Source: an optimization exercise on an open RTL-to-GDS flow (aim: small area and a short achievable clock period). Production flows keep margins and buffers that such runs may drop. RTL that was checked went through simulation tests only; none was proved equivalent to the original. Some runs may be left out. An edit can pass the tests and still lose a function that they never use. The RTL of runs 6, 7, 16, 17 and 19 was laid out without a check of its function.

==> design/flow/design.v <==
module wallace_tree_multiplier (
    input  logic        clk,
    input  logic        reset,
    input  logic [31:0] multiplicand,
    input  logic [31:0] multiplier,
    output logic [63:0] product,
    output logic        overflow
);
    logic [15:0] one, two, neg;
    logic [33:0] ae;
    assign ae = {multiplicand[31], multiplicand, 1'b0};
    logic [32:0] pp0;
    logic [32:0] pp1;
    logic [32:0] pp2;
    logic [32:0] pp3;
    logic [32:0] pp4;
    logic [32:0] pp5;
    logic [32:0] pp6;
    logic [32:0] pp7;
    logic [32:0] pp8;
    logic [32:0] pp9;
    logic [32:0] pp10;
    logic [32:0] pp11;
    logic [32:0] pp12;
    logic [32:0] pp13;
    logic [32:0] pp14;
    logic [32:0] pp15;
    logic s1, c2, s3, c4, s5, c6, s7, c8, s9, c10, s11, c12, s13, c14, s15, c16, s17, c18, s19, c20, s21, c22, s23, c24, s25, c26, s27, c28, s29, c30, s31, c32, s33, c34, s35, c36, s37, c38, s39, c40, s41, c42, s43, c44, s45, c46, s47, c48, s49, c50, s51, c52, s53, c54, s55, c56, s57, c58, s59, c60, s61, c62, s63, c64, s65, c66, s67, c68, s69, c70, s71, c72, s73, c74, s75, c76, s77, c78, s79, c80, s81, c82, s83, c84, s85, c86, s87, c88, s89, c90, s91, c92, s93, c94, s95, c96, s97, c98, s99, c100, s101, c102, s103, c104, s105, c106, s107, c108, s109, c110, s111, c112, s113, c114, s115, c116, s117, c118, s119, c120, s121, c122, s123, c124, s125, c126, s127, c128, s129, c130, s131, c132, s133, c134, s135, c136, s137, c138, s139, c140, s141, c142, s143, c144, s145, c146, s147, c148, s149, c150, s151, c152, s153, c154, s155, c156, s157, c158, s159, c160, s161, c162, s163, c164, s165, c166, s167, c168, s169, c170, s171, c172, s173, c174, s175, c176, s177, c178, s179, c180, s181, c182, s183, c184, s185, c186, s187, c188, s189, c190, s191, c192, s193, c194, s195, c196, s197, c198, s199, c200, s201, c202, s203, c204, s205, c206, s207, c208, s209, c210, s211, c212, s213, c214, s215, c216, s217, c218, s219, c220, s221, c222, s223, c224, s225, c226, s227, c228, s229, c230, s231, c232, s233, c234, s235, c236, s237, c238, s239, c240, s241, c242, s243, c244, s245, c246, s247, c248, s249, c250, s251, c252, s253, c254, s255, c256, s257, c258, s259, c260, s261, c262, s263, c264, s265, c266, s267, c268, s269, c270, s271, c272, s273, c274, s275, c276, s277, c278, s279, c280, s281, c282, s283, c284, s285, c286, s287, c288, s289, c290, s291, c292, s293, c294, s295, c296, s297, c298, s299, c300, s301, c302, s303, c304, s305, c306, s307, c308, s309, c310, s311, c312, s313, c314, s315, c316, s317, c318, s319, c320, s321, c322, s323, c324, s325, c326, s327, c328, s329, c330, s331, c332, s333, c334, s335, c336, s337, c338, s339, c340, s341, c342, s343, c344, s345, c346, s347, c348, s349, c350, s351, c352, s353, c354, s355, c356, s357, c358, s359, c360, s361, c362, s363, c364, s365, c366, s367, c368, s369, c370, s371, c372, s373, c374, s375, c376, s377, c378, s379, c380, s381, c382, s383, c384, s385, c386, s387, c388, s389, c390, s391, c392, s393, c394, s395, c396, s397, c398, s399, c400, s401, c402, s403, c404, s405, c406, s407, c408, s409, c410, s411, c412, s413, c414, s415, c416, s417, c418, s419, c420, s421, c422, s423, c424, s425, c426, s427, c428, s429, c430, s431, c432, s433, c434, s435, c436, s437, c438, s439, c440, s441, c442, s443, c444, s445, c446, s447, c448, s449, c450, s451, c452, s453, c454, s455, c456, s457, c458, s459, c460, s461, c462, s463, c464, s465, c466, s467, c468, s469, c470, s471, c472, s473, c474, s475, c476, s477, c478, s479, c480, s481, c482, s483, c484, s485, c486, s487, c488, s489, c490, s491, c492, s493, c494, s495, c496, s497, c498, s499, c500, s501, c502, s503, c504, s505, c506, s507, c508, s509, c510, s511, c512, s513, c514, s515, c516, s517, c518, s519, c520, s521, c522, s523, c524, s525, c526, s527, c528, s529, c530, s531, c532, s533, c534, s535, c536, s537, c538, s539, c540, s541, c542, s543, c544, s545, c546, s547, c548, s549, c550, s551, c552, s553, c554, s555, c556, s557, c558, s559, c560, s561, c562, s563, c564, s565, c566, s567, c568, s569, c570, s571, c572, s573, c574, s575, c576, s577, c578, s579, c580, s581, c582, s583, c584, s585, c586, s587, c588, s589, c590, s591, c592, s593, c594, s595, c596, s597, c598, s599, c600, s601, c602, s603, c604, s605, c606, s607, c608, s609, c610, s611, c612, s613, c614, s615, c616, s617, c618, s619, c620, s621, c622, s623, c624, s625, c626, s627, c628, s629, c630, s631, c632, s633, c634, s635, c636, s637, c638, s639, c640, s641, c642, s643, c644, s645, c646, s647, c648, s649, c650, s651, c652, s653, c654, s655, c656, s657, c658, s659, c660, s661, c662, s663, c664, s665, c666, s667, c668, s669, c670, s671, c672, s673, c674, s675, c676, s677, c678, s679, c680, s681, c682, s683, c684, s685, c686, s687, c688, s689, c690, s691, c692, s693, c694, s695, c696, s697, c698, s699, c700, s701, c702, s703, c704, s705, c706, s707, c708, s709, c710, s711, c712, s713, c714, s715, c716, s717, c718, s719, c720, s721, c722, s723, c724, s725, c726, s727, c728, s729, c730, s731, c732, s733, c734, s735, c736, s737, c738, s739, c740, s741, c742, s743, c744, s745, c746, s747, c748, s749, c750, s751, c752, s753, c754, s755, c756, s757, c758, s759, c760, s761, c762, s763, c764, s765, c766, s767, c768, s769, c770, s771, c772, s773, c774, s775, c776, s777, c778, s779, c780, s781, c782, s783, c784, s785, c786, s787, c788, s789, c790, s791, c792, s793, c794, s795, c796, s797, c798, s799, c800, s801, c802, s803, c804, s805, c806, s807, c808, s809, c810, s811, c812, s813, c814, s815, c816, s817, c818, s819, c820, s821, c822, s823, c824, s825, c826, s827, c828, s829, c830, s831, c832, s833, c834, s835, c836, s837, c838, s839, c840, s841, c842, s843, c844, s845, c846, s847, c848, s849, c850, s851, c852, s853, c854, s855, c856, s857, c858, s859, c860, s861, c862, s863, c864, s865, c866, s867, c868, s869, c870, s871, c872, s873, c874, s875, c876, s877, c878, s879, c880, s881, c882, s883, c884, s885, c886, s887, c888, s889, c890, s891, c892, s893, c894, s895, c896, s897, c898, s899, c900, s901, c902, s903, c904, s905, c906, s907, c908, s909, c910, s911, c912, s913, c914, s915, c916, s917, c918, s919, c920, s921, c922, s923, c924, s925, c926, s927, c928, s929, c930, s931, c932, s933, c934, s935, c936, s937, c938, s939, c940, s941, c942, s943, c944, s945, c946, s947, c948, s949, c950, s951, c952, s953, c954, s955, c956, s957, c958, s959, c960, s961, c962, g963, p964, g965, p966, g967, p968, g969, p970, g971, p972, g973, p974, g975, p976, g977, p978, g979, p980, g981, p982, g983, p984, g985, p986, g987, p988, g989, p990, g991, p992, g993, p994, g995, p996, g997, p998, g999, p1000, g1001, p1002, g1003, p1004, g1005, p1006, g1007, p1008, g1009, p1010, g1011, p1012, g1013, p1014, g1015, p1016, g1017, p1018, g1019, p1020, g1021, p1022, g1023, p1024, g1025, p1026, g1027, p1028, g1029, p1030, g1031, p1032, g1033, p1034, g1035, p1036, g1037, p1038, g1039, p1040, g1041, p1042, g1043, p1044, g1045, p1046, g1047, p1048, g1049, p1050, g1051, p1052, g1053, p1054, g1055, p1056, g1057, p1058, g1059, p1060, g1061, p1062, g1063, p1064, g1065, p1066, g1067, p1068, g1069, p1070, g1071, p1072, g1073, p1074, g1075, p1076, g1077, p1078, g1079, p1080, g1081, p1082, g1083, p1084, G1085, P1086, G1087, P1088, G1089, P1090, G1091, P1092, G1093, P1094, G1095, P1096, G1097, P1098, G1099, P1100, G1101, P1102, G1103, P1104, G1105, P1106, G1107, P1108, G1109, P1110, G1111, P1112, G1113, P1114, G1115, P1116, G1117, P1118, G1119, P1120, G1121, P1122, G1123, P1124, G1125, P1126, G1127, P1128, G1129, P1130, G1131, P1132, G1133, P1134, G1135, P1136, G1137, P1138, G1139, P1140, G1141, P1142, G1143, P1144, G1145, P1146, G1147, P1148, G1149, P1150, G1151, P1152, G1153, P1154, G1155, P1156, G1157, P1158, G1159, P1160, G1161, P1162, G1163, P1164, G1165, P1166, G1167, P1168, G1169, P1170, G1171, P1172, G1173, P1174, G1175, P1176, G1177, P1178, G1179, P1180, G1181, P1182, G1183, P1184, G1185, P1186, G1187, P1188, G1189, P1190, G1191, P1192, G1193, P1194, G1195, P1196, G1197, P1198, G1199, P1200, G1201, P1202, G1203, P1204, G1205, P1206, G1207, P1208, G1209, P1210, G1211, P1212, G1213, P1214, G1215, P1216, G1217, P1218, G1219, P1220, G1221, P1222, G1223, P1224, G1225, P1226, G1227, P1228, G1229, P1230, G1231, P1232, G1233, P1234, G1235, P1236, G1237, P1238, G1239, P1240, G1241, P1242, G1243, P1244, G1245, P1246, G1247, P1248, G1249, P1250, G1251, P1252, G1253, P1254, G1255, P1256, G1257, P1258, G1259, P1260, G1261, P1262, G1263, P1264, G1265, P1266, G1267, P1268, G1269, P1270, G1271, P1272, G1273, P1274, G1275, P1276, G1277, P1278, G1279, P1280, G1281, P1282, G1283, P1284, G1285, P1286, G1287, P1288, G1289, P1290, G1291, P1292, G1293, P1294, G1295, P1296, G1297, P1298, G1299, P1300, G1301, P1302, G1303, P1304, G1305, P1306, G1307, P1308, G1309, P1310, G1311, P1312, G1313, P1314, G1315, P1316, G1317, P1318, G1319, P1320, G1321, P1322, G1323, P1324, G1325, P1326, G1327, P1328, G1329, P1330, G1331, P1332, G1333, P1334, G1335, P1336, G1337, P1338, G1339, P1340, G1341, P1342, G1343, P1344, G1345, P1346, G1347, P1348, G1349, P1350, G1351, P1352, G1353, P1354, G1355, P1356, G1357, P1358, G1359, P1360, G1361, P1362, G1363, P1364, G1365, P1366, G1367, P1368, G1369, P1370, G1371, P1372, G1373, P1374, G1375, P1376, G1377, P1378, G1379, P1380, G1381, P1382, G1383, P1384, G1385, P1386, G1387, P1388, G1389, P1390, G1391, P1392, G1393, P1394, G1395, P1396, G1397, P1398, G1399, P1400, G1401, P1402, G1403, P1404, G1405, P1406, G1407, P1408, G1409, P1410, G1411, P1412, G1413, P1414, G1415, P1416, G1417, P1418, G1419, P1420, G1421, P1422, G1423, P1424, G1425, P1426, G1427, P1428, G1429, P1430, G1431, P1432, G1433, P1434, G1435, P1436, G1437, P1438, G1439, P1440, G1441, P1442, G1443, P1444, G1445, P1446, G1447, P1448, G1449, P1450, G1451, P1452, G1453, P1454, G1455, P1456, G1457, P1458, G1459, P1460, G1461, P1462, G1463, P1464, G1465, P1466, G1467, P1468;
    logic [63:0] sum;
    assign one[0] = multiplier[0] ^ 1'b0;
    assign two[0] = (multiplier[1] & ~multiplier[0] & ~1'b0) | (~multiplier[1] & multiplier[0] & 1'b0);
    assign neg[0] = multiplier[1];
    assign one[1] = multiplier[2] ^ multiplier[1];
    assign two[1] = (multiplier[3] & ~multiplier[2] & ~multiplier[1]) | (~multiplier[3] & multiplier[2] & multiplier[1]);
    assign neg[1] = multiplier[3];
    assign one[2] = multiplier[4] ^ multiplier[3];
    assign two[2] = (multiplier[5] & ~multiplier[4] & ~multiplier[3]) | (~multiplier[5] & multiplier[4] & multiplier[3]);
    assign neg[2] = multiplier[5];
    assign one[3] = multiplier[6] ^ multiplier[5];
    assign two[3] = (multiplier[7] & ~multiplier[6] & ~multiplier[5]) | (~multiplier[7] & multiplier[6] & multiplier[5]);
    assign neg[3] = multiplier[7];
    assign one[4] = multiplier[8] ^ multiplier[7];
    assign two[4] = (multiplier[9] & ~multiplier[8] & ~multiplier[7]) | (~multiplier[9] & multiplier[8] & multiplier[7]);
    assign neg[4] = multiplier[9];
    assign one[5] = multiplier[10] ^ multiplier[9];
    assign two[5] = (multiplier[11] & ~multiplier[10] & ~multiplier[9]) | (~multiplier[11] & multiplier[10] & multiplier[9]);
    assign neg[5] = multiplier[11];
    assign one[6] = multiplier[12] ^ multiplier[11];
    assign two[6] = (multiplier[13] & ~multiplier[12] & ~multiplier[11]) | (~multiplier[13] & multiplier[12] & multiplier[11]);
    assign neg[6] = multiplier[13];
    assign one[7] = multiplier[14] ^ multiplier[13];
    assign two[7] = (multiplier[15] & ~multiplier[14] & ~multiplier[13]) | (~multiplier[15] & multiplier[14] & multiplier[13]);
    assign neg[7] = multiplier[15];
    assign one[8] = multiplier[16] ^ multiplier[15];
    assign two[8] = (multiplier[17] & ~multiplier[16] & ~multiplier[15]) | (~multiplier[17] & multiplier[16] & multiplier[15]);
    assign neg[8] = multiplier[17];
    assign one[9] = multiplier[18] ^ multiplier[17];
    assign two[9] = (multiplier[19] & ~multiplier[18] & ~multiplier[17]) | (~multiplier[19] & multiplier[18] & multiplier[17]);
    assign neg[9] = multiplier[19];
    assign one[10] = multiplier[20] ^ multiplier[19];
    assign two[10] = (multiplier[21] & ~multiplier[20] & ~multiplier[19]) | (~multiplier[21] & multiplier[20] & multiplier[19]);
    assign neg[10] = multiplier[21];
    assign one[11] = multiplier[22] ^ multiplier[21];
    assign two[11] = (multiplier[23] & ~multiplier[22] & ~multiplier[21]) | (~multiplier[23] & multiplier[22] & multiplier[21]);
    assign neg[11] = multiplier[23];
    assign one[12] = multiplier[24] ^ multiplier[23];
    assign two[12] = (multiplier[25] & ~multiplier[24] & ~multiplier[23]) | (~multiplier[25] & multiplier[24] & multiplier[23]);
    assign neg[12] = multiplier[25];
    assign one[13] = multiplier[26] ^ multiplier[25];
    assign two[13] = (multiplier[27] & ~multiplier[26] & ~multiplier[25]) | (~multiplier[27] & multiplier[26] & multiplier[25]);
    assign neg[13] = multiplier[27];
    assign one[14] = multiplier[28] ^ multiplier[27];
    assign two[14] = (multiplier[29] & ~multiplier[28] & ~multiplier[27]) | (~multiplier[29] & multiplier[28] & multiplier[27]);
    assign neg[14] = multiplier[29];
    assign one[15] = multiplier[30] ^ multiplier[29];
    assign two[15] = (multiplier[31] & ~multiplier[30] & ~multiplier[29]) | (~multiplier[31] & multiplier[30] & multiplier[29]);
    assign neg[15] = multiplier[31];
    assign pp0 = {((one[0] & ae[33]) | (two[0] & ae[32])) ^ neg[0], ((one[0] & ae[32]) | (two[0] & ae[31])) ^ neg[0], ((one[0] & ae[31]) | (two[0] & ae[30])) ^ neg[0], ((one[0] & ae[30]) | (two[0] & ae[29])) ^ neg[0], ((one[0] & ae[29]) | (two[0] & ae[28])) ^ neg[0], ((one[0] & ae[28]) | (two[0] & ae[27])) ^ neg[0], ((one[0] & ae[27]) | (two[0] & ae[26])) ^ neg[0], ((one[0] & ae[26]) | (two[0] & ae[25])) ^ neg[0], ((one[0] & ae[25]) | (two[0] & ae[24])) ^ neg[0], ((one[0] & ae[24]) | (two[0] & ae[23])) ^ neg[0], ((one[0] & ae[23]) | (two[0] & ae[22])) ^ neg[0], ((one[0] & ae[22]) | (two[0] & ae[21])) ^ neg[0], ((one[0] & ae[21]) | (two[0] & ae[20])) ^ neg[0], ((one[0] & ae[20]) | (two[0] & ae[19])) ^ neg[0], ((one[0] & ae[19]) | (two[0] & ae[18])) ^ neg[0], ((one[0] & ae[18]) | (two[0] & ae[17])) ^ neg[0], ((one[0] & ae[17]) | (two[0] & ae[16])) ^ neg[0], ((one[0] & ae[16]) | (two[0] & ae[15])) ^ neg[0], ((one[0] & ae[15]) | (two[0] & ae[14])) ^ neg[0], ((one[0] & ae[14]) | (two[0] & ae[13])) ^ neg[0], ((one[0] & ae[13]) | (two[0] & ae[12])) ^ neg[0], ((one[0] & ae[12]) | (two[0] & ae[11])) ^ neg[0], ((one[0] & ae[11]) | (two[0] & ae[10])) ^ neg[0], ((one[0] & ae[10]) | (two[0] & ae[9])) ^ neg[0], ((one[0] & ae[9]) | (two[0] & ae[8])) ^ neg[0], ((one[0] & ae[8]) | (two[0] & ae[7])) ^ neg[0], ((one[0] & ae[7]) | (two[0] & ae[6])) ^ neg[0], ((one[0] & ae[6]) | (two[0] & ae[5])) ^ neg[0], ((one[0] & ae[5]) | (two[0] & ae[4])) ^ neg[0], ((one[0] & ae[4]) | (two[0] & ae[3])) ^ neg[0], ((one[0] & ae[3]) | (two[0] & ae[2])) ^ neg[0], ((one[0] & ae[2]) | (two[0] & ae[1])) ^ neg[0], ((one[0] & ae[1]) | (two[0] & ae[0])) ^ neg[0]};
    assign pp1 = {((one[1] & ae[33]) | (two[1] & ae[32])) ^ neg[1], ((one[1] & ae[32]) | (two[1] & ae[31])) ^ neg[1], ((one[1] & ae[31]) | (two[1] & ae[30])) ^ neg[1], ((one[1] & ae[30]) | (two[1] & ae[29])) ^ neg[1], ((one[1] & ae[29]) | (two[1] & ae[28])) ^ neg[1], ((one[1] & ae[28]) | (two[1] & ae[27])) ^ neg[1], ((one[1] & ae[27]) | (two[1] & ae[26])) ^ neg[1], ((one[1] & ae[26]) | (two[1] & ae[25])) ^ neg[1], ((one[1] & ae[25]) | (two[1] & ae[24])) ^ neg[1], ((one[1] & ae[24]) | (two[1] & ae[23])) ^ neg[1], ((one[1] & ae[23]) | (two[1] & ae[22])) ^ neg[1], ((one[1] & ae[22]) | (two[1] & ae[21])) ^ neg[1], ((one[1] & ae[21]) | (two[1] & ae[20])) ^ neg[1], ((one[1] & ae[20]) | (two[1] & ae[19])) ^ neg[1], ((one[1] & ae[19]) | (two[1] & ae[18])) ^ neg[1], ((one[1] & ae[18]) | (two[1] & ae[17])) ^ neg[1], ((one[1] & ae[17]) | (two[1] & ae[16])) ^ neg[1], ((one[1] & ae[16]) | (two[1] & ae[15])) ^ neg[1], ((one[1] & ae[15]) | (two[1] & ae[14])) ^ neg[1], ((one[1] & ae[14]) | (two[1] & ae[13])) ^ neg[1], ((one[1] & ae[13]) | (two[1] & ae[12])) ^ neg[1], ((one[1] & ae[12]) | (two[1] & ae[11])) ^ neg[1], ((one[1] & ae[11]) | (two[1] & ae[10])) ^ neg[1], ((one[1] & ae[10]) | (two[1] & ae[9])) ^ neg[1], ((one[1] & ae[9]) | (two[1] & ae[8])) ^ neg[1], ((one[1] & ae[8]) | (two[1] & ae[7])) ^ neg[1], ((one[1] & ae[7]) | (two[1] & ae[6])) ^ neg[1], ((one[1] & ae[6]) | (two[1] & ae[5])) ^ neg[1], ((one[1] & ae[5]) | (two[1] & ae[4])) ^ neg[1], ((one[1] & ae[4]) | (two[1] & ae[3])) ^ neg[1], ((one[1] & ae[3]) | (two[1] & ae[2])) ^ neg[1], ((one[1] & ae[2]) | (two[1] & ae[1])) ^ neg[1], ((one[1] & ae[1]) | (two[1] & ae[0])) ^ neg[1]};
    assign pp2 = {((one[2] & ae[33]) | (two[2] & ae[32])) ^ neg[2], ((one[2] & ae[32]) | (two[2] & ae[31])) ^ neg[2], ((one[2] & ae[31]) | (two[2] & ae[30])) ^ neg[2], ((one[2] & ae[30]) | (two[2] & ae[29])) ^ neg[2], ((one[2] & ae[29]) | (two[2] & ae[28])) ^ neg[2], ((one[2] & ae[28]) | (two[2] & ae[27])) ^ neg[2], ((one[2] & ae[27]) | (two[2] & ae[26])) ^ neg[2], ((one[2] & ae[26]) | (two[2] & ae[25])) ^ neg[2], ((one[2] & ae[25]) | (two[2] & ae[24])) ^ neg[2], ((one[2] & ae[24]) | (two[2] & ae[23])) ^ neg[2], ((one[2] & ae[23]) | (two[2] & ae[22])) ^ neg[2], ((one[2] & ae[22]) | (two[2] & ae[21])) ^ neg[2], ((one[2] & ae[21]) | (two[2] & ae[20])) ^ neg[2], ((one[2] & ae[20]) | (two[2] & ae[19])) ^ neg[2], ((one[2] & ae[19]) | (two[2] & ae[18])) ^ neg[2], ((one[2] & ae[18]) | (two[2] & ae[17])) ^ neg[2], ((one[2] & ae[17]) | (two[2] & ae[16])) ^ neg[2], ((one[2] & ae[16]) | (two[2] & ae[15])) ^ neg[2], ((one[2] & ae[15]) | (two[2] & ae[14])) ^ neg[2], ((one[2] & ae[14]) | (two[2] & ae[13])) ^ neg[2], ((one[2] & ae[13]) | (two[2] & ae[12])) ^ neg[2], ((one[2] & ae[12]) | (two[2] & ae[11])) ^ neg[2], ((one[2] & ae[11]) | (two[2] & ae[10])) ^ neg[2], ((one[2] & ae[10]) | (two[2] & ae[9])) ^ neg[2], ((one[2] & ae[9]) | (two[2] & ae[8])) ^ neg[2], ((one[2] & ae[8]) | (two[2] & ae[7])) ^ neg[2], ((one[2] & ae[7]) | (two[2] & ae[6])) ^ neg[2], ((one[2] & ae[6]) | (two[2] & ae[5])) ^ neg[2], ((one[2] & ae[5]) | (two[2] & ae[4])) ^ neg[2], ((one[2] & ae[4]) | (two[2] & ae[3])) ^ neg[2], ((one[2] & ae[3]) | (two[2] & ae[2])) ^ neg[2], ((one[2] & ae[2]) | (two[2] & ae[1])) ^ neg[2], ((one[2] & ae[1]) | (two[2] & ae[0])) ^ neg[2]};
    assign pp3 = {((one[3] & ae[33]) | (two[3] & ae[32])) ^ neg[3], ((one[3] & ae[32]) | (two[3] & ae[31])) ^ neg[3], ((one[3] & ae[31]) | (two[3] & ae[30])) ^ neg[3], ((one[3] & ae[30]) | (two[3] & ae[29])) ^ neg[3], ((one[3] & ae[29]) | (two[3] & ae[28])) ^ neg[3], ((one[3] & ae[28]) | (two[3] & ae[27])) ^ neg[3], ((one[3] & ae[27]) | (two[3] & ae[26])) ^ neg[3], ((one[3] & ae[26]) | (two[3] & ae[25])) ^ neg[3], ((one[3] & ae[25]) | (two[3] & ae[24])) ^ neg[3], ((one[3] & ae[24]) | (two[3] & ae[23])) ^ neg[3], ((one[3] & ae[23]) | (two[3] & ae[22])) ^ neg[3], ((one[3] & ae[22]) | (two[3] & ae[21])) ^ neg[3], ((one[3] & ae[21]) | (two[3] & ae[20])) ^ neg[3], ((one[3] & ae[20]) | (two[3] & ae[19])) ^ neg[3], ((one[3] & ae[19]) | (two[3] & ae[18])) ^ neg[3], ((one[3] & ae[18]) | (two[3] & ae[17])) ^ neg[3], ((one[3] & ae[17]) | (two[3] & ae[16])) ^ neg[3], ((one[3] & ae[16]) | (two[3] & ae[15])) ^ neg[3], ((one[3] & ae[15]) | (two[3] & ae[14])) ^ neg[3], ((one[3] & ae[14]) | (two[3] & ae[13])) ^ neg[3], ((one[3] & ae[13]) | (two[3] & ae[12])) ^ neg[3], ((one[3] & ae[12]) | (two[3] & ae[11])) ^ neg[3], ((one[3] & ae[11]) | (two[3] & ae[10])) ^ neg[3], ((one[3] & ae[10]) | (two[3] & ae[9])) ^ neg[3], ((one[3] & ae[9]) | (two[3] & ae[8])) ^ neg[3], ((one[3] & ae[8]) | (two[3] & ae[7])) ^ neg[3], ((one[3] & ae[7]) | (two[3] & ae[6])) ^ neg[3], ((one[3] & ae[6]) | (two[3] & ae[5])) ^ neg[3], ((one[3] & ae[5]) | (two[3] & ae[4])) ^ neg[3], ((one[3] & ae[4]) | (two[3] & ae[3])) ^ neg[3], ((one[3] & ae[3]) | (two[3] & ae[2])) ^ neg[3], ((one[3] & ae[2]) | (two[3] & ae[1])) ^ neg[3], ((one[3] & ae[1]) | (two[3] & ae[0])) ^ neg[3]};
    assign pp4 = {((one[4] & ae[33]) | (two[4] & ae[32])) ^ neg[4], ((one[4] & ae[32]) | (two[4] & ae[31])) ^ neg[4], ((one[4] & ae[31]) | (two[4] & ae[30])) ^ neg[4], ((one[4] & ae[30]) | (two[4] & ae[29])) ^ neg[4], ((one[4] & ae[29]) | (two[4] & ae[28])) ^ neg[4], ((one[4] & ae[28]) | (two[4] & ae[27])) ^ neg[4], ((one[4] & ae[27]) | (two[4] & ae[26])) ^ neg[4], ((one[4] & ae[26]) | (two[4] & ae[25])) ^ neg[4], ((one[4] & ae[25]) | (two[4] & ae[24])) ^ neg[4], ((one[4] & ae[24]) | (two[4] & ae[23])) ^ neg[4], ((one[4] & ae[23]) | (two[4] & ae[22])) ^ neg[4], ((one[4] & ae[22]) | (two[4] & ae[21])) ^ neg[4], ((one[4] & ae[21]) | (two[4] & ae[20])) ^ neg[4], ((one[4] & ae[20]) | (two[4] & ae[19])) ^ neg[4], ((one[4] & ae[19]) | (two[4] & ae[18])) ^ neg[4], ((one[4] & ae[18]) | (two[4] & ae[17])) ^ neg[4], ((one[4] & ae[17]) | (two[4] & ae[16])) ^ neg[4], ((one[4] & ae[16]) | (two[4] & ae[15])) ^ neg[4], ((one[4] & ae[15]) | (two[4] & ae[14])) ^ neg[4], ((one[4] & ae[14]) | (two[4] & ae[13])) ^ neg[4], ((one[4] & ae[13]) | (two[4] & ae[12])) ^ neg[4], ((one[4] & ae[12]) | (two[4] & ae[11])) ^ neg[4], ((one[4] & ae[11]) | (two[4] & ae[10])) ^ neg[4], ((one[4] & ae[10]) | (two[4] & ae[9])) ^ neg[4], ((one[4] & ae[9]) | (two[4] & ae[8])) ^ neg[4], ((one[4] & ae[8]) | (two[4] & ae[7])) ^ neg[4], ((one[4] & ae[7]) | (two[4] & ae[6])) ^ neg[4], ((one[4] & ae[6]) | (two[4] & ae[5])) ^ neg[4], ((one[4] & ae[5]) | (two[4] & ae[4])) ^ neg[4], ((one[4] & ae[4]) | (two[4] & ae[3])) ^ neg[4], ((one[4] & ae[3]) | (two[4] & ae[2])) ^ neg[4], ((one[4] & ae[2]) | (two[4] & ae[1])) ^ neg[4], ((one[4] & ae[1]) | (two[4] & ae[0])) ^ neg[4]};
    assign pp5 = {((one[5] & ae[33]) | (two[5] & ae[32])) ^ neg[5], ((one[5] & ae[32]) | (two[5] & ae[31])) ^ neg[5], ((one[5] & ae[31]) | (two[5] & ae[30])) ^ neg[5], ((one[5] & ae[30]) | (two[5] & ae[29])) ^ neg[5], ((one[5] & ae[29]) | (two[5] & ae[28])) ^ neg[5], ((one[5] & ae[28]) | (two[5] & ae[27])) ^ neg[5], ((one[5] & ae[27]) | (two[5] & ae[26])) ^ neg[5], ((one[5] & ae[26]) | (two[5] & ae[25])) ^ neg[5], ((one[5] & ae[25]) | (two[5] & ae[24])) ^ neg[5], ((one[5] & ae[24]) | (two[5] & ae[23])) ^ neg[5], ((one[5] & ae[23]) | (two[5] & ae[22])) ^ neg[5], ((one[5] & ae[22]) | (two[5] & ae[21])) ^ neg[5], ((one[5] & ae[21]) | (two[5] & ae[20])) ^ neg[5], ((one[5] & ae[20]) | (two[5] & ae[19])) ^ neg[5], ((one[5] & ae[19]) | (two[5] & ae[18])) ^ neg[5], ((one[5] & ae[18]) | (two[5] & ae[17])) ^ neg[5], ((one[5] & ae[17]) | (two[5] & ae[16])) ^ neg[5], ((one[5] & ae[16]) | (two[5] & ae[15])) ^ neg[5], ((one[5] & ae[15]) | (two[5] & ae[14])) ^ neg[5], ((one[5] & ae[14]) | (two[5] & ae[13])) ^ neg[5], ((one[5] & ae[13]) | (two[5] & ae[12])) ^ neg[5], ((one[5] & ae[12]) | (two[5] & ae[11])) ^ neg[5], ((one[5] & ae[11]) | (two[5] & ae[10])) ^ neg[5], ((one[5] & ae[10]) | (two[5] & ae[9])) ^ neg[5], ((one[5] & ae[9]) | (two[5] & ae[8])) ^ neg[5], ((one[5] & ae[8]) | (two[5] & ae[7])) ^ neg[5], ((one[5] & ae[7]) | (two[5] & ae[6])) ^ neg[5], ((one[5] & ae[6]) | (two[5] & ae[5])) ^ neg[5], ((one[5] & ae[5]) | (two[5] & ae[4])) ^ neg[5], ((one[5] & ae[4]) | (two[5] & ae[3])) ^ neg[5], ((one[5] & ae[3]) | (two[5] & ae[2])) ^ neg[5], ((one[5] & ae[2]) | (two[5] & ae[1])) ^ neg[5], ((one[5] & ae[1]) | (two[5] & ae[0])) ^ neg[5]};
    assign pp6 = {((one[6] & ae[33]) | (two[6] & ae[32])) ^ neg[6], ((one[6] & ae[32]) | (two[6] & ae[31])) ^ neg[6], ((one[6] & ae[31]) | (two[6] & ae[30])) ^ neg[6], ((one[6] & ae[30]) | (two[6] & ae[29])) ^ neg[6], ((one[6] & ae[29]) | (two[6] & ae[28])) ^ neg[6], ((one[6] & ae[28]) | (two[6] & ae[27])) ^ neg[6], ((one[6] & ae[27]) | (two[6] & ae[26])) ^ neg[6], ((one[6] & ae[26]) | (two[6] & ae[25])) ^ neg[6], ((one[6] & ae[25]) | (two[6] & ae[24])) ^ neg[6], ((one[6] & ae[24]) | (two[6] & ae[23])) ^ neg[6], ((one[6] & ae[23]) | (two[6] & ae[22])) ^ neg[6], ((one[6] & ae[22]) | (two[6] & ae[21])) ^ neg[6], ((one[6] & ae[21]) | (two[6] & ae[20])) ^ neg[6], ((one[6] & ae[20]) | (two[6] & ae[19])) ^ neg[6], ((one[6] & ae[19]) | (two[6] & ae[18])) ^ neg[6], ((one[6] & ae[18]) | (two[6] & ae[17])) ^ neg[6], ((one[6] & ae[17]) | (two[6] & ae[16])) ^ neg[6], ((one[6] & ae[16]) | (two[6] & ae[15])) ^ neg[6], ((one[6] & ae[15]) | (two[6] & ae[14])) ^ neg[6], ((one[6] & ae[14]) | (two[6] & ae[13])) ^ neg[6], ((one[6] & ae[13]) | (two[6] & ae[12])) ^ neg[6], ((one[6] & ae[12]) | (two[6] & ae[11])) ^ neg[6], ((one[6] & ae[11]) | (two[6] & ae[10])) ^ neg[6], ((one[6] & ae[10]) | (two[6] & ae[9])) ^ neg[6], ((one[6] & ae[9]) | (two[6] & ae[8])) ^ neg[6], ((one[6] & ae[8]) | (two[6] & ae[7])) ^ neg[6], ((one[6] & ae[7]) | (two[6] & ae[6])) ^ neg[6], ((one[6] & ae[6]) | (two[6] & ae[5])) ^ neg[6], ((one[6] & ae[5]) | (two[6] & ae[4])) ^ neg[6], ((one[6] & ae[4]) | (two[6] & ae[3])) ^ neg[6], ((one[6] & ae[3]) | (two[6] & ae[2])) ^ neg[6], ((one[6] & ae[2]) | (two[6] & ae[1])) ^ neg[6], ((one[6] & ae[1]) | (two[6] & ae[0])) ^ neg[6]};
    assign pp7 = {((one[7] & ae[33]) | (two[7] & ae[32])) ^ neg[7], ((one[7] & ae[32]) | (two[7] & ae[31])) ^ neg[7], ((one[7] & ae[31]) | (two[7] & ae[30])) ^ neg[7], ((one[7] & ae[30]) | (two[7] & ae[29])) ^ neg[7], ((one[7] & ae[29]) | (two[7] & ae[28])) ^ neg[7], ((one[7] & ae[28]) | (two[7] & ae[27])) ^ neg[7], ((one[7] & ae[27]) | (two[7] & ae[26])) ^ neg[7], ((one[7] & ae[26]) | (two[7] & ae[25])) ^ neg[7], ((one[7] & ae[25]) | (two[7] & ae[24])) ^ neg[7], ((one[7] & ae[24]) | (two[7] & ae[23])) ^ neg[7], ((one[7] & ae[23]) | (two[7] & ae[22])) ^ neg[7], ((one[7] & ae[22]) | (two[7] & ae[21])) ^ neg[7], ((one[7] & ae[21]) | (two[7] & ae[20])) ^ neg[7], ((one[7] & ae[20]) | (two[7] & ae[19])) ^ neg[7], ((one[7] & ae[19]) | (two[7] & ae[18])) ^ neg[7], ((one[7] & ae[18]) | (two[7] & ae[17])) ^ neg[7], ((one[7] & ae[17]) | (two[7] & ae[16])) ^ neg[7], ((one[7] & ae[16]) | (two[7] & ae[15])) ^ neg[7], ((one[7] & ae[15]) | (two[7] & ae[14])) ^ neg[7], ((one[7] & ae[14]) | (two[7] & ae[13])) ^ neg[7], ((one[7] & ae[13]) | (two[7] & ae[12])) ^ neg[7], ((one[7] & ae[12]) | (two[7] & ae[11])) ^ neg[7], ((one[7] & ae[11]) | (two[7] & ae[10])) ^ neg[7], ((one[7] & ae[10]) | (two[7] & ae[9])) ^ neg[7], ((one[7] & ae[9]) | (two[7] & ae[8])) ^ neg[7], ((one[7] & ae[8]) | (two[7] & ae[7])) ^ neg[7], ((one[7] & ae[7]) | (two[7] & ae[6])) ^ neg[7], ((one[7] & ae[6]) | (two[7] & ae[5])) ^ neg[7], ((one[7] & ae[5]) | (two[7] & ae[4])) ^ neg[7], ((one[7] & ae[4]) | (two[7] & ae[3])) ^ neg[7], ((one[7] & ae[3]) | (two[7] & ae[2])) ^ neg[7], ((one[7] & ae[2]) | (two[7] & ae[1])) ^ neg[7], ((one[7] & ae[1]) | (two[7] & ae[0])) ^ neg[7]};
    assign pp8 = {((one[8] & ae[33]) | (two[8] & ae[32])) ^ neg[8], ((one[8] & ae[32]) | (two[8] & ae[31])) ^ neg[8], ((one[8] & ae[31]) | (two[8] & ae[30])) ^ neg[8], ((one[8] & ae[30]) | (two[8] & ae[29])) ^ neg[8], ((one[8] & ae[29]) | (two[8] & ae[28])) ^ neg[8], ((one[8] & ae[28]) | (two[8] & ae[27])) ^ neg[8], ((one[8] & ae[27]) | (two[8] & ae[26])) ^ neg[8], ((one[8] & ae[26]) | (two[8] & ae[25])) ^ neg[8], ((one[8] & ae[25]) | (two[8] & ae[24])) ^ neg[8], ((one[8] & ae[24]) | (two[8] & ae[23])) ^ neg[8], ((one[8] & ae[23]) | (two[8] & ae[22])) ^ neg[8], ((one[8] & ae[22]) | (two[8] & ae[21])) ^ neg[8], ((one[8] & ae[21]) | (two[8] & ae[20])) ^ neg[8], ((one[8] & ae[20]) | (two[8] & ae[19])) ^ neg[8], ((one[8] & ae[19]) | (two[8] & ae[18])) ^ neg[8], ((one[8] & ae[18]) | (two[8] & ae[17])) ^ neg[8], ((one[8] & ae[17]) | (two[8] & ae[16])) ^ neg[8], ((one[8] & ae[16]) | (two[8] & ae[15])) ^ neg[8], ((one[8] & ae[15]) | (two[8] & ae[14])) ^ neg[8], ((one[8] & ae[14]) | (two[8] & ae[13])) ^ neg[8], ((one[8] & ae[13]) | (two[8] & ae[12])) ^ neg[8], ((one[8] & ae[12]) | (two[8] & ae[11])) ^ neg[8], ((one[8] & ae[11]) | (two[8] & ae[10])) ^ neg[8], ((one[8] & ae[10]) | (two[8] & ae[9])) ^ neg[8], ((one[8] & ae[9]) | (two[8] & ae[8])) ^ neg[8], ((one[8] & ae[8]) | (two[8] & ae[7])) ^ neg[8], ((one[8] & ae[7]) | (two[8] & ae[6])) ^ neg[8], ((one[8] & ae[6]) | (two[8] & ae[5])) ^ neg[8], ((one[8] & ae[5]) | (two[8] & ae[4])) ^ neg[8], ((one[8] & ae[4]) | (two[8] & ae[3])) ^ neg[8], ((one[8] & ae[3]) | (two[8] & ae[2])) ^ neg[8], ((one[8] & ae[2]) | (two[8] & ae[1])) ^ neg[8], ((one[8] & ae[1]) | (two[8] & ae[0])) ^ neg[8]};
    assign pp9 = {((one[9] & ae[33]) | (two[9] & ae[32])) ^ neg[9], ((one[9] & ae[32]) | (two[9] & ae[31])) ^ neg[9], ((one[9] & ae[31]) | (two[9] & ae[30])) ^ neg[9], ((one[9] & ae[30]) | (two[9] & ae[29])) ^ neg[9], ((one[9] & ae[29]) | (two[9] & ae[28])) ^ neg[9], ((one[9] & ae[28]) | (two[9] & ae[27])) ^ neg[9], ((one[9] & ae[27]) | (two[9] & ae[26])) ^ neg[9], ((one[9] & ae[26]) | (two[9] & ae[25])) ^ neg[9], ((one[9] & ae[25]) | (two[9] & ae[24])) ^ neg[9], ((one[9] & ae[24]) | (two[9] & ae[23])) ^ neg[9], ((one[9] & ae[23]) | (two[9] & ae[22])) ^ neg[9], ((one[9] & ae[22]) | (two[9] & ae[21])) ^ neg[9], ((one[9] & ae[21]) | (two[9] & ae[20])) ^ neg[9], ((one[9] & ae[20]) | (two[9] & ae[19])) ^ neg[9], ((one[9] & ae[19]) | (two[9] & ae[18])) ^ neg[9], ((one[9] & ae[18]) | (two[9] & ae[17])) ^ neg[9], ((one[9] & ae[17]) | (two[9] & ae[16])) ^ neg[9], ((one[9] & ae[16]) | (two[9] & ae[15])) ^ neg[9], ((one[9] & ae[15]) | (two[9] & ae[14])) ^ neg[9], ((one[9] & ae[14]) | (two[9] & ae[13])) ^ neg[9], ((one[9] & ae[13]) | (two[9] & ae[12])) ^ neg[9], ((one[9] & ae[12]) | (two[9] & ae[11])) ^ neg[9], ((one[9] & ae[11]) | (two[9] & ae[10])) ^ neg[9], ((one[9] & ae[10]) | (two[9] & ae[9])) ^ neg[9], ((one[9] & ae[9]) | (two[9] & ae[8])) ^ neg[9], ((one[9] & ae[8]) | (two[9] & ae[7])) ^ neg[9], ((one[9] & ae[7]) | (two[9] & ae[6])) ^ neg[9], ((one[9] & ae[6]) | (two[9] & ae[5])) ^ neg[9], ((one[9] & ae[5]) | (two[9] & ae[4])) ^ neg[9], ((one[9] & ae[4]) | (two[9] & ae[3])) ^ neg[9], ((one[9] & ae[3]) | (two[9] & ae[2])) ^ neg[9], ((one[9] & ae[2]) | (two[9] & ae[1])) ^ neg[9], ((one[9] & ae[1]) | (two[9] & ae[0])) ^ neg[9]};
    assign pp10 = {((one[10] & ae[33]) | (two[10] & ae[32])) ^ neg[10], ((one[10] & ae[32]) | (two[10] & ae[31])) ^ neg[10], ((one[10] & ae[31]) | (two[10] & ae[30])) ^ neg[10], ((one[10] & ae[30]) | (two[10] & ae[29])) ^ neg[10], ((one[10] & ae[29]) | (two[10] & ae[28])) ^ neg[10], ((one[10] & ae[28]) | (two[10] & ae[27])) ^ neg[10], ((one[10] & ae[27]) | (two[10] & ae[26])) ^ neg[10], ((one[10] & ae[26]) | (two[10] & ae[25])) ^ neg[10], ((one[10] & ae[25]) | (two[10] & ae[24])) ^ neg[10], ((one[10] & ae[24]) | (two[10] & ae[23])) ^ neg[10], ((one[10] & ae[23]) | (two[10] & ae[22])) ^ neg[10], ((one[10] & ae[22]) | (two[10] & ae[21])) ^ neg[10], ((one[10] & ae[21]) | (two[10] & ae[20])) ^ neg[10], ((one[10] & ae[20]) | (two[10] & ae[19])) ^ neg[10], ((one[10] & ae[19]) | (two[10] & ae[18])) ^ neg[10], ((one[10] & ae[18]) | (two[10] & ae[17])) ^ neg[10], ((one[10] & ae[17]) | (two[10] & ae[16])) ^ neg[10], ((one[10] & ae[16]) | (two[10] & ae[15])) ^ neg[10], ((one[10] & ae[15]) | (two[10] & ae[14])) ^ neg[10], ((one[10] & ae[14]) | (two[10] & ae[13])) ^ neg[10], ((one[10] & ae[13]) | (two[10] & ae[12])) ^ neg[10], ((one[10] & ae[12]) | (two[10] & ae[11])) ^ neg[10], ((one[10] & ae[11]) | (two[10] & ae[10])) ^ neg[10], ((one[10] & ae[10]) | (two[10] & ae[9])) ^ neg[10], ((one[10] & ae[9]) | (two[10] & ae[8])) ^ neg[10], ((one[10] & ae[8]) | (two[10] & ae[7])) ^ neg[10], ((one[10] & ae[7]) | (two[10] & ae[6])) ^ neg[10], ((one[10] & ae[6]) | (two[10] & ae[5])) ^ neg[10], ((one[10] & ae[5]) | (two[10] & ae[4])) ^ neg[10], ((one[10] & ae[4]) | (two[10] & ae[3])) ^ neg[10], ((one[10] & ae[3]) | (two[10] & ae[2])) ^ neg[10], ((one[10] & ae[2]) | (two[10] & ae[1])) ^ neg[10], ((one[10] & ae[1]) | (two[10] & ae[0])) ^ neg[10]};
    assign pp11 = {((one[11] & ae[33]) | (two[11] & ae[32])) ^ neg[11], ((one[11] & ae[32]) | (two[11] & ae[31])) ^ neg[11], ((one[11] & ae[31]) | (two[11] & ae[30])) ^ neg[11], ((one[11] & ae[30]) | (two[11] & ae[29])) ^ neg[11], ((one[11] & ae[29]) | (two[11] & ae[28])) ^ neg[11], ((one[11] & ae[28]) | (two[11] & ae[27])) ^ neg[11], ((one[11] & ae[27]) | (two[11] & ae[26])) ^ neg[11], ((one[11] & ae[26]) | (two[11] & ae[25])) ^ neg[11], ((one[11] & ae[25]) | (two[11] & ae[24])) ^ neg[11], ((one[11] & ae[24]) | (two[11] & ae[23])) ^ neg[11], ((one[11] & ae[23]) | (two[11] & ae[22])) ^ neg[11], ((one[11] & ae[22]) | (two[11] & ae[21])) ^ neg[11], ((one[11] & ae[21]) | (two[11] & ae[20])) ^ neg[11], ((one[11] & ae[20]) | (two[11] & ae[19])) ^ neg[11], ((one[11] & ae[19]) | (two[11] & ae[18])) ^ neg[11], ((one[11] & ae[18]) | (two[11] & ae[17])) ^ neg[11], ((one[11] & ae[17]) | (two[11] & ae[16])) ^ neg[11], ((one[11] & ae[16]) | (two[11] & ae[15])) ^ neg[11], ((one[11] & ae[15]) | (two[11] & ae[14])) ^ neg[11], ((one[11] & ae[14]) | (two[11] & ae[13])) ^ neg[11], ((one[11] & ae[13]) | (two[11] & ae[12])) ^ neg[11], ((one[11] & ae[12]) | (two[11] & ae[11])) ^ neg[11], ((one[11] & ae[11]) | (two[11] & ae[10])) ^ neg[11], ((one[11] & ae[10]) | (two[11] & ae[9])) ^ neg[11], ((one[11] & ae[9]) | (two[11] & ae[8])) ^ neg[11], ((one[11] & ae[8]) | (two[11] & ae[7])) ^ neg[11], ((one[11] & ae[7]) | (two[11] & ae[6])) ^ neg[11], ((one[11] & ae[6]) | (two[11] & ae[5])) ^ neg[11], ((one[11] & ae[5]) | (two[11] & ae[4])) ^ neg[11], ((one[11] & ae[4]) | (two[11] & ae[3])) ^ neg[11], ((one[11] & ae[3]) | (two[11] & ae[2])) ^ neg[11], ((one[11] & ae[2]) | (two[11] & ae[1])) ^ neg[11], ((one[11] & ae[1]) | (two[11] & ae[0])) ^ neg[11]};
    assign pp12 = {((one[12] & ae[33]) | (two[12] & ae[32])) ^ neg[12], ((one[12] & ae[32]) | (two[12] & ae[31])) ^ neg[12], ((one[12] & ae[31]) | (two[12] & ae[30])) ^ neg[12], ((one[12] & ae[30]) | (two[12] & ae[29])) ^ neg[12], ((one[12] & ae[29]) | (two[12] & ae[28])) ^ neg[12], ((one[12] & ae[28]) | (two[12] & ae[27])) ^ neg[12], ((one[12] & ae[27]) | (two[12] & ae[26])) ^ neg[12], ((one[12] & ae[26]) | (two[12] & ae[25])) ^ neg[12], ((one[12] & ae[25]) | (two[12] & ae[24])) ^ neg[12], ((one[12] & ae[24]) | (two[12] & ae[23])) ^ neg[12], ((one[12] & ae[23]) | (two[12] & ae[22])) ^ neg[12], ((one[12] & ae[22]) | (two[12] & ae[21])) ^ neg[12], ((one[12] & ae[21]) | (two[12] & ae[20])) ^ neg[12], ((one[12] & ae[20]) | (two[12] & ae[19])) ^ neg[12], ((one[12] & ae[19]) | (two[12] & ae[18])) ^ neg[12], ((one[12] & ae[18]) | (two[12] & ae[17])) ^ neg[12], ((one[12] & ae[17]) | (two[12] & ae[16])) ^ neg[12], ((one[12] & ae[16]) | (two[12] & ae[15])) ^ neg[12], ((one[12] & ae[15]) | (two[12] & ae[14])) ^ neg[12], ((one[12] & ae[14]) | (two[12] & ae[13])) ^ neg[12], ((one[12] & ae[13]) | (two[12] & ae[12])) ^ neg[12], ((one[12] & ae[12]) | (two[12] & ae[11])) ^ neg[12], ((one[12] & ae[11]) | (two[12] & ae[10])) ^ neg[12], ((one[12] & ae[10]) | (two[12] & ae[9])) ^ neg[12], ((one[12] & ae[9]) | (two[12] & ae[8])) ^ neg[12], ((one[12] & ae[8]) | (two[12] & ae[7])) ^ neg[12], ((one[12] & ae[7]) | (two[12] & ae[6])) ^ neg[12], ((one[12] & ae[6]) | (two[12] & ae[5])) ^ neg[12], ((one[12] & ae[5]) | (two[12] & ae[4])) ^ neg[12], ((one[12] & ae[4]) | (two[12] & ae[3])) ^ neg[12], ((one[12] & ae[3]) | (two[12] & ae[2])) ^ neg[12], ((one[12] & ae[2]) | (two[12] & ae[1])) ^ neg[12], ((one[12] & ae[1]) | (two[12] & ae[0])) ^ neg[12]};
    assign pp13 = {((one[13] & ae[33]) | (two[13] & ae[32])) ^ neg[13], ((one[13] & ae[32]) | (two[13] & ae[31])) ^ neg[13], ((one[13] & ae[31]) | (two[13] & ae[30])) ^ neg[13], ((one[13] & ae[30]) | (two[13] & ae[29])) ^ neg[13], ((one[13] & ae[29]) | (two[13] & ae[28])) ^ neg[13], ((one[13] & ae[28]) | (two[13] & ae[27])) ^ neg[13], ((one[13] & ae[27]) | (two[13] & ae[26])) ^ neg[13], ((one[13] & ae[26]) | (two[13] & ae[25])) ^ neg[13], ((one[13] & ae[25]) | (two[13] & ae[24])) ^ neg[13], ((one[13] & ae[24]) | (two[13] & ae[23])) ^ neg[13], ((one[13] & ae[23]) | (two[13] & ae[22])) ^ neg[13], ((one[13] & ae[22]) | (two[13] & ae[21])) ^ neg[13], ((one[13] & ae[21]) | (two[13] & ae[20])) ^ neg[13], ((one[13] & ae[20]) | (two[13] & ae[19])) ^ neg[13], ((one[13] & ae[19]) | (two[13] & ae[18])) ^ neg[13], ((one[13] & ae[18]) | (two[13] & ae[17])) ^ neg[13], ((one[13] & ae[17]) | (two[13] & ae[16])) ^ neg[13], ((one[13] & ae[16]) | (two[13] & ae[15])) ^ neg[13], ((one[13] & ae[15]) | (two[13] & ae[14])) ^ neg[13], ((one[13] & ae[14]) | (two[13] & ae[13])) ^ neg[13], ((one[13] & ae[13]) | (two[13] & ae[12])) ^ neg[13], ((one[13] & ae[12]) | (two[13] & ae[11])) ^ neg[13], ((one[13] & ae[11]) | (two[13] & ae[10])) ^ neg[13], ((one[13] & ae[10]) | (two[13] & ae[9])) ^ neg[13], ((one[13] & ae[9]) | (two[13] & ae[8])) ^ neg[13], ((one[13] & ae[8]) | (two[13] & ae[7])) ^ neg[13], ((one[13] & ae[7]) | (two[13] & ae[6])) ^ neg[13], ((one[13] & ae[6]) | (two[13] & ae[5])) ^ neg[13], ((one[13] & ae[5]) | (two[13] & ae[4])) ^ neg[13], ((one[13] & ae[4]) | (two[13] & ae[3])) ^ neg[13], ((one[13] & ae[3]) | (two[13] & ae[2])) ^ neg[13], ((one[13] & ae[2]) | (two[13] & ae[1])) ^ neg[13], ((one[13] & ae[1]) | (two[13] & ae[0])) ^ neg[13]};
    assign pp14 = {((one[14] & ae[33]) | (two[14] & ae[32])) ^ neg[14], ((one[14] & ae[32]) | (two[14] & ae[31])) ^ neg[14], ((one[14] & ae[31]) | (two[14] & ae[30])) ^ neg[14], ((one[14] & ae[30]) | (two[14] & ae[29])) ^ neg[14], ((one[14] & ae[29]) | (two[14] & ae[28])) ^ neg[14], ((one[14] & ae[28]) | (two[14] & ae[27])) ^ neg[14], ((one[14] & ae[27]) | (two[14] & ae[26])) ^ neg[14], ((one[14] & ae[26]) | (two[14] & ae[25])) ^ neg[14], ((one[14] & ae[25]) | (two[14] & ae[24])) ^ neg[14], ((one[14] & ae[24]) | (two[14] & ae[23])) ^ neg[14], ((one[14] & ae[23]) | (two[14] & ae[22])) ^ neg[14], ((one[14] & ae[22]) | (two[14] & ae[21])) ^ neg[14], ((one[14] & ae[21]) | (two[14] & ae[20])) ^ neg[14], ((one[14] & ae[20]) | (two[14] & ae[19])) ^ neg[14], ((one[14] & ae[19]) | (two[14] & ae[18])) ^ neg[14], ((one[14] & ae[18]) | (two[14] & ae[17])) ^ neg[14], ((one[14] & ae[17]) | (two[14] & ae[16])) ^ neg[14], ((one[14] & ae[16]) | (two[14] & ae[15])) ^ neg[14], ((one[14] & ae[15]) | (two[14] & ae[14])) ^ neg[14], ((one[14] & ae[14]) | (two[14] & ae[13])) ^ neg[14], ((one[14] & ae[13]) | (two[14] & ae[12])) ^ neg[14], ((one[14] & ae[12]) | (two[14] & ae[11])) ^ neg[14], ((one[14] & ae[11]) | (two[14] & ae[10])) ^ neg[14], ((one[14] & ae[10]) | (two[14] & ae[9])) ^ neg[14], ((one[14] & ae[9]) | (two[14] & ae[8])) ^ neg[14], ((one[14] & ae[8]) | (two[14] & ae[7])) ^ neg[14], ((one[14] & ae[7]) | (two[14] & ae[6])) ^ neg[14], ((one[14] & ae[6]) | (two[14] & ae[5])) ^ neg[14], ((one[14] & ae[5]) | (two[14] & ae[4])) ^ neg[14], ((one[14] & ae[4]) | (two[14] & ae[3])) ^ neg[14], ((one[14] & ae[3]) | (two[14] & ae[2])) ^ neg[14], ((one[14] & ae[2]) | (two[14] & ae[1])) ^ neg[14], ((one[14] & ae[1]) | (two[14] & ae[0])) ^ neg[14]};
    assign pp15 = {((one[15] & ae[33]) | (two[15] & ae[32])) ^ neg[15], ((one[15] & ae[32]) | (two[15] & ae[31])) ^ neg[15], ((one[15] & ae[31]) | (two[15] & ae[30])) ^ neg[15], ((one[15] & ae[30]) | (two[15] & ae[29])) ^ neg[15], ((one[15] & ae[29]) | (two[15] & ae[28])) ^ neg[15], ((one[15] & ae[28]) | (two[15] & ae[27])) ^ neg[15], ((one[15] & ae[27]) | (two[15] & ae[26])) ^ neg[15], ((one[15] & ae[26]) | (two[15] & ae[25])) ^ neg[15], ((one[15] & ae[25]) | (two[15] & ae[24])) ^ neg[15], ((one[15] & ae[24]) | (two[15] & ae[23])) ^ neg[15], ((one[15] & ae[23]) | (two[15] & ae[22])) ^ neg[15], ((one[15] & ae[22]) | (two[15] & ae[21])) ^ neg[15], ((one[15] & ae[21]) | (two[15] & ae[20])) ^ neg[15], ((one[15] & ae[20]) | (two[15] & ae[19])) ^ neg[15], ((one[15] & ae[19]) | (two[15] & ae[18])) ^ neg[15], ((one[15] & ae[18]) | (two[15] & ae[17])) ^ neg[15], ((one[15] & ae[17]) | (two[15] & ae[16])) ^ neg[15], ((one[15] & ae[16]) | (two[15] & ae[15])) ^ neg[15], ((one[15] & ae[15]) | (two[15] & ae[14])) ^ neg[15], ((one[15] & ae[14]) | (two[15] & ae[13])) ^ neg[15], ((one[15] & ae[13]) | (two[15] & ae[12])) ^ neg[15], ((one[15] & ae[12]) | (two[15] & ae[11])) ^ neg[15], ((one[15] & ae[11]) | (two[15] & ae[10])) ^ neg[15], ((one[15] & ae[10]) | (two[15] & ae[9])) ^ neg[15], ((one[15] & ae[9]) | (two[15] & ae[8])) ^ neg[15], ((one[15] & ae[8]) | (two[15] & ae[7])) ^ neg[15], ((one[15] & ae[7]) | (two[15] & ae[6])) ^ neg[15], ((one[15] & ae[6]) | (two[15] & ae[5])) ^ neg[15], ((one[15] & ae[5]) | (two[15] & ae[4])) ^ neg[15], ((one[15] & ae[4]) | (two[15] & ae[3])) ^ neg[15], ((one[15] & ae[3]) | (two[15] & ae[2])) ^ neg[15], ((one[15] & ae[2]) | (two[15] & ae[1])) ^ neg[15], ((one[15] & ae[1]) | (two[15] & ae[0])) ^ neg[15]};
    mul_ha us1 (.a(neg[1]), .b(pp0[2]), .s(s1), .co(c2));
    mul_ha us3 (.a(pp0[3]), .b(pp1[1]), .s(s3), .co(c4));
    mul_fa us5 (.a(neg[2]), .b(pp0[4]), .c(pp1[2]), .s(s5), .co(c6));
    mul_ha us7 (.a(pp2[0]), .b(c4), .s(s7), .co(c8));
    mul_fa us9 (.a(pp0[5]), .b(pp1[3]), .c(pp2[1]), .s(s9), .co(c10));
    mul_ha us11 (.a(c6), .b(c8), .s(s11), .co(c12));
    mul_fa us13 (.a(neg[3]), .b(pp0[6]), .c(pp1[4]), .s(s13), .co(c14));
    mul_fa us15 (.a(pp2[2]), .b(pp3[0]), .c(c10), .s(s15), .co(c16));
    mul_ha us17 (.a(s13), .b(c12), .s(s17), .co(c18));
    mul_fa us19 (.a(pp0[7]), .b(pp1[5]), .c(pp2[3]), .s(s19), .co(c20));
    mul_fa us21 (.a(pp3[1]), .b(c14), .c(s19), .s(s21), .co(c22));
    mul_ha us23 (.a(c16), .b(c18), .s(s23), .co(c24));
    mul_fa us25 (.a(neg[4]), .b(pp0[8]), .c(pp1[6]), .s(s25), .co(c26));
    mul_fa us27 (.a(pp2[4]), .b(pp3[2]), .c(pp4[0]), .s(s27), .co(c28));
    mul_fa us29 (.a(c20), .b(s25), .c(s27), .s(s29), .co(c30));
    mul_ha us31 (.a(c22), .b(s29), .s(s31), .co(c32));
    mul_fa us33 (.a(pp0[9]), .b(pp1[7]), .c(pp2[5]), .s(s33), .co(c34));
    mul_fa us35 (.a(pp3[3]), .b(pp4[1]), .c(c26), .s(s35), .co(c36));
    mul_fa us37 (.a(c28), .b(s33), .c(c30), .s(s37), .co(c38));
    mul_ha us39 (.a(s35), .b(c32), .s(s39), .co(c40));
    mul_fa us41 (.a(neg[5]), .b(pp0[10]), .c(pp1[8]), .s(s41), .co(c42));
    mul_fa us43 (.a(pp2[6]), .b(pp3[4]), .c(pp4[2]), .s(s43), .co(c44));
    mul_fa us45 (.a(pp5[0]), .b(c34), .c(s41), .s(s45), .co(c46));
    mul_fa us47 (.a(s43), .b(c36), .c(s45), .s(s47), .co(c48));
    mul_ha us49 (.a(c38), .b(c40), .s(s49), .co(c50));
    mul_fa us51 (.a(pp0[11]), .b(pp1[9]), .c(pp2[7]), .s(s51), .co(c52));
    mul_fa us53 (.a(pp3[5]), .b(pp4[3]), .c(pp5[1]), .s(s53), .co(c54));
    mul_fa us55 (.a(c42), .b(c44), .c(s51), .s(s55), .co(c56));
    mul_fa us57 (.a(s53), .b(c46), .c(s55), .s(s57), .co(c58));
    mul_ha us59 (.a(c48), .b(s57), .s(s59), .co(c60));
    mul_fa us61 (.a(neg[6]), .b(pp0[12]), .c(pp1[10]), .s(s61), .co(c62));
    mul_fa us63 (.a(pp2[8]), .b(pp3[6]), .c(pp4[4]), .s(s63), .co(c64));
    mul_fa us65 (.a(pp5[2]), .b(pp6[0]), .c(c52), .s(s65), .co(c66));
    mul_fa us67 (.a(c54), .b(s61), .c(s63), .s(s67), .co(c68));
    mul_fa us69 (.a(c56), .b(s65), .c(s67), .s(s69), .co(c70));
    mul_ha us71 (.a(c58), .b(s69), .s(s71), .co(c72));
    mul_fa us73 (.a(pp0[13]), .b(pp1[11]), .c(pp2[9]), .s(s73), .co(c74));
    mul_fa us75 (.a(pp3[7]), .b(pp4[5]), .c(pp5[3]), .s(s75), .co(c76));
    mul_fa us77 (.a(pp6[1]), .b(c62), .c(c64), .s(s77), .co(c78));
    mul_fa us79 (.a(s73), .b(s75), .c(c66), .s(s79), .co(c80));
    mul_fa us81 (.a(c68), .b(s77), .c(s79), .s(s81), .co(c82));
    mul_ha us83 (.a(c70), .b(c72), .s(s83), .co(c84));
    mul_fa us85 (.a(neg[7]), .b(pp0[14]), .c(pp1[12]), .s(s85), .co(c86));
    mul_fa us87 (.a(pp2[10]), .b(pp3[8]), .c(pp4[6]), .s(s87), .co(c88));
    mul_fa us89 (.a(pp5[4]), .b(pp6[2]), .c(pp7[0]), .s(s89), .co(c90));
    mul_fa us91 (.a(c74), .b(c76), .c(s85), .s(s91), .co(c92));
    mul_fa us93 (.a(s87), .b(s89), .c(c78), .s(s93), .co(c94));
    mul_fa us95 (.a(s91), .b(c80), .c(s93), .s(s95), .co(c96));
    mul_ha us97 (.a(c82), .b(s95), .s(s97), .co(c98));
    mul_fa us99 (.a(pp0[15]), .b(pp1[13]), .c(pp2[11]), .s(s99), .co(c100));
    mul_fa us101 (.a(pp3[9]), .b(pp4[7]), .c(pp5[5]), .s(s101), .co(c102));
    mul_fa us103 (.a(pp6[3]), .b(pp7[1]), .c(c86), .s(s103), .co(c104));
    mul_fa us105 (.a(c88), .b(c90), .c(s99), .s(s105), .co(c106));
    mul_fa us107 (.a(s101), .b(c92), .c(s103), .s(s107), .co(c108));
    mul_fa us109 (.a(s105), .b(c94), .c(s107), .s(s109), .co(c110));
    mul_ha us111 (.a(c96), .b(s109), .s(s111), .co(c112));
    mul_fa us113 (.a(neg[8]), .b(pp0[16]), .c(pp1[14]), .s(s113), .co(c114));
    mul_fa us115 (.a(pp2[12]), .b(pp3[10]), .c(pp4[8]), .s(s115), .co(c116));
    mul_fa us117 (.a(pp5[6]), .b(pp6[4]), .c(pp7[2]), .s(s117), .co(c118));
    mul_fa us119 (.a(pp8[0]), .b(c100), .c(c102), .s(s119), .co(c120));
    mul_fa us121 (.a(s113), .b(s115), .c(s117), .s(s121), .co(c122));
    mul_fa us123 (.a(c104), .b(c106), .c(s119), .s(s123), .co(c124));
    mul_fa us125 (.a(s121), .b(c108), .c(s123), .s(s125), .co(c126));
    mul_ha us127 (.a(c110), .b(s125), .s(s127), .co(c128));
    mul_fa us129 (.a(pp0[17]), .b(pp1[15]), .c(pp2[13]), .s(s129), .co(c130));
    mul_fa us131 (.a(pp3[11]), .b(pp4[9]), .c(pp5[7]), .s(s131), .co(c132));
    mul_fa us133 (.a(pp6[5]), .b(pp7[3]), .c(pp8[1]), .s(s133), .co(c134));
    mul_fa us135 (.a(c114), .b(c116), .c(c118), .s(s135), .co(c136));
    mul_fa us137 (.a(s129), .b(s131), .c(s133), .s(s137), .co(c138));
    mul_fa us139 (.a(c120), .b(c122), .c(s135), .s(s139), .co(c140));
    mul_fa us141 (.a(s137), .b(c124), .c(s139), .s(s141), .co(c142));
    mul_ha us143 (.a(c126), .b(s141), .s(s143), .co(c144));
    mul_fa us145 (.a(neg[9]), .b(pp0[18]), .c(pp1[16]), .s(s145), .co(c146));
    mul_fa us147 (.a(pp2[14]), .b(pp3[12]), .c(pp4[10]), .s(s147), .co(c148));
    mul_fa us149 (.a(pp5[8]), .b(pp6[6]), .c(pp7[4]), .s(s149), .co(c150));
    mul_fa us151 (.a(pp8[2]), .b(pp9[0]), .c(c130), .s(s151), .co(c152));
    mul_fa us153 (.a(c132), .b(c134), .c(s145), .s(s153), .co(c154));
    mul_fa us155 (.a(s147), .b(s149), .c(c136), .s(s155), .co(c156));
    mul_fa us157 (.a(c138), .b(s151), .c(s153), .s(s157), .co(c158));
    mul_fa us159 (.a(c140), .b(s155), .c(s157), .s(s159), .co(c160));
    mul_ha us161 (.a(c142), .b(s159), .s(s161), .co(c162));
    mul_fa us163 (.a(pp0[19]), .b(pp1[17]), .c(pp2[15]), .s(s163), .co(c164));
    mul_fa us165 (.a(pp3[13]), .b(pp4[11]), .c(pp5[9]), .s(s165), .co(c166));
    mul_fa us167 (.a(pp6[7]), .b(pp7[5]), .c(pp8[3]), .s(s167), .co(c168));
    mul_fa us169 (.a(pp9[1]), .b(c146), .c(c148), .s(s169), .co(c170));
    mul_fa us171 (.a(c150), .b(s163), .c(s165), .s(s171), .co(c172));
    mul_fa us173 (.a(s167), .b(c152), .c(c154), .s(s173), .co(c174));
    mul_fa us175 (.a(s169), .b(s171), .c(c156), .s(s175), .co(c176));
    mul_fa us177 (.a(c158), .b(s173), .c(s175), .s(s177), .co(c178));
    mul_ha us179 (.a(c160), .b(s177), .s(s179), .co(c180));
    mul_fa us181 (.a(neg[10]), .b(pp0[20]), .c(pp1[18]), .s(s181), .co(c182));
    mul_fa us183 (.a(pp2[16]), .b(pp3[14]), .c(pp4[12]), .s(s183), .co(c184));
    mul_fa us185 (.a(pp5[10]), .b(pp6[8]), .c(pp7[6]), .s(s185), .co(c186));
    mul_fa us187 (.a(pp8[4]), .b(pp9[2]), .c(pp10[0]), .s(s187), .co(c188));
    mul_fa us189 (.a(c164), .b(c166), .c(c168), .s(s189), .co(c190));
    mul_fa us191 (.a(s181), .b(s183), .c(s185), .s(s191), .co(c192));
    mul_fa us193 (.a(s187), .b(c170), .c(c172), .s(s193), .co(c194));
    mul_fa us195 (.a(s189), .b(s191), .c(c174), .s(s195), .co(c196));
    mul_fa us197 (.a(s193), .b(c176), .c(s195), .s(s197), .co(c198));
    mul_ha us199 (.a(c178), .b(s197), .s(s199), .co(c200));
    mul_fa us201 (.a(pp0[21]), .b(pp1[19]), .c(pp2[17]), .s(s201), .co(c202));
    mul_fa us203 (.a(pp3[15]), .b(pp4[13]), .c(pp5[11]), .s(s203), .co(c204));
    mul_fa us205 (.a(pp6[9]), .b(pp7[7]), .c(pp8[5]), .s(s205), .co(c206));
    mul_fa us207 (.a(pp9[3]), .b(pp10[1]), .c(c182), .s(s207), .co(c208));
    mul_fa us209 (.a(c184), .b(c186), .c(c188), .s(s209), .co(c210));
    mul_fa us211 (.a(s201), .b(s203), .c(s205), .s(s211), .co(c212));
    mul_fa us213 (.a(c190), .b(c192), .c(s207), .s(s213), .co(c214));
    mul_fa us215 (.a(s209), .b(s211), .c(c194), .s(s215), .co(c216));
    mul_fa us217 (.a(s213), .b(c196), .c(s215), .s(s217), .co(c218));
    mul_ha us219 (.a(c198), .b(s217), .s(s219), .co(c220));
    mul_fa us221 (.a(neg[11]), .b(pp0[22]), .c(pp1[20]), .s(s221), .co(c222));
    mul_fa us223 (.a(pp2[18]), .b(pp3[16]), .c(pp4[14]), .s(s223), .co(c224));
    mul_fa us225 (.a(pp5[12]), .b(pp6[10]), .c(pp7[8]), .s(s225), .co(c226));
    mul_fa us227 (.a(pp8[6]), .b(pp9[4]), .c(pp10[2]), .s(s227), .co(c228));
    mul_fa us229 (.a(pp11[0]), .b(c202), .c(c204), .s(s229), .co(c230));
    mul_fa us231 (.a(c206), .b(s221), .c(s223), .s(s231), .co(c232));
    mul_fa us233 (.a(s225), .b(s227), .c(c208), .s(s233), .co(c234));
    mul_fa us235 (.a(c210), .b(c212), .c(s229), .s(s235), .co(c236));
    mul_fa us237 (.a(s231), .b(c214), .c(s233), .s(s237), .co(c238));
    mul_fa us239 (.a(s235), .b(c216), .c(s237), .s(s239), .co(c240));
    mul_ha us241 (.a(c218), .b(s239), .s(s241), .co(c242));
    mul_fa us243 (.a(pp0[23]), .b(pp1[21]), .c(pp2[19]), .s(s243), .co(c244));
    mul_fa us245 (.a(pp3[17]), .b(pp4[15]), .c(pp5[13]), .s(s245), .co(c246));
    mul_fa us247 (.a(pp6[11]), .b(pp7[9]), .c(pp8[7]), .s(s247), .co(c248));
    mul_fa us249 (.a(pp9[5]), .b(pp10[3]), .c(pp11[1]), .s(s249), .co(c250));
    mul_fa us251 (.a(c222), .b(c224), .c(c226), .s(s251), .co(c252));
    mul_fa us253 (.a(c228), .b(s243), .c(s245), .s(s253), .co(c254));
    mul_fa us255 (.a(s247), .b(s249), .c(c230), .s(s255), .co(c256));
    mul_fa us257 (.a(c232), .b(s251), .c(s253), .s(s257), .co(c258));
    mul_fa us259 (.a(c234), .b(c236), .c(s255), .s(s259), .co(c260));
    mul_fa us261 (.a(s257), .b(c238), .c(s259), .s(s261), .co(c262));
    mul_ha us263 (.a(c240), .b(s261), .s(s263), .co(c264));
    mul_fa us265 (.a(neg[12]), .b(pp0[24]), .c(pp1[22]), .s(s265), .co(c266));
    mul_fa us267 (.a(pp2[20]), .b(pp3[18]), .c(pp4[16]), .s(s267), .co(c268));
    mul_fa us269 (.a(pp5[14]), .b(pp6[12]), .c(pp7[10]), .s(s269), .co(c270));
    mul_fa us271 (.a(pp8[8]), .b(pp9[6]), .c(pp10[4]), .s(s271), .co(c272));
    mul_fa us273 (.a(pp11[2]), .b(pp12[0]), .c(c244), .s(s273), .co(c274));
    mul_fa us275 (.a(c246), .b(c248), .c(c250), .s(s275), .co(c276));
    mul_fa us277 (.a(s265), .b(s267), .c(s269), .s(s277), .co(c278));
    mul_fa us279 (.a(s271), .b(c252), .c(c254), .s(s279), .co(c280));
    mul_fa us281 (.a(s273), .b(s275), .c(s277), .s(s281), .co(c282));
    mul_fa us283 (.a(c256), .b(c258), .c(s279), .s(s283), .co(c284));
    mul_fa us285 (.a(s281), .b(c260), .c(s283), .s(s285), .co(c286));
    mul_ha us287 (.a(c262), .b(s285), .s(s287), .co(c288));
    mul_fa us289 (.a(pp0[25]), .b(pp1[23]), .c(pp2[21]), .s(s289), .co(c290));
    mul_fa us291 (.a(pp3[19]), .b(pp4[17]), .c(pp5[15]), .s(s291), .co(c292));
    mul_fa us293 (.a(pp6[13]), .b(pp7[11]), .c(pp8[9]), .s(s293), .co(c294));
    mul_fa us295 (.a(pp9[7]), .b(pp10[5]), .c(pp11[3]), .s(s295), .co(c296));
    mul_fa us297 (.a(pp12[1]), .b(c266), .c(c268), .s(s297), .co(c298));
    mul_fa us299 (.a(c270), .b(c272), .c(s289), .s(s299), .co(c300));
    mul_fa us301 (.a(s291), .b(s293), .c(s295), .s(s301), .co(c302));
    mul_fa us303 (.a(c274), .b(c276), .c(c278), .s(s303), .co(c304));
    mul_fa us305 (.a(s297), .b(s299), .c(s301), .s(s305), .co(c306));
    mul_fa us307 (.a(c280), .b(c282), .c(s303), .s(s307), .co(c308));
    mul_fa us309 (.a(s305), .b(c284), .c(s307), .s(s309), .co(c310));
    mul_ha us311 (.a(c286), .b(s309), .s(s311), .co(c312));
    mul_fa us313 (.a(neg[13]), .b(pp0[26]), .c(pp1[24]), .s(s313), .co(c314));
    mul_fa us315 (.a(pp2[22]), .b(pp3[20]), .c(pp4[18]), .s(s315), .co(c316));
    mul_fa us317 (.a(pp5[16]), .b(pp6[14]), .c(pp7[12]), .s(s317), .co(c318));
    mul_fa us319 (.a(pp8[10]), .b(pp9[8]), .c(pp10[6]), .s(s319), .co(c320));
    mul_fa us321 (.a(pp11[4]), .b(pp12[2]), .c(pp13[0]), .s(s321), .co(c322));
    mul_fa us323 (.a(c290), .b(c292), .c(c294), .s(s323), .co(c324));
    mul_fa us325 (.a(c296), .b(s313), .c(s315), .s(s325), .co(c326));
    mul_fa us327 (.a(s317), .b(s319), .c(s321), .s(s327), .co(c328));
    mul_fa us329 (.a(c298), .b(c300), .c(c302), .s(s329), .co(c330));
    mul_fa us331 (.a(s323), .b(s325), .c(s327), .s(s331), .co(c332));
    mul_fa us333 (.a(c304), .b(c306), .c(s329), .s(s333), .co(c334));
    mul_fa us335 (.a(s331), .b(c308), .c(s333), .s(s335), .co(c336));
    mul_ha us337 (.a(c310), .b(s335), .s(s337), .co(c338));
    mul_fa us339 (.a(pp0[27]), .b(pp1[25]), .c(pp2[23]), .s(s339), .co(c340));
    mul_fa us341 (.a(pp3[21]), .b(pp4[19]), .c(pp5[17]), .s(s341), .co(c342));
    mul_fa us343 (.a(pp6[15]), .b(pp7[13]), .c(pp8[11]), .s(s343), .co(c344));
    mul_fa us345 (.a(pp9[9]), .b(pp10[7]), .c(pp11[5]), .s(s345), .co(c346));
    mul_fa us347 (.a(pp12[3]), .b(pp13[1]), .c(c314), .s(s347), .co(c348));
    mul_fa us349 (.a(c316), .b(c318), .c(c320), .s(s349), .co(c350));
    mul_fa us351 (.a(c322), .b(s339), .c(s341), .s(s351), .co(c352));
    mul_fa us353 (.a(s343), .b(s345), .c(c324), .s(s353), .co(c354));
    mul_fa us355 (.a(c326), .b(c328), .c(s347), .s(s355), .co(c356));
    mul_fa us357 (.a(s349), .b(s351), .c(c330), .s(s357), .co(c358));
    mul_fa us359 (.a(s353), .b(c332), .c(s355), .s(s359), .co(c360));
    mul_fa us361 (.a(c334), .b(s357), .c(s359), .s(s361), .co(c362));
    mul_ha us363 (.a(c336), .b(s361), .s(s363), .co(c364));
    mul_fa us365 (.a(neg[14]), .b(pp0[28]), .c(pp1[26]), .s(s365), .co(c366));
    mul_fa us367 (.a(pp2[24]), .b(pp3[22]), .c(pp4[20]), .s(s367), .co(c368));
    mul_fa us369 (.a(pp5[18]), .b(pp6[16]), .c(pp7[14]), .s(s369), .co(c370));
    mul_fa us371 (.a(pp8[12]), .b(pp9[10]), .c(pp10[8]), .s(s371), .co(c372));
    mul_fa us373 (.a(pp11[6]), .b(pp12[4]), .c(pp13[2]), .s(s373), .co(c374));
    mul_fa us375 (.a(pp14[0]), .b(c340), .c(c342), .s(s375), .co(c376));
    mul_fa us377 (.a(c344), .b(c346), .c(s365), .s(s377), .co(c378));
    mul_fa us379 (.a(s367), .b(s369), .c(s371), .s(s379), .co(c380));
    mul_fa us381 (.a(s373), .b(c348), .c(c350), .s(s381), .co(c382));
    mul_fa us383 (.a(c352), .b(s375), .c(s377), .s(s383), .co(c384));
    mul_fa us385 (.a(s379), .b(c354), .c(c356), .s(s385), .co(c386));
    mul_fa us387 (.a(s381), .b(s383), .c(c358), .s(s387), .co(c388));
    mul_fa us389 (.a(c360), .b(s385), .c(s387), .s(s389), .co(c390));
    mul_ha us391 (.a(c362), .b(c364), .s(s391), .co(c392));
    mul_fa us393 (.a(pp0[29]), .b(pp1[27]), .c(pp2[25]), .s(s393), .co(c394));
    mul_fa us395 (.a(pp3[23]), .b(pp4[21]), .c(pp5[19]), .s(s395), .co(c396));
    mul_fa us397 (.a(pp6[17]), .b(pp7[15]), .c(pp8[13]), .s(s397), .co(c398));
    mul_fa us399 (.a(pp9[11]), .b(pp10[9]), .c(pp11[7]), .s(s399), .co(c400));
    mul_fa us401 (.a(pp12[5]), .b(pp13[3]), .c(pp14[1]), .s(s401), .co(c402));
    mul_fa us403 (.a(c366), .b(c368), .c(c370), .s(s403), .co(c404));
    mul_fa us405 (.a(c372), .b(c374), .c(s393), .s(s405), .co(c406));
    mul_fa us407 (.a(s395), .b(s397), .c(s399), .s(s407), .co(c408));
    mul_fa us409 (.a(s401), .b(c376), .c(c378), .s(s409), .co(c410));
    mul_fa us411 (.a(c380), .b(s403), .c(s405), .s(s411), .co(c412));
    mul_fa us413 (.a(s407), .b(c382), .c(c384), .s(s413), .co(c414));
    mul_fa us415 (.a(s409), .b(s411), .c(c386), .s(s415), .co(c416));
    mul_fa us417 (.a(s413), .b(c388), .c(s415), .s(s417), .co(c418));
    mul_ha us419 (.a(c390), .b(s417), .s(s419), .co(c420));
    mul_fa us421 (.a(neg[15]), .b(pp0[30]), .c(pp1[28]), .s(s421), .co(c422));
    mul_fa us423 (.a(pp2[26]), .b(pp3[24]), .c(pp4[22]), .s(s423), .co(c424));
    mul_fa us425 (.a(pp5[20]), .b(pp6[18]), .c(pp7[16]), .s(s425), .co(c426));
    mul_fa us427 (.a(pp8[14]), .b(pp9[12]), .c(pp10[10]), .s(s427), .co(c428));
    mul_fa us429 (.a(pp11[8]), .b(pp12[6]), .c(pp13[4]), .s(s429), .co(c430));
    mul_fa us431 (.a(pp14[2]), .b(pp15[0]), .c(c394), .s(s431), .co(c432));
    mul_fa us433 (.a(c396), .b(c398), .c(c400), .s(s433), .co(c434));
    mul_fa us435 (.a(c402), .b(s421), .c(s423), .s(s435), .co(c436));
    mul_fa us437 (.a(s425), .b(s427), .c(s429), .s(s437), .co(c438));
    mul_fa us439 (.a(c404), .b(c406), .c(c408), .s(s439), .co(c440));
    mul_fa us441 (.a(s431), .b(s433), .c(s435), .s(s441), .co(c442));
    mul_fa us443 (.a(s437), .b(c410), .c(c412), .s(s443), .co(c444));
    mul_fa us445 (.a(s439), .b(s441), .c(c414), .s(s445), .co(c446));
    mul_fa us447 (.a(s443), .b(c416), .c(s445), .s(s447), .co(c448));
    mul_ha us449 (.a(c418), .b(s447), .s(s449), .co(c450));
    mul_fa us451 (.a(pp0[31]), .b(pp1[29]), .c(pp2[27]), .s(s451), .co(c452));
    mul_fa us453 (.a(pp3[25]), .b(pp4[23]), .c(pp5[21]), .s(s453), .co(c454));
    mul_fa us455 (.a(pp6[19]), .b(pp7[17]), .c(pp8[15]), .s(s455), .co(c456));
    mul_fa us457 (.a(pp9[13]), .b(pp10[11]), .c(pp11[9]), .s(s457), .co(c458));
    mul_fa us459 (.a(pp12[7]), .b(pp13[5]), .c(pp14[3]), .s(s459), .co(c460));
    mul_fa us461 (.a(pp15[1]), .b(c422), .c(c424), .s(s461), .co(c462));
    mul_fa us463 (.a(c426), .b(c428), .c(c430), .s(s463), .co(c464));
    mul_fa us465 (.a(s451), .b(s453), .c(s455), .s(s465), .co(c466));
    mul_fa us467 (.a(s457), .b(s459), .c(c432), .s(s467), .co(c468));
    mul_fa us469 (.a(c434), .b(c436), .c(c438), .s(s469), .co(c470));
    mul_fa us471 (.a(s461), .b(s463), .c(s465), .s(s471), .co(c472));
    mul_fa us473 (.a(c440), .b(s467), .c(c442), .s(s473), .co(c474));
    mul_fa us475 (.a(s469), .b(s471), .c(c444), .s(s475), .co(c476));
    mul_fa us477 (.a(s473), .b(c446), .c(s475), .s(s477), .co(c478));
    mul_ha us479 (.a(c448), .b(s477), .s(s479), .co(c480));
    mul_fa us481 (.a(pp0[32]), .b(pp1[30]), .c(pp2[28]), .s(s481), .co(c482));
    mul_fa us483 (.a(pp3[26]), .b(pp4[24]), .c(pp5[22]), .s(s483), .co(c484));
    mul_fa us485 (.a(pp6[20]), .b(pp7[18]), .c(pp8[16]), .s(s485), .co(c486));
    mul_fa us487 (.a(pp9[14]), .b(pp10[12]), .c(pp11[10]), .s(s487), .co(c488));
    mul_fa us489 (.a(pp12[8]), .b(pp13[6]), .c(pp14[4]), .s(s489), .co(c490));
    mul_fa us491 (.a(pp15[2]), .b(c452), .c(c454), .s(s491), .co(c492));
    mul_fa us493 (.a(c456), .b(c458), .c(c460), .s(s493), .co(c494));
    mul_fa us495 (.a(s481), .b(s483), .c(s485), .s(s495), .co(c496));
    mul_fa us497 (.a(s487), .b(s489), .c(c462), .s(s497), .co(c498));
    mul_fa us499 (.a(c464), .b(c466), .c(s491), .s(s499), .co(c500));
    mul_fa us501 (.a(s493), .b(s495), .c(c468), .s(s501), .co(c502));
    mul_fa us503 (.a(c470), .b(s497), .c(c472), .s(s503), .co(c504));
    mul_fa us505 (.a(s499), .b(s501), .c(c474), .s(s505), .co(c506));
    mul_fa us507 (.a(s503), .b(c476), .c(s505), .s(s507), .co(c508));
    mul_ha us509 (.a(c478), .b(s507), .s(s509), .co(c510));
    mul_fa us511 (.a(pp0[32]), .b(pp1[31]), .c(pp2[29]), .s(s511), .co(c512));
    mul_fa us513 (.a(pp3[27]), .b(pp4[25]), .c(pp5[23]), .s(s513), .co(c514));
    mul_fa us515 (.a(pp6[21]), .b(pp7[19]), .c(pp8[17]), .s(s515), .co(c516));
    mul_fa us517 (.a(pp9[15]), .b(pp10[13]), .c(pp11[11]), .s(s517), .co(c518));
    mul_fa us519 (.a(pp12[9]), .b(pp13[7]), .c(pp14[5]), .s(s519), .co(c520));
    mul_fa us521 (.a(pp15[3]), .b(c482), .c(c484), .s(s521), .co(c522));
    mul_fa us523 (.a(c486), .b(c488), .c(c490), .s(s523), .co(c524));
    mul_fa us525 (.a(s511), .b(s513), .c(s515), .s(s525), .co(c526));
    mul_fa us527 (.a(s517), .b(s519), .c(c492), .s(s527), .co(c528));
    mul_fa us529 (.a(c494), .b(c496), .c(s521), .s(s529), .co(c530));
    mul_fa us531 (.a(s523), .b(s525), .c(c498), .s(s531), .co(c532));
    mul_fa us533 (.a(c500), .b(s527), .c(s529), .s(s533), .co(c534));
    mul_fa us535 (.a(c502), .b(s531), .c(c504), .s(s535), .co(c536));
    mul_fa us537 (.a(s533), .b(c506), .c(s535), .s(s537), .co(c538));
    mul_ha us539 (.a(c508), .b(s537), .s(s539), .co(c540));
    mul_fa us541 (.a(pp2[30]), .b(pp3[28]), .c(pp4[26]), .s(s541), .co(c542));
    mul_fa us543 (.a(pp5[24]), .b(pp6[22]), .c(pp7[20]), .s(s543), .co(c544));
    mul_fa us545 (.a(pp8[18]), .b(pp9[16]), .c(pp10[14]), .s(s545), .co(c546));
    mul_fa us547 (.a(pp11[12]), .b(pp12[10]), .c(pp13[8]), .s(s547), .co(c548));
    mul_fa us549 (.a(pp14[6]), .b(pp15[4]), .c(~pp0[32]), .s(s549), .co(c550));
    mul_fa us551 (.a(~pp1[32]), .b(c512), .c(c514), .s(s551), .co(c552));
    mul_fa us553 (.a(c516), .b(c518), .c(c520), .s(s553), .co(c554));
    mul_fa us555 (.a(s541), .b(s543), .c(s545), .s(s555), .co(c556));
    mul_fa us557 (.a(s547), .b(s549), .c(c522), .s(s557), .co(c558));
    mul_fa us559 (.a(c524), .b(c526), .c(s551), .s(s559), .co(c560));
    mul_fa us561 (.a(s553), .b(s555), .c(c528), .s(s561), .co(c562));
    mul_fa us563 (.a(c530), .b(s557), .c(s559), .s(s563), .co(c564));
    mul_fa us565 (.a(c532), .b(s561), .c(c534), .s(s565), .co(c566));
    mul_fa us567 (.a(s563), .b(c536), .c(s565), .s(s567), .co(c568));
    mul_ha us569 (.a(c538), .b(s567), .s(s569), .co(c570));
    assign s571 = ~(pp2[31] ^ pp3[29]);
    assign c572 = pp2[31] | pp3[29];
    mul_fa us573 (.a(pp4[27]), .b(pp5[25]), .c(pp6[23]), .s(s573), .co(c574));
    mul_fa us575 (.a(pp7[21]), .b(pp8[19]), .c(pp9[17]), .s(s575), .co(c576));
    mul_fa us577 (.a(pp10[15]), .b(pp11[13]), .c(pp12[11]), .s(s577), .co(c578));
    mul_fa us579 (.a(pp13[9]), .b(pp14[7]), .c(pp15[5]), .s(s579), .co(c580));
    mul_fa us581 (.a(c542), .b(c544), .c(c546), .s(s581), .co(c582));
    mul_fa us583 (.a(c548), .b(c550), .c(s571), .s(s583), .co(c584));
    mul_fa us585 (.a(s573), .b(s575), .c(s577), .s(s585), .co(c586));
    mul_fa us587 (.a(s579), .b(c552), .c(c554), .s(s587), .co(c588));
    mul_fa us589 (.a(c556), .b(s581), .c(s583), .s(s589), .co(c590));
    mul_fa us591 (.a(s585), .b(c558), .c(c560), .s(s591), .co(c592));
    mul_fa us593 (.a(s587), .b(s589), .c(c562), .s(s593), .co(c594));
    mul_fa us595 (.a(c564), .b(s591), .c(s593), .s(s595), .co(c596));
    mul_fa us597 (.a(c566), .b(s595), .c(c568), .s(s597), .co(c598));
    mul_fa us599 (.a(pp3[30]), .b(pp4[28]), .c(pp5[26]), .s(s599), .co(c600));
    mul_fa us601 (.a(pp6[24]), .b(pp7[22]), .c(pp8[20]), .s(s601), .co(c602));
    mul_fa us603 (.a(pp9[18]), .b(pp10[16]), .c(pp11[14]), .s(s603), .co(c604));
    mul_fa us605 (.a(pp12[12]), .b(pp13[10]), .c(pp14[8]), .s(s605), .co(c606));
    mul_fa us607 (.a(pp15[6]), .b(~pp2[32]), .c(c572), .s(s607), .co(c608));
    mul_fa us609 (.a(c574), .b(c576), .c(c578), .s(s609), .co(c610));
    mul_fa us611 (.a(c580), .b(s599), .c(s601), .s(s611), .co(c612));
    mul_fa us613 (.a(s603), .b(s605), .c(c582), .s(s613), .co(c614));
    mul_fa us615 (.a(c584), .b(c586), .c(s607), .s(s615), .co(c616));
    mul_fa us617 (.a(s609), .b(s611), .c(c588), .s(s617), .co(c618));
    mul_fa us619 (.a(s613), .b(c590), .c(s615), .s(s619), .co(c620));
    mul_fa us621 (.a(c592), .b(s617), .c(s619), .s(s621), .co(c622));
    mul_fa us623 (.a(c594), .b(s621), .c(c596), .s(s623), .co(c624));
    assign s625 = ~(pp3[31] ^ pp4[29]);
    assign c626 = pp3[31] | pp4[29];
    mul_fa us627 (.a(pp5[27]), .b(pp6[25]), .c(pp7[23]), .s(s627), .co(c628));
    mul_fa us629 (.a(pp8[21]), .b(pp9[19]), .c(pp10[17]), .s(s629), .co(c630));
    mul_fa us631 (.a(pp11[15]), .b(pp12[13]), .c(pp13[11]), .s(s631), .co(c632));
    mul_fa us633 (.a(pp14[9]), .b(pp15[7]), .c(c600), .s(s633), .co(c634));
    mul_fa us635 (.a(c602), .b(c604), .c(c606), .s(s635), .co(c636));
    mul_fa us637 (.a(s625), .b(s627), .c(s629), .s(s637), .co(c638));
    mul_fa us639 (.a(s631), .b(c608), .c(c610), .s(s639), .co(c640));
    mul_fa us641 (.a(c612), .b(s633), .c(s635), .s(s641), .co(c642));
    mul_fa us643 (.a(s637), .b(c614), .c(c616), .s(s643), .co(c644));
    mul_fa us645 (.a(s639), .b(s641), .c(c618), .s(s645), .co(c646));
    mul_fa us647 (.a(c620), .b(s643), .c(s645), .s(s647), .co(c648));
    mul_ha us649 (.a(c622), .b(s647), .s(s649), .co(c650));
    mul_fa us651 (.a(pp4[30]), .b(pp5[28]), .c(pp6[26]), .s(s651), .co(c652));
    mul_fa us653 (.a(pp7[24]), .b(pp8[22]), .c(pp9[20]), .s(s653), .co(c654));
    mul_fa us655 (.a(pp10[18]), .b(pp11[16]), .c(pp12[14]), .s(s655), .co(c656));
    mul_fa us657 (.a(pp13[12]), .b(pp14[10]), .c(pp15[8]), .s(s657), .co(c658));
    mul_fa us659 (.a(~pp3[32]), .b(c626), .c(c628), .s(s659), .co(c660));
    mul_fa us661 (.a(c630), .b(c632), .c(s651), .s(s661), .co(c662));
    mul_fa us663 (.a(s653), .b(s655), .c(s657), .s(s663), .co(c664));
    mul_fa us665 (.a(c634), .b(c636), .c(c638), .s(s665), .co(c666));
    mul_fa us667 (.a(s659), .b(s661), .c(s663), .s(s667), .co(c668));
    mul_fa us669 (.a(c640), .b(c642), .c(s665), .s(s669), .co(c670));
    mul_fa us671 (.a(s667), .b(c644), .c(s669), .s(s671), .co(c672));
    mul_fa us673 (.a(c646), .b(s671), .c(c648), .s(s673), .co(c674));
    assign s675 = ~(pp4[31] ^ pp5[29]);
    assign c676 = pp4[31] | pp5[29];
    mul_fa us677 (.a(pp6[27]), .b(pp7[25]), .c(pp8[23]), .s(s677), .co(c678));
    mul_fa us679 (.a(pp9[21]), .b(pp10[19]), .c(pp11[17]), .s(s679), .co(c680));
    mul_fa us681 (.a(pp12[15]), .b(pp13[13]), .c(pp14[11]), .s(s681), .co(c682));
    mul_fa us683 (.a(pp15[9]), .b(c652), .c(c654), .s(s683), .co(c684));
    mul_fa us685 (.a(c656), .b(c658), .c(s675), .s(s685), .co(c686));
    mul_fa us687 (.a(s677), .b(s679), .c(s681), .s(s687), .co(c688));
    mul_fa us689 (.a(c660), .b(c662), .c(c664), .s(s689), .co(c690));
    mul_fa us691 (.a(s683), .b(s685), .c(s687), .s(s691), .co(c692));
    mul_fa us693 (.a(c666), .b(c668), .c(s689), .s(s693), .co(c694));
    mul_fa us695 (.a(s691), .b(c670), .c(s693), .s(s695), .co(c696));
    mul_ha us697 (.a(c672), .b(s695), .s(s697), .co(c698));
    mul_fa us699 (.a(pp5[30]), .b(pp6[28]), .c(pp7[26]), .s(s699), .co(c700));
    mul_fa us701 (.a(pp8[24]), .b(pp9[22]), .c(pp10[20]), .s(s701), .co(c702));
    mul_fa us703 (.a(pp11[18]), .b(pp12[16]), .c(pp13[14]), .s(s703), .co(c704));
    mul_fa us705 (.a(pp14[12]), .b(pp15[10]), .c(~pp4[32]), .s(s705), .co(c706));
    mul_fa us707 (.a(c676), .b(c678), .c(c680), .s(s707), .co(c708));
    mul_fa us709 (.a(c682), .b(s699), .c(s701), .s(s709), .co(c710));
    mul_fa us711 (.a(s703), .b(s705), .c(c684), .s(s711), .co(c712));
    mul_fa us713 (.a(c686), .b(c688), .c(s707), .s(s713), .co(c714));
    mul_fa us715 (.a(s709), .b(c690), .c(s711), .s(s715), .co(c716));
    mul_fa us717 (.a(c692), .b(s713), .c(c694), .s(s717), .co(c718));
    mul_fa us719 (.a(s715), .b(c696), .c(s717), .s(s719), .co(c720));
    assign s721 = ~(pp5[31] ^ pp6[29]);
    assign c722 = pp5[31] | pp6[29];
    mul_fa us723 (.a(pp7[27]), .b(pp8[25]), .c(pp9[23]), .s(s723), .co(c724));
    mul_fa us725 (.a(pp10[21]), .b(pp11[19]), .c(pp12[17]), .s(s725), .co(c726));
    mul_fa us727 (.a(pp13[15]), .b(pp14[13]), .c(pp15[11]), .s(s727), .co(c728));
    mul_fa us729 (.a(c700), .b(c702), .c(c704), .s(s729), .co(c730));
    mul_fa us731 (.a(c706), .b(s721), .c(s723), .s(s731), .co(c732));
    mul_fa us733 (.a(s725), .b(s727), .c(c708), .s(s733), .co(c734));
    mul_fa us735 (.a(c710), .b(s729), .c(s731), .s(s735), .co(c736));
    mul_fa us737 (.a(c712), .b(c714), .c(s733), .s(s737), .co(c738));
    mul_fa us739 (.a(s735), .b(c716), .c(s737), .s(s739), .co(c740));
    mul_ha us741 (.a(c718), .b(s739), .s(s741), .co(c742));
    mul_fa us743 (.a(pp6[30]), .b(pp7[28]), .c(pp8[26]), .s(s743), .co(c744));
    mul_fa us745 (.a(pp9[24]), .b(pp10[22]), .c(pp11[20]), .s(s745), .co(c746));
    mul_fa us747 (.a(pp12[18]), .b(pp13[16]), .c(pp14[14]), .s(s747), .co(c748));
    mul_fa us749 (.a(pp15[12]), .b(~pp5[32]), .c(c722), .s(s749), .co(c750));
    mul_fa us751 (.a(c724), .b(c726), .c(c728), .s(s751), .co(c752));
    mul_fa us753 (.a(s743), .b(s745), .c(s747), .s(s753), .co(c754));
    mul_fa us755 (.a(c730), .b(c732), .c(s749), .s(s755), .co(c756));
    mul_fa us757 (.a(s751), .b(s753), .c(c734), .s(s757), .co(c758));
    mul_fa us759 (.a(c736), .b(s755), .c(c738), .s(s759), .co(c760));
    mul_fa us761 (.a(s757), .b(c740), .c(s759), .s(s761), .co(c762));
    assign s763 = ~(pp6[31] ^ pp7[29]);
    assign c764 = pp6[31] | pp7[29];
    mul_fa us765 (.a(pp8[27]), .b(pp9[25]), .c(pp10[23]), .s(s765), .co(c766));
    mul_fa us767 (.a(pp11[21]), .b(pp12[19]), .c(pp13[17]), .s(s767), .co(c768));
    mul_fa us769 (.a(pp14[15]), .b(pp15[13]), .c(c744), .s(s769), .co(c770));
    mul_fa us771 (.a(c746), .b(c748), .c(s763), .s(s771), .co(c772));
    mul_fa us773 (.a(s765), .b(s767), .c(c750), .s(s773), .co(c774));
    mul_fa us775 (.a(c752), .b(c754), .c(s769), .s(s775), .co(c776));
    mul_fa us777 (.a(s771), .b(c756), .c(s773), .s(s777), .co(c778));
    mul_fa us779 (.a(s775), .b(c758), .c(s777), .s(s779), .co(c780));
    mul_ha us781 (.a(c760), .b(s779), .s(s781), .co(c782));
    mul_fa us783 (.a(pp7[30]), .b(pp8[28]), .c(pp9[26]), .s(s783), .co(c784));
    mul_fa us785 (.a(pp10[24]), .b(pp11[22]), .c(pp12[20]), .s(s785), .co(c786));
    mul_fa us787 (.a(pp13[18]), .b(pp14[16]), .c(pp15[14]), .s(s787), .co(c788));
    mul_fa us789 (.a(~pp6[32]), .b(c764), .c(c766), .s(s789), .co(c790));
    mul_fa us791 (.a(c768), .b(s783), .c(s785), .s(s791), .co(c792));
    mul_fa us793 (.a(s787), .b(c770), .c(c772), .s(s793), .co(c794));
    mul_fa us795 (.a(s789), .b(s791), .c(c774), .s(s795), .co(c796));
    mul_fa us797 (.a(c776), .b(s793), .c(c778), .s(s797), .co(c798));
    mul_fa us799 (.a(s795), .b(c780), .c(s797), .s(s799), .co(c800));
    assign s801 = ~(pp7[31] ^ pp8[29]);
    assign c802 = pp7[31] | pp8[29];
    mul_fa us803 (.a(pp9[27]), .b(pp10[25]), .c(pp11[23]), .s(s803), .co(c804));
    mul_fa us805 (.a(pp12[21]), .b(pp13[19]), .c(pp14[17]), .s(s805), .co(c806));
    mul_fa us807 (.a(pp15[15]), .b(c784), .c(c786), .s(s807), .co(c808));
    mul_fa us809 (.a(c788), .b(s801), .c(s803), .s(s809), .co(c810));
    mul_fa us811 (.a(s805), .b(c790), .c(c792), .s(s811), .co(c812));
    mul_fa us813 (.a(s807), .b(s809), .c(c794), .s(s813), .co(c814));
    mul_fa us815 (.a(s811), .b(c796), .c(s813), .s(s815), .co(c816));
    mul_ha us817 (.a(c798), .b(s815), .s(s817), .co(c818));
    mul_fa us819 (.a(pp8[30]), .b(pp9[28]), .c(pp10[26]), .s(s819), .co(c820));
    mul_fa us821 (.a(pp11[24]), .b(pp12[22]), .c(pp13[20]), .s(s821), .co(c822));
    mul_fa us823 (.a(pp14[18]), .b(pp15[16]), .c(~pp7[32]), .s(s823), .co(c824));
    mul_fa us825 (.a(c802), .b(c804), .c(c806), .s(s825), .co(c826));
    mul_fa us827 (.a(s819), .b(s821), .c(s823), .s(s827), .co(c828));
    mul_fa us829 (.a(c808), .b(c810), .c(s825), .s(s829), .co(c830));
    mul_fa us831 (.a(s827), .b(c812), .c(s829), .s(s831), .co(c832));
    mul_fa us833 (.a(c814), .b(s831), .c(c816), .s(s833), .co(c834));
    assign s835 = ~(pp8[31] ^ pp9[29]);
    assign c836 = pp8[31] | pp9[29];
    mul_fa us837 (.a(pp10[27]), .b(pp11[25]), .c(pp12[23]), .s(s837), .co(c838));
    mul_fa us839 (.a(pp13[21]), .b(pp14[19]), .c(pp15[17]), .s(s839), .co(c840));
    mul_fa us841 (.a(c820), .b(c822), .c(c824), .s(s841), .co(c842));
    mul_fa us843 (.a(s835), .b(s837), .c(s839), .s(s843), .co(c844));
    mul_fa us845 (.a(c826), .b(s841), .c(c828), .s(s845), .co(c846));
    mul_fa us847 (.a(s843), .b(c830), .c(s845), .s(s847), .co(c848));
    mul_ha us849 (.a(c832), .b(s847), .s(s849), .co(c850));
    mul_fa us851 (.a(pp9[30]), .b(pp10[28]), .c(pp11[26]), .s(s851), .co(c852));
    mul_fa us853 (.a(pp12[24]), .b(pp13[22]), .c(pp14[20]), .s(s853), .co(c854));
    mul_fa us855 (.a(pp15[18]), .b(~pp8[32]), .c(c836), .s(s855), .co(c856));
    mul_fa us857 (.a(c838), .b(c840), .c(s851), .s(s857), .co(c858));
    mul_fa us859 (.a(s853), .b(c842), .c(c844), .s(s859), .co(c860));
    mul_fa us861 (.a(s855), .b(s857), .c(c846), .s(s861), .co(c862));
    mul_fa us863 (.a(s859), .b(c848), .c(s861), .s(s863), .co(c864));
    assign s865 = ~(pp9[31] ^ pp10[29]);
    assign c866 = pp9[31] | pp10[29];
    mul_fa us867 (.a(pp11[27]), .b(pp12[25]), .c(pp13[23]), .s(s867), .co(c868));
    mul_fa us869 (.a(pp14[21]), .b(pp15[19]), .c(c852), .s(s869), .co(c870));
    mul_fa us871 (.a(c854), .b(s865), .c(s867), .s(s871), .co(c872));
    mul_fa us873 (.a(c856), .b(c858), .c(s869), .s(s873), .co(c874));
    mul_fa us875 (.a(s871), .b(c860), .c(s873), .s(s875), .co(c876));
    mul_ha us877 (.a(c862), .b(s875), .s(s877), .co(c878));
    mul_fa us879 (.a(pp10[30]), .b(pp11[28]), .c(pp12[26]), .s(s879), .co(c880));
    mul_fa us881 (.a(pp13[24]), .b(pp14[22]), .c(pp15[20]), .s(s881), .co(c882));
    mul_fa us883 (.a(~pp9[32]), .b(c866), .c(c868), .s(s883), .co(c884));
    mul_fa us885 (.a(s879), .b(s881), .c(c870), .s(s885), .co(c886));
    mul_fa us887 (.a(c872), .b(s883), .c(c874), .s(s887), .co(c888));
    mul_fa us889 (.a(s885), .b(c876), .c(s887), .s(s889), .co(c890));
    assign s891 = ~(pp10[31] ^ pp11[29]);
    assign c892 = pp10[31] | pp11[29];
    mul_fa us893 (.a(pp12[27]), .b(pp13[25]), .c(pp14[23]), .s(s893), .co(c894));
    mul_fa us895 (.a(pp15[21]), .b(c880), .c(c882), .s(s895), .co(c896));
    mul_fa us897 (.a(s891), .b(s893), .c(c884), .s(s897), .co(c898));
    mul_fa us899 (.a(s895), .b(c886), .c(s897), .s(s899), .co(c900));
    mul_ha us901 (.a(c888), .b(s899), .s(s901), .co(c902));
    mul_fa us903 (.a(pp11[30]), .b(pp12[28]), .c(pp13[26]), .s(s903), .co(c904));
    mul_fa us905 (.a(pp14[24]), .b(pp15[22]), .c(~pp10[32]), .s(s905), .co(c906));
    mul_fa us907 (.a(c892), .b(c894), .c(s903), .s(s907), .co(c908));
    mul_fa us909 (.a(s905), .b(c896), .c(s907), .s(s909), .co(c910));
    mul_fa us911 (.a(c898), .b(s909), .c(c900), .s(s911), .co(c912));
    assign s913 = ~(pp11[31] ^ pp12[29]);
    assign c914 = pp11[31] | pp12[29];
    mul_fa us915 (.a(pp13[27]), .b(pp14[25]), .c(pp15[23]), .s(s915), .co(c916));
    mul_fa us917 (.a(c904), .b(c906), .c(s913), .s(s917), .co(c918));
    mul_fa us919 (.a(s915), .b(c908), .c(s917), .s(s919), .co(c920));
    mul_ha us921 (.a(c910), .b(s919), .s(s921), .co(c922));
    mul_fa us923 (.a(pp12[30]), .b(pp13[28]), .c(pp14[26]), .s(s923), .co(c924));
    mul_fa us925 (.a(pp15[24]), .b(~pp11[32]), .c(c914), .s(s925), .co(c926));
    mul_fa us927 (.a(c916), .b(s923), .c(c918), .s(s927), .co(c928));
    mul_fa us929 (.a(s925), .b(c920), .c(s927), .s(s929), .co(c930));
    assign s931 = ~(pp12[31] ^ pp13[29]);
    assign c932 = pp12[31] | pp13[29];
    mul_fa us933 (.a(pp14[27]), .b(pp15[25]), .c(c924), .s(s933), .co(c934));
    mul_fa us935 (.a(s931), .b(c926), .c(s933), .s(s935), .co(c936));
    mul_ha us937 (.a(c928), .b(s935), .s(s937), .co(c938));
    mul_fa us939 (.a(pp13[30]), .b(pp14[28]), .c(pp15[26]), .s(s939), .co(c940));
    mul_fa us941 (.a(~pp12[32]), .b(c932), .c(s939), .s(s941), .co(c942));
    mul_fa us943 (.a(c934), .b(s941), .c(c936), .s(s943), .co(c944));
    assign s945 = ~(pp13[31] ^ pp14[29]);
    assign c946 = pp13[31] | pp14[29];
    mul_fa us947 (.a(pp15[27]), .b(c940), .c(s945), .s(s947), .co(c948));
    mul_ha us949 (.a(c942), .b(s947), .s(s949), .co(c950));
    mul_fa us951 (.a(pp14[30]), .b(pp15[28]), .c(~pp13[32]), .s(s951), .co(c952));
    mul_fa us953 (.a(c946), .b(s951), .c(c948), .s(s953), .co(c954));
    assign s955 = ~(pp14[31] ^ pp15[29]);
    assign c956 = pp14[31] | pp15[29];
    mul_ha us957 (.a(c952), .b(s955), .s(s957), .co(c958));
    mul_fa us959 (.a(pp15[30]), .b(~pp14[32]), .c(c956), .s(s959), .co(c960));
    assign s961 = ~(pp15[31] ^ c960);
    assign c962 = pp15[31] | c960;
    assign g963 = neg[0] & pp0[0];
    assign p964 = neg[0] ^ pp0[0];
    assign g965 = pp1[0] & s1;
    assign p966 = pp1[0] ^ s1;
    assign g967 = c2 & s3;
    assign p968 = c2 ^ s3;
    assign g969 = s5 & s7;
    assign p970 = s5 ^ s7;
    assign g971 = s9 & s11;
    assign p972 = s9 ^ s11;
    assign g973 = s15 & s17;
    assign p974 = s15 ^ s17;
    assign g975 = s21 & s23;
    assign p976 = s21 ^ s23;
    assign g977 = c24 & s31;
    assign p978 = c24 ^ s31;
    assign g979 = s37 & s39;
    assign p980 = s37 ^ s39;
    assign g981 = s47 & s49;
    assign p982 = s47 ^ s49;
    assign g983 = c50 & s59;
    assign p984 = c50 ^ s59;
    assign g985 = c60 & s71;
    assign p986 = c60 ^ s71;
    assign g987 = s81 & s83;
    assign p988 = s81 ^ s83;
    assign g989 = c84 & s97;
    assign p990 = c84 ^ s97;
    assign g991 = c98 & s111;
    assign p992 = c98 ^ s111;
    assign g993 = c112 & s127;
    assign p994 = c112 ^ s127;
    assign g995 = c128 & s143;
    assign p996 = c128 ^ s143;
    assign g997 = c144 & s161;
    assign p998 = c144 ^ s161;
    assign g999 = c162 & s179;
    assign p1000 = c162 ^ s179;
    assign g1001 = c180 & s199;
    assign p1002 = c180 ^ s199;
    assign g1003 = c200 & s219;
    assign p1004 = c200 ^ s219;
    assign g1005 = c220 & s241;
    assign p1006 = c220 ^ s241;
    assign g1007 = c242 & s263;
    assign p1008 = c242 ^ s263;
    assign g1009 = c264 & s287;
    assign p1010 = c264 ^ s287;
    assign g1011 = c288 & s311;
    assign p1012 = c288 ^ s311;
    assign g1013 = c312 & s337;
    assign p1014 = c312 ^ s337;
    assign g1015 = c338 & s363;
    assign p1016 = c338 ^ s363;
    assign g1017 = s389 & s391;
    assign p1018 = s389 ^ s391;
    assign g1019 = c392 & s419;
    assign p1020 = c392 ^ s419;
    assign g1021 = c420 & s449;
    assign p1022 = c420 ^ s449;
    assign g1023 = c450 & s479;
    assign p1024 = c450 ^ s479;
    assign g1025 = c480 & s509;
    assign p1026 = c480 ^ s509;
    assign g1027 = c510 & s539;
    assign p1028 = c510 ^ s539;
    assign g1029 = c540 & s569;
    assign p1030 = c540 ^ s569;
    assign g1031 = c570 & s597;
    assign p1032 = c570 ^ s597;
    assign g1033 = s623 & c598;
    assign p1034 = s623 ^ c598;
    assign g1035 = c624 & s649;
    assign p1036 = c624 ^ s649;
    assign g1037 = c650 & s673;
    assign p1038 = c650 ^ s673;
    assign g1039 = s697 & c674;
    assign p1040 = s697 ^ c674;
    assign g1041 = c698 & s719;
    assign p1042 = c698 ^ s719;
    assign g1043 = s741 & c720;
    assign p1044 = s741 ^ c720;
    assign g1045 = c742 & s761;
    assign p1046 = c742 ^ s761;
    assign g1047 = c762 & s781;
    assign p1048 = c762 ^ s781;
    assign g1049 = c782 & s799;
    assign p1050 = c782 ^ s799;
    assign g1051 = c800 & s817;
    assign p1052 = c800 ^ s817;
    assign g1053 = c818 & s833;
    assign p1054 = c818 ^ s833;
    assign g1055 = s849 & c834;
    assign p1056 = s849 ^ c834;
    assign g1057 = c850 & s863;
    assign p1058 = c850 ^ s863;
    assign g1059 = s877 & c864;
    assign p1060 = s877 ^ c864;
    assign g1061 = c878 & s889;
    assign p1062 = c878 ^ s889;
    assign g1063 = s901 & c890;
    assign p1064 = s901 ^ c890;
    assign g1065 = c902 & s911;
    assign p1066 = c902 ^ s911;
    assign g1067 = s921 & c912;
    assign p1068 = s921 ^ c912;
    assign g1069 = c922 & s929;
    assign p1070 = c922 ^ s929;
    assign g1071 = s937 & c930;
    assign p1072 = s937 ^ c930;
    assign g1073 = c938 & s943;
    assign p1074 = c938 ^ s943;
    assign g1075 = s949 & c944;
    assign p1076 = s949 ^ c944;
    assign g1077 = c950 & s953;
    assign p1078 = c950 ^ s953;
    assign g1079 = s957 & c954;
    assign p1080 = s957 ^ c954;
    assign g1081 = c958 & s959;
    assign p1082 = c958 ^ s959;
    assign g1083 = ~pp15[32] & c962;
    assign p1084 = ~pp15[32] ^ c962;
    assign G1085 = 1'b0 | (pp0[1] & g963);
    assign P1086 = pp0[1] & p964;
    assign G1087 = g967 | (p968 & g965);
    assign P1088 = p968 & p966;
    assign G1089 = g971 | (p972 & g969);
    assign P1090 = p972 & p970;
    assign G1091 = g975 | (p976 & g973);
    assign P1092 = p976 & p974;
    assign G1093 = g979 | (p980 & g977);
    assign P1094 = p980 & p978;
    assign G1095 = g983 | (p984 & g981);
    assign P1096 = p984 & p982;
    assign G1097 = g987 | (p988 & g985);
    assign P1098 = p988 & p986;
    assign G1099 = g991 | (p992 & g989);
    assign P1100 = p992 & p990;
    assign G1101 = g995 | (p996 & g993);
    assign P1102 = p996 & p994;
    assign G1103 = g999 | (p1000 & g997);
    assign P1104 = p1000 & p998;
    assign G1105 = g1003 | (p1004 & g1001);
    assign P1106 = p1004 & p1002;
    assign G1107 = g1007 | (p1008 & g1005);
    assign P1108 = p1008 & p1006;
    assign G1109 = g1011 | (p1012 & g1009);
    assign P1110 = p1012 & p1010;
    assign G1111 = g1015 | (p1016 & g1013);
    assign P1112 = p1016 & p1014;
    assign G1113 = g1019 | (p1020 & g1017);
    assign P1114 = p1020 & p1018;
    assign G1115 = g1023 | (p1024 & g1021);
    assign P1116 = p1024 & p1022;
    assign G1117 = g1027 | (p1028 & g1025);
    assign P1118 = p1028 & p1026;
    assign G1119 = g1031 | (p1032 & g1029);
    assign P1120 = p1032 & p1030;
    assign G1121 = g1035 | (p1036 & g1033);
    assign P1122 = p1036 & p1034;
    assign G1123 = g1039 | (p1040 & g1037);
    assign P1124 = p1040 & p1038;
    assign G1125 = g1043 | (p1044 & g1041);
    assign P1126 = p1044 & p1042;
    assign G1127 = g1047 | (p1048 & g1045);
    assign P1128 = p1048 & p1046;
    assign G1129 = g1051 | (p1052 & g1049);
    assign P1130 = p1052 & p1050;
    assign G1131 = g1055 | (p1056 & g1053);
    assign P1132 = p1056 & p1054;
    assign G1133 = g1059 | (p1060 & g1057);
    assign P1134 = p1060 & p1058;
    assign G1135 = g1063 | (p1064 & g1061);
    assign P1136 = p1064 & p1062;
    assign G1137 = g1067 | (p1068 & g1065);
    assign P1138 = p1068 & p1066;
    assign G1139 = g1071 | (p1072 & g1069);
    assign P1140 = p1072 & p1070;
    assign G1141 = g1075 | (p1076 & g1073);
    assign P1142 = p1076 & p1074;
    assign G1143 = g1079 | (p1080 & g1077);
    assign P1144 = p1080 & p1078;
    assign G1145 = 1'b0 | (s961 & g1081);
    assign P1146 = s961 & p1082;
    assign G1147 = 1'b0 | (1'b1 & g1083);
    assign P1148 = 1'b1 & p1084;
    assign G1149 = g965 | (p966 & G1085);
    assign P1150 = p966 & P1086;
    assign G1151 = G1087 | (P1088 & G1085);
    assign P1152 = P1088 & P1086;
    assign G1153 = g973 | (p974 & G1089);
    assign P1154 = p974 & P1090;
    assign G1155 = G1091 | (P1092 & G1089);
    assign P1156 = P1092 & P1090;
    assign G1157 = g981 | (p982 & G1093);
    assign P1158 = p982 & P1094;
    assign G1159 = G1095 | (P1096 & G1093);
    assign P1160 = P1096 & P1094;
    assign G1161 = g989 | (p990 & G1097);
    assign P1162 = p990 & P1098;
    assign G1163 = G1099 | (P1100 & G1097);
    assign P1164 = P1100 & P1098;
    assign G1165 = g997 | (p998 & G1101);
    assign P1166 = p998 & P1102;
    assign G1167 = G1103 | (P1104 & G1101);
    assign P1168 = P1104 & P1102;
    assign G1169 = g1005 | (p1006 & G1105);
    assign P1170 = p1006 & P1106;
    assign G1171 = G1107 | (P1108 & G1105);
    assign P1172 = P1108 & P1106;
    assign G1173 = g1013 | (p1014 & G1109);
    assign P1174 = p1014 & P1110;
    assign G1175 = G1111 | (P1112 & G1109);
    assign P1176 = P1112 & P1110;
    assign G1177 = g1021 | (p1022 & G1113);
    assign P1178 = p1022 & P1114;
    assign G1179 = G1115 | (P1116 & G1113);
    assign P1180 = P1116 & P1114;
    assign G1181 = g1029 | (p1030 & G1117);
    assign P1182 = p1030 & P1118;
    assign G1183 = G1119 | (P1120 & G1117);
    assign P1184 = P1120 & P1118;
    assign G1185 = g1037 | (p1038 & G1121);
    assign P1186 = p1038 & P1122;
    assign G1187 = G1123 | (P1124 & G1121);
    assign P1188 = P1124 & P1122;
    assign G1189 = g1045 | (p1046 & G1125);
    assign P1190 = p1046 & P1126;
    assign G1191 = G1127 | (P1128 & G1125);
    assign P1192 = P1128 & P1126;
    assign G1193 = g1053 | (p1054 & G1129);
    assign P1194 = p1054 & P1130;
    assign G1195 = G1131 | (P1132 & G1129);
    assign P1196 = P1132 & P1130;
    assign G1197 = g1061 | (p1062 & G1133);
    assign P1198 = p1062 & P1134;
    assign G1199 = G1135 | (P1136 & G1133);
    assign P1200 = P1136 & P1134;
    assign G1201 = g1069 | (p1070 & G1137);
    assign P1202 = p1070 & P1138;
    assign G1203 = G1139 | (P1140 & G1137);
    assign P1204 = P1140 & P1138;
    assign G1205 = g1077 | (p1078 & G1141);
    assign P1206 = p1078 & P1142;
    assign G1207 = G1143 | (P1144 & G1141);
    assign P1208 = P1144 & P1142;
    assign G1209 = g1083 | (p1084 & G1145);
    assign P1210 = p1084 & P1146;
    assign G1211 = G1147 | (P1148 & G1145);
    assign P1212 = P1148 & P1146;
    assign G1213 = g969 | (p970 & G1151);
    assign P1214 = p970 & P1152;
    assign G1215 = G1089 | (P1090 & G1151);
    assign P1216 = P1090 & P1152;
    assign G1217 = G1153 | (P1154 & G1151);
    assign P1218 = P1154 & P1152;
    assign G1219 = G1155 | (P1156 & G1151);
    assign P1220 = P1156 & P1152;
    assign G1221 = g985 | (p986 & G1159);
    assign P1222 = p986 & P1160;
    assign G1223 = G1097 | (P1098 & G1159);
    assign P1224 = P1098 & P1160;
    assign G1225 = G1161 | (P1162 & G1159);
    assign P1226 = P1162 & P1160;
    assign G1227 = G1163 | (P1164 & G1159);
    assign P1228 = P1164 & P1160;
    assign G1229 = g1001 | (p1002 & G1167);
    assign P1230 = p1002 & P1168;
    assign G1231 = G1105 | (P1106 & G1167);
    assign P1232 = P1106 & P1168;
    assign G1233 = G1169 | (P1170 & G1167);
    assign P1234 = P1170 & P1168;
    assign G1235 = G1171 | (P1172 & G1167);
    assign P1236 = P1172 & P1168;
    assign G1237 = g1017 | (p1018 & G1175);
    assign P1238 = p1018 & P1176;
    assign G1239 = G1113 | (P1114 & G1175);
    assign P1240 = P1114 & P1176;
    assign G1241 = G1177 | (P1178 & G1175);
    assign P1242 = P1178 & P1176;
    assign G1243 = G1179 | (P1180 & G1175);
    assign P1244 = P1180 & P1176;
    assign G1245 = g1033 | (p1034 & G1183);
    assign P1246 = p1034 & P1184;
    assign G1247 = G1121 | (P1122 & G1183);
    assign P1248 = P1122 & P1184;
    assign G1249 = G1185 | (P1186 & G1183);
    assign P1250 = P1186 & P1184;
    assign G1251 = G1187 | (P1188 & G1183);
    assign P1252 = P1188 & P1184;
    assign G1253 = g1049 | (p1050 & G1191);
    assign P1254 = p1050 & P1192;
    assign G1255 = G1129 | (P1130 & G1191);
    assign P1256 = P1130 & P1192;
    assign G1257 = G1193 | (P1194 & G1191);
    assign P1258 = P1194 & P1192;
    assign G1259 = G1195 | (P1196 & G1191);
    assign P1260 = P1196 & P1192;
    assign G1261 = g1065 | (p1066 & G1199);
    assign P1262 = p1066 & P1200;
    assign G1263 = G1137 | (P1138 & G1199);
    assign P1264 = P1138 & P1200;
    assign G1265 = G1201 | (P1202 & G1199);
    assign P1266 = P1202 & P1200;
    assign G1267 = G1203 | (P1204 & G1199);
    assign P1268 = P1204 & P1200;
    assign G1269 = g1081 | (p1082 & G1207);
    assign P1270 = p1082 & P1208;
    assign G1271 = G1145 | (P1146 & G1207);
    assign P1272 = P1146 & P1208;
    assign G1273 = G1209 | (P1210 & G1207);
    assign P1274 = P1210 & P1208;
    assign G1275 = G1211 | (P1212 & G1207);
    assign P1276 = P1212 & P1208;
    assign G1277 = g977 | (p978 & G1219);
    assign P1278 = p978 & P1220;
    assign G1279 = G1093 | (P1094 & G1219);
    assign P1280 = P1094 & P1220;
    assign G1281 = G1157 | (P1158 & G1219);
    assign P1282 = P1158 & P1220;
    assign G1283 = G1159 | (P1160 & G1219);
    assign P1284 = P1160 & P1220;
    assign G1285 = G1221 | (P1222 & G1219);
    assign P1286 = P1222 & P1220;
    assign G1287 = G1223 | (P1224 & G1219);
    assign P1288 = P1224 & P1220;
    assign G1289 = G1225 | (P1226 & G1219);
    assign P1290 = P1226 & P1220;
    assign G1291 = G1227 | (P1228 & G1219);
    assign P1292 = P1228 & P1220;
    assign G1293 = g1009 | (p1010 & G1235);
    assign P1294 = p1010 & P1236;
    assign G1295 = G1109 | (P1110 & G1235);
    assign P1296 = P1110 & P1236;
    assign G1297 = G1173 | (P1174 & G1235);
    assign P1298 = P1174 & P1236;
    assign G1299 = G1175 | (P1176 & G1235);
    assign P1300 = P1176 & P1236;
    assign G1301 = G1237 | (P1238 & G1235);
    assign P1302 = P1238 & P1236;
    assign G1303 = G1239 | (P1240 & G1235);
    assign P1304 = P1240 & P1236;
    assign G1305 = G1241 | (P1242 & G1235);
    assign P1306 = P1242 & P1236;
    assign G1307 = G1243 | (P1244 & G1235);
    assign P1308 = P1244 & P1236;
    assign G1309 = g1041 | (p1042 & G1251);
    assign P1310 = p1042 & P1252;
    assign G1311 = G1125 | (P1126 & G1251);
    assign P1312 = P1126 & P1252;
    assign G1313 = G1189 | (P1190 & G1251);
    assign P1314 = P1190 & P1252;
    assign G1315 = G1191 | (P1192 & G1251);
    assign P1316 = P1192 & P1252;
    assign G1317 = G1253 | (P1254 & G1251);
    assign P1318 = P1254 & P1252;
    assign G1319 = G1255 | (P1256 & G1251);
    assign P1320 = P1256 & P1252;
    assign G1321 = G1257 | (P1258 & G1251);
    assign P1322 = P1258 & P1252;
    assign G1323 = G1259 | (P1260 & G1251);
    assign P1324 = P1260 & P1252;
    assign G1325 = g1073 | (p1074 & G1267);
    assign P1326 = p1074 & P1268;
    assign G1327 = G1141 | (P1142 & G1267);
    assign P1328 = P1142 & P1268;
    assign G1329 = G1205 | (P1206 & G1267);
    assign P1330 = P1206 & P1268;
    assign G1331 = G1207 | (P1208 & G1267);
    assign P1332 = P1208 & P1268;
    assign G1333 = G1269 | (P1270 & G1267);
    assign P1334 = P1270 & P1268;
    assign G1335 = G1271 | (P1272 & G1267);
    assign P1336 = P1272 & P1268;
    assign G1337 = G1273 | (P1274 & G1267);
    assign P1338 = P1274 & P1268;
    assign G1339 = G1275 | (P1276 & G1267);
    assign P1340 = P1276 & P1268;
    assign G1341 = g993 | (p994 & G1291);
    assign P1342 = p994 & P1292;
    assign G1343 = G1101 | (P1102 & G1291);
    assign P1344 = P1102 & P1292;
    assign G1345 = G1165 | (P1166 & G1291);
    assign P1346 = P1166 & P1292;
    assign G1347 = G1167 | (P1168 & G1291);
    assign P1348 = P1168 & P1292;
    assign G1349 = G1229 | (P1230 & G1291);
    assign P1350 = P1230 & P1292;
    assign G1351 = G1231 | (P1232 & G1291);
    assign P1352 = P1232 & P1292;
    assign G1353 = G1233 | (P1234 & G1291);
    assign P1354 = P1234 & P1292;
    assign G1355 = G1235 | (P1236 & G1291);
    assign P1356 = P1236 & P1292;
    assign G1357 = G1293 | (P1294 & G1291);
    assign P1358 = P1294 & P1292;
    assign G1359 = G1295 | (P1296 & G1291);
    assign P1360 = P1296 & P1292;
    assign G1361 = G1297 | (P1298 & G1291);
    assign P1362 = P1298 & P1292;
    assign G1363 = G1299 | (P1300 & G1291);
    assign P1364 = P1300 & P1292;
    assign G1365 = G1301 | (P1302 & G1291);
    assign P1366 = P1302 & P1292;
    assign G1367 = G1303 | (P1304 & G1291);
    assign P1368 = P1304 & P1292;
    assign G1369 = G1305 | (P1306 & G1291);
    assign P1370 = P1306 & P1292;
    assign G1371 = G1307 | (P1308 & G1291);
    assign P1372 = P1308 & P1292;
    assign G1373 = g1057 | (p1058 & G1323);
    assign P1374 = p1058 & P1324;
    assign G1375 = G1133 | (P1134 & G1323);
    assign P1376 = P1134 & P1324;
    assign G1377 = G1197 | (P1198 & G1323);
    assign P1378 = P1198 & P1324;
    assign G1379 = G1199 | (P1200 & G1323);
    assign P1380 = P1200 & P1324;
    assign G1381 = G1261 | (P1262 & G1323);
    assign P1382 = P1262 & P1324;
    assign G1383 = G1263 | (P1264 & G1323);
    assign P1384 = P1264 & P1324;
    assign G1385 = G1265 | (P1266 & G1323);
    assign P1386 = P1266 & P1324;
    assign G1387 = G1267 | (P1268 & G1323);
    assign P1388 = P1268 & P1324;
    assign G1389 = G1325 | (P1326 & G1323);
    assign P1390 = P1326 & P1324;
    assign G1391 = G1327 | (P1328 & G1323);
    assign P1392 = P1328 & P1324;
    assign G1393 = G1329 | (P1330 & G1323);
    assign P1394 = P1330 & P1324;
    assign G1395 = G1331 | (P1332 & G1323);
    assign P1396 = P1332 & P1324;
    assign G1397 = G1333 | (P1334 & G1323);
    assign P1398 = P1334 & P1324;
    assign G1399 = G1335 | (P1336 & G1323);
    assign P1400 = P1336 & P1324;
    assign G1401 = G1337 | (P1338 & G1323);
    assign P1402 = P1338 & P1324;
    assign G1403 = G1339 | (P1340 & G1323);
    assign P1404 = P1340 & P1324;
    assign G1405 = g1025 | (p1026 & G1371);
    assign P1406 = p1026 & P1372;
    assign G1407 = G1117 | (P1118 & G1371);
    assign P1408 = P1118 & P1372;
    assign G1409 = G1181 | (P1182 & G1371);
    assign P1410 = P1182 & P1372;
    assign G1411 = G1183 | (P1184 & G1371);
    assign P1412 = P1184 & P1372;
    assign G1413 = G1245 | (P1246 & G1371);
    assign P1414 = P1246 & P1372;
    assign G1415 = G1247 | (P1248 & G1371);
    assign P1416 = P1248 & P1372;
    assign G1417 = G1249 | (P1250 & G1371);
    assign P1418 = P1250 & P1372;
    assign G1419 = G1251 | (P1252 & G1371);
    assign P1420 = P1252 & P1372;
    assign G1421 = G1309 | (P1310 & G1371);
    assign P1422 = P1310 & P1372;
    assign G1423 = G1311 | (P1312 & G1371);
    assign P1424 = P1312 & P1372;
    assign G1425 = G1313 | (P1314 & G1371);
    assign P1426 = P1314 & P1372;
    assign G1427 = G1315 | (P1316 & G1371);
    assign P1428 = P1316 & P1372;
    assign G1429 = G1317 | (P1318 & G1371);
    assign P1430 = P1318 & P1372;
    assign G1431 = G1319 | (P1320 & G1371);
    assign P1432 = P1320 & P1372;
    assign G1433 = G1321 | (P1322 & G1371);
    assign P1434 = P1322 & P1372;
    assign G1435 = G1323 | (P1324 & G1371);
    assign P1436 = P1324 & P1372;
    assign G1437 = G1373 | (P1374 & G1371);
    assign P1438 = P1374 & P1372;
    assign G1439 = G1375 | (P1376 & G1371);
    assign P1440 = P1376 & P1372;
    assign G1441 = G1377 | (P1378 & G1371);
    assign P1442 = P1378 & P1372;
    assign G1443 = G1379 | (P1380 & G1371);
    assign P1444 = P1380 & P1372;
    assign G1445 = G1381 | (P1382 & G1371);
    assign P1446 = P1382 & P1372;
    assign G1447 = G1383 | (P1384 & G1371);
    assign P1448 = P1384 & P1372;
    assign G1449 = G1385 | (P1386 & G1371);
    assign P1450 = P1386 & P1372;
    assign G1451 = G1387 | (P1388 & G1371);
    assign P1452 = P1388 & P1372;
    assign G1453 = G1389 | (P1390 & G1371);
    assign P1454 = P1390 & P1372;
    assign G1455 = G1391 | (P1392 & G1371);
    assign P1456 = P1392 & P1372;
    assign G1457 = G1393 | (P1394 & G1371);
    assign P1458 = P1394 & P1372;
    assign G1459 = G1395 | (P1396 & G1371);
    assign P1460 = P1396 & P1372;
    assign G1461 = G1397 | (P1398 & G1371);
    assign P1462 = P1398 & P1372;
    assign G1463 = G1399 | (P1400 & G1371);
    assign P1464 = P1400 & P1372;
    assign G1465 = G1401 | (P1402 & G1371);
    assign P1466 = P1402 & P1372;
    assign G1467 = G1403 | (P1404 & G1371);
    assign P1468 = P1404 & P1372;
    assign sum[0] = p964;
    assign sum[1] = pp0[1] ^ g963;
    assign sum[2] = p966 ^ G1085;
    assign sum[3] = p968 ^ G1149;
    assign sum[4] = p970 ^ G1151;
    assign sum[5] = p972 ^ G1213;
    assign sum[6] = p974 ^ G1215;
    assign sum[7] = p976 ^ G1217;
    assign sum[8] = p978 ^ G1219;
    assign sum[9] = p980 ^ G1277;
    assign sum[10] = p982 ^ G1279;
    assign sum[11] = p984 ^ G1281;
    assign sum[12] = p986 ^ G1283;
    assign sum[13] = p988 ^ G1285;
    assign sum[14] = p990 ^ G1287;
    assign sum[15] = p992 ^ G1289;
    assign sum[16] = p994 ^ G1291;
    assign sum[17] = p996 ^ G1341;
    assign sum[18] = p998 ^ G1343;
    assign sum[19] = p1000 ^ G1345;
    assign sum[20] = p1002 ^ G1347;
    assign sum[21] = p1004 ^ G1349;
    assign sum[22] = p1006 ^ G1351;
    assign sum[23] = p1008 ^ G1353;
    assign sum[24] = p1010 ^ G1355;
    assign sum[25] = p1012 ^ G1357;
    assign sum[26] = p1014 ^ G1359;
    assign sum[27] = p1016 ^ G1361;
    assign sum[28] = p1018 ^ G1363;
    assign sum[29] = p1020 ^ G1365;
    assign sum[30] = p1022 ^ G1367;
    assign sum[31] = p1024 ^ G1369;
    assign sum[32] = p1026 ^ G1371;
    assign sum[33] = p1028 ^ G1405;
    assign sum[34] = p1030 ^ G1407;
    assign sum[35] = p1032 ^ G1409;
    assign sum[36] = p1034 ^ G1411;
    assign sum[37] = p1036 ^ G1413;
    assign sum[38] = p1038 ^ G1415;
    assign sum[39] = p1040 ^ G1417;
    assign sum[40] = p1042 ^ G1419;
    assign sum[41] = p1044 ^ G1421;
    assign sum[42] = p1046 ^ G1423;
    assign sum[43] = p1048 ^ G1425;
    assign sum[44] = p1050 ^ G1427;
    assign sum[45] = p1052 ^ G1429;
    assign sum[46] = p1054 ^ G1431;
    assign sum[47] = p1056 ^ G1433;
    assign sum[48] = p1058 ^ G1435;
    assign sum[49] = p1060 ^ G1437;
    assign sum[50] = p1062 ^ G1439;
    assign sum[51] = p1064 ^ G1441;
    assign sum[52] = p1066 ^ G1443;
    assign sum[53] = p1068 ^ G1445;
    assign sum[54] = p1070 ^ G1447;
    assign sum[55] = p1072 ^ G1449;
    assign sum[56] = p1074 ^ G1451;
    assign sum[57] = p1076 ^ G1453;
    assign sum[58] = p1078 ^ G1455;
    assign sum[59] = p1080 ^ G1457;
    assign sum[60] = p1082 ^ G1459;
    assign sum[61] = s961 ^ G1461;
    assign sum[62] = p1084 ^ G1463;
    assign sum[63] = 1'b1 ^ G1465;
    always_ff @(posedge clk or posedge reset) begin
        if (reset) begin
            product <= '0;
            overflow <= 1'b0;
        end else begin
            product <= sum;
            overflow <= (product[63] != product[62]) && (|product[61:0]);
        end
    end
endmodule
module mul_fa (input logic a, b, c, output logic s, co);
    assign s = ~(~a ^ b ^ c);
    assign co = ~((~a & ~b) | (~a & ~c) | (~b & ~c));
endmodule
module mul_ha (input logic a, b, output logic s, co);
    assign s = a ^ b;
    assign co = a & b;
endmodule
==> design/flow/run.sh <==
#!/bin/bash
# synth_recipe.tcl (not shown) runs the flow's synth.tcl, then flattens the netlist and writes it again
# the make line also repeats each setting of config.mk as NAME=value (left out here)
make -C /OpenROAD-flow-scripts/flow DESIGN_CONFIG=/design/flow/config.mk WORK_HOME=/design/flow/orfs CLKGATE_MAP_FILE= SYNTH_SCRIPT=/design/flow/synth_recipe.tcl finish
==> design/flow/config.mk <==
export PLATFORM = sky130hd
export DESIGN_NAME = wallace_tree_multiplier
export DESIGN_NICKNAME = wallace_tree_multiplier
export VERILOG_FILES = /design/flow/design.v
export SDC_FILE = /design/flow/constraint.sdc
export NUM_CORES = 4
export LEC_CHECK = 0
export ABC_AREA = 1
export CAP_MARGIN = 20
export CORE_MARGIN = 2
export CORE_UTILIZATION = 40
export SLEW_MARGIN = 20
export SYNTH_HIERARCHICAL = 1
==> design/flow/constraint.sdc <==
create_clock -name core_clock -period 13.5 [get_ports {clk}]
set_input_delay 2.7000 -clock core_clock [delete_from_list [all_inputs] [get_ports {clk}]]
set_output_delay 2.7000 -clock core_clock [all_outputs]
set_load 0.01 [all_outputs]
==> out/qor.yml, run 1 <==
synth_xor_area_frac: 0.192
track_usage: 0.285
number_of_warnings_reported_in_the_yosys_synthesis_log: 7
max_flop_register: "product"
worstSetupPathType: "primary input to flop"
crit_path_top_delay_cell: "sky130_fd_sc_hd__o21ai_2"
met2_length_um: 40400
rrSetupSlack_ns: 11.12
area_used_by_multi_input_combinational_logic_mm2: 0.0208
synth_top_cells_by_count: "sky130_fd_sc_hd__xor2_1 (527), sky130_fd_sc_hd__o22ai_1 (495), sky130_fd_sc_hd__fa_1 (427)"
period_needed_ns: 9.63
grt_start_max_net_pins: 66
final-nonclk-buf-share: 0.0692
fillerInstances: 5744
ctsRootBufferMaster: "sky130_fd_sc_hd__clkbuf_16"
yosys.cell_count.top_type: "sky130_fd_sc_hd__xor2_1"
cp.required_ns: 13.76
post_cts_buffers: 0
netlist_instances: 2742
synth_nets: 3356
hp_class: "flop to flop"
multiInputCombCellCount: 2196
firstDrtPassIters: 6
cp_num_buf_inv: 5
seq_share: 0.0617
layout_top_registers: "product x64, overflow x1"
syn_to_final_growth_pct: 8.12
global_routing_met3_resource_utilization: 0.0720
place.gp.congestion: 0.899
rr_worst_depth: 4
yosys-top-cells-area: "sky130_fd_sc_hd__fa_1 (35%), sky130_fd_sc_hd__xor2_1 (19%), sky130_fd_sc_hd__o22ai_1 (13%), sky130_fd_sc_hd__dfrtp_1 (6.7%), sky130_fd_sc_hd__ha_1 (6.2%)"
number_of_standard_cells_in_the_layout_taps_in_and_fillers_out: 3487
r2r-start: "product[21]"
die_w_um: 251
n_all_buffers: 210
layout.non_clock_inverters: 218
first_global_vias: 23070
cts.hold.buffers_added: 0
run_status: "finished clean"
met1_demand_to_capacity_share_in_global_routing: 0.369
highest_layer: "met4"
htree_num_levels: 3
std_cell_rows: 90
hold-path-cell-count: 2
numCtsBuffers: 9
cpLargestDelayFamily: "adder cells"
Run 1, gate-type map:
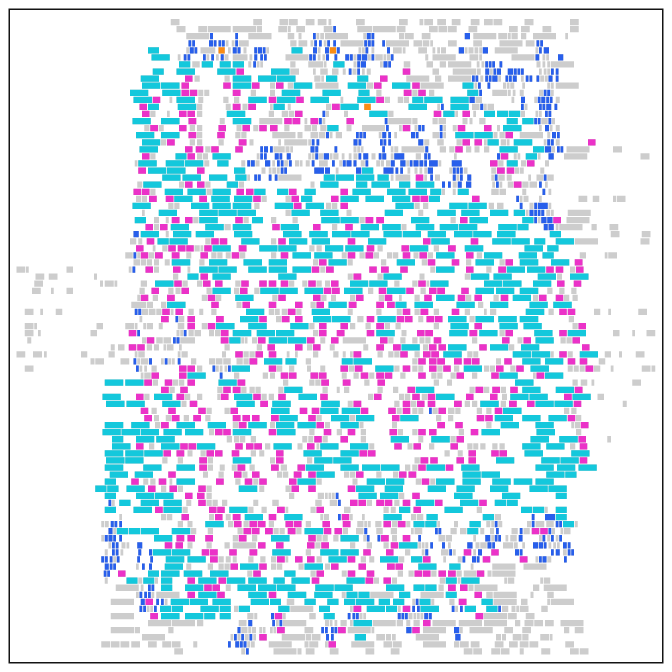
[fa/ha/maj cells] cyan | cells: 548
[xor and xnor cells] magenta | cells: 533
[non-inverting ao/oa cells] orange | cells: 3
[nand cells] blue | cells: 379 | where: widely spread

Run 1, the metal 4 layer:
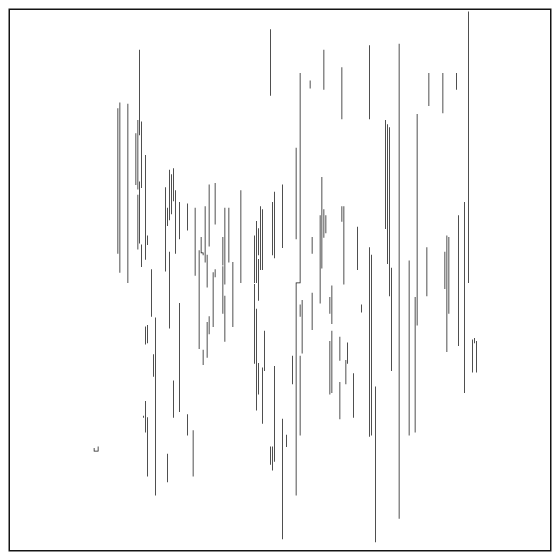
share of all routed wire: 4.6%
wire length on this layer: 4,060 um
routed vias: 21,680
total routed wirelength: 89,100 um

Run 1, clock routing:
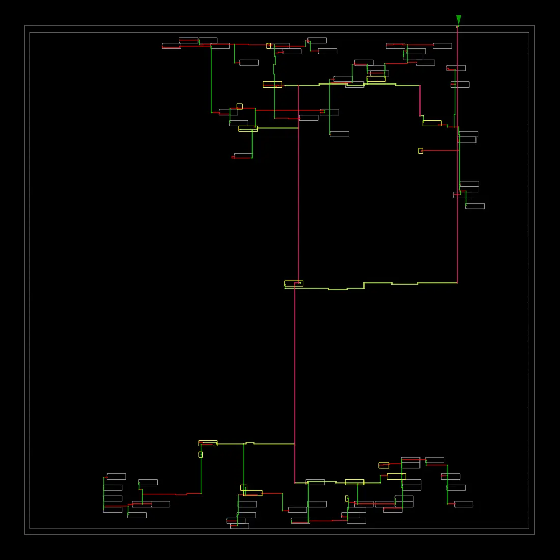
clock sinks: 65
Layout Skew: 0.00970 ns
seq_cells: 65
clk_buf instances: 11

--- run 2 (diff from run 1) ---
--- a/design/flow/config.mk
+++ b/design/flow/config.mk
@@ -9,5 +9,6 @@
 export CAP_MARGIN = 20
 export CORE_MARGIN = 2
 export CORE_UTILIZATION = 40
+export SETUP_SLACK_MARGIN = 3
 export SLEW_MARGIN = 20
 export SYNTH_HIERARCHICAL = 1
Run 2, routed clock nets over the placement:
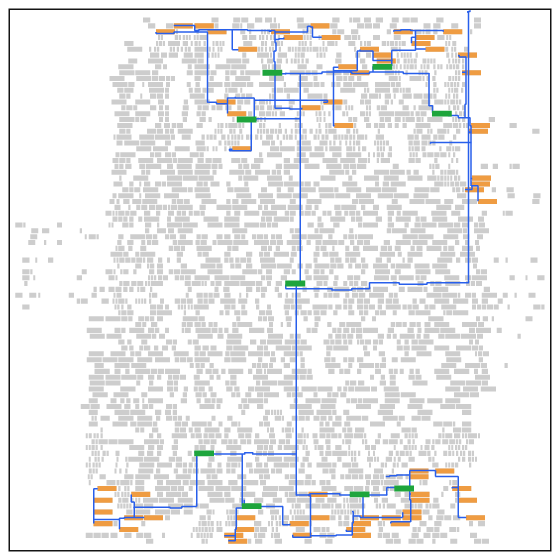
[flip-flops] orange | count: 65
[clock wires] blue | length: 1,610 um
[clock-net drivers] green | count: 9
flops lie: widely spread
clock network latency to the later pin of the worst-skew pair: 0.38 ns

Run 2, M1 wires:
Scale bar: 100 um.
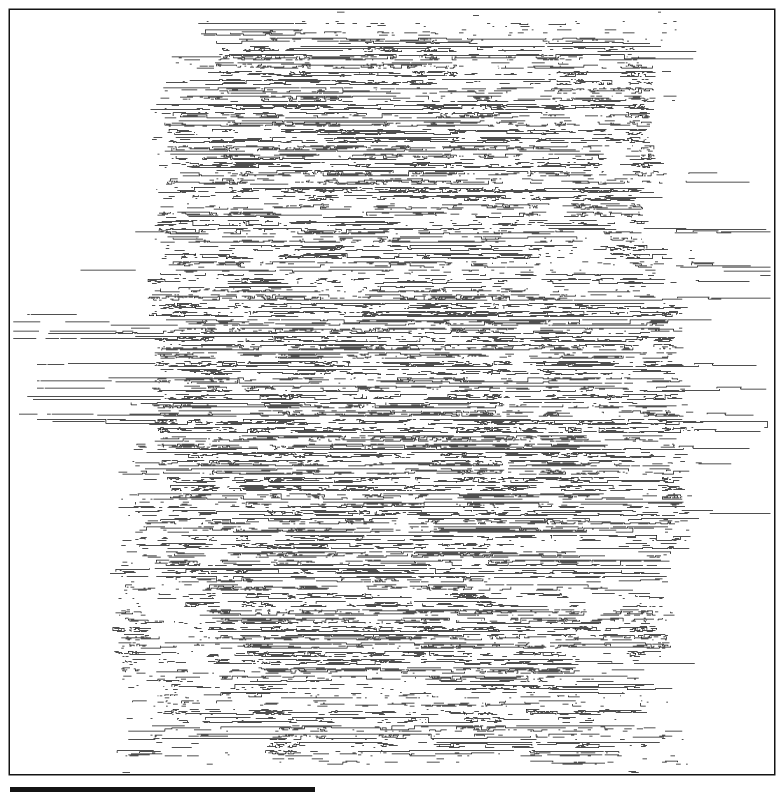
wire length on this layer: 34.9 mm
longest straight run: 89.2 um
share of all routed wire: 39%
nets with wire on the layer: 3,020
met1 demand-to-capacity share in global routing: 0.369

==> out/qor.yml, run 2 <==
fillerInstances: 5744  # unchanged
timing.final.ws_setup_ns: 3.87
critPathLaunch: "multiplier[5]"
synthesized_area_mm2: 0.0244
total_routed_wirelength_um: 89100  # unchanged
tritoncts: "built"
cts.hold.buffers_added: 0  # unchanged
totalNegativeSetupSlack_ns: 0
ctsRootBufferMaster: "sky130_fd_sc_hd__clkbuf_16"
yosys.cell_count.top_type: "sky130_fd_sc_hd__xor2_1"
highest_layer: "met4"
met2_length_um: 40400  # unchanged
layout_top_registers: "product x64, overflow x1"
worstSetupPathType: "primary input to flop"
cp_num_buf_inv: 5  # unchanged
rr_worst_depth: 4  # unchanged
timing_worst_slew_pin_value_ns: 1.08
timing.hold.ws_ns: 0.671
die_w_um: 251  # unchanged
share_of_cells_above_drive_strength_1: 0.0688
drv.max_cap_violation_count: 0
cpLargestDelayFamily: "adder cells"
ys_seq_area_frac: 0.0668
final-nonclk-buf-share: 0.0692  # unchanged
global_routing_met3_resource_utilization: 0.0720  # unchanged
portBuffers: 130
first_global_vias: 23070  # unchanged
yosys-top-cells-area: "sky130_fd_sc_hd__fa_1 (35%), sky130_fd_sc_hd__xor2_1 (19%), sky130_fd_sc_hd__o22ai_1 (13%), sky130_fd_sc_hd__dfrtp_1 (6.7%), sky130_fd_sc_hd__ha_1 (6.2%)"
synth_mux_area_frac: 0
tap-cell-count: 782
hp_class: "flop to flop"
htree_num_levels: 3  # unchanged
hold-path-cell-count: 2  # unchanged
crit_path_top_delay_cell: "sky130_fd_sc_hd__o21ai_2"
synth_top_cells_by_count: "sky130_fd_sc_hd__xor2_1 (527), sky130_fd_sc_hd__o22ai_1 (495), sky130_fd_sc_hd__fa_1 (427)"
multiInputCombCellCount: 2196  # unchanged
period_needed_ns: 9.63  # unchanged
cts_num_sinks: 65  # unchanged
post_cts_buffers: 0  # unchanged
met1Wirelength_um: 34900
seq_share: 0.0617  # unchanged
syn_to_final_growth_pct: 8.12  # unchanged
n_sequential_cell: 65  # unchanged
endpoint: "product[33]"
r2r-start: "product[21]"
place.detailed.instances: 3471
cp.required_ns: 13.76  # about the same
synth_xor_area_frac: 0.192  # unchanged
place.gp.congestion: 0.899  # unchanged
layout.non_clock_inverters: 218  # unchanged
initial_utilization: 0.404
area_used_by_multi_input_combinational_logic_mm2: 0.0208  # unchanged
most-common-layout-cells: "sky130_fd_sc_hd__xor2_1 (527), sky130_fd_sc_hd__o22ai_1 (495), sky130_fd_sc_hd__fa_1 (427), sky130_fd_sc_hd__nand2_1 (287), sky130_fd_sc_hd__inv_1 (210)"
std_cell_rows: 90  # unchanged
via_count: 21680  # unchanged
number_of_standard_cells_in_the_layout_taps_in_and_fillers_out: 3487  # unchanged
firstDrtPassIters: 6  # unchanged
synth_nets: 3356  # unchanged
netlist_instances: 2742  # unchanged
track_usage: 0.285  # unchanged
numCtsBuffers: 9  # unchanged
grt_start_max_net_pins: 66  # unchanged
number_of_warnings_reported_in_the_yosys_synthesis_log: 7  # unchanged
run_status: "finished clean"
adder_cell_share_of_the_synthesized_area: 0.413
layout.clock_buffers: 11  # unchanged
--- run 3 (diff from run 2) ---
--- a/design/flow/config.mk
+++ b/design/flow/config.mk
@@ -9,6 +9,6 @@
 export CAP_MARGIN = 20
 export CORE_MARGIN = 2
 export CORE_UTILIZATION = 40
-export SETUP_SLACK_MARGIN = 3
+export SETUP_SLACK_MARGIN = 5
 export SLEW_MARGIN = 20
 export SYNTH_HIERARCHICAL = 1
Run 3, routed clock nets over the placement:
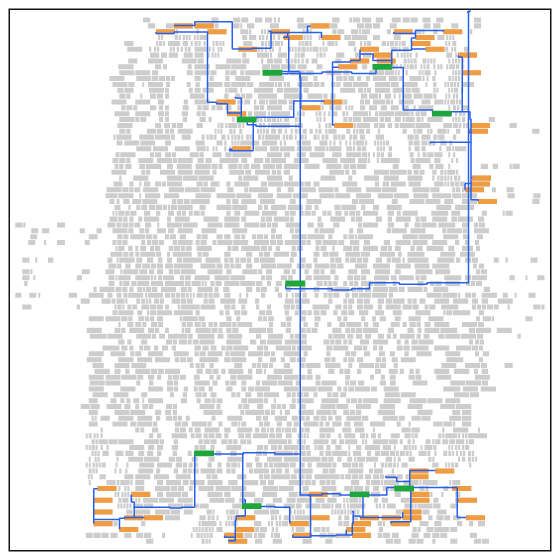
[flip-flops] orange | count: 65
[clock-net drivers] green | count: 9
[clock wires] blue | length: 1,600 um
flops lie: widely spread
Layout Skew: 0.0102 ns

==> out/qor.yml, run 3 <==
drv.max_cap_violation_count: 0  # unchanged
number_of_standard_cells_in_the_layout_taps_in_and_fillers_out: 3615  # +3.7%
totalNegativeSetupSlack_ns: 0  # unchanged
layout.non_clock_inverters: 219  # +0.46%
initial_utilization: 0.404  # unchanged
seq_share: 0.0555  # -0.00628
std_cell_rows: 90  # unchanged
firstDrtPassIters: 6  # unchanged
rr_worst_depth: 4  # unchanged
highest_layer: "met5"
met1Wirelength_um: 36700  # +5.1%
adder_cell_share_of_the_synthesized_area: 0.413  # unchanged
global_routing_met3_resource_utilization: 0.0733  # +0.00135
area_used_by_multi_input_combinational_logic_mm2: 0.0217  # +4.1%
tritoncts: "built"
endpoint: "product[33]"
final-nonclk-buf-share: 0.133  # +0.0638
layout.clock_buffers: 11  # unchanged
ys_seq_area_frac: 0.0668  # unchanged
timing_worst_slew_pin_value_ns: 1.04  # -0.0389 ns
htree_num_levels: 3  # unchanged
die_w_um: 251  # unchanged
period_needed_ns: 8.38  # -1.25 ns
total_routed_wirelength_um: 98700  # +11%
numCtsBuffers: 9  # unchanged
place.detailed.instances: 3471  # unchanged
syn_to_final_growth_pct: 20.4
met2_length_um: 43100  # +6.7%
synth_xor_area_frac: 0.192  # unchanged
yosys-top-cells-area: "sky130_fd_sc_hd__fa_1 (35%), sky130_fd_sc_hd__xor2_1 (19%), sky130_fd_sc_hd__o22ai_1 (13%), sky130_fd_sc_hd__dfrtp_1 (6.7%), sky130_fd_sc_hd__ha_1 (6.2%)"
cts_num_sinks: 65  # unchanged
cp.required_ns: 13.77  # about the same
multiInputCombCellCount: 2202  # +0.27%
most-common-layout-cells: "sky130_fd_sc_hd__xor2_1 (519), sky130_fd_sc_hd__o22ai_1 (478), sky130_fd_sc_hd__fa_1 (397), sky130_fd_sc_hd__nand2_1 (260), sky130_fd_sc_hd__inv_1 (192)"
r2r-start: "product[21]"
timing.final.ws_setup_ns: 5.12  # +1.25 ns
clock_latency_ns: 0.38  # about the same
synthesized_area_mm2: 0.0244  # unchanged
fillerInstances: 5463  # -4.9%
tap-cell-count: 782  # unchanged
run_status: "finished clean"
synth_mux_area_frac: 0  # unchanged
layout_top_registers: "product x64, overflow x1"
first_global_vias: 23396  # +1.4%
worstSetupPathType: "primary input to flop"
portBuffers: 130  # unchanged
via_count: 23092  # +6.5%
ctsRootBufferMaster: "sky130_fd_sc_hd__clkbuf_16"
post_cts_buffers: 27  # +27
crit_path_top_delay_cell: "sky130_fd_sc_hd__fa_1"
yosys.cell_count.top_type: "sky130_fd_sc_hd__xor2_1"
synth_top_cells_by_count: "sky130_fd_sc_hd__xor2_1 (527), sky130_fd_sc_hd__o22ai_1 (495), sky130_fd_sc_hd__fa_1 (427)"
hp-start: "product[62]"
number_of_warnings_reported_in_the_yosys_synthesis_log: 7  # unchanged
cpLargestDelayFamily: "adder cells"
track_usage: 0.292  # +0.00649
critPathLaunch: "multiplier[17]"
hp_class: "flop to flop"
hold_path_end: "overflow"
netlist_instances: 2742  # unchanged
timing.hold.ws_ns: 0.663  # -0.00728 ns
Run 3, the metal 4 layer:
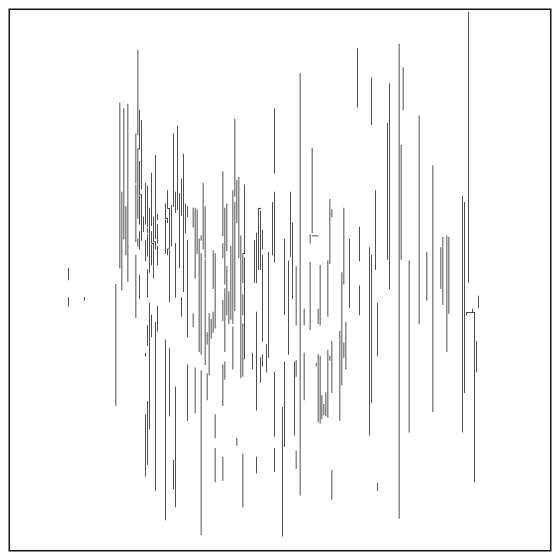
nets with wire on the layer: 152
wire length on this layer: 6,020 um
share of all routed wire: 6.1%

--- run 4 (diff from run 3) ---
--- a/design/flow/config.mk
+++ b/design/flow/config.mk
@@ -8,7 +8,7 @@
 export ABC_AREA = 1
 export CAP_MARGIN = 20
 export CORE_MARGIN = 2
-export CORE_UTILIZATION = 40
+export CORE_UTILIZATION = 60
 export SETUP_SLACK_MARGIN = 5
 export SLEW_MARGIN = 20
 export SYNTH_HIERARCHICAL = 1
==> out/qor.yml, run 4 <==
highest_layer: "met5"
track_usage: 0.436  # +0.144
critPathLaunch: "multiplicand[14]"
std_cell_rows: 73  # -19%
layout.clock_buffers: 11  # unchanged
numCtsBuffers: 9  # unchanged
layout.non_clock_inverters: 218  # -0.46%
place.detailed.instances: 3214  # -7.4%
hp-start: "product[63]"
critical_path_arrival_ns: 8.69
die_w_um: 206  # -18%
ys_seq_area_frac: 0.0668  # unchanged
r2r-start: "product[17]"
synthesized_area_mm2: 0.0244  # unchanged
fillerInstances: 3037  # -44%
ctsRootBufferMaster: "sky130_fd_sc_hd__clkbuf_16"
worstSetupPathType: "primary input to flop"
synth_top_cells_by_count: "sky130_fd_sc_hd__xor2_1 (527), sky130_fd_sc_hd__o22ai_1 (495), sky130_fd_sc_hd__fa_1 (427)"
syn_to_final_growth_pct: 17.7
cp.required_ns: 13.76  # about the same
totalNegativeSetupSlack_ns: 0  # unchanged
drv.max_cap_violation_count: 0  # unchanged
crit_path_top_delay_cell: "sky130_fd_sc_hd__fa_2"
multiInputCombCellCount: 2201  # -0.045%
wl_per_cell_um: 28.8
clock_latency_ns: 0.38  # about the same
cpLargestDelayFamily: "adder cells"
firstDrtPassIters: 13  # +7
initial_utilization: 0.610  # +0.206
yosys-top-cells-area: "sky130_fd_sc_hd__fa_1 (35%), sky130_fd_sc_hd__xor2_1 (19%), sky130_fd_sc_hd__o22ai_1 (13%), sky130_fd_sc_hd__dfrtp_1 (6.7%), sky130_fd_sc_hd__ha_1 (6.2%)"
rr_worst_depth: 4  # unchanged
fin_skew_ns: 0.00801  # -0.00220 ns
synth-compound-area-share: 0.158
global_routing_met3_resource_utilization: 0.161  # +0.0876
seq_share: 0.0567  # +0.00128
first_global_vias: 23269  # -0.54%
portBuffers: 130  # unchanged
timing.hold.ws_ns: 0.586  # -0.0779 ns
synth_xor_area_frac: 0.192  # unchanged
tap-cell-count: 525  # -33%
most-common-layout-cells: "sky130_fd_sc_hd__xor2_1 (524), sky130_fd_sc_hd__o22ai_1 (485), sky130_fd_sc_hd__fa_1 (393), sky130_fd_sc_hd__nand2_1 (262), sky130_fd_sc_hd__inv_1 (200)"
total_routed_wirelength_um: 96600  # -2.1%
timing_worst_slew_pin_value_ns: 0.983  # -0.0601 ns
synth_mux_area_frac: 0  # unchanged
cts_num_sinks: 65  # unchanged
hp_class: "flop to flop"
number_of_warnings_reported_in_the_yosys_synthesis_log: 7  # unchanged
timing.final.ws_setup_ns: 5.07  # -0.0491 ns
yosys.cell_count.top_type: "sky130_fd_sc_hd__xor2_1"
post_cts_buffers: 38  # +41%
number_of_standard_cells_in_the_layout_taps_in_and_fillers_out: 3350  # -7.3%
met1Wirelength_um: 35400  # -3.6%
period_needed_ns: 8.43  # +0.0491 ns
run_status: "finished clean"
layout_top_registers: "product x64, overflow x1"
hold_path_end: "overflow"
drc_errors: 0
endpoint: "product[53]"
adder_cell_share_of_the_synthesized_area: 0.413  # unchanged
htree_num_levels: 3  # unchanged
final-nonclk-buf-share: 0.126  # -0.00689
met2_length_um: 39500  # -8.3%
area_used_by_multi_input_combinational_logic_mm2: 0.0216  # about the same
die_h_um: 206
netlist_instances: 2742  # unchanged
tritoncts: "built"
Run 4, M1 wires:
Scale bar: 50 um.
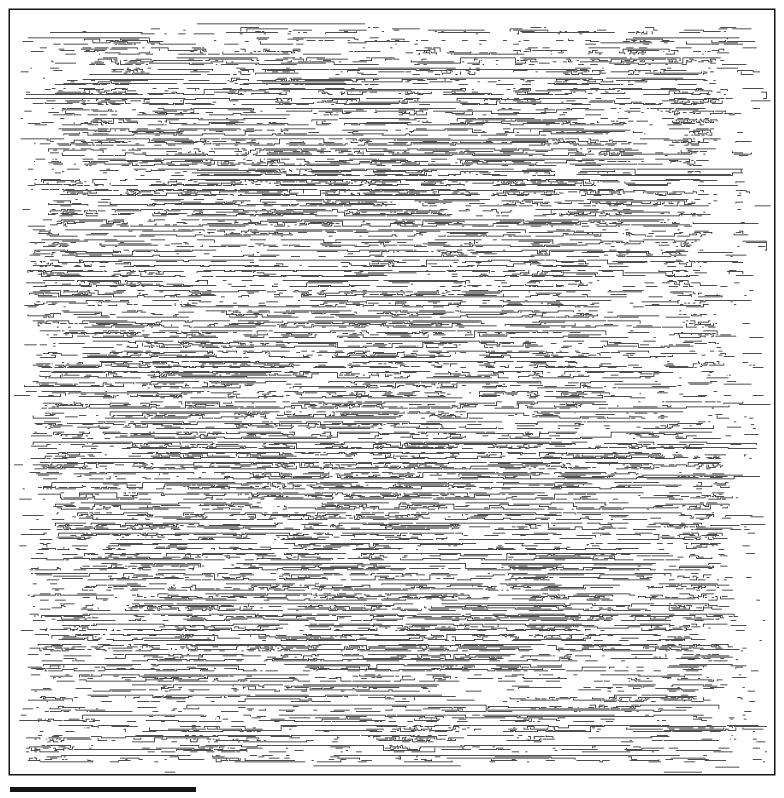
wire length on this layer: 35.4 mm
share of all routed wire: 37%
nets with wire on the layer: 3,165
main direction: horizontal
longest straight run: 92.9 um
met1 demand-to-capacity share in global routing: 0.587
routed vias: 23,393

Run 4, routed clock nets over the placement:
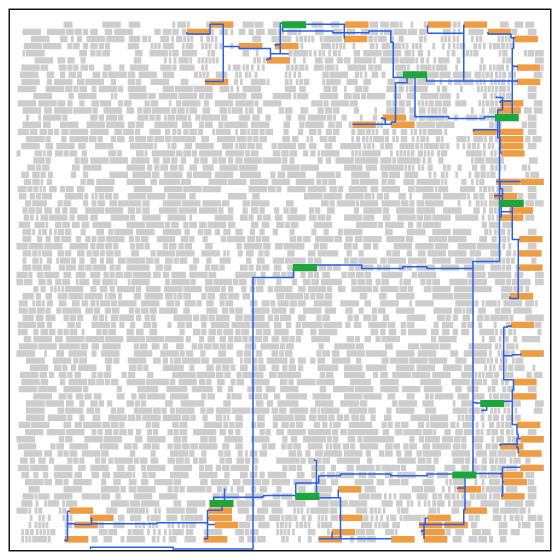
[flip-flops] orange | count: 65
[clock-net drivers] green | count: 9
[clock wires] blue | length: 1,390 um
routed clock nets: 10

--- run 5 (diff from run 4) ---
==> design/flow/flow/run.sh (new file) <==
#!/bin/bash
# Standard ORFS layout, with plain buf_1 cells as the port buffers (buffer_ports
# otherwise picks a delay-cell buffer for every port).
set -euo pipefail
export BUFFER_PORTS_ARGS="-buffer_cell sky130_fd_sc_hd__buf_1"
bash standard.sh > standard_flow.log 2>&1
==> design/flow/standard.sh (new file) <==
#!/bin/bash
# synth_recipe.tcl (not shown) runs the flow's synth.tcl, then flattens the netlist and writes it again
# the make line also repeats each setting of config.mk as NAME=value (left out here)
make -C /OpenROAD-flow-scripts/flow DESIGN_CONFIG=/design/flow/config.mk WORK_HOME=/design/flow/orfs CLKGATE_MAP_FILE= SYNTH_SCRIPT=/design/flow/synth_recipe.tcl "${@:-finish}"
--- a/design/flow/config.mk
+++ b/design/flow/config.mk
@@ -8,7 +8,7 @@
 export ABC_AREA = 1
 export CAP_MARGIN = 20
 export CORE_MARGIN = 2
-export CORE_UTILIZATION = 60
+export CORE_UTILIZATION = 40
 export SETUP_SLACK_MARGIN = 5
 export SLEW_MARGIN = 20
 export SYNTH_HIERARCHICAL = 1
removed: design/flow/run.sh
Run 5, the metal 4 layer:
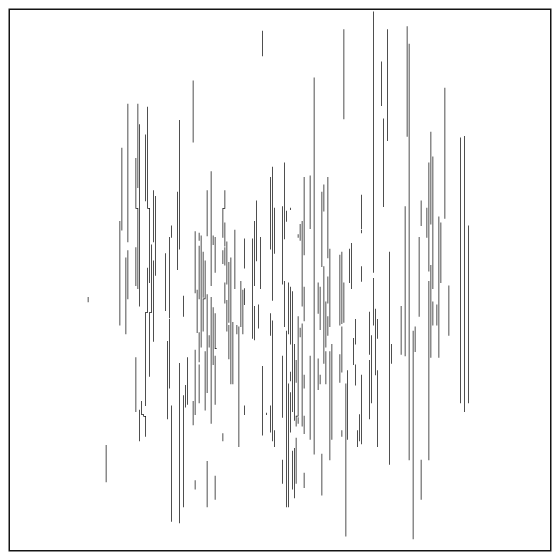
main direction: vertical
share of all routed wire: 6.5%
nets with wire on the layer: 153
wire length on this layer: 6,300 um
longest straight run: 193 um
routed vias: 22,764
total routed wirelength: 96,600 um

Run 5, M1 wires:
Scale bar: 100 um.
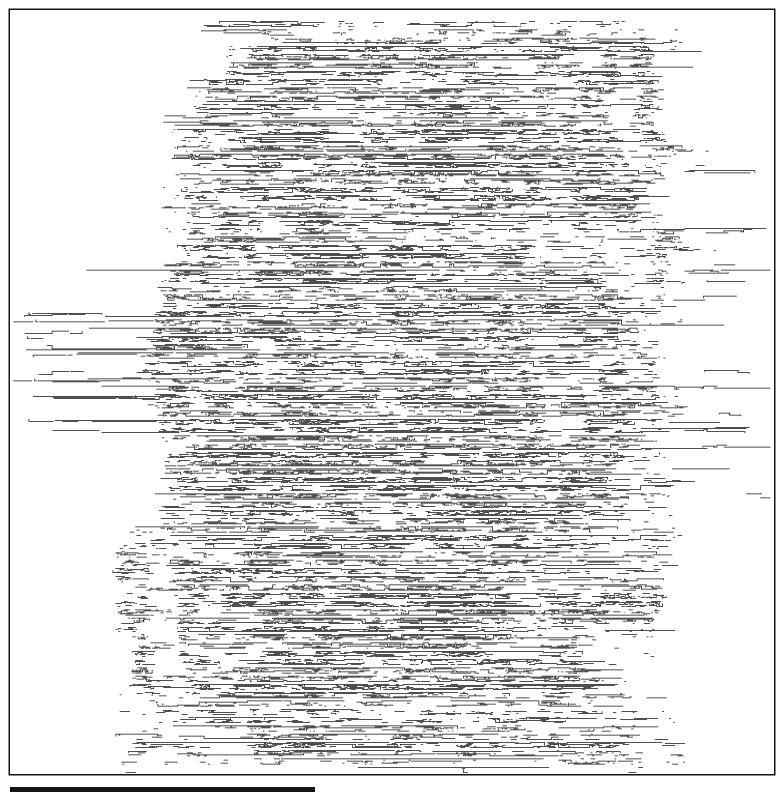
wire length on this layer: 35.7 mm
nets with wire on the layer: 3,119
main direction: horizontal
longest straight run: 102 um
met1 demand-to-capacity share in global routing: 0.372

==> out/qor.yml, run 5 <==
numCtsBuffers: 9  # unchanged
area_used_by_multi_input_combinational_logic_mm2: 0.0215  # -0.74%
rr_worst_depth: 4  # unchanged
firstDrtPassIters: 8  # -5
totalNegativeSetupSlack_ns: 0  # unchanged
number_of_warnings_reported_in_the_yosys_synthesis_log: 7  # unchanged
std_cell_rows: 90  # +23%
critical_path_arrival_ns: 8.68  # about the same
worstSetupPathType: "primary input to flop"
place.detailed.instances: 3472  # +8.0%
yosys-top-cells-area: "sky130_fd_sc_hd__fa_1 (35%), sky130_fd_sc_hd__xor2_1 (19%), sky130_fd_sc_hd__o22ai_1 (13%), sky130_fd_sc_hd__dfrtp_1 (6.7%), sky130_fd_sc_hd__ha_1 (6.2%)"
clock_latency_ns: 0.39  # about the same
met1Wirelength_um: 35700  # +0.83%
timing.final.ws_setup_ns: 5.10  # +0.0298 ns
cpLargestDelayFamily: "adder cells"
period_needed_ns: 8.40  # -0.0298 ns
hold_path_end: "overflow"
global_routing_met3_resource_utilization: 0.0890  # -0.0719
adder_cell_share_of_the_synthesized_area: 0.413  # unchanged
met2_length_um: 42300  # +7.0%
cp.required_ns: 13.78  # +0.02 ns
ctsRootBufferMaster: "sky130_fd_sc_hd__clkbuf_16"
drv.max_cap_violation_count: 0  # unchanged
ys_seq_area_frac: 0.0668  # unchanged
multiInputCombCellCount: 2200  # -0.045%
post_cts_buffers: 16  # -58%
crit_path_top_delay_cell: "sky130_fd_sc_hd__fa_2"
die_h_um: 251  # +22%
layout.non_clock_inverters: 219  # +0.46%
hp_class: "flop to flop"
critPathLaunch: "multiplier[3]"
syn_to_final_growth_pct: 14.7
portBuffers: 130  # unchanged
wl_per_cell_um: 27.1  # -6.1%
netlist_instances: 2742  # unchanged
r2r-start: "product[21]"
drc_errors: 0  # unchanged
most-common-layout-cells: "sky130_fd_sc_hd__xor2_1 (523), sky130_fd_sc_hd__o22ai_1 (485), sky130_fd_sc_hd__fa_1 (406), sky130_fd_sc_hd__nand2_1 (275), sky130_fd_sc_hd__inv_1 (197)"
run_status: "finished clean"
htree_num_levels: 3  # unchanged
Run 5, routed clock nets over the placement:
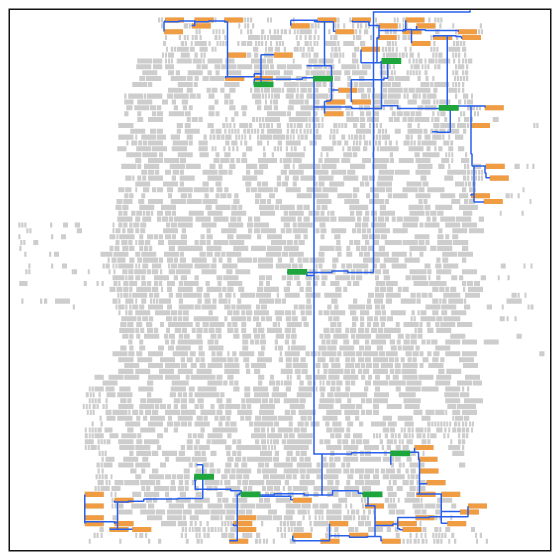

## Run 6: large edit since run 5, in outline
design/flow/design.v: 1176 -> 1112 lines; modules unchanged: 2
  wallace_tree_multiplier: edited, 1168 -> 1104 lines
==> design/flow/run.sh (new file) <==
#!/bin/bash
# synth_recipe.tcl (not shown) runs the flow's synth.tcl, then flattens the netlist and writes it again
# the make line also repeats each setting of config.mk as NAME=value (left out here)
make -C /OpenROAD-flow-scripts/flow DESIGN_CONFIG=/design/flow/config.mk WORK_HOME=/design/flow/orfs CLKGATE_MAP_FILE= SYNTH_SCRIPT=/design/flow/synth_recipe.tcl finish
removed: design/flow/flow/run.sh
removed: design/flow/standard.sh
Run 6, routed clock nets over the placement:
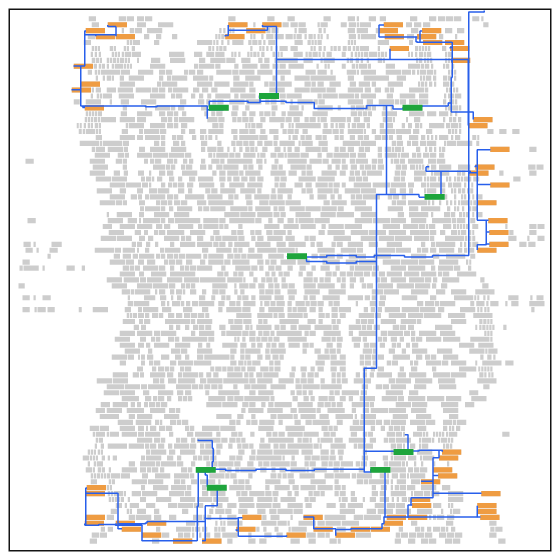
[flip-flops] orange | count: 65
[clock wires] blue | length: 1,710 um
[clock-net drivers] green | count: 9
flops lie: widely spread
routed clock nets: 10

==> out/qor.yml, run 6 <==
synth.lib_cells_used.distinct: 37
dpl_cell_area_mm2: 0.0255
drc_errors: 0  # unchanged
drv.max_cap_violation_count: 0  # unchanged
place.detailed.instances: 3341  # -3.8%
numCtsBuffers: 9  # unchanged
die_h_um: 247  # -1.3%
clock_cell_area_share: 0.0105
clock_latency_ns: 0.39  # about the same
hp_class: "flop to flop"
synthesized_area_mm2: 0.0237
via_count: 22471  # -1.3%
grt_start_max_net_pins: 66
timing.hold.ws_ns: 0.577
cp.required_ns: 13.79  # about the same
timing_worst_slew_pin_value_ns: 1.17
grt.overflow.total: 0
run_status: "finished clean"
combinational_family_with_the_most_area_after_synthesis: "adder cells"
report.final.setup_viol: 0
crit_path_top_delay_cell: "sky130_fd_sc_hd__fa_2"
most-common-layout-cells: "sky130_fd_sc_hd__xor2_1 (515), sky130_fd_sc_hd__o22ai_1 (464), sky130_fd_sc_hd__fa_1 (351), sky130_fd_sc_hd__nand2_1 (206), sky130_fd_sc_hd__inv_1 (170)"
path_common_cell: "sky130_fd_sc_hd__fa_1"
global_routing_met3_resource_utilization: 0.102  # +0.0132
std_cell_rows: 89  # -1.1%
fin_crit_share: 0.624
ctsRootBufferMaster: "sky130_fd_sc_hd__clkbuf_16"
number_of_warnings_reported_in_the_yosys_synthesis_log: 7  # unchanged
total_routed_wirelength_um: 100000  # +3.5%
totalNegativeSetupSlack_ns: 0  # unchanged
place.gp.congestion: 0.927
hold_path_end: "overflow"
cpLargestDelayFamily: "adder cells"
synth-compound-area-share: 0.156
met1_demand_to_capacity_share_in_global_routing: 0.395  # +0.0232
netlist_instances: 2613  # -4.7%
grt_first_pass_wirelength_um: 145000
htree_num_levels: 3  # unchanged
placement.setup.worst_slack_ns: 3.24
critPathLaunch: "multiplier[17]"
synth-edff-count: 0
initial_utilization: 0.403
yosys-top-cells-area: "sky130_fd_sc_hd__fa_1 (37%), sky130_fd_sc_hd__xor2_1 (19%), sky130_fd_sc_hd__o22ai_1 (13%), sky130_fd_sc_hd__dfrtp_1 (6.9%), sky130_fd_sc_hd__ha_1 (6.0%)"
synth_flop_cell: "sky130_fd_sc_hd__dfrtp_1"
report.final.slew_viol_count: 0
num_io_pins: 131
ys_seq_elements: 65
detailedPlacementHpwl_um: 59500
timing.final.ws_setup_ns: 5.08  # -0.0195 ns
r2r-start: "product[17]"
worst-path-stages: 26
post_cts_buffers: 72  # +56
die-area_mm2: 0.0612
number_of_standard_cells_in_the_layout_taps_in_and_fillers_out: 3491
wl_per_cell_um: 28.6  # +5.8%
max_ffs_per_register: 64
firstDrtPassIters: 8  # unchanged
type_of_destination_of_the_critical_path: "flop"
rsz0062_at_grt: "true"
multiInputCombCellCount: 2096  # -4.7%
ys_seq_area_frac: 0.0686  # +0.00184
finish.net_count: 3328
adder_cell_share_of_the_synthesized_area: 0.427  # +0.0139
area_used_by_multi_input_combinational_logic_mm2: 0.0216  # +0.64%
die_w_um: 247
global_route.usage.met2: 0.484
cts_resized: 281
routed_via_density: 6.44
met2_length_um: 43900  # +3.8%
antenna_found_initial: 4
fin_area_mm2: 0.0296
worstSetupPathType: "primary input to flop"
path_max_fanout: 7
top_area_cell_class: "multi-input combinational cells"
layout_top_registers: "product x64, overflow x1"
syn_to_final_growth_pct: 25.1
met1Wirelength_um: 35900  # +0.47%
portBuffers: 130  # unchanged
rr_worst_depth: 4  # unchanged
period_needed_ns: 8.42  # +0.0195 ns
critical_path_arrival_ns: 8.70  # +0.02 ns
clk_path_buf_depth: 2
synth_xor_area_frac: 0.197
layout.non_clock_inverters: 198  # -9.6%
Run 6, clock routing:
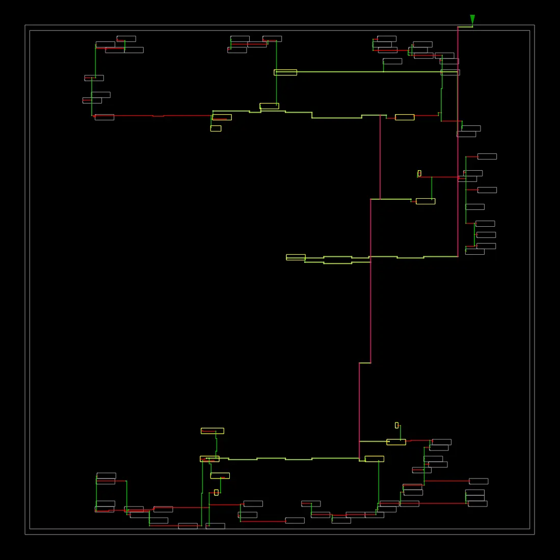
clk_buf instances: 12
Layout Skew: 0.0124 ns

==> run 7: too many edits to list; what changed since run 6 <==
design/flow/design.v: 1112 -> 1032 lines; modules unchanged: 2
  wallace_tree_multiplier: edited, 1104 -> 1024 lines
==> design/flow/flow/run.sh (new file) <==
#!/bin/bash
# Standard ORFS layout, with plain buf_1 cells as the port buffers (buffer_ports
# otherwise picks a delay-cell buffer for every port).
set -euo pipefail
export BUFFER_PORTS_ARGS="-buffer_cell sky130_fd_sc_hd__buf_1"
bash standard.sh > standard_flow.log 2>&1
==> design/flow/standard.sh (new file) <==
#!/bin/bash
# synth_recipe.tcl (not shown) runs the flow's synth.tcl, then flattens the netlist and writes it again
# the make line also repeats each setting of config.mk as NAME=value (left out here)
make -C /OpenROAD-flow-scripts/flow DESIGN_CONFIG=/design/flow/config.mk WORK_HOME=/design/flow/orfs CLKGATE_MAP_FILE= SYNTH_SCRIPT=/design/flow/synth_recipe.tcl "${@:-finish}"
removed: design/flow/run.sh
Run 7, gate-type map:
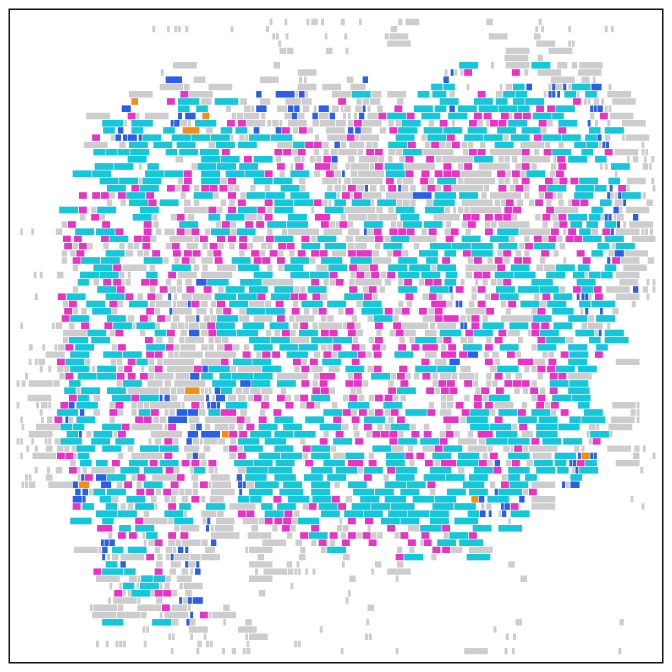
[xor and xnor cells] magenta | cells: 542
[nand cells] blue | cells: 156 | where: widely spread
[non-inverting ao/oa cells] orange | cells: 8
[fa/ha/maj cells] cyan | cells: 573
multi-input gate share of the layout cell area: 0.739
commonest non-fill, non-tap cell in the layout: sky130_fd_sc_hd__xor2_1
number of standard cells in the layout, taps in and fillers out: 3,290

Run 7, the metal 4 layer:
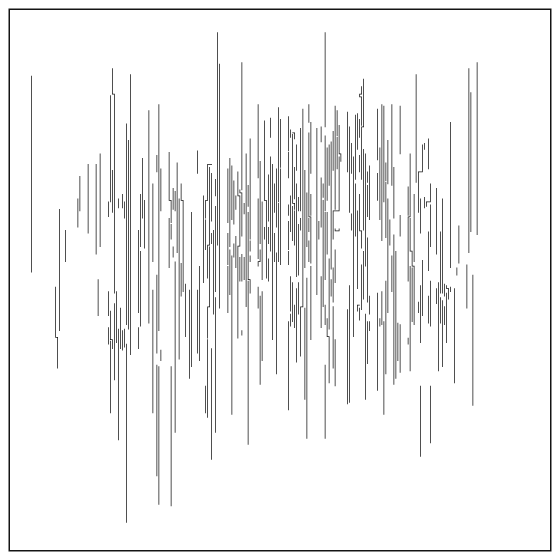
wire length on this layer: 8,760 um
nets with wire on the layer: 217
share of all routed wire: 8.7%
longest straight run: 127 um
routed vias: 21,970
total routed wirelength: 101,000 um

==> out/qor.yml, run 7 <==
post_cts_buffers: 86  # +19%
synthesized_area_mm2: 0.0233  # -1.9%
hp_class: "flop to flop"
worstSetupPathType: "primary input to flop"
cts_resized: 300  # +6.8%
adder_cell_share_of_the_synthesized_area: 0.454  # +0.0273
cpLargestDelayFamily: "adder cells"
numCtsBuffers: 9  # unchanged
layout.non_clock_inverters: 156  # -21%
clock_latency_ns: 0.40  # about the same
routed_via_density: 6.68  # +3.7%
ctsRootBufferMaster: "sky130_fd_sc_hd__clkbuf_16"
period_needed_ns: 8.67  # +0.250 ns
synth-compound-area-share: 0.156  # -0.000652
grt_start_max_net_pins: 38  # -42%
met1Wirelength_um: 34000  # -5.3%
type_of_destination_of_the_critical_path: "flop"
yosys.cell_count.top_type: "sky130_fd_sc_hd__xor2_1"
fin_area_mm2: 0.0290  # -2.2%
syn_to_final_growth_pct: 24.6
report.final.setup_viol: 0  # unchanged
final-nonclk-buf-share: 0.138
syn_avg_cell_area_um2: 9.69
cp.required_ns: 13.80  # about the same
r2r-start: "product[14]"
met1_demand_to_capacity_share_in_global_routing: 0.385  # -0.00957
drc_errors: 0  # unchanged
rsz0062_at_grt: "true"
layout.clock_buffers: 10  # -2
report.final.slew_viol_count: 0  # unchanged
synth-edff-count: 0  # unchanged
die_w_um: 245  # -0.92%
yosys-top-cells-area: "sky130_fd_sc_hd__fa_1 (39%), sky130_fd_sc_hd__xor2_1 (20%), sky130_fd_sc_hd__o22ai_1 (13%), sky130_fd_sc_hd__dfrtp_1 (7.0%), sky130_fd_sc_hd__ha_1 (6.5%)"
met2_length_um: 44400  # +1.2%
finish.net_count: 3159  # -5.1%
num_io_pins: 131  # unchanged
place.detailed.instances: 3115  # -6.8%
critPathLaunch: "multiplier[13]"
worst-path-stages: 24  # -7.7%
antenna_found_initial: 0  # -4
layout.area.seq_mm2: 0.00163
hold_path_end: "overflow"
firstDrtPassIters: 6  # -2
dpl_cell_area_mm2: 0.0244  # -4.5%
std_cell_rows: 88  # -1.1%
synth_flop_cell: "sky130_fd_sc_hd__dfrtp_1"
share_of_cells_above_drive_strength_1: 0.229
fin_crit_share: 0.642  # +0.0185
wl_per_cell_um: 30.7  # +7.1%
detailedRoute.firstIterationViolations: 3166
synth_xor_area_frac: 0.204  # +0.00710
top_area_cell_class: "multi-input combinational cells"
die-area_mm2: 0.0601  # -1.8%
run_status: "finished clean"
clk_path_buf_depth: 2  # unchanged
initial_utilization: 0.404  # +0.000855
most-common-layout-cells: "sky130_fd_sc_hd__xor2_1 (517), sky130_fd_sc_hd__o22ai_1 (464), sky130_fd_sc_hd__fa_1 (356), sky130_fd_sc_hd__inv_1 (132), sky130_fd_sc_hd__buf_4 (129)"
global_route.usage.met2: 0.501  # +0.0171
drv.max_cap_violation_count: 0  # unchanged
timing.final.ws_setup_ns: 4.83  # -0.250 ns
yosys.area.top_type: "sky130_fd_sc_hd__fa_1"
slowest_delay_ns: 0.59
rr_worst_depth: 4  # unchanged
crit_path_top_delay_cell: "sky130_fd_sc_hd__fa_1"
cp_num_buf_inv: 5
area_used_by_multi_input_combinational_logic_mm2: 0.0214  # -0.95%
layout_top_registers: "product x64, overflow x1"
fin_skew_ns: 0.0130  # +0.000652 ns
grt_first_pass_wirelength_um: 148000  # +1.9%
global_routing_met3_resource_utilization: 0.130  # +0.0274
critical_path_arrival_ns: 8.97  # +0.27 ns
netlist_instances: 2401  # -8.1%
ys_seq_elements: 65  # unchanged
placement.setup.worst_slack_ns: 2.83  # -0.412 ns
grt.overflow.total: 0  # unchanged
combinational_family_with_the_most_area_after_synthesis: "adder cells"
detailedPlacementHpwl_um: 57800  # -2.7%
timing_worst_slew_pin_value_ns: 1.04  # -0.138 ns
place.gp.congestion: 0.927  # about the same
multiInputCombCellCount: 1926  # -8.1%
timing.hold.ws_ns: 0.560  # -0.0165 ns
path_max_fanout: 16  # +9
max_ffs_per_register: 64  # unchanged
htree_num_levels: 3  # unchanged
totalNegativeSetupSlack_ns: 0  # unchanged
die_h_um: 245  # -0.92%
synth.lib_cells_used.distinct: 38  # +2.7%
number_of_warnings_reported_in_the_yosys_synthesis_log: 7  # unchanged
ys_seq_area_frac: 0.0699  # +0.00129
clock_cell_area_share: 0.0119  # +0.00136
portBuffers: 130  # unchanged
tap-cell-count: 765
## Run 8: large edit since run 7, in outline
design/flow/design.v: 1032 -> 1136 lines; modules unchanged: 2
  wallace_tree_multiplier: edited, 1024 -> 1128 lines
--- a/design/flow/config.mk
+++ b/design/flow/config.mk
@@ -9,5 +9,5 @@
 export CAP_MARGIN = 20
 export CORE_MARGIN = 2
-export CORE_UTILIZATION = 40
+export CORE_UTILIZATION = 50
 export SETUP_SLACK_MARGIN = 5
 export SLEW_MARGIN = 20
Run 8, gate-type map:
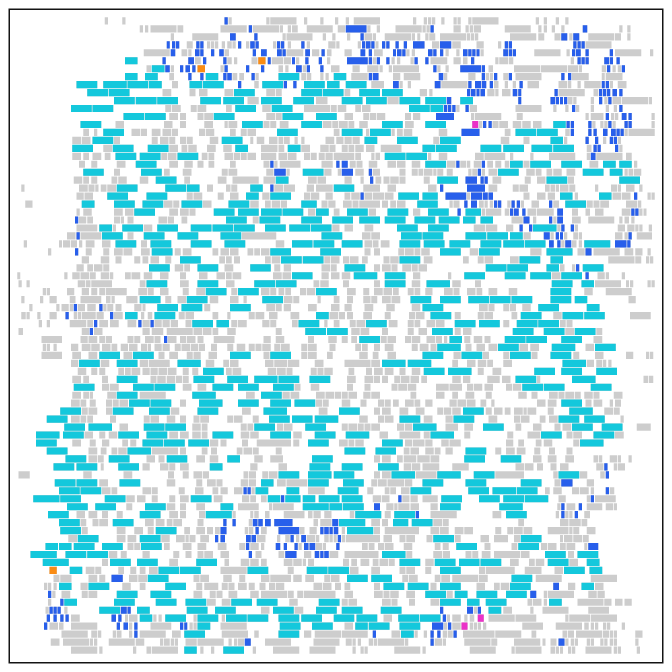
[fa/ha/maj cells] cyan | cells: 528 | where: widely spread
[non-inverting ao/oa cells] orange | cells: 3
[and/or cells] magenta | cells: 3
[nand cells] blue | cells: 332 | where: widely spread

Run 8, clock routing:
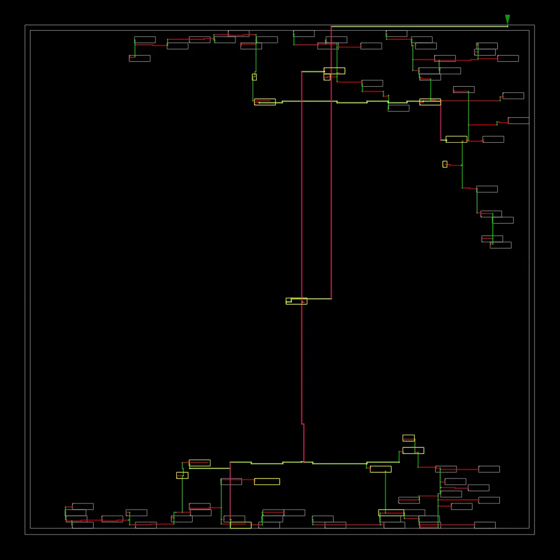
number of buffers added by the clock tree synthesis step: 9
Layout Skew: 0.00727 ns

==> out/qor.yml, run 8 <==
rr_worst_depth: 4  # unchanged
critPathLaunch: "multiplier[9]"
synth-compound-area-share: 0.159  # +0.00288
drv.max_cap_violation_count: 0  # unchanged
die-area_mm2: 0.0496  # -18%
syn_avg_cell_area_um2: 9.02  # -7.0%
crit_path_top_delay_cell: "sky130_fd_sc_hd__fa_1"
firstDrtPassIters: 7  # +1
rsz0062_at_grt: "false"
placement.setup.worst_slack_ns: 3.14  # +0.313 ns
clock_cell_area_share: 0.0121  # +0.000267
htree_num_levels: 3  # unchanged
clk_path_buf_depth: 2  # unchanged
r2r-start: "product[44]"
routed_via_density: 6.64  # -0.56%
via_count: 22066  # +0.44%
fin_crit_share: 0.622  # -0.0203
combinational_family_with_the_most_area_after_synthesis: "adder cells"
detailedRoute.firstIterationViolations: 2773  # -12%
num_io_pins: 131  # unchanged
timing.final.ws_setup_ns: 5.11  # +0.274 ns
global_routing_met3_resource_utilization: 0.101  # -0.0292
multiInputCombCellCount: 2133  # +11%
global_route.usage.met2: 0.549  # +0.0478
grt_start_max_net_pins: 66  # +74%
initial_utilization: 0.504  # +0.0999
layout.clock_buffers: 11  # +1
met1Wirelength_um: 36500  # +7.3%
total_routed_wirelength_um: 93300  # -7.5%
grt.overflow.total: 0  # unchanged
core-area_mm2: 0.0474
synthesized_area_mm2: 0.0239  # +2.8%
report.final.slew_viol_count: 0  # unchanged
worst-path-stages: 23  # -4.2%
cp.required_ns: 13.76  # -0.04 ns
type_of_destination_of_the_critical_path: "flop"
post_cts_buffers: 33  # -62%
layout_commonest_cell: "sky130_fd_sc_hd__xor2_1"
synth.lib_cells_used.distinct: 43  # +13%
hold_path_end: "overflow"
synth-async-reset-ratio: 1.00
multi_input_area_share: 0.779  # +0.0402
antenna_found_initial: 0  # unchanged
cpLargestDelayFamily: "adder cells"
detailedPlacementHpwl_um: 58500  # +1.1%
cts_resized: 152  # -49%
run_status: "finished clean"
yosys.cell_count.top_type: "sky130_fd_sc_hd__xor2_1"
netlist_instances: 2652  # +10%
die_w_um: 223  # -9.2%
wl_per_cell_um: 28.1  # -8.4%
path_max_fanout: 31  # +15
critical_path_arrival_ns: 8.65  # -0.32 ns
share_of_cells_above_drive_strength_1: 0.147  # -0.0820
report.final.setup_viol: 0  # unchanged
place.gp.congestion: 0.913  # -1.5%
drc_errors: 0  # unchanged
totalNegativeSetupSlack_ns: 0  # unchanged
max_ffs_per_register: 64  # unchanged
yosys-top-cells-area: "sky130_fd_sc_hd__fa_1 (37%), sky130_fd_sc_hd__xor2_1 (19%), sky130_fd_sc_hd__o22ai_1 (13%), sky130_fd_sc_hd__dfrtp_1 (6.8%), sky130_fd_sc_hd__ha_1 (4.4%)"
tap-cell-count: 615  # -20%
synth_xor_area_frac: 0.194  # -0.00951
slowest_delay_ns: 0.58  # about the same
hp_class: "flop to flop"
met2_length_um: 40500  # -8.7%
period_needed_ns: 8.39  # -0.274 ns
finish.net_count: 3297  # +4.4%
number_of_standard_cells_in_the_layout_taps_in_and_fillers_out: 3323  # +1.0%
die_h_um: 223  # -9.2%
worstSetupPathType: "primary input to flop"
clock_latency_ns: 0.38  # -0.02 ns
met1_demand_to_capacity_share_in_global_routing: 0.512  # +0.126
area_used_by_multi_input_combinational_logic_mm2: 0.0212  # -1.0%
final-nonclk-buf-share: 0.0929  # -0.0455
n_sequential_cell: 65
synth-edff-count: 0  # unchanged
timing.hold.ws_ns: 0.616  # +0.0554 ns
ys_seq_area_frac: 0.0680  # -0.00188
layout_top_registers: "product x64, overflow x1"
synth_flop_cell: "sky130_fd_sc_hd__dfrtp_1"
portBuffers: 130  # unchanged
syn_to_final_growth_pct: 13.9
most-common-layout-cells: "sky130_fd_sc_hd__xor2_1 (525), sky130_fd_sc_hd__o22ai_1 (486), sky130_fd_sc_hd__fa_1 (412), sky130_fd_sc_hd__nand2_1 (234), sky130_fd_sc_hd__inv_1 (171)"
--- run 9 (diff from run 8) ---
--- a/design/flow/config.mk
+++ b/design/flow/config.mk
@@ -8,7 +8,7 @@
 export ABC_AREA = 1
 export CAP_MARGIN = 20
 export CORE_MARGIN = 2
-export CORE_UTILIZATION = 50
+export CORE_UTILIZATION = 60
 export SETUP_SLACK_MARGIN = 5
 export SLEW_MARGIN = 20
 export SYNTH_HIERARCHICAL = 1
==> out/qor.yml, run 9 <==
grt_start_max_net_pins: 66  # unchanged
layout_top_registers: "product x64, overflow x1"
synth-async-reset-ratio: 1.00  # unchanged
netlist_instances: 2652  # unchanged
detailedPlacementHpwl_um: 58200  # -0.51%
area_used_by_multi_input_combinational_logic_mm2: 0.0212  # about the same
post_cts_buffers: 14  # -58%
fin_crit_share: 0.619  # -0.00326
max_ffs_per_register: 64  # unchanged
layout.clock_buffers: 10  # -1
num_io_pins: 131  # unchanged
core-area_mm2: 0.0395  # -17%
detailedRoute.firstIterationViolations: 3292  # +19%
clk_path_buf_depth: 2  # unchanged
cts_resized: 127  # -16%
placement.setup.worst_slack_ns: 3.52  # +0.385 ns
numCtsBuffers: 9  # unchanged
slowest_delay_ns: 0.56  # -0.02 ns
most-common-layout-cells: "sky130_fd_sc_hd__xor2_1 (520), sky130_fd_sc_hd__o22ai_1 (486), sky130_fd_sc_hd__fa_1 (416), sky130_fd_sc_hd__nand2_1 (232), sky130_fd_sc_hd__inv_1 (166)"
worst-path-stages: 24  # +4.3%
drv.max_cap_violation_count: 0  # unchanged
synth_xor_area_frac: 0.194  # unchanged
finish.net_count: 3282  # -0.45%
report.final.slew_viol_count: 0  # unchanged
multi_input_area_share: 0.784  # +0.00516
rr_worst_depth: 4  # unchanged
routed_via_density: 6.96  # +4.8%
syn_to_final_growth_pct: 13.0
drc_errors: 0  # unchanged
global_route.usage.met2: 0.634  # +0.0851
rsz0062_at_grt: "false"
final-nonclk-buf-share: 0.0915  # -0.00137
type_of_destination_of_the_critical_path: "flop"
grt.overflow.total: 0  # unchanged
n_sequential_cell: 65  # unchanged
global_routing_met3_resource_utilization: 0.149  # +0.0484
layout_commonest_cell: "sky130_fd_sc_hd__xor2_1"
die-area_mm2: 0.0415  # -16%
timing.final.ws_setup_ns: 5.15  # +0.0440 ns
run_status: "finished clean"
cpLargestDelayFamily: "adder cells"
synth.lib_cells_used.distinct: 43  # unchanged
synth-edff-count: 0  # unchanged
tap-cell-count: 525  # -15%
worstSetupPathType: "primary input to flop"
Run 9, routed clock nets over the placement:
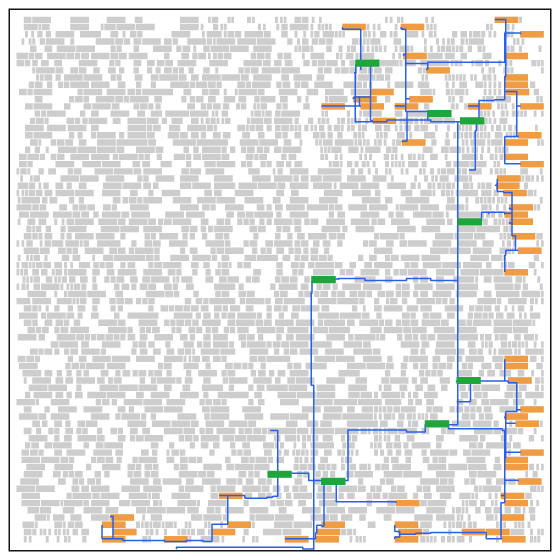
[flip-flops] orange | count: 65
[clock wires] blue | length: 1,290 um
[clock-net drivers] green | count: 9
routed clock nets: 10
Layout Skew: 0.00718 ns

Run 9, M1 wires:
Scale bar: 50 um.
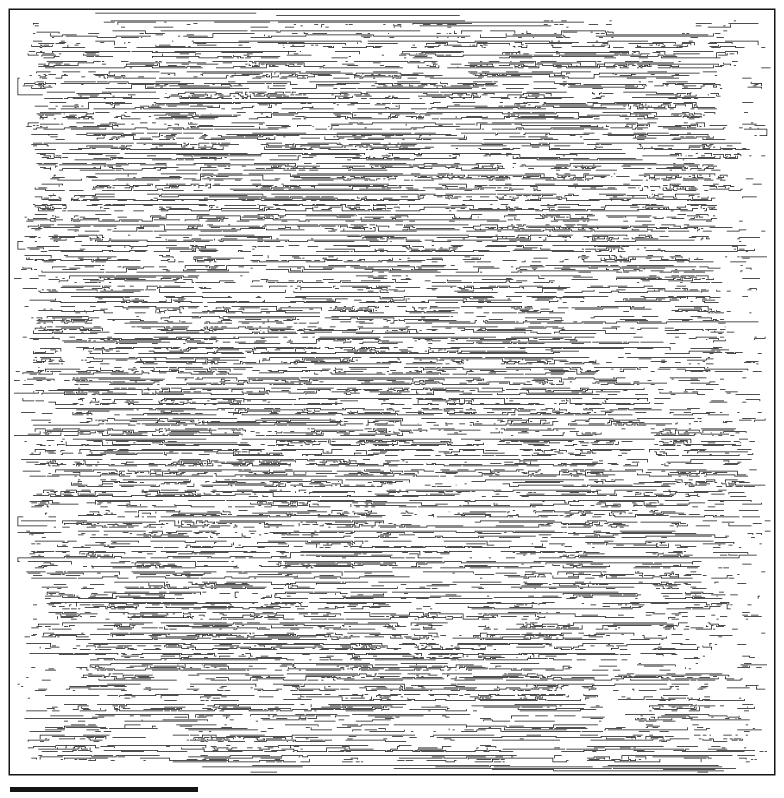
longest straight run: 94.3 um
nets with wire on the layer: 2,971
total routed wirelength: 94,000 um
met1 demand-to-capacity share in global routing: 0.611
routed vias: 22,389

--- run 10 (diff from run 9) ---
--- a/design/flow/config.mk
+++ b/design/flow/config.mk
@@ -8,7 +8,7 @@
 export ABC_AREA = 1
 export CAP_MARGIN = 20
 export CORE_MARGIN = 2
-export CORE_UTILIZATION = 60
+export CORE_UTILIZATION = 40
 export SETUP_SLACK_MARGIN = 5
 export SLEW_MARGIN = 20
 export SYNTH_HIERARCHICAL = 1
Run 10, M1 wires:
Scale bar: 50 um.
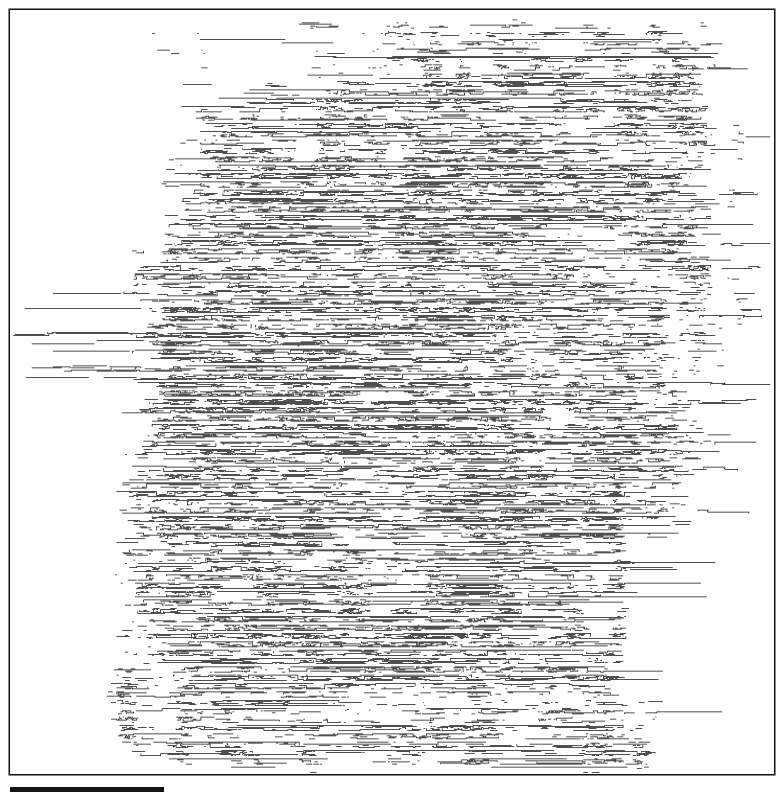
nets with wire on the layer: 3,000
longest straight run: 81.4 um
main direction: horizontal
wire length on this layer: 36.1 mm
routed vias: 22,479
met1 demand-to-capacity share in global routing: 0.389
total routed wirelength: 97,900 um

Run 10, gate-type map:
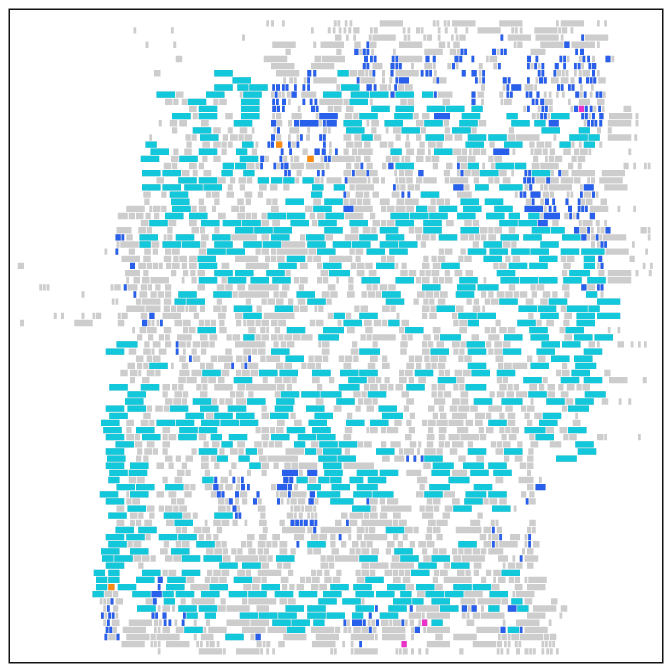
[and/or cells] magenta | cells: 3
[nand cells] blue | cells: 332
[fa/ha/maj cells] cyan | cells: 528
[non-inverting ao/oa cells] orange | cells: 3

==> out/qor.yml, run 10 <==
ctsRootBufferMaster: "sky130_fd_sc_hd__clkbuf_16"
synth-async-reset-ratio: 1.00  # unchanged
num_io_pins: 131  # unchanged
hp-start: "product[63]"
timing.final.ws_setup_ns: 5.08  # -0.0675 ns
rr_worst_depth: 4  # unchanged
placement.setup.worst_slack_ns: 3.32  # -0.202 ns
cpLargestDelayFamily: "adder cells"
multi_input_area_share: 0.768  # -0.0155
layout.clock_buffers: 11  # +1
global_routing_met3_resource_utilization: 0.0872  # -0.0617
hold_violations: 0
portBuffers: 130
grt_start_max_net_pins: 66  # unchanged
final-nonclk-buf-share: 0.0973  # +0.00579
grt_first_pass_wirelength_um: 142000
cts_resized: 159  # +25%
layout_top_registers: "product x64, overflow x1"
max_flop_register: "product"
type_of_destination_of_the_critical_path: "flop"
cts.hold.buffers_added: 0
track_usage: 0.303
drc_errors: 0  # unchanged
synth-compound-area-share: 0.159
synth-edff-count: 0  # unchanged
layout_commonest_cell: "sky130_fd_sc_hd__xor2_1"
most-common-layout-cells: "sky130_fd_sc_hd__xor2_1 (523), sky130_fd_sc_hd__o22ai_1 (478), sky130_fd_sc_hd__fa_1 (417), sky130_fd_sc_hd__nand2_1 (233), sky130_fd_sc_hd__inv_1 (154)"
path_common_cell: "sky130_fd_sc_hd__fa_1"
first_global_vias: 22685
period_needed_ns: 8.42
max_ffs_per_register: 64  # unchanged
synth_largest_type_area_fraction: 0.372
worstSetupPathType: "primary input to flop"
rsz0062_at_grt: "false"
grt.overflow.total: 0  # unchanged
drv.max_cap_violation_count: 0  # unchanged
simple_logic_cell_fraction_of_the_synthesized_area: 0.0838
detailedPlacementHpwl_um: 60700  # +4.2%
slowest_delay_ns: 0.73  # +0.17 ns
timing_worst_slew_pin_value_ns: 1.12
core-area_mm2: 0.0590  # +49%
die_h_um: 249
multiInputCombCellCount: 2133
netlist_instances: 2652  # unchanged
n_sequential_cell: 65  # unchanged
synth_xor_area_frac: 0.194  # unchanged
die-area_mm2: 0.0618  # +49%
fin_skew_ns: 0.00803  # +0.000850 ns
hold-path-cell-count: 2
tap-cell-count: 773  # +47%
global_route.usage.met2: 0.454  # -0.180
detailedRoute.firstIterationViolations: 3032  # -7.9%
worst-path-stages: 20  # -17%
highest_layer: "met5"
top_area_cell_class: "multi-input combinational cells"
clk_path_buf_depth: 2  # unchanged
routed_via_density: 6.48  # -6.9%
run_status: "finished clean"
combinational_family_with_the_most_area_after_synthesis: "adder cells"
finish.net_count: 3286  # +0.12%
numCtsBuffers: 9  # unchanged
hold_path_end: "overflow"
syn_to_final_growth_pct: 15.6
timing.hold.ws_ns: 0.556
synth.lib_cells_used.distinct: 43  # unchanged
area_used_by_multi_input_combinational_logic_mm2: 0.0212  # +0.27%
fin_crit_share: 0.624  # +0.00500
report.final.slew_viol_count: 0  # unchanged
post_cts_buffers: 31  # +17
--- run 11 (diff from run 10) ---
--- a/design/flow/config.mk
+++ b/design/flow/config.mk
@@ -9,6 +9,6 @@
 export CAP_MARGIN = 20
 export CORE_MARGIN = 2
 export CORE_UTILIZATION = 40
-export SETUP_SLACK_MARGIN = 5
+export SETUP_SLACK_MARGIN = 4.5
 export SLEW_MARGIN = 20
 export SYNTH_HIERARCHICAL = 1
Run 11, gate-type map:
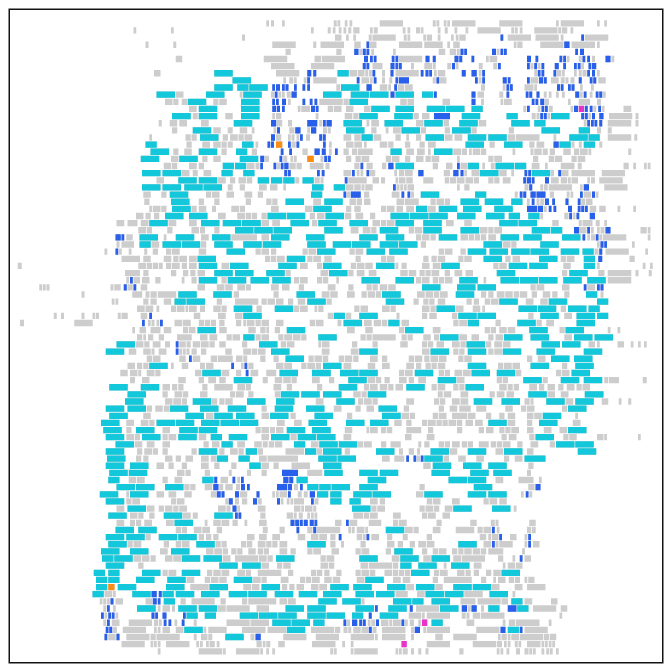
[fa/ha/maj cells] cyan | cells: 528
[nand cells] blue | cells: 330
[non-inverting ao/oa cells] orange | cells: 3
[and/or cells] magenta | cells: 3

==> out/qor.yml, run 11 <==
run_status: "finished clean"
type_of_destination_of_the_critical_path: "flop"
cts.hold.buffers_added: 0  # unchanged
endpoint: "product[47]"
drv.max_cap_violation_count: 0  # unchanged
fillerInstances: 5668
report.final.slew_viol_count: 0  # unchanged
synth.lib_cells_used.distinct: 43  # unchanged
slowest_delay_ns: 0.53  # -0.20 ns
grt_start_max_net_pins: 66  # unchanged
track_usage: 0.292  # -0.0109
synth-async-reset-ratio: 1.00  # unchanged
timing_worst_slew_pin_value_ns: 1.14  # +0.0213 ns
area_used_by_multi_input_combinational_logic_mm2: 0.0206  # -3.0%
htree_num_levels: 3
hold_path_end: "overflow"
numCtsBuffers: 9  # unchanged
die_w_um: 249
wl_per_cell_um: 27.0
hold-path-cell-count: 2  # unchanged
detailedPlacementHpwl_um: 60700  # unchanged
finish.net_count: 3228  # -1.8%
yosys-top-cells-area: "sky130_fd_sc_hd__fa_1 (37%), sky130_fd_sc_hd__xor2_1 (19%), sky130_fd_sc_hd__o22ai_1 (13%), sky130_fd_sc_hd__dfrtp_1 (6.8%), sky130_fd_sc_hd__ha_1 (4.4%)"
final-nonclk-buf-share: 0.0648  # -0.0325
hold_violations: 0  # unchanged
synth-edff-count: 0  # unchanged
global_route.usage.met2: 0.448  # -0.00611
cts_resized: 71  # -55%
cp.required_ns: 13.75
hp_class: "flop to flop"
synth_nets: 3246
top_area_cell_class: "multi-input combinational cells"
first_global_vias: 22225  # -2.0%
timing.hold.ws_ns: 0.557  # +0.000231 ns
path_common_cell: "sky130_fd_sc_hd__fa_1"
total_routed_wirelength_um: 92100  # -6.0%
critPathLaunch: "multiplier[21]"
dpl_cell_area_mm2: 0.0249
layout.clock_buffers: 11  # unchanged
met1_demand_to_capacity_share_in_global_routing: 0.376  # -0.0130
most-common-layout-cells: "sky130_fd_sc_hd__xor2_1 (526), sky130_fd_sc_hd__o22ai_1 (494), sky130_fd_sc_hd__fa_1 (443), sky130_fd_sc_hd__nand2_1 (241), sky130_fd_sc_hd__inv_1 (167)"
met2_length_um: 40800
grt_first_pass_wirelength_um: 137000  # -3.1%
grt.overflow.total: 0  # unchanged
period_needed_ns: 8.82  # +0.405 ns
simple_logic_cell_fraction_of_the_synthesized_area: 0.0838  # unchanged
die-area_mm2: 0.0618  # unchanged
post_cts_buffers: 9  # -71%
global_routing_met3_resource_utilization: 0.0831  # -0.00408
met1Wirelength_um: 35200
antenna_found_initial: 4
detailedRoute.firstIterationViolations: 2966  # -2.2%
netlist_instances: 2652  # unchanged
drc_errors: 0  # unchanged
ys_seq_elements: 65
multi_input_area_share: 0.794  # +0.0254
routed_via_density: 6.30  # -2.7%
antenna_cells_inserted: 1
clk_path_buf_depth: 2  # unchanged
synth-compound-area-share: 0.159  # unchanged
fin_crit_share: 0.654  # +0.0300
synth_xor_area_frac: 0.194  # unchanged
max_flop_register: "product"
cp_num_buf_inv: 6
busiest_grt_layer: "met2"
initial_utilization: 0.405
critical_path_arrival_ns: 9.07
final_core_utilization: 0.440
num_io_pins: 131  # unchanged
rsz0062_at_grt: "true"
worst-path-stages: 26  # +30%
tap-cell-count: 773  # unchanged
clock_latency_ns: 0.38
via_count: 21503  # -4.3%
n_sequential_cell: 65  # unchanged
layout_commonest_cell: "sky130_fd_sc_hd__xor2_1"
r2r-start: "product[21]"
ctsRootBufferMaster: "sky130_fd_sc_hd__clkbuf_16"
multiInputCombCellCount: 2131  # -0.094%
die_h_um: 249  # unchanged
worstSetupPathType: "primary input to flop"
synth_largest_type_area_fraction: 0.372  # unchanged
syn_to_final_growth_pct: 8.55
core-area_mm2: 0.0590  # unchanged
placement.setup.worst_slack_ns: 3.32  # unchanged
n_all_buffers: 234
timing.final.ws_setup_ns: 4.68  # -0.405 ns
layout_top_registers: "product x64, overflow x1"
highest_layer: "met5"
synthesized_area_mm2: 0.0239
cts_num_sinks: 65
timing.rr.end: "overflow"
max_ffs_per_register: 64  # unchanged
cpLargestDelayFamily: "adder cells"
portBuffers: 130  # unchanged
rr_worst_depth: 4  # unchanged
hp-start: "product[63]"
combinational_family_with_the_most_area_after_synthesis: "adder cells"
layout.non_clock_inverters: 193
Run 11, routed clock nets over the placement:
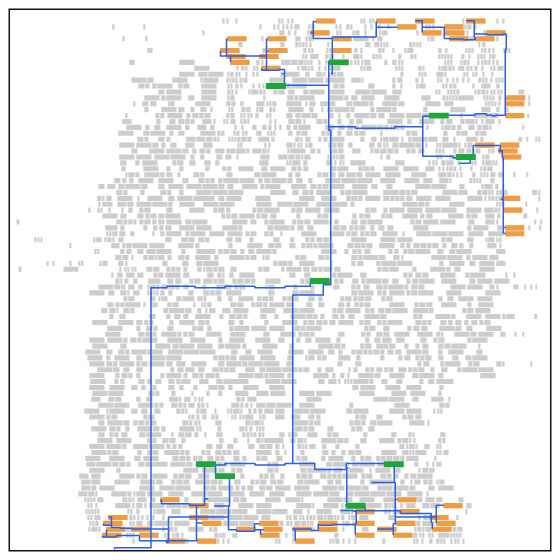
[clock wires] blue | length: 1,450 um
[clock-net drivers] green | count: 9
[flip-flops] orange | count: 65
routed clock nets: 10
Layout Skew: 0.00625 ns

--- run 12 (diff from run 11) ---
--- a/design/flow/config.mk
+++ b/design/flow/config.mk
@@ -8,7 +8,7 @@
 export ABC_AREA = 1
 export CAP_MARGIN = 20
 export CORE_MARGIN = 2
-export CORE_UTILIZATION = 40
+export CORE_UTILIZATION = 50
 export SETUP_SLACK_MARGIN = 4.5
 export SLEW_MARGIN = 20
 export SYNTH_HIERARCHICAL = 1
==> out/qor.yml, run 12 <==
finish.net_count: 3244  # +0.50%
hp_class: "flop to flop"
multi_input_area_share: 0.798  # +0.00458
syn_to_final_growth_pct: 7.96
fin_crit_share: 0.653  # -0.00109
detailedRoute.firstIterationViolations: 2727  # -8.1%
routed_via_density: 6.57  # +4.3%
combinational_family_with_the_most_area_after_synthesis: "adder cells"
die-area_mm2: 0.0496  # -20%
drc_errors: 0  # unchanged
simple_logic_cell_fraction_of_the_synthesized_area: 0.0838  # unchanged
timing_worst_slew_pin_value_ns: 1.24  # +0.0961 ns
wl_per_cell_um: 27.5  # +2.0%
grt.overflow.total: 0  # unchanged
busiest_grt_layer: "met2"
htree_num_levels: 3  # unchanged
critical_path_arrival_ns: 9.08  # about the same
hold_path_end: "overflow"
track_usage: 0.362  # +0.0696
run_status: "finished clean"
synth-edff-count: 0  # unchanged
global_routing_met3_resource_utilization: 0.0964  # +0.0133
drv.max_cap_violation_count: 0  # unchanged
layout_commonest_cell: "sky130_fd_sc_hd__xor2_1"
die_w_um: 223  # -10%
numCtsBuffers: 9  # unchanged
die_h_um: 223  # -10%
timing.rr.end: "overflow"
synth_nets: 3246  # unchanged
top_area_cell_class: "multi-input combinational cells"
timing.hold.ws_ns: 0.604  # +0.0476 ns
detailedPlacementHpwl_um: 58500  # -3.5%
hp-start: "product[62]"
area_used_by_multi_input_combinational_logic_mm2: 0.0206  # about the same
period_needed_ns: 8.81  # -0.0147 ns
n_all_buffers: 249  # +6.4%
highest_layer: "met4"
cts_resized: 39  # -45%
rsz0062_at_grt: "false"
met1_demand_to_capacity_share_in_global_routing: 0.498  # +0.122
initial_utilization: 0.504  # +0.0988
synth.lib_cells_used.distinct: 43  # unchanged
post_cts_buffers: 18  # +9
ys_seq_elements: 65  # unchanged
max_flop_register: "product"
fillerInstances: 4396  # -22%
clk_path_buf_depth: 2  # unchanged
netlist_instances: 2652  # unchanged
worstSetupPathType: "primary input to flop"
met2_length_um: 39400  # -3.2%
grt_start_max_net_pins: 66  # unchanged
n_sequential_cell: 65  # unchanged
global_route.usage.met2: 0.541  # +0.0935
most-common-layout-cells: "sky130_fd_sc_hd__xor2_1 (527), sky130_fd_sc_hd__o22ai_1 (495), sky130_fd_sc_hd__fa_1 (444), sky130_fd_sc_hd__nand2_1 (241), sky130_fd_sc_hd__inv_1 (180)"
hold_violations: 0  # unchanged
multiInputCombCellCount: 2131  # unchanged
cp_num_buf_inv: 4  # -2
via_count: 21497  # -0.028%
report.final.slew_viol_count: 0  # unchanged
cts.hold.buffers_added: 0  # unchanged
endpoint: "product[53]"
final_core_utilization: 0.544  # +0.104
hold-path-cell-count: 2  # unchanged
ctsRootBufferMaster: "sky130_fd_sc_hd__clkbuf_16"
max_ffs_per_register: 64  # unchanged
synth-async-reset-ratio: 1.00  # unchanged
synth-compound-area-share: 0.159  # unchanged
portBuffers: 130  # unchanged
placement.setup.worst_slack_ns: 3.14  # -0.182 ns
num_io_pins: 131  # unchanged
timing.final.ws_setup_ns: 4.69  # +0.0147 ns
r2r-start: "product[44]"
tap-cell-count: 615  # -20%
antenna_found_initial: 0  # -4
slowest_delay_ns: 0.59  # +0.06 ns
clock_latency_ns: 0.38  # about the same
cp.required_ns: 13.77  # +0.02 ns
Run 12, clock routing:
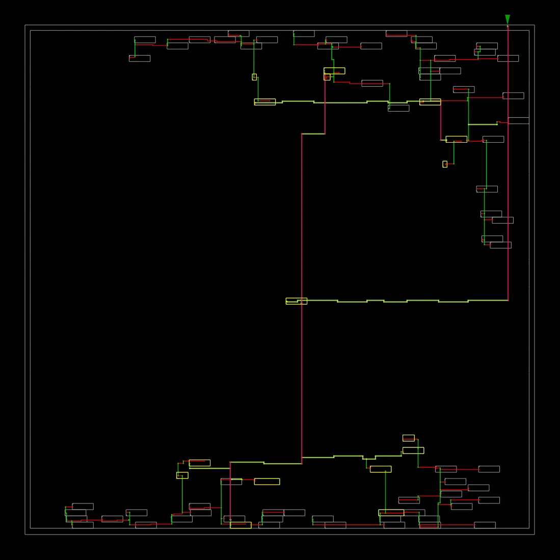
Layout Skew: 0.00836 ns
clk_buf instances: 11

Run 12, routed clock nets over the placement:
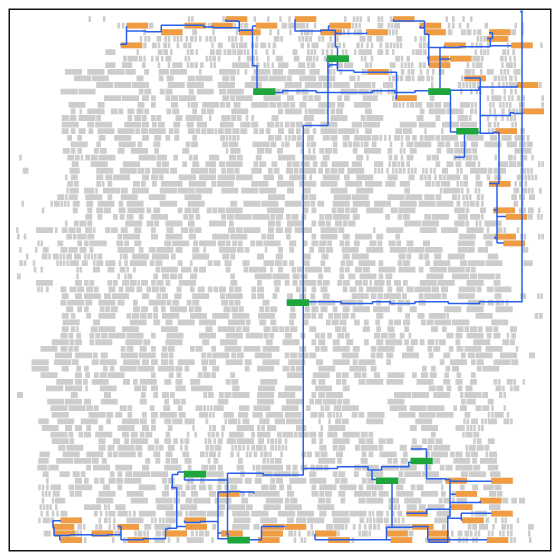
[clock wires] blue | length: 1,570 um
[clock-net drivers] green | count: 9
[flip-flops] orange | count: 65
flops lie: widely spread

--- run 13 (diff from run 12) ---
--- a/design/flow/config.mk
+++ b/design/flow/config.mk
@@ -9,6 +9,6 @@
 export CAP_MARGIN = 20
 export CORE_MARGIN = 2
 export CORE_UTILIZATION = 50
-export SETUP_SLACK_MARGIN = 4.5
+export SETUP_SLACK_MARGIN = 4
 export SLEW_MARGIN = 20
 export SYNTH_HIERARCHICAL = 1
==> out/qor.yml, run 13 <==
antenna_found_initial: 0  # unchanged
rsz0062_at_grt: "false"
global_route.usage.met2: 0.539  # -0.00252
htree_num_levels: 3  # unchanged
combinational_family_with_the_most_area_after_synthesis: "adder cells"
numCtsBuffers: 9  # unchanged
report.final.slew_viol_count: 0  # unchanged
critical_path_arrival_ns: 9.50  # +0.42 ns
hold_path_end: "overflow"
portBuffers: 130  # unchanged
hold-path-cell-count: 2  # unchanged
wl_per_cell_um: 27.3  # -0.83%
timing_worst_slew_pin_value_ns: 1.13  # -0.108 ns
die_w_um: 223  # unchanged
initial_utilization: 0.504  # unchanged
syn_to_final_growth_pct: 5.69
fin_skew_ns: 0.00638  # -0.00199 ns
drv.max_cap_violation_count: 0  # unchanged
cts.hold.buffers_added: 0  # unchanged
top_area_cell_class: "multi-input combinational cells"
n_sequential_cell: 65  # unchanged
finish.net_count: 3219  # -0.77%
run_status: "finished clean"
layout.clock_buffers: 11  # unchanged
die-area_mm2: 0.0496  # unchanged
fillerInstances: 4435  # +0.89%
ctsRootBufferMaster: "sky130_fd_sc_hd__clkbuf_16"
r2r-start: "product[21]"
timing.hold.ws_ns: 0.601  # -0.00321 ns
hp-start: "product[62]"
post_cts_buffers: 8  # -10
synth-edff-count: 0  # unchanged
period_needed_ns: 9.23  # +0.416 ns
netlist_instances: 2652  # unchanged
endpoint: "product[47]"
detailedPlacementHpwl_um: 58500  # unchanged
worstSetupPathType: "primary input to flop"
routed_via_density: 6.60  # +0.42%
multi_input_area_share: 0.812  # +0.0131
die_h_um: 223  # unchanged
n_all_buffers: 225  # -9.6%
busiest_grt_layer: "met2"
global_routing_met3_resource_utilization: 0.0939  # -0.00251
Run 13, M1 wires:
Scale bar: 50 um.
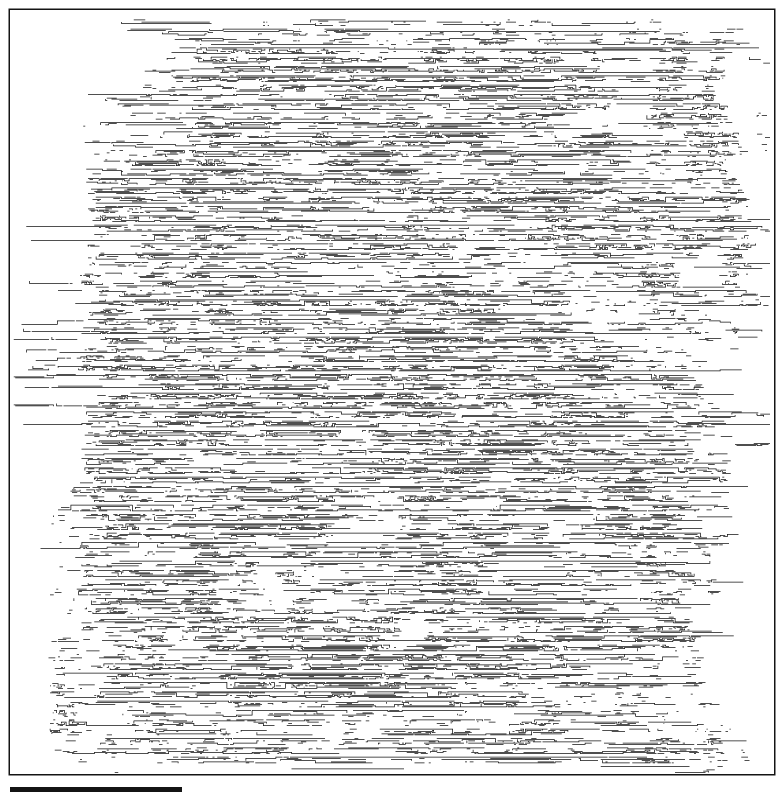
longest straight run: 92.5 um
share of all routed wire: 40%
main direction: horizontal
nets with wire on the layer: 2,906
routed vias: 21,422
met1 demand-to-capacity share in global routing: 0.496
total routed wirelength: 88,600 um

Run 13, the metal 4 layer:
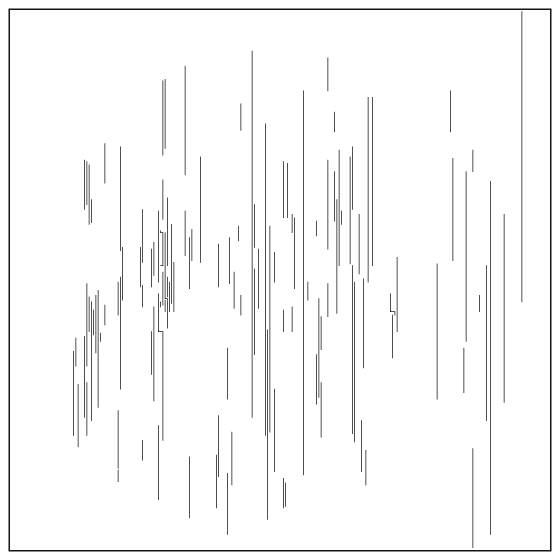
main direction: vertical
longest straight run: 158 um
nets with wire on the layer: 95

--- run 14 (diff from run 13) ---
--- a/design/flow/config.mk
+++ b/design/flow/config.mk
@@ -8,7 +8,7 @@
 export ABC_AREA = 1
 export CAP_MARGIN = 20
 export CORE_MARGIN = 2
-export CORE_UTILIZATION = 50
-export SETUP_SLACK_MARGIN = 4
+export CORE_UTILIZATION = 60
+export SETUP_SLACK_MARGIN = 4.5
 export SLEW_MARGIN = 20
 export SYNTH_HIERARCHICAL = 1
==> out/qor.yml, run 14 <==
run_status: "finished clean"
clock_cell_area_share: 0.0129
most-common-layout-cells: "sky130_fd_sc_hd__xor2_1 (527), sky130_fd_sc_hd__o22ai_1 (495), sky130_fd_sc_hd__fa_1 (444), sky130_fd_sc_hd__nand2_1 (241), sky130_fd_sc_hd__inv_1 (175)"
worst-path-stages: 26
wl_per_cell_um: 28.3  # +3.6%
drc_errors: 0
seq_share: 0.0639
yosys.area.top_type: "sky130_fd_sc_hd__fa_1"
route.antenna.remaining_nets: 0
grt_start_max_net_pins: 66
std_cell_rows: 73
grt.overflow.total: 0
area_used_by_multi_input_combinational_logic_mm2: 0.0205
period_needed_ns: 8.81  # -0.416 ns
rsz0062_at_grt: "true"
type_of_destination_of_the_critical_path: "flop"
first_global_vias: 21978
ys_seq_area_frac: 0.0680
timing_worst_slew_pin_value_ns: 0.891  # -0.242 ns
timing.rr.end: "overflow"
track_usage: 0.429
timing.final.ws_setup_ns: 4.69
timing.hold.ws_ns: 0.549  # -0.0526 ns
top_area_cell_class: "multi-input combinational cells"
tritoncts: "built"
cts.hold.buffers_added: 0  # unchanged
numCtsBuffers: 9  # unchanged
finish.net_count: 3221  # +0.062%
slowest_delay_ns: 0.54
fin_area_mm2: 0.0254
detailedPlacementHpwl_um: 58200  # -0.51%
final-nonclk-buf-share: 0.0605
highest_layer: "met4"
path_max_fanout: 21
layout_commonest_cell: "sky130_fd_sc_hd__xor2_1"
layout_top_registers: "product x64, overflow x1"
slew-limit-headroom: 0.406
n_all_buffers: 227  # +0.89%
htree_num_levels: 3  # unchanged
die_h_um: 204  # -8.6%
met1_demand_to_capacity_share_in_global_routing: 0.591  # +0.0945
syn_to_final_growth_pct: 6.38
routed_via_density: 6.88  # +4.2%
met1Wirelength_um: 34400
cp.required_ns: 13.74
drv.max_cap_violation_count: 0  # unchanged
r2r-start: "product[21]"
endpoint: "product[52]"
crit_path_start_kind: "primary input"
path_common_cell: "sky130_fd_sc_hd__fa_1"
place.detailed.instances: 3127
crit_path_top_delay_cell: "sky130_fd_sc_hd__fa_1"
adder_cell_share_of_the_synthesized_area: 0.416
via_count: 21716  # +1.4%
cp_num_buf_inv: 6
critical_path_arrival_ns: 9.04  # -0.46 ns
critPathLaunch: "multiplier[21]"
hold_violations: 0
hp-start: "product[62]"
yosys-top-cells-area: "sky130_fd_sc_hd__fa_1 (37%), sky130_fd_sc_hd__xor2_1 (19%), sky130_fd_sc_hd__o22ai_1 (13%), sky130_fd_sc_hd__dfrtp_1 (6.8%), sky130_fd_sc_hd__ha_1 (4.4%)"
total_routed_wirelength_um: 89300  # +0.80%
die_w_um: 204  # -8.6%
syn_avg_cell_area_um2: 9.02
rr_worst_depth: 4
global_route.usage.met2: 0.625  # +0.0866
fmaxAchievable_mhz: 114
netlist_instances: 2652  # unchanged
multiInputCombCellCount: 2131
synth-async-reset-ratio: 1.00
final_core_utilization: 0.643
cpLargestDelayFamily: "adder cells"
ctsRootBufferMaster: "sky130_fd_sc_hd__clkbuf_16"
report.final.slew_viol_count: 0  # unchanged
synth_xor_area_frac: 0.194
max_flop_register: "product"
worstSetupPathType: "primary input to flop"
placement.setup.worst_slack_ns: 3.52
busiest_grt_layer: "met2"
clock_latency_ns: 0.36
layout.clock_buffers: 10  # -1
post_cts_buffers: 4  # -4
global_routing_met3_resource_utilization: 0.139  # +0.0453
fillerInstances: 3385  # -24%
number_of_warnings_reported_in_the_yosys_synthesis_log: 7
combinational_family_with_the_most_area_after_synthesis: "adder cells"
initial_utilization: 0.605  # +0.101
synth_flop_cell: "sky130_fd_sc_hd__dfrtp_1"
grt_first_pass_wirelength_um: 133000
hold-path-cell-count: 2  # unchanged
synth_top_cells_by_count: "sky130_fd_sc_hd__xor2_1 (527), sky130_fd_sc_hd__o22ai_1 (495), sky130_fd_sc_hd__fa_1 (444)"
n_sequential_cell: 65  # unchanged
portBuffers: 130  # unchanged
hp_class: "flop to flop"
ys_seq_elements: 65
rrSetupSlack_ns: 11.55
die-area_mm2: 0.0415  # -16%
hold_path_end: "overflow"
antenna_found_initial: 1  # +1
synth-edff-count: 0  # unchanged
Run 14, clock routing:
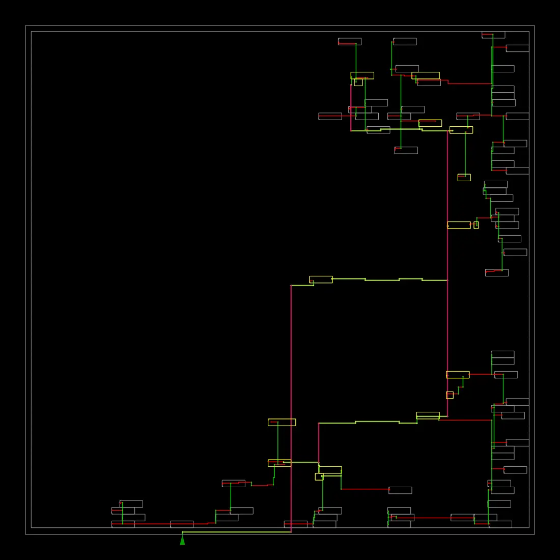
Layout Skew: 0.00684 ns

Run 14, gate-type map:
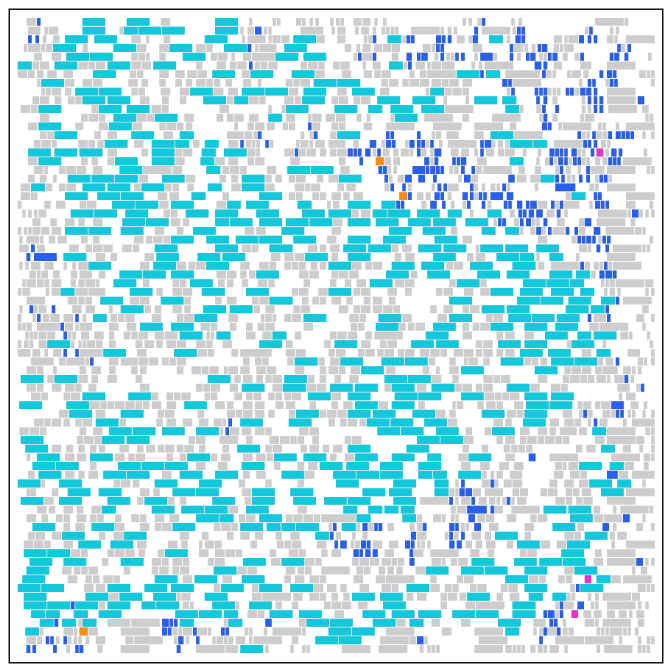
[fa/ha/maj cells] cyan | cells: 528 | where: widely spread
[and/or cells] magenta | cells: 3
[nand cells] blue | cells: 330 | where: widely spread
[non-inverting ao/oa cells] orange | cells: 3
multi-input gate share of the layout cell area: 0.808
number of standard cells in the layout, taps in and fillers out: 3,158

--- run 15 (diff from run 14) ---
--- a/design/flow/config.mk
+++ b/design/flow/config.mk
@@ -8,7 +8,7 @@
 export ABC_AREA = 1
 export CAP_MARGIN = 20
 export CORE_MARGIN = 2
-export CORE_UTILIZATION = 60
+export CORE_UTILIZATION = 70
 export SETUP_SLACK_MARGIN = 4.5
 export SLEW_MARGIN = 20
 export SYNTH_HIERARCHICAL = 1
Run 15, clock routing:
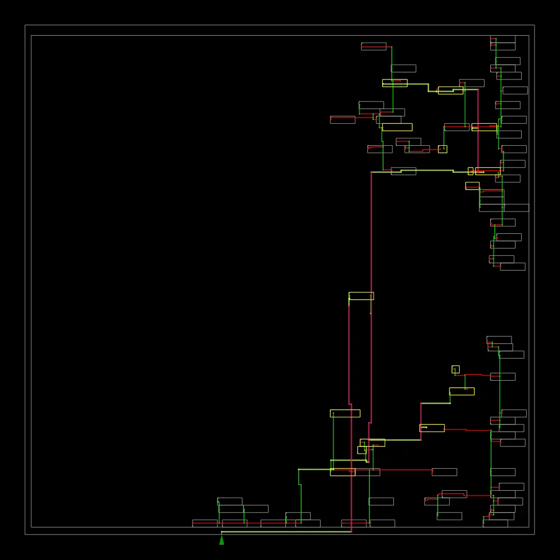
Layout Skew: 0.00617 ns
clk_buf instances: 10

Run 15, M1 wires:
Scale bar: 50 um.
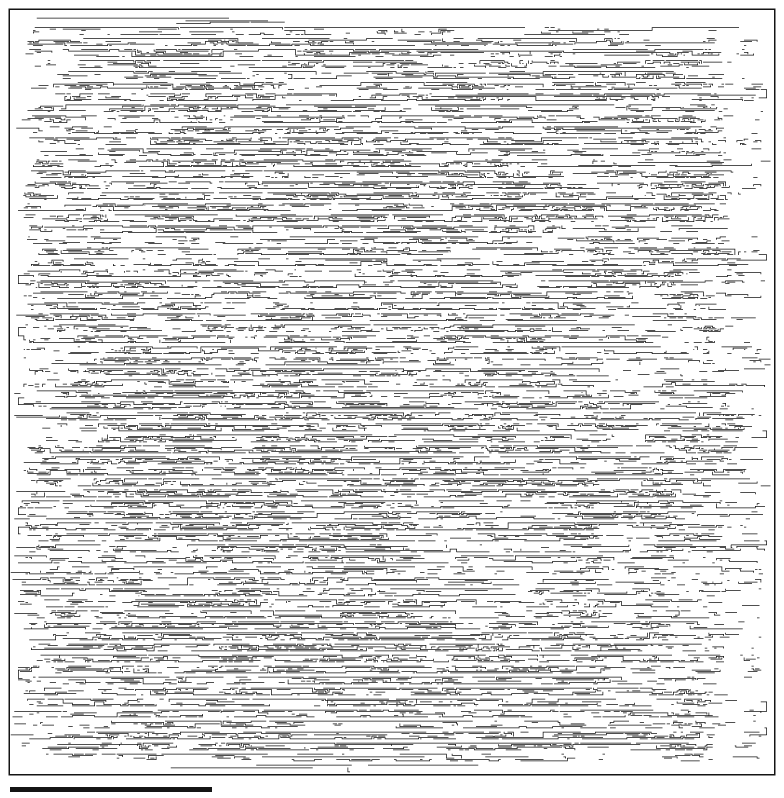
share of all routed wire: 35%
nets with wire on the layer: 2,900
wire length on this layer: 30.3 mm
main direction: horizontal
total routed wirelength: 86,500 um
routed vias: 22,254
met1 demand-to-capacity share in global routing: 0.648

==> out/qor.yml, run 15 <==
run_status: "finished clean"
synth_flop_cell: "sky130_fd_sc_hd__dfrtp_1"
fin_area_mm2: 0.0254  # -0.28%
ys_seq_elements: 65  # unchanged
die-area_mm2: 0.0357  # -14%
wl_per_cell_um: 28.0  # -0.86%
combinational_family_with_the_most_area_after_synthesis: "adder cells"
tritoncts: "built"
endpoint: "product[33]"
timing.hold.ws_ns: 0.561  # +0.0124 ns
grt_first_pass_wirelength_um: 130000  # -1.9%
slew-limit-headroom: 0.431  # +0.0242
route.antenna.remaining_nets: 0  # unchanged
top_area_cell_class: "multi-input combinational cells"
met1Wirelength_um: 30300  # -12%
drv.max_cap_violation_count: 0  # unchanged
timing.rr.end: "overflow"
tap-cell-count: 448
worstSetupPathType: "primary input to flop"
r2r-start: "product[21]"
netlist_instances: 2652  # unchanged
crit_path_top_delay_cell: "sky130_fd_sc_hd__fa_1"
type_of_destination_of_the_critical_path: "flop"
placement.setup.worst_slack_ns: 3.49  # -0.0378 ns
hp_class: "flop to flop"
hold_violations: 0  # unchanged
place.detailed.instances: 3050  # -2.5%
most-common-layout-cells: "sky130_fd_sc_hd__xor2_1 (527), sky130_fd_sc_hd__o22ai_1 (494), sky130_fd_sc_hd__fa_1 (443), sky130_fd_sc_hd__nand2_1 (243), sky130_fd_sc_hd__inv_1 (179)"
timing.final.ws_setup_ns: 4.68  # -0.00989 ns
ys_seq_area_frac: 0.0680  # unchanged
finish.net_count: 3227  # +0.19%
rrSetupSlack_ns: 11.65  # +0.10 ns
busiest_grt_layer: "met2"
drc_errors: 0  # unchanged
yosys-top-cells-area: "sky130_fd_sc_hd__fa_1 (37%), sky130_fd_sc_hd__xor2_1 (19%), sky130_fd_sc_hd__o22ai_1 (13%), sky130_fd_sc_hd__dfrtp_1 (6.8%), sky130_fd_sc_hd__ha_1 (4.4%)"
synth_xor_area_frac: 0.194  # unchanged
number_of_standard_cells_in_the_layout_taps_in_and_fillers_out: 3086  # -2.3%
slowest_delay_ns: 0.53  # about the same
syn_avg_cell_area_um2: 9.02  # unchanged
routed_via_density: 7.21  # +4.9%
number_of_warnings_reported_in_the_yosys_synthesis_log: 7  # unchanged
portBuffers: 130  # unchanged
critical_path_arrival_ns: 9.06  # +0.02 ns
yosys.area.top_type: "sky130_fd_sc_hd__fa_1"
initial_utilization: 0.711  # +0.107
rr_worst_depth: 4  # unchanged
hold-path-cell-count: 2  # unchanged
first_global_vias: 22319  # +1.6%
std_cell_rows: 67  # -8.2%
critPathLaunch: "multiplier[21]"
area_used_by_multi_input_combinational_logic_mm2: 0.0206  # +0.15%
clock_latency_ns: 0.36  # about the same
die_w_um: 189  # -7.3%
highest_layer: "met4"
crit_path_start_kind: "primary input"
numCtsBuffers: 9  # unchanged
detailedPlacementHpwl_um: 56500  # -2.8%
grt_start_max_net_pins: 66  # unchanged
hold_path_end: "overflow"
timing_worst_slew_pin_value_ns: 0.854  # -0.0363 ns
clock_cell_area_share: 0.0130  # +0.0000364
ctsRootBufferMaster: "sky130_fd_sc_hd__clkbuf_16"
synth.lib_cells_used.distinct: 43
synth_top_cells_by_count: "sky130_fd_sc_hd__xor2_1 (527), sky130_fd_sc_hd__o22ai_1 (495), sky130_fd_sc_hd__fa_1 (444)"
layout_commonest_cell: "sky130_fd_sc_hd__xor2_1"
adder_cell_share_of_the_synthesized_area: 0.416  # unchanged
report.final.slew_viol_count: 0  # unchanged
cts.hold.buffers_added: 0  # unchanged
cp_num_buf_inv: 3  # -3
synth-edff-count: 0  # unchanged
synth-async-reset-ratio: 1.00  # unchanged
global_routing_met3_resource_utilization: 0.199  # +0.0599
die_h_um: 189  # -7.3%
fillerInstances: 2520  # -26%
multi_input_area_share: 0.811  # +0.00350
hp-start: "product[62]"
cpLargestDelayFamily: "adder cells"
path_max_fanout: 21  # unchanged
final-nonclk-buf-share: 0.0607  # +0.000170
rsz0062_at_grt: "false"
syn_to_final_growth_pct: 6.08
antenna_found_initial: 0  # -1
cp.required_ns: 13.74  # about the same
seq_share: 0.0641  # +0.000180
n_all_buffers: 233  # +2.6%
worst-path-stages: 20  # -23%
max_flop_register: "product"
path_common_cell: "sky130_fd_sc_hd__fa_1"
global_route.usage.met2: 0.694  # +0.0685
layout_top_registers: "product x64, overflow x1"
multiInputCombCellCount: 2131  # unchanged
final_core_utilization: 0.755  # +0.111
period_needed_ns: 8.82  # +0.00989 ns
fmaxAchievable_mhz: 113  # -0.11%
grt.overflow.total: 0  # unchanged
post_cts_buffers: 5  # +1
htree_num_levels: 3  # unchanged
n_sequential_cell: 65  # unchanged
track_usage: 0.485  # +0.0558
==> run 16: too many edits to list; what changed since run 15 <==
design/flow/design.v: 1136 -> 1268 lines; modules unchanged: 2
  wallace_tree_multiplier: edited, 1128 -> 1260 lines
==> design/flow/flow/run.sh (replaced) <==
#!/bin/bash
# Standard ORFS layout, with plain buf_1 cells as the port buffers (buffer_ports
# otherwise picks a delay-cell buffer for every port), and timing repair aimed
# at a 5.9 ns setup margin.
set -euo pipefail
export BUFFER_PORTS_ARGS="-buffer_cell sky130_fd_sc_hd__buf_1"
bash standard.sh SETUP_SLACK_MARGIN=5.9 finish > standard_flow.log 2>&1
--- a/design/flow/config.mk
+++ b/design/flow/config.mk
@@ -10,5 +10,4 @@
 export CORE_MARGIN = 2
 export CORE_UTILIZATION = 70
-export SETUP_SLACK_MARGIN = 4.5
 export SLEW_MARGIN = 20
 export SYNTH_HIERARCHICAL = 1
Run 16, M1 wires:
Scale bar: 50 um.
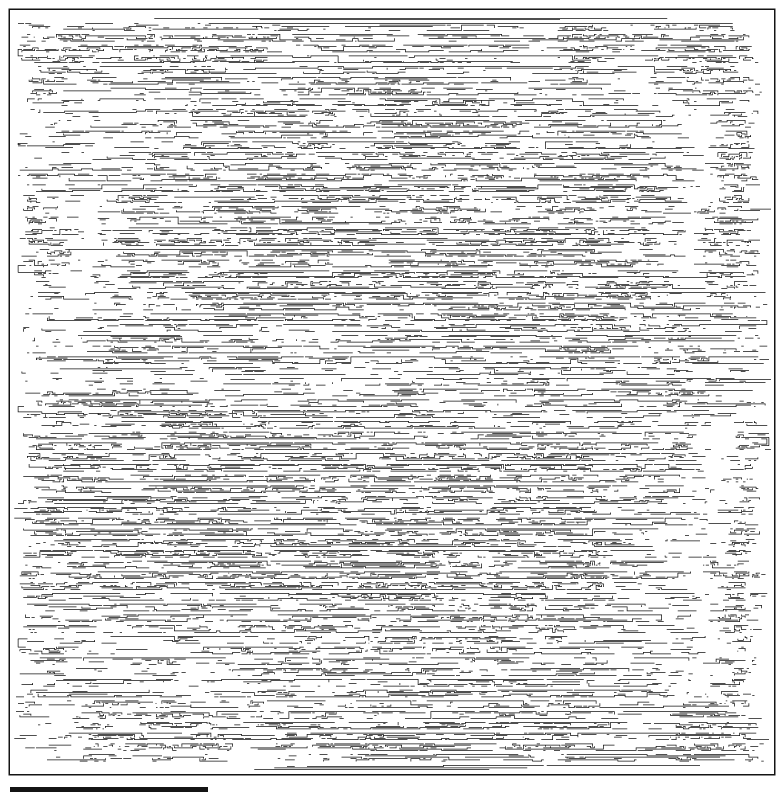
main direction: horizontal
wire length on this layer: 30.3 mm
nets with wire on the layer: 3,082
longest straight run: 133 um

==> out/qor.yml, run 16 <==
layout.clock_buffers: 10  # unchanged
layout_commonest_cell: "sky130_fd_sc_hd__xor2_1"
std_cell_rows: 69  # +3.0%
placement.setup.worst_slack_ns: 5.32  # +1.83 ns
detailedPlacementHpwl_um: 57500  # +1.7%
die_h_um: 193  # +2.4%
final_core_utilization: 0.742  # -0.0130
cp.required_ns: 13.78  # +0.04 ns
most-common-layout-cells: "sky130_fd_sc_hd__xor2_1 (490), sky130_fd_sc_hd__o22ai_1 (465), sky130_fd_sc_hd__fa_1 (444), sky130_fd_sc_hd__nand2_1 (311), sky130_fd_sc_hd__inv_1 (224)"
fmaxAchievable_mhz: 133  # +17%
yosys-top-cells-area: "sky130_fd_sc_hd__fa_1 (35%), sky130_fd_sc_hd__xor2_1 (17%), sky130_fd_sc_hd__o22ai_1 (12%), sky130_fd_sc_hd__dfrtp_1 (11%), sky130_fd_sc_hd__nand2_1 (4.7%)"
drc_errors: 0  # unchanged
busiest_grt_layer: "met2"
synth_flop_cell: "sky130_fd_sc_hd__dfrtp_1"
combinational_family_with_the_most_area_after_synthesis: "adder cells"
synth_top_cells_by_count: "sky130_fd_sc_hd__xor2_1 (490), sky130_fd_sc_hd__o22ai_1 (465), sky130_fd_sc_hd__fa_1 (444)"
slew-limit-headroom: 0.362  # -0.0682
area_used_by_multi_input_combinational_logic_mm2: 0.0207  # +0.55%
syn_avg_cell_area_um2: 8.89  # -1.4%
synth-edff-count: 0  # unchanged
endpoint: "qb[32]"
layout_top_registers: "qa x64, qb x41, overflow x1"
worstSetupPathType: "primary input to flop"
track_usage: 0.454  # -0.0316
ctsRootBufferMaster: "sky130_fd_sc_hd__clkbuf_16"
synth_xor_area_frac: 0.176  # -0.0187
r2r-start: "qa[0]"
syn_to_final_growth_pct: 4.84
ys_seq_elements: 106  # +63%
final-nonclk-buf-share: 0.0448  # -0.0158
tritoncts: "built"
fin_area_mm2: 0.0263  # +3.7%
grt.overflow.total: 0  # unchanged
hold-path-cell-count: 5  # +3
numCtsBuffers: 9  # unchanged
period_needed_ns: 7.52  # -1.30 ns
tap-cell-count: 461  # +2.9%
critPathLaunch: "multiplier[3]"
timing.hold.ws_ns: 0.776  # +0.215 ns
routed_via_density: 6.89  # -4.4%
drv.max_cap_violation_count: 0  # unchanged
finish.net_count: 3383  # +4.8%
via_count: 22440  # +0.84%
highest_layer: "met5"
netlist_instances: 2824  # +6.5%
initial_utilization: 0.707  # -0.00396
total_routed_wirelength_um: 84000  # -2.9%
hold_violations: 0  # unchanged
cts.hold.buffers_added: 0  # unchanged
type_of_destination_of_the_critical_path: "flop"
worst-path-stages: 13  # -35%
portBuffers: 130  # unchanged
run_status: "finished clean"
multiInputCombCellCount: 2219  # +4.1%
crit_path_top_delay_cell: "sky130_fd_sc_hd__o21ai_4"
cp_num_buf_inv: 2  # -1
n_all_buffers: 217  # -6.9%
die_w_um: 193  # +2.4%
global_routing_met3_resource_utilization: 0.139  # -0.0600
fillerInstances: 2698  # +7.1%
critical_path_arrival_ns: 7.80  # -1.26 ns
seq_share: 0.101  # +0.0367
hp_class: "flop to flop"
die-area_mm2: 0.0374  # +4.9%
hold_path_end: "overflow"
place.detailed.instances: 3227  # +5.8%
grt_start_max_net_pins: 70  # +6.1%
route.antenna.remaining_nets: 0  # unchanged
path_common_cell: "sky130_fd_sc_hd__fa_1"
hp-start: "qa[63]"
synth-async-reset-ratio: 1.00  # unchanged
top_area_cell_class: "multi-input combinational cells"
path_max_fanout: 39  # +86%
number_of_warnings_reported_in_the_yosys_synthesis_log: 7  # unchanged
wl_per_cell_um: 25.8  # -8.0%
ys_seq_area_frac: 0.106  # +0.0377
synth.lib_cells_used.distinct: 45  # +4.7%
global_route.usage.met2: 0.670  # -0.0240
cpLargestDelayFamily: "adder cells"
Run 16, clock routing:
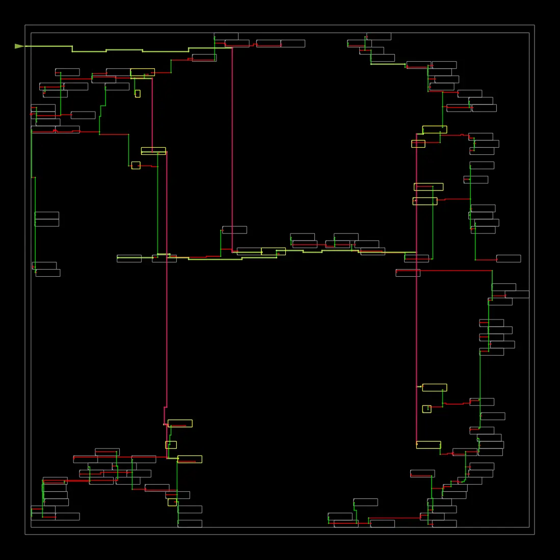
Layout Skew: 0.0144 ns
seq_cells: 106
clock network latency to the later pin of the worst-skew pair: 0.40 ns
clock sinks: 106

--- run 17 (diff from run 16) ---
==> design/flow/flow/run.sh (replaced) <==
#!/bin/bash
# Standard ORFS layout, with plain buf_1 cells as the port buffers (buffer_ports
# otherwise picks a delay-cell buffer for every port), and timing repair aimed
# at a 6.3 ns setup margin.
set -euo pipefail
export BUFFER_PORTS_ARGS="-buffer_cell sky130_fd_sc_hd__buf_1"
bash standard.sh SETUP_SLACK_MARGIN=6.3 finish > standard_flow.log 2>&1
==> out/qor.yml, run 17 <==
hold_violations: 0  # unchanged
ctsRootBufferMaster: "sky130_fd_sc_hd__clkbuf_16"
initial_utilization: 0.707  # unchanged
tritoncts: "built"
final_core_utilization: 0.751  # +0.00927
critical_path_arrival_ns: 7.45  # -0.35 ns
die_h_um: 193  # unchanged
cts.hold.buffers_added: 0  # unchanged
worstSetupPathType: "primary input to flop"
numCtsBuffers: 9  # unchanged
endpoint: "qb[35]"
drc_errors: 0  # unchanged
area_used_by_multi_input_combinational_logic_mm2: 0.0208  # +0.29%
path_common_cell: "sky130_fd_sc_hd__fa_1"
layout.clock_buffers: 10  # unchanged
most-common-layout-cells: "sky130_fd_sc_hd__xor2_1 (490), sky130_fd_sc_hd__o22ai_1 (465), sky130_fd_sc_hd__fa_1 (444), sky130_fd_sc_hd__nand2_1 (308), sky130_fd_sc_hd__inv_1 (221)"
netlist_instances: 2824  # unchanged
hold-path-cell-count: 5  # unchanged
type_of_destination_of_the_critical_path: "flop"
path_max_fanout: 35  # -10%
drv.max_cap_violation_count: 0  # unchanged
synth.lib_cells_used.distinct: 45  # unchanged
busiest_grt_layer: "met2"
critPathLaunch: "multiplier[29]"
global_routing_met3_resource_utilization: 0.144  # +0.00506
layout_commonest_cell: "sky130_fd_sc_hd__xor2_1"
ys_seq_elements: 106  # unchanged
run_status: "finished clean"
std_cell_rows: 69  # unchanged
cpLargestDelayFamily: "adder cells"
clock_latency_ns: 0.40  # about the same
fillerInstances: 2640  # -2.1%
tap-cell-count: 461  # unchanged
hold_path_end: "overflow"
top_area_cell_class: "multi-input combinational cells"
synth_flop_cell: "sky130_fd_sc_hd__dfrtp_1"
fin_skew_ns: 0.0125  # -0.00183 ns
die-area_mm2: 0.0374  # unchanged
portBuffers: 130  # unchanged
n_all_buffers: 228  # +5.1%
track_usage: 0.457  # +0.00315
crit_path_top_delay_cell: "sky130_fd_sc_hd__o21ai_4"
global_route.usage.met2: 0.674  # +0.00397
hp-start: "qa[63]"
grt_start_max_net_pins: 70  # unchanged
layout_top_registers: "qa x64, qb x41, overflow x1"
ys_seq_area_frac: 0.106  # unchanged
synth-edff-count: 0  # unchanged
timing.hold.ws_ns: 0.777  # +0.000521 ns
r2r-start: "qa[0]"
routed_via_density: 6.89  # about the same
yosys.area.top_type: "sky130_fd_sc_hd__fa_1"
combinational_family_with_the_most_area_after_synthesis: "adder cells"
num_io_pins: 131
syn_to_final_growth_pct: 6.15
synth_top_cells_by_count: "sky130_fd_sc_hd__xor2_1 (490), sky130_fd_sc_hd__o22ai_1 (465), sky130_fd_sc_hd__fa_1 (444)"
synth_xor_area_frac: 0.176  # unchanged
worst-path-stages: 13  # unchanged
yosys-top-cells-area: "sky130_fd_sc_hd__fa_1 (35%), sky130_fd_sc_hd__xor2_1 (17%), sky130_fd_sc_hd__o22ai_1 (12%), sky130_fd_sc_hd__dfrtp_1 (11%), sky130_fd_sc_hd__nand2_1 (4.7%)"
cts_num_sinks: 106  # unchanged
finish.net_count: 3395  # +0.35%
fin_area_mm2: 0.0266  # +1.3%
route.antenna.remaining_nets: 0  # unchanged
grt.overflow.total: 0  # unchanged
Run 17, M1 wires:
Scale bar: 50 um.
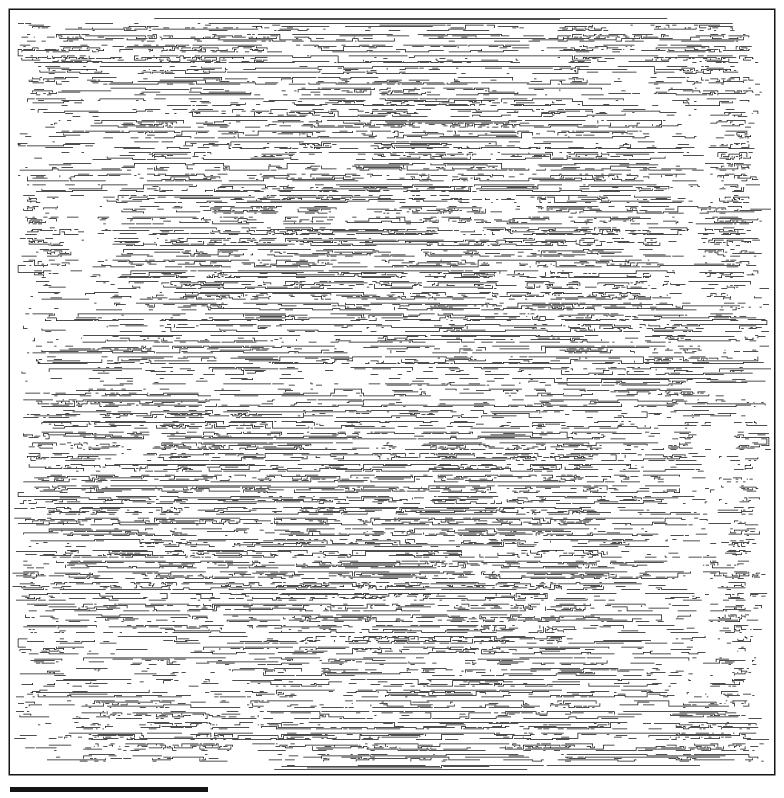
wire length on this layer: 30.4 mm
main direction: horizontal
nets with wire on the layer: 3,081
share of all routed wire: 36%
routed vias: 22,502
met1 demand-to-capacity share in global routing: 0.595
total routed wirelength: 84,500 um

Run 17, gate-type map:
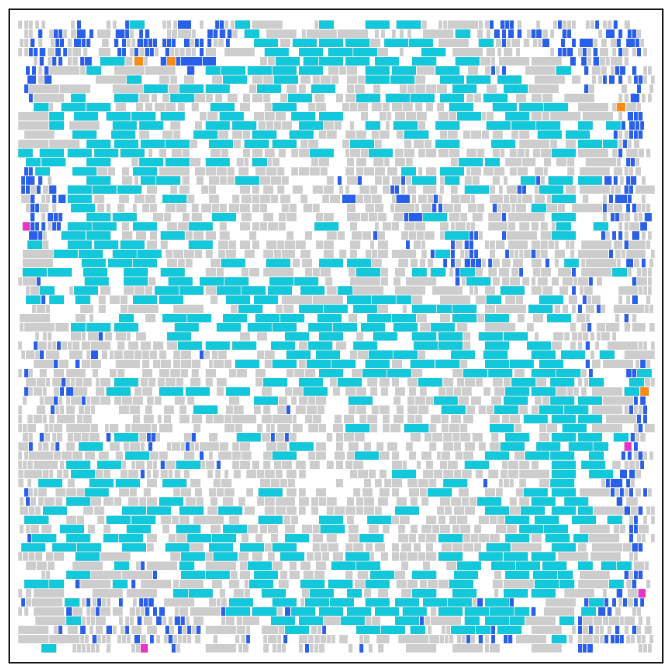
[nand cells] blue | cells: 383 | where: widely spread
[and/or cells] magenta | cells: 4
[non-inverting ao/oa cells] orange | cells: 4
[fa/ha/maj cells] cyan | cells: 528 | where: widely spread
multi-input gate share of the layout cell area: 0.779
number of standard cells in the layout, taps in and fillers out: 3,267

--- run 18 (diff from run 17) ---
--- a/design/flow/design.v
+++ b/design/flow/design.v
@@ -27,7 +27,7 @@
     logic [32:0] pp15;
     logic s1, c2, s3, c4, s5, c6, s7, c8, s9, c10, s11, c12, s13, c14, s15, c16, s17, c18, s19, c20, s21, c22, s23, c24, s25, c26, s27, c28, s29, c30, s31, c32, s33, c34, s35, c36, s37, c38, s39, c40, s41, c42, s43, c44, s45, c46, s47, c48, s49, c50, s51, c52, s53, c54, s55, c56, s57, c58, s59, c60, s61, c62, s63, c64, s65, c66, s67, c68, s69, c70, s71, c72, s73, c74, s75, c76, s77, c78, s79, c80, s81, c82, s83, c84, s85, c86, s87, c88, s89, c90, s91, c92, s93, c94, s95, c96, s97, c98, s99, c100, s101, c102, s103, c104, s105, c106, s107, c108, s109, c110, s111, c112, s113, c114, s115, c116, s117, c118, s119, c120, s121, c122, s123, c124, s125, c126, s127, c128, s129, c130, s131, c132, s133, c134, s135, c136, s137, c138, s139, c140, s141, c142, s143, c144, s145, c146, s147, c148, s149, c150, s151, c152, s153, c154, s155, c156, s157, c158, s159, c160, s161, c162, s163, c164, s165, c166, s167, c168, s169, c170, s171, c172, s173, c174, s175, c176, s177, c178, s179, c180, s181, c182, s183, c184, s185, c186, s187, c188, s189, c190, s191, c192, s193, c194, s195, c196, s197, c198, s199, c200, s201, c202, s203, c204, s205, c206, s207, c208, s209, c210, s211, c212, s213, c214, s215, c216, s217, c218, s219, c220, s221, c222, s223, c224, s225, c226, s227, c228, s229, c230, s231, c232, s233, c234, s235, c236, s237, c238, s239, c240, s241, c242, s243, c244, s245, c246, s247, c248, s249, c250, s251, c252, s253, c254, s255, c256, s257, c258, s259, c260, s261, c262, s263, c264, s265, c266, s267, c268, s269, c270, s271, c272, s273, c274, s275, c276, s277, c278, s279, c280, s281, c282, s283, c284, s285, c286, s287, c288, s289, c290, s291, c292, s293, c294, s295, c296, s297, c298, s299, c300, s301, c302, s303, c304, s305, c306, s307, c308, s309, c310, s311, c312, s313, c314, s315, c316, s317, c318, s319, c320, s321, c322, s323, c324, s325, c326, s327, c328, s329, c330, s331, c332, s333, c334, s335, c336, s337, c338, s339, c340, s341, c342, s343, c344, s345, c346, s347, c348, s349, c350, s351, c352, s353, c354, s355, c356, s357, c358, s359, c360, s361, c362, s363, c364, s365, c366, s367, c368, s369, c370, s371, c372, s373, c374, s375, c376, s377, c378, s379, c380, s381, c382, s383, c384, s385, c386, s387, c388, s389, c390, s391, c392, s393, c394, s395, c396, s397, c398, s399, c400, s401, c402, s403, c404, s405, c406, s407, c408, s409, c410, s411, c412, s413, c414, s415, c416, s417, c418, s419, c420, s421, c422, s423, c424, s425, c426, s427, c428, s429, c430, s431, c432, s433, c434, s435, c436, s437, c438, s439, c440, s441, c442, s443, c444, s445, c446, s447, c448, s449, c450, s451, c452, s453, c454, s455, c456, s457, c458, s459, c460, s461, c462, s463, c464, s465, c466, s467, c468, s469, c470, s471, c472, s473, c474, s475, c476, s477, c478, s479, c480, s481, c482, s483, c484, s485, c486, s487, c488, s489, c490, s491, c492, s493, c494, s495, c496, s497, c498, s499, c500, s501, c502, s503, c504, s505, c506, s507, c508, s509, c510, s511, c512, s513, c514, s515, c516, s517, c518, s519, c520, s521, c522, s523, c524, s525, c526, s527, c528, s529, c530, s531, c532, s533, c534, s535, c536, s537, c538, s539, c540, s541, c542, s543, c544, s545, c546, s547, c548, s549, c550, s551, c552, s553, c554, s555, c556, s557, c558, s559, c560, s561, c562, s563, c564, s565, c566, s567, c568, s569, c570, s571, c572, s573, c574, s575, c576, s577, c578, s579, c580, s581, c582, s583, c584, s585, c586, s587, c588, s589, c590, s591, c592, s593, c594, s595, c596, s597, c598, s599, c600, s601, c602, s603, c604, s605, c606, s607, c608, s609, c610, s611, c612, s613, c614, s615, c616, s617, c618, s619, c620, s621, c622, s623, c624, s625, c626, s627, c628, s629, c630, s631, c632, s633, c634, s635, c636, s637, c638, s639, c640, s641, c642, s643, c644, s645, c646, s647, c648, s649, c650, s651, c652, s653, c654, s655, c656, s657, c658, s659, c660, s661, c662, s663, c664, s665, c666, s667, c668, s669, c670, s671, c672, s673, c674, s675, c676, s677, c678, s679, c680, s681, c682, s683, c684, s685, c686, s687, c688, s689, c690, s691, c692, s693, c694, s695, c696, s697, c698, s699, c700, s701, c702, s703, c704, s705, c706, s707, c708, s709, c710, s711, c712, s713, c714, s715, c716, s717, c718, s719, c720, s721, c722, s723, c724, s725, c726, s727, c728, s729, c730, s731, c732, s733, c734, s735, c736, s737, c738, s739, c740, s741, c742, s743, c744, s745, c746, s747, c748, s749, c750, s751, c752, s753, c754, s755, c756, s757, c758, s759, c760, s761, c762, s763, c764, s765, c766, s767, c768, s769, c770, s771, c772, s773, c774, s775, c776, s777, c778, s779, c780, s781, c782, s783, c784, s785, c786, s787, c788, s789, c790, s791, c792, s793, c794, s795, c796, s797, c798, s799, c800, s801, c802, s803, c804, s805, c806, s807, c808, s809, c810, s811, c812, s813, c814, s815, c816, s817, c818, s819, c820, s821, c822, s823, c824, s825, c826, s827, c828, s829, c830, s831, c832, s833, c834, s835, c836, s837, c838, s839, c840, s841, c842, s843, c844, s845, c846, s847, c848, s849, c850, s851, c852, s853, c854, s855, c856, s857, c858, s859, c860, s861, c862, s863, c864, s865, c866, s867, c868, s869, c870, s871, c872, s873, c874, s875, c876, s877, c878, s879, c880, s881, c882, s883, c884, s885, c886, s887, c888, s889, c890, s891, c892, s893, c894, s895, c896, s897, c898, s899, c900, s901, c902, s903, c904, s905, c906, s907, c908, s909, c910, s911, c912, s913, c914, s915, c916, s917, c918, s919, c920, s921, c922, s923, c924, s925, c926, s927, c928, s929, c930, s931, c932, s933, c934, s935, c936, s937, c938, s939, c940, s941, c942, s943, c944, s945, c946, s947, c948, s949, c950, s951, c952, s953, c954, s955, c956, s957, c958, s959, c960, s961, c962, g963, p964, g965, p966, g967, p968, g969, p970, g971, p972, g973, p974, g975, p976, g977, p978, g979, p980, g981, p982, g983, p984, g985, p986, g987, p988, g989, p990, g991, p992, g993, p994, g995, p996, g997, p998, g999, p1000, g1001, p1002, g1003, p1004, g1005, p1006, g1007, p1008, g1009, p1010, g1011, p1012, g1013, p1014, g1015, p1016, g1017, p1018, g1019, p1020, g1021, p1022, g1023, p1024, g1025, p1026, g1027, p1028, g1029, p1030, g1031, p1032, g1033, p1034, g1035, p1036, g1037, p1038, g1039, p1040, g1041, p1042, g1043, p1044, G1045, P1046, G1047, P1048, G1049, P1050, G1051, P1052, G1053, P1054, G1055, P1056, G1057, P1058, G1059, P1060, G1061, P1062, G1063, P1064, G1065, P1066, G1067, P1068, G1069, P1070, G1071, P1072, G1073, P1074, G1075, P1076, G1077, P1078, G1079, P1080, G1081, P1082, G1083, P1084, G1085, P1086, G1087, P1088, G1089, P1090, G1091, P1092, G1093, P1094, G1095, P1096, G1097, P1098, G1099, P1100, G1101, P1102, G1103, P1104, G1105, P1106, G1107, P1108, G1109, P1110, G1111, P1112, G1113, P1114, G1115, P1116, G1117, P1118, G1119, P1120, G1121, P1122, G1123, P1124, G1125, P1126, G1127, P1128, G1129, P1130, G1131, P1132, G1133, P1134, G1135, P1136, G1137, P1138, G1139, P1140, G1141, P1142, G1143, P1144, G1145, P1146, G1147, P1148, G1149, P1150, G1151, P1152, G1153, P1154, G1155, P1156, G1157, P1158, G1159, P1160, G1161, P1162, G1163, P1164, G1165, P1166, G1167, P1168, G1169, P1170, G1171, P1172, G1173, P1174, G1175, P1176, G1177, P1178, G1179, P1180, G1181, P1182, G1183, P1184, G1185, P1186, G1187, P1188, G1189, P1190, G1191, P1192, G1193, P1194, G1195, P1196, G1197, P1198, G1199, P1200, G1201, P1202, G1203, P1204, G1205, P1206, G1207, P1208, G1209, P1210, G1211, P1212, G1213, P1214, G1215, P1216, G1217, P1218, G1219, P1220, G1221, P1222, G1223, P1224, G1225, P1226, G1227, P1228, G1229, P1230, G1231, P1232, G1233, P1234, G1235, P1236, G1237, P1238, G1239, P1240, G1241, P1242, G1243, P1244, G1245, P1246, G1247, P1248, G1249, P1250, G1251, P1252, G1253, P1254, G1255, P1256, G1257, P1258, G1259, P1260, G1261, P1262, G1263, P1264, G1265, P1266, G1267, P1268, G1269, P1270, G1271, P1272, G1273, P1274, G1275, P1276, G1277, P1278, G1279, P1280, G1281, P1282, G1283, P1284, G1285, P1286, G1287, P1288, G1289, P1290, G1291, P1292, G1293, P1294, G1295, P1296, G1297, P1298, G1299, P1300, G1301, P1302, G1303, P1304, G1305, P1306, G1307, P1308, G1309, P1310, G1311, P1312, G1313, P1314, G1315, P1316, G1317, P1318, G1319, P1320, G1321, P1322, G1323, P1324, G1325, P1326, G1327, P1328, G1329, P1330, G1331, P1332, G1333, P1334, G1335, P1336, G1337, P1338, G1339, P1340, G1341, P1342, G1343, P1344, G1345, P1346, G1347, P1348, G1349, P1350, G1351, P1352, G1353, P1354, G1355, P1356, G1357, P1358, G1359, P1360, G1361, P1362, G1363, P1364, G1365, P1366, G1367, P1368, G1369, P1370, G1371, P1372, G1373, P1374, G1375, P1376, G1377, P1378, G1379, P1380, G1381, P1382, G1383, P1384, G1385, P1386, G1387, P1388, G1389, P1390, G1391, P1392, G1393, P1394, G1395, P1396, G1397, P1398, G1399, P1400, G1401, P1402, G1403, P1404, G1405, P1406, G1407, P1408, G1409, P1410, G1411, P1412, G1413, P1414, G1415, P1416, G1417, P1418, G1419, P1420, G1421, P1422, G1423, P1424, G1425, P1426, G1427, P1428;
     logic [63:0] sum;
-    logic [63:0] da, db, qa, qb;
+    logic [63:0] da, qa, db, qb;
     assign one[0] = multiplier[0] ^ 1'b0;
     assign two[0] = (multiplier[1] & ~multiplier[0] & ~1'b0) | (~multiplier[1] & multiplier[0] & 1'b0);
     assign neg[0] = multiplier[1];
Run 18, the metal 4 layer:
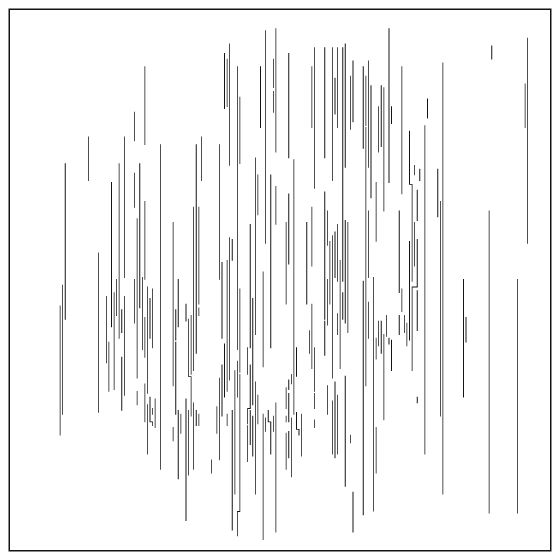
share of all routed wire: 6.8%
nets with wire on the layer: 152
wire length on this layer: 5,760 um
longest straight run: 154 um
main direction: vertical

Run 18, clock routing:
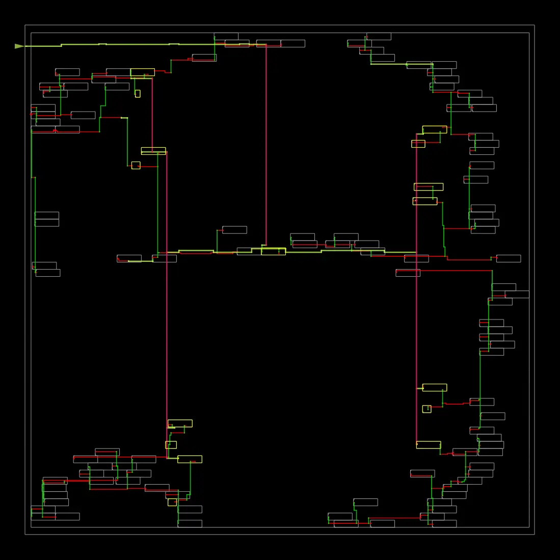
Layout Skew: 0.0125 ns

==> out/qor.yml, run 18 <==
yosys-top-cells-area: "sky130_fd_sc_hd__fa_1 (35%), sky130_fd_sc_hd__xor2_1 (17%), sky130_fd_sc_hd__o22ai_1 (12%), sky130_fd_sc_hd__dfrtp_1 (11%), sky130_fd_sc_hd__nand2_1 (4.7%)"
num_io_pins: 131  # unchanged
clock_latency_ns: 0.40  # about the same
met1_demand_to_capacity_share_in_global_routing: 0.595  # unchanged
synth_flop_cell: "sky130_fd_sc_hd__dfrtp_1"
numCtsBuffers: 9  # unchanged
layout_top_registers: "qa x64, qb x41, overflow x1"
hp-start: "qa[63]"
critPathLaunch: "multiplier[29]"
worst-path-stages: 13  # unchanged
hold_path_end: "overflow"
simple_logic_cell_fraction_of_the_synthesized_area: 0.0914
number_of_standard_cells_in_the_layout_taps_in_and_fillers_out: 3267  # unchanged
type_of_destination_of_the_critical_path: "flop"
ys_seq_area_frac: 0.106  # unchanged
netlist_instances: 2824  # unchanged
endpoint: "qb[35]"
ctsRootBufferMaster: "sky130_fd_sc_hd__clkbuf_16"
worstSetupPathType: "primary input to flop"
critical_path_arrival_ns: 7.45  # about the same
ys_seq_elements: 106  # unchanged
synth_top_cells_by_count: "sky130_fd_sc_hd__xor2_1 (490), sky130_fd_sc_hd__o22ai_1 (465), sky130_fd_sc_hd__fa_1 (444)"
timing_worst_slew_pin_value_ns: 0.946
drc_errors: 0  # unchanged
slowest_delay_ns: 0.52
routed_via_density: 6.89  # unchanged
cts_num_sinks: 106  # unchanged
cp_num_buf_inv: 3
synth.lib_cells_used.distinct: 45  # unchanged
die_h_um: 193  # unchanged
final_core_utilization: 0.751  # unchanged
tritoncts: "built"
run_status: "finished clean"
synth_largest_type_area_fraction: 0.354
multi_input_area_share: 0.779  # unchanged
cpLargestDelayFamily: "adder cells"
grt_start_max_net_pins: 70  # unchanged
tap-cell-count: 461  # unchanged
fillerInstances: 2640  # unchanged
hold_violations: 0  # unchanged
total_routed_wirelength_um: 84500  # unchanged
die-area_mm2: 0.0374  # unchanged
via_count: 22502  # unchanged
layout.area.seq_mm2: 0.00265
busiest_grt_layer: "met2"
grt.overflow.total: 0  # unchanged
hold-path-cell-count: 5  # unchanged
route.antenna.remaining_nets: 0  # unchanged
finish.net_count: 3395  # unchanged
synth-edff-count: 0  # unchanged
synth_mux_area_frac: 0
syn_to_final_growth_pct: 6.15  # unchanged
area_used_by_multi_input_combinational_logic_mm2: 0.0208  # unchanged
global_routing_met3_resource_utilization: 0.144  # unchanged
rrSetupSlack_ns: 8.22
n_all_buffers: 228  # unchanged
htree_num_levels: 3
timing.hold.ws_ns: 0.777  # unchanged
antenna_cells_inserted: 0
fin_area_mm2: 0.0266  # unchanged
drv.max_cap_violation_count: 0  # unchanged
global_route.usage.met2: 0.674  # unchanged
crit_path_start_kind: "primary input"
combinational_family_with_the_most_area_after_synthesis: "adder cells"
met2_length_um: 36200
layout_commonest_cell: "sky130_fd_sc_hd__xor2_1"
layout.clock_buffers: 10  # unchanged
grt_first_pass_wirelength_um: 131000
track_usage: 0.457  # unchanged
synth_xor_area_frac: 0.176  # unchanged
initial_utilization: 0.707  # unchanged
std_cell_rows: 69  # unchanged
path_common_cell: "sky130_fd_sc_hd__fa_1"
cts.hold.buffers_added: 0  # unchanged
crit_path_top_delay_cell: "sky130_fd_sc_hd__o21ai_4"
synth-async-reset-ratio: 1.00
report.final.setup_viol: 0
r2r-start: "qa[0]"
portBuffers: 130  # unchanged
top_area_cell_class: "multi-input combinational cells"
yosys.area.top_type: "sky130_fd_sc_hd__fa_1"
path_max_fanout: 35  # unchanged
detailedRoute.firstIterationViolations: 3164
most-common-layout-cells: "sky130_fd_sc_hd__xor2_1 (490), sky130_fd_sc_hd__o22ai_1 (465), sky130_fd_sc_hd__fa_1 (444), sky130_fd_sc_hd__nand2_1 (308), sky130_fd_sc_hd__inv_1 (221)"
met3WireLength_um: 12100
## Run 19: large edit since run 18, in outline
design/flow/design.v: 1268 -> 1072 lines; modules unchanged: 2
  wallace_tree_multiplier: edited, 1260 -> 1064 lines
==> design/flow/flow/run.sh (replaced) <==
#!/bin/bash
# Standard ORFS layout, with plain buf_1 cells as the port buffers (buffer_ports
# otherwise picks a delay-cell buffer for every port).
set -euo pipefail
export BUFFER_PORTS_ARGS="-buffer_cell sky130_fd_sc_hd__buf_1"
bash standard.sh > standard_flow.log 2>&1
--- a/design/flow/config.mk
+++ b/design/flow/config.mk
@@ -9,5 +9,6 @@
 export CAP_MARGIN = 20
 export CORE_MARGIN = 2
-export CORE_UTILIZATION = 70
+export CORE_UTILIZATION = 60
+export SETUP_SLACK_MARGIN = 4.5
 export SLEW_MARGIN = 20
 export SYNTH_HIERARCHICAL = 1
Run 19, the metal 4 layer:
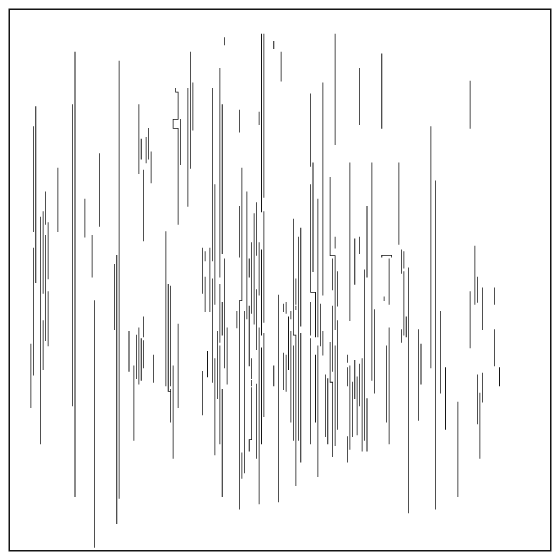
wire length on this layer: 5,720 um
longest straight run: 167 um
share of all routed wire: 6.6%
nets with wire on the layer: 131

==> out/qor.yml, run 19 <==
synth-async-reset-ratio: 1.00  # unchanged
met2_length_um: 38000  # +4.8%
detailedRoute.firstIterationViolations: 2720  # -14%
report.final.setup_viol: 0  # unchanged
fillerInstances: 3335  # +26%
syn_to_final_growth_pct: 6.86
synth_mux_area_frac: 0  # unchanged
path_max_fanout: 18  # -49%
met3WireLength_um: 11000  # -9.6%
critical_path_arrival_ns: 9.15  # +1.70 ns
hold_violations: 0  # unchanged
final_core_utilization: 0.652  # -0.0989
path_common_cell: "sky130_fd_sc_hd__fa_1"
ys_seq_area_frac: 0.0688  # -0.0369
routed_via_density: 6.84  # -0.75%
global_routing_met3_resource_utilization: 0.132  # -0.0121
ys_seq_elements: 65  # -39%
num_io_pins: 131  # unchanged
die_h_um: 202  # +4.7%
worst-path-stages: 28  # +15
track_usage: 0.428  # -0.0289
top_area_cell_class: "multi-input combinational cells"
portBuffers: 130  # unchanged
cp_num_buf_inv: 7  # +4
timing_worst_slew_pin_value_ns: 1.00  # +0.0583 ns
drv.max_cap_violation_count: 0  # unchanged
yosys.area.top_type: "sky130_fd_sc_hd__fa_1"
cpLargestDelayFamily: "adder cells"
layout.clock_buffers: 10  # unchanged
hp-start: "product[62]"
multi_input_area_share: 0.808  # +0.0290
area_used_by_multi_input_combinational_logic_mm2: 0.0204  # -1.7%
ctsRootBufferMaster: "sky130_fd_sc_hd__clkbuf_16"
synth-edff-count: 0  # unchanged
most-common-layout-cells: "sky130_fd_sc_hd__xor2_1 (491), sky130_fd_sc_hd__o22ai_1 (467), sky130_fd_sc_hd__fa_1 (446), sky130_fd_sc_hd__nand2_1 (242), sky130_fd_sc_hd__inv_1 (173)"
clock_latency_ns: 0.38  # -0.02 ns
hold_path_end: "overflow"
cts_num_sinks: 65  # -39%
tap-cell-count: 518  # +12%
timing.hold.ws_ns: 0.563  # -0.213 ns
r2r-start: "product[33]"
run_status: "finished clean"
Run 19, gate-type map:
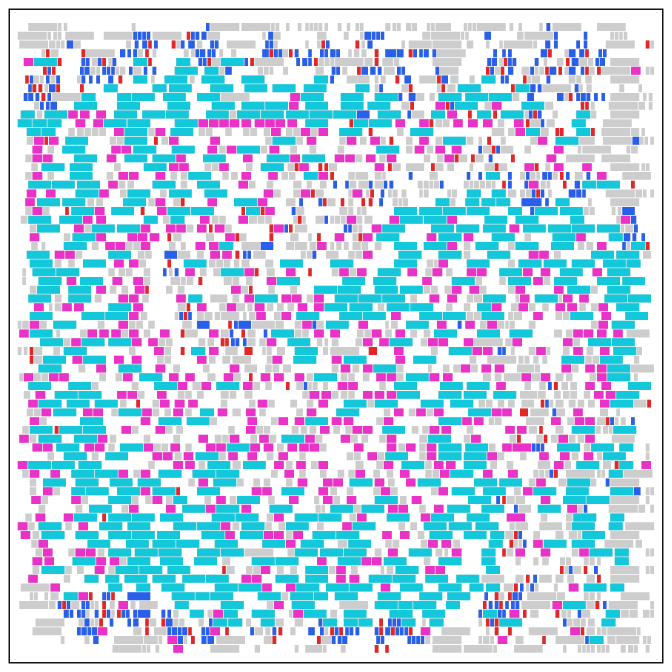
[fa/ha/maj cells] cyan | cells: 535 | where: widely spread
[inv cells] red | cells: 185 | where: widely spread
[xor and xnor cells] magenta | cells: 501
[nand cells] blue | cells: 316 | where: widely spread

[port drivers added, routing unchanged]
No port has a modelled driver above. Below, the same layouts with a new extraction and two added sets of constraints. Step 1 sets driving cells, clkbuf_16 on the clock port and buf_2 on the other inputs (assumed; they add their load-dependent delay and slew). Step 2 adds t to the input delays and takes it off the output delays; t is the mean of the earliest and latest rising clock arrival at the registers after step 1. Input paths then give back, and output paths get back, about the clock's delay inside the block. a / b / c = ideal / step 1 / step 2; a / b = the first two.
| run | shift t [ns] | slack for setup (ns) | worst setup path after step 2 | latest minus earliest clock arrival (ns) | worst data-port slew with drivers (ns) |
|---|---|---|---|---|---|
| run 1 | 0.440 | 3.867 / 3.897 / 3.457 | input to register | 0.016 / 0.016 | 0.06 |
| run 2 | 0.440 | 3.867 / 3.897 / 3.457 | input to register | 0.016 / 0.016 | 0.06 |
| run 3 | 0.444 | 5.120 / 5.142 / 4.698 | input to register | 0.016 / 0.016 | 0.06 |
| run 4 | 0.431 | 5.071 / 5.102 / 4.671 | input to register | 0.009 / 0.008 | 0.06 |
| run 5 | 0.442 | 5.101 / 5.115 / 4.673 | input to register | 0.011 / 0.012 | 0.07 |
| run 6 | 0.446 | 5.081 / 5.086 / 4.641 | input to register | 0.014 / 0.015 | 0.09 |
| run 7 | 0.453 | 4.831 / 4.834 / 4.381 | input to register | 0.016 / 0.017 | 0.07 |
| run 8 | 0.435 | 5.105 / 5.128 / 4.693 | input to register | 0.009 / 0.009 | 0.06 |
| run 9 | 0.415 | 5.149 / 5.152 / 4.737 | input to register | 0.012 / 0.012 | 0.06 |
| run 10 | 0.442 | 5.082 / 5.119 / 4.678 | input to register | 0.012 / 0.011 | 0.07 |
| run 11 | 0.441 | 4.676 / 4.711 / 4.270 | input to register | 0.010 / 0.010 | 0.07 |
| run 12 | 0.443 | 4.691 / 4.711 / 4.269 | input to register | 0.009 / 0.009 | 0.07 |
| run 13 | 0.447 | 4.275 / 4.314 / 3.868 | input to register | 0.009 / 0.009 | 0.07 |
| run 14 | 0.410 | 4.691 / 4.712 / 4.302 | input to register | 0.012 / 0.012 | 0.06 |
| run 15 | 0.404 | 4.681 / 4.700 / 4.296 | input to register | 0.008 / 0.007 | 0.05 |
| run 16 | 0.448 | 5.977 / 6.010 / 5.562 | input to register | 0.020 / 0.020 | 0.05 |
| run 17 | 0.450 | 6.336 / 6.360 / 5.910 | input to register | 0.019 / 0.019 | 0.05 |
| run 18 | 0.450 | 6.336 / 6.360 / 5.910 | input to register | 0.019 / 0.019 | 0.05 |
| run 19 | 0.442 | 4.630 / 4.660 / 4.218 | input to register | 0.012 / 0.012 | 0.11 |
After both steps every run listed still meets setup and hold. The setup slack of run 7, which loses most, moves by +0.003 ns with the drivers and by -0.450 ns with both steps.
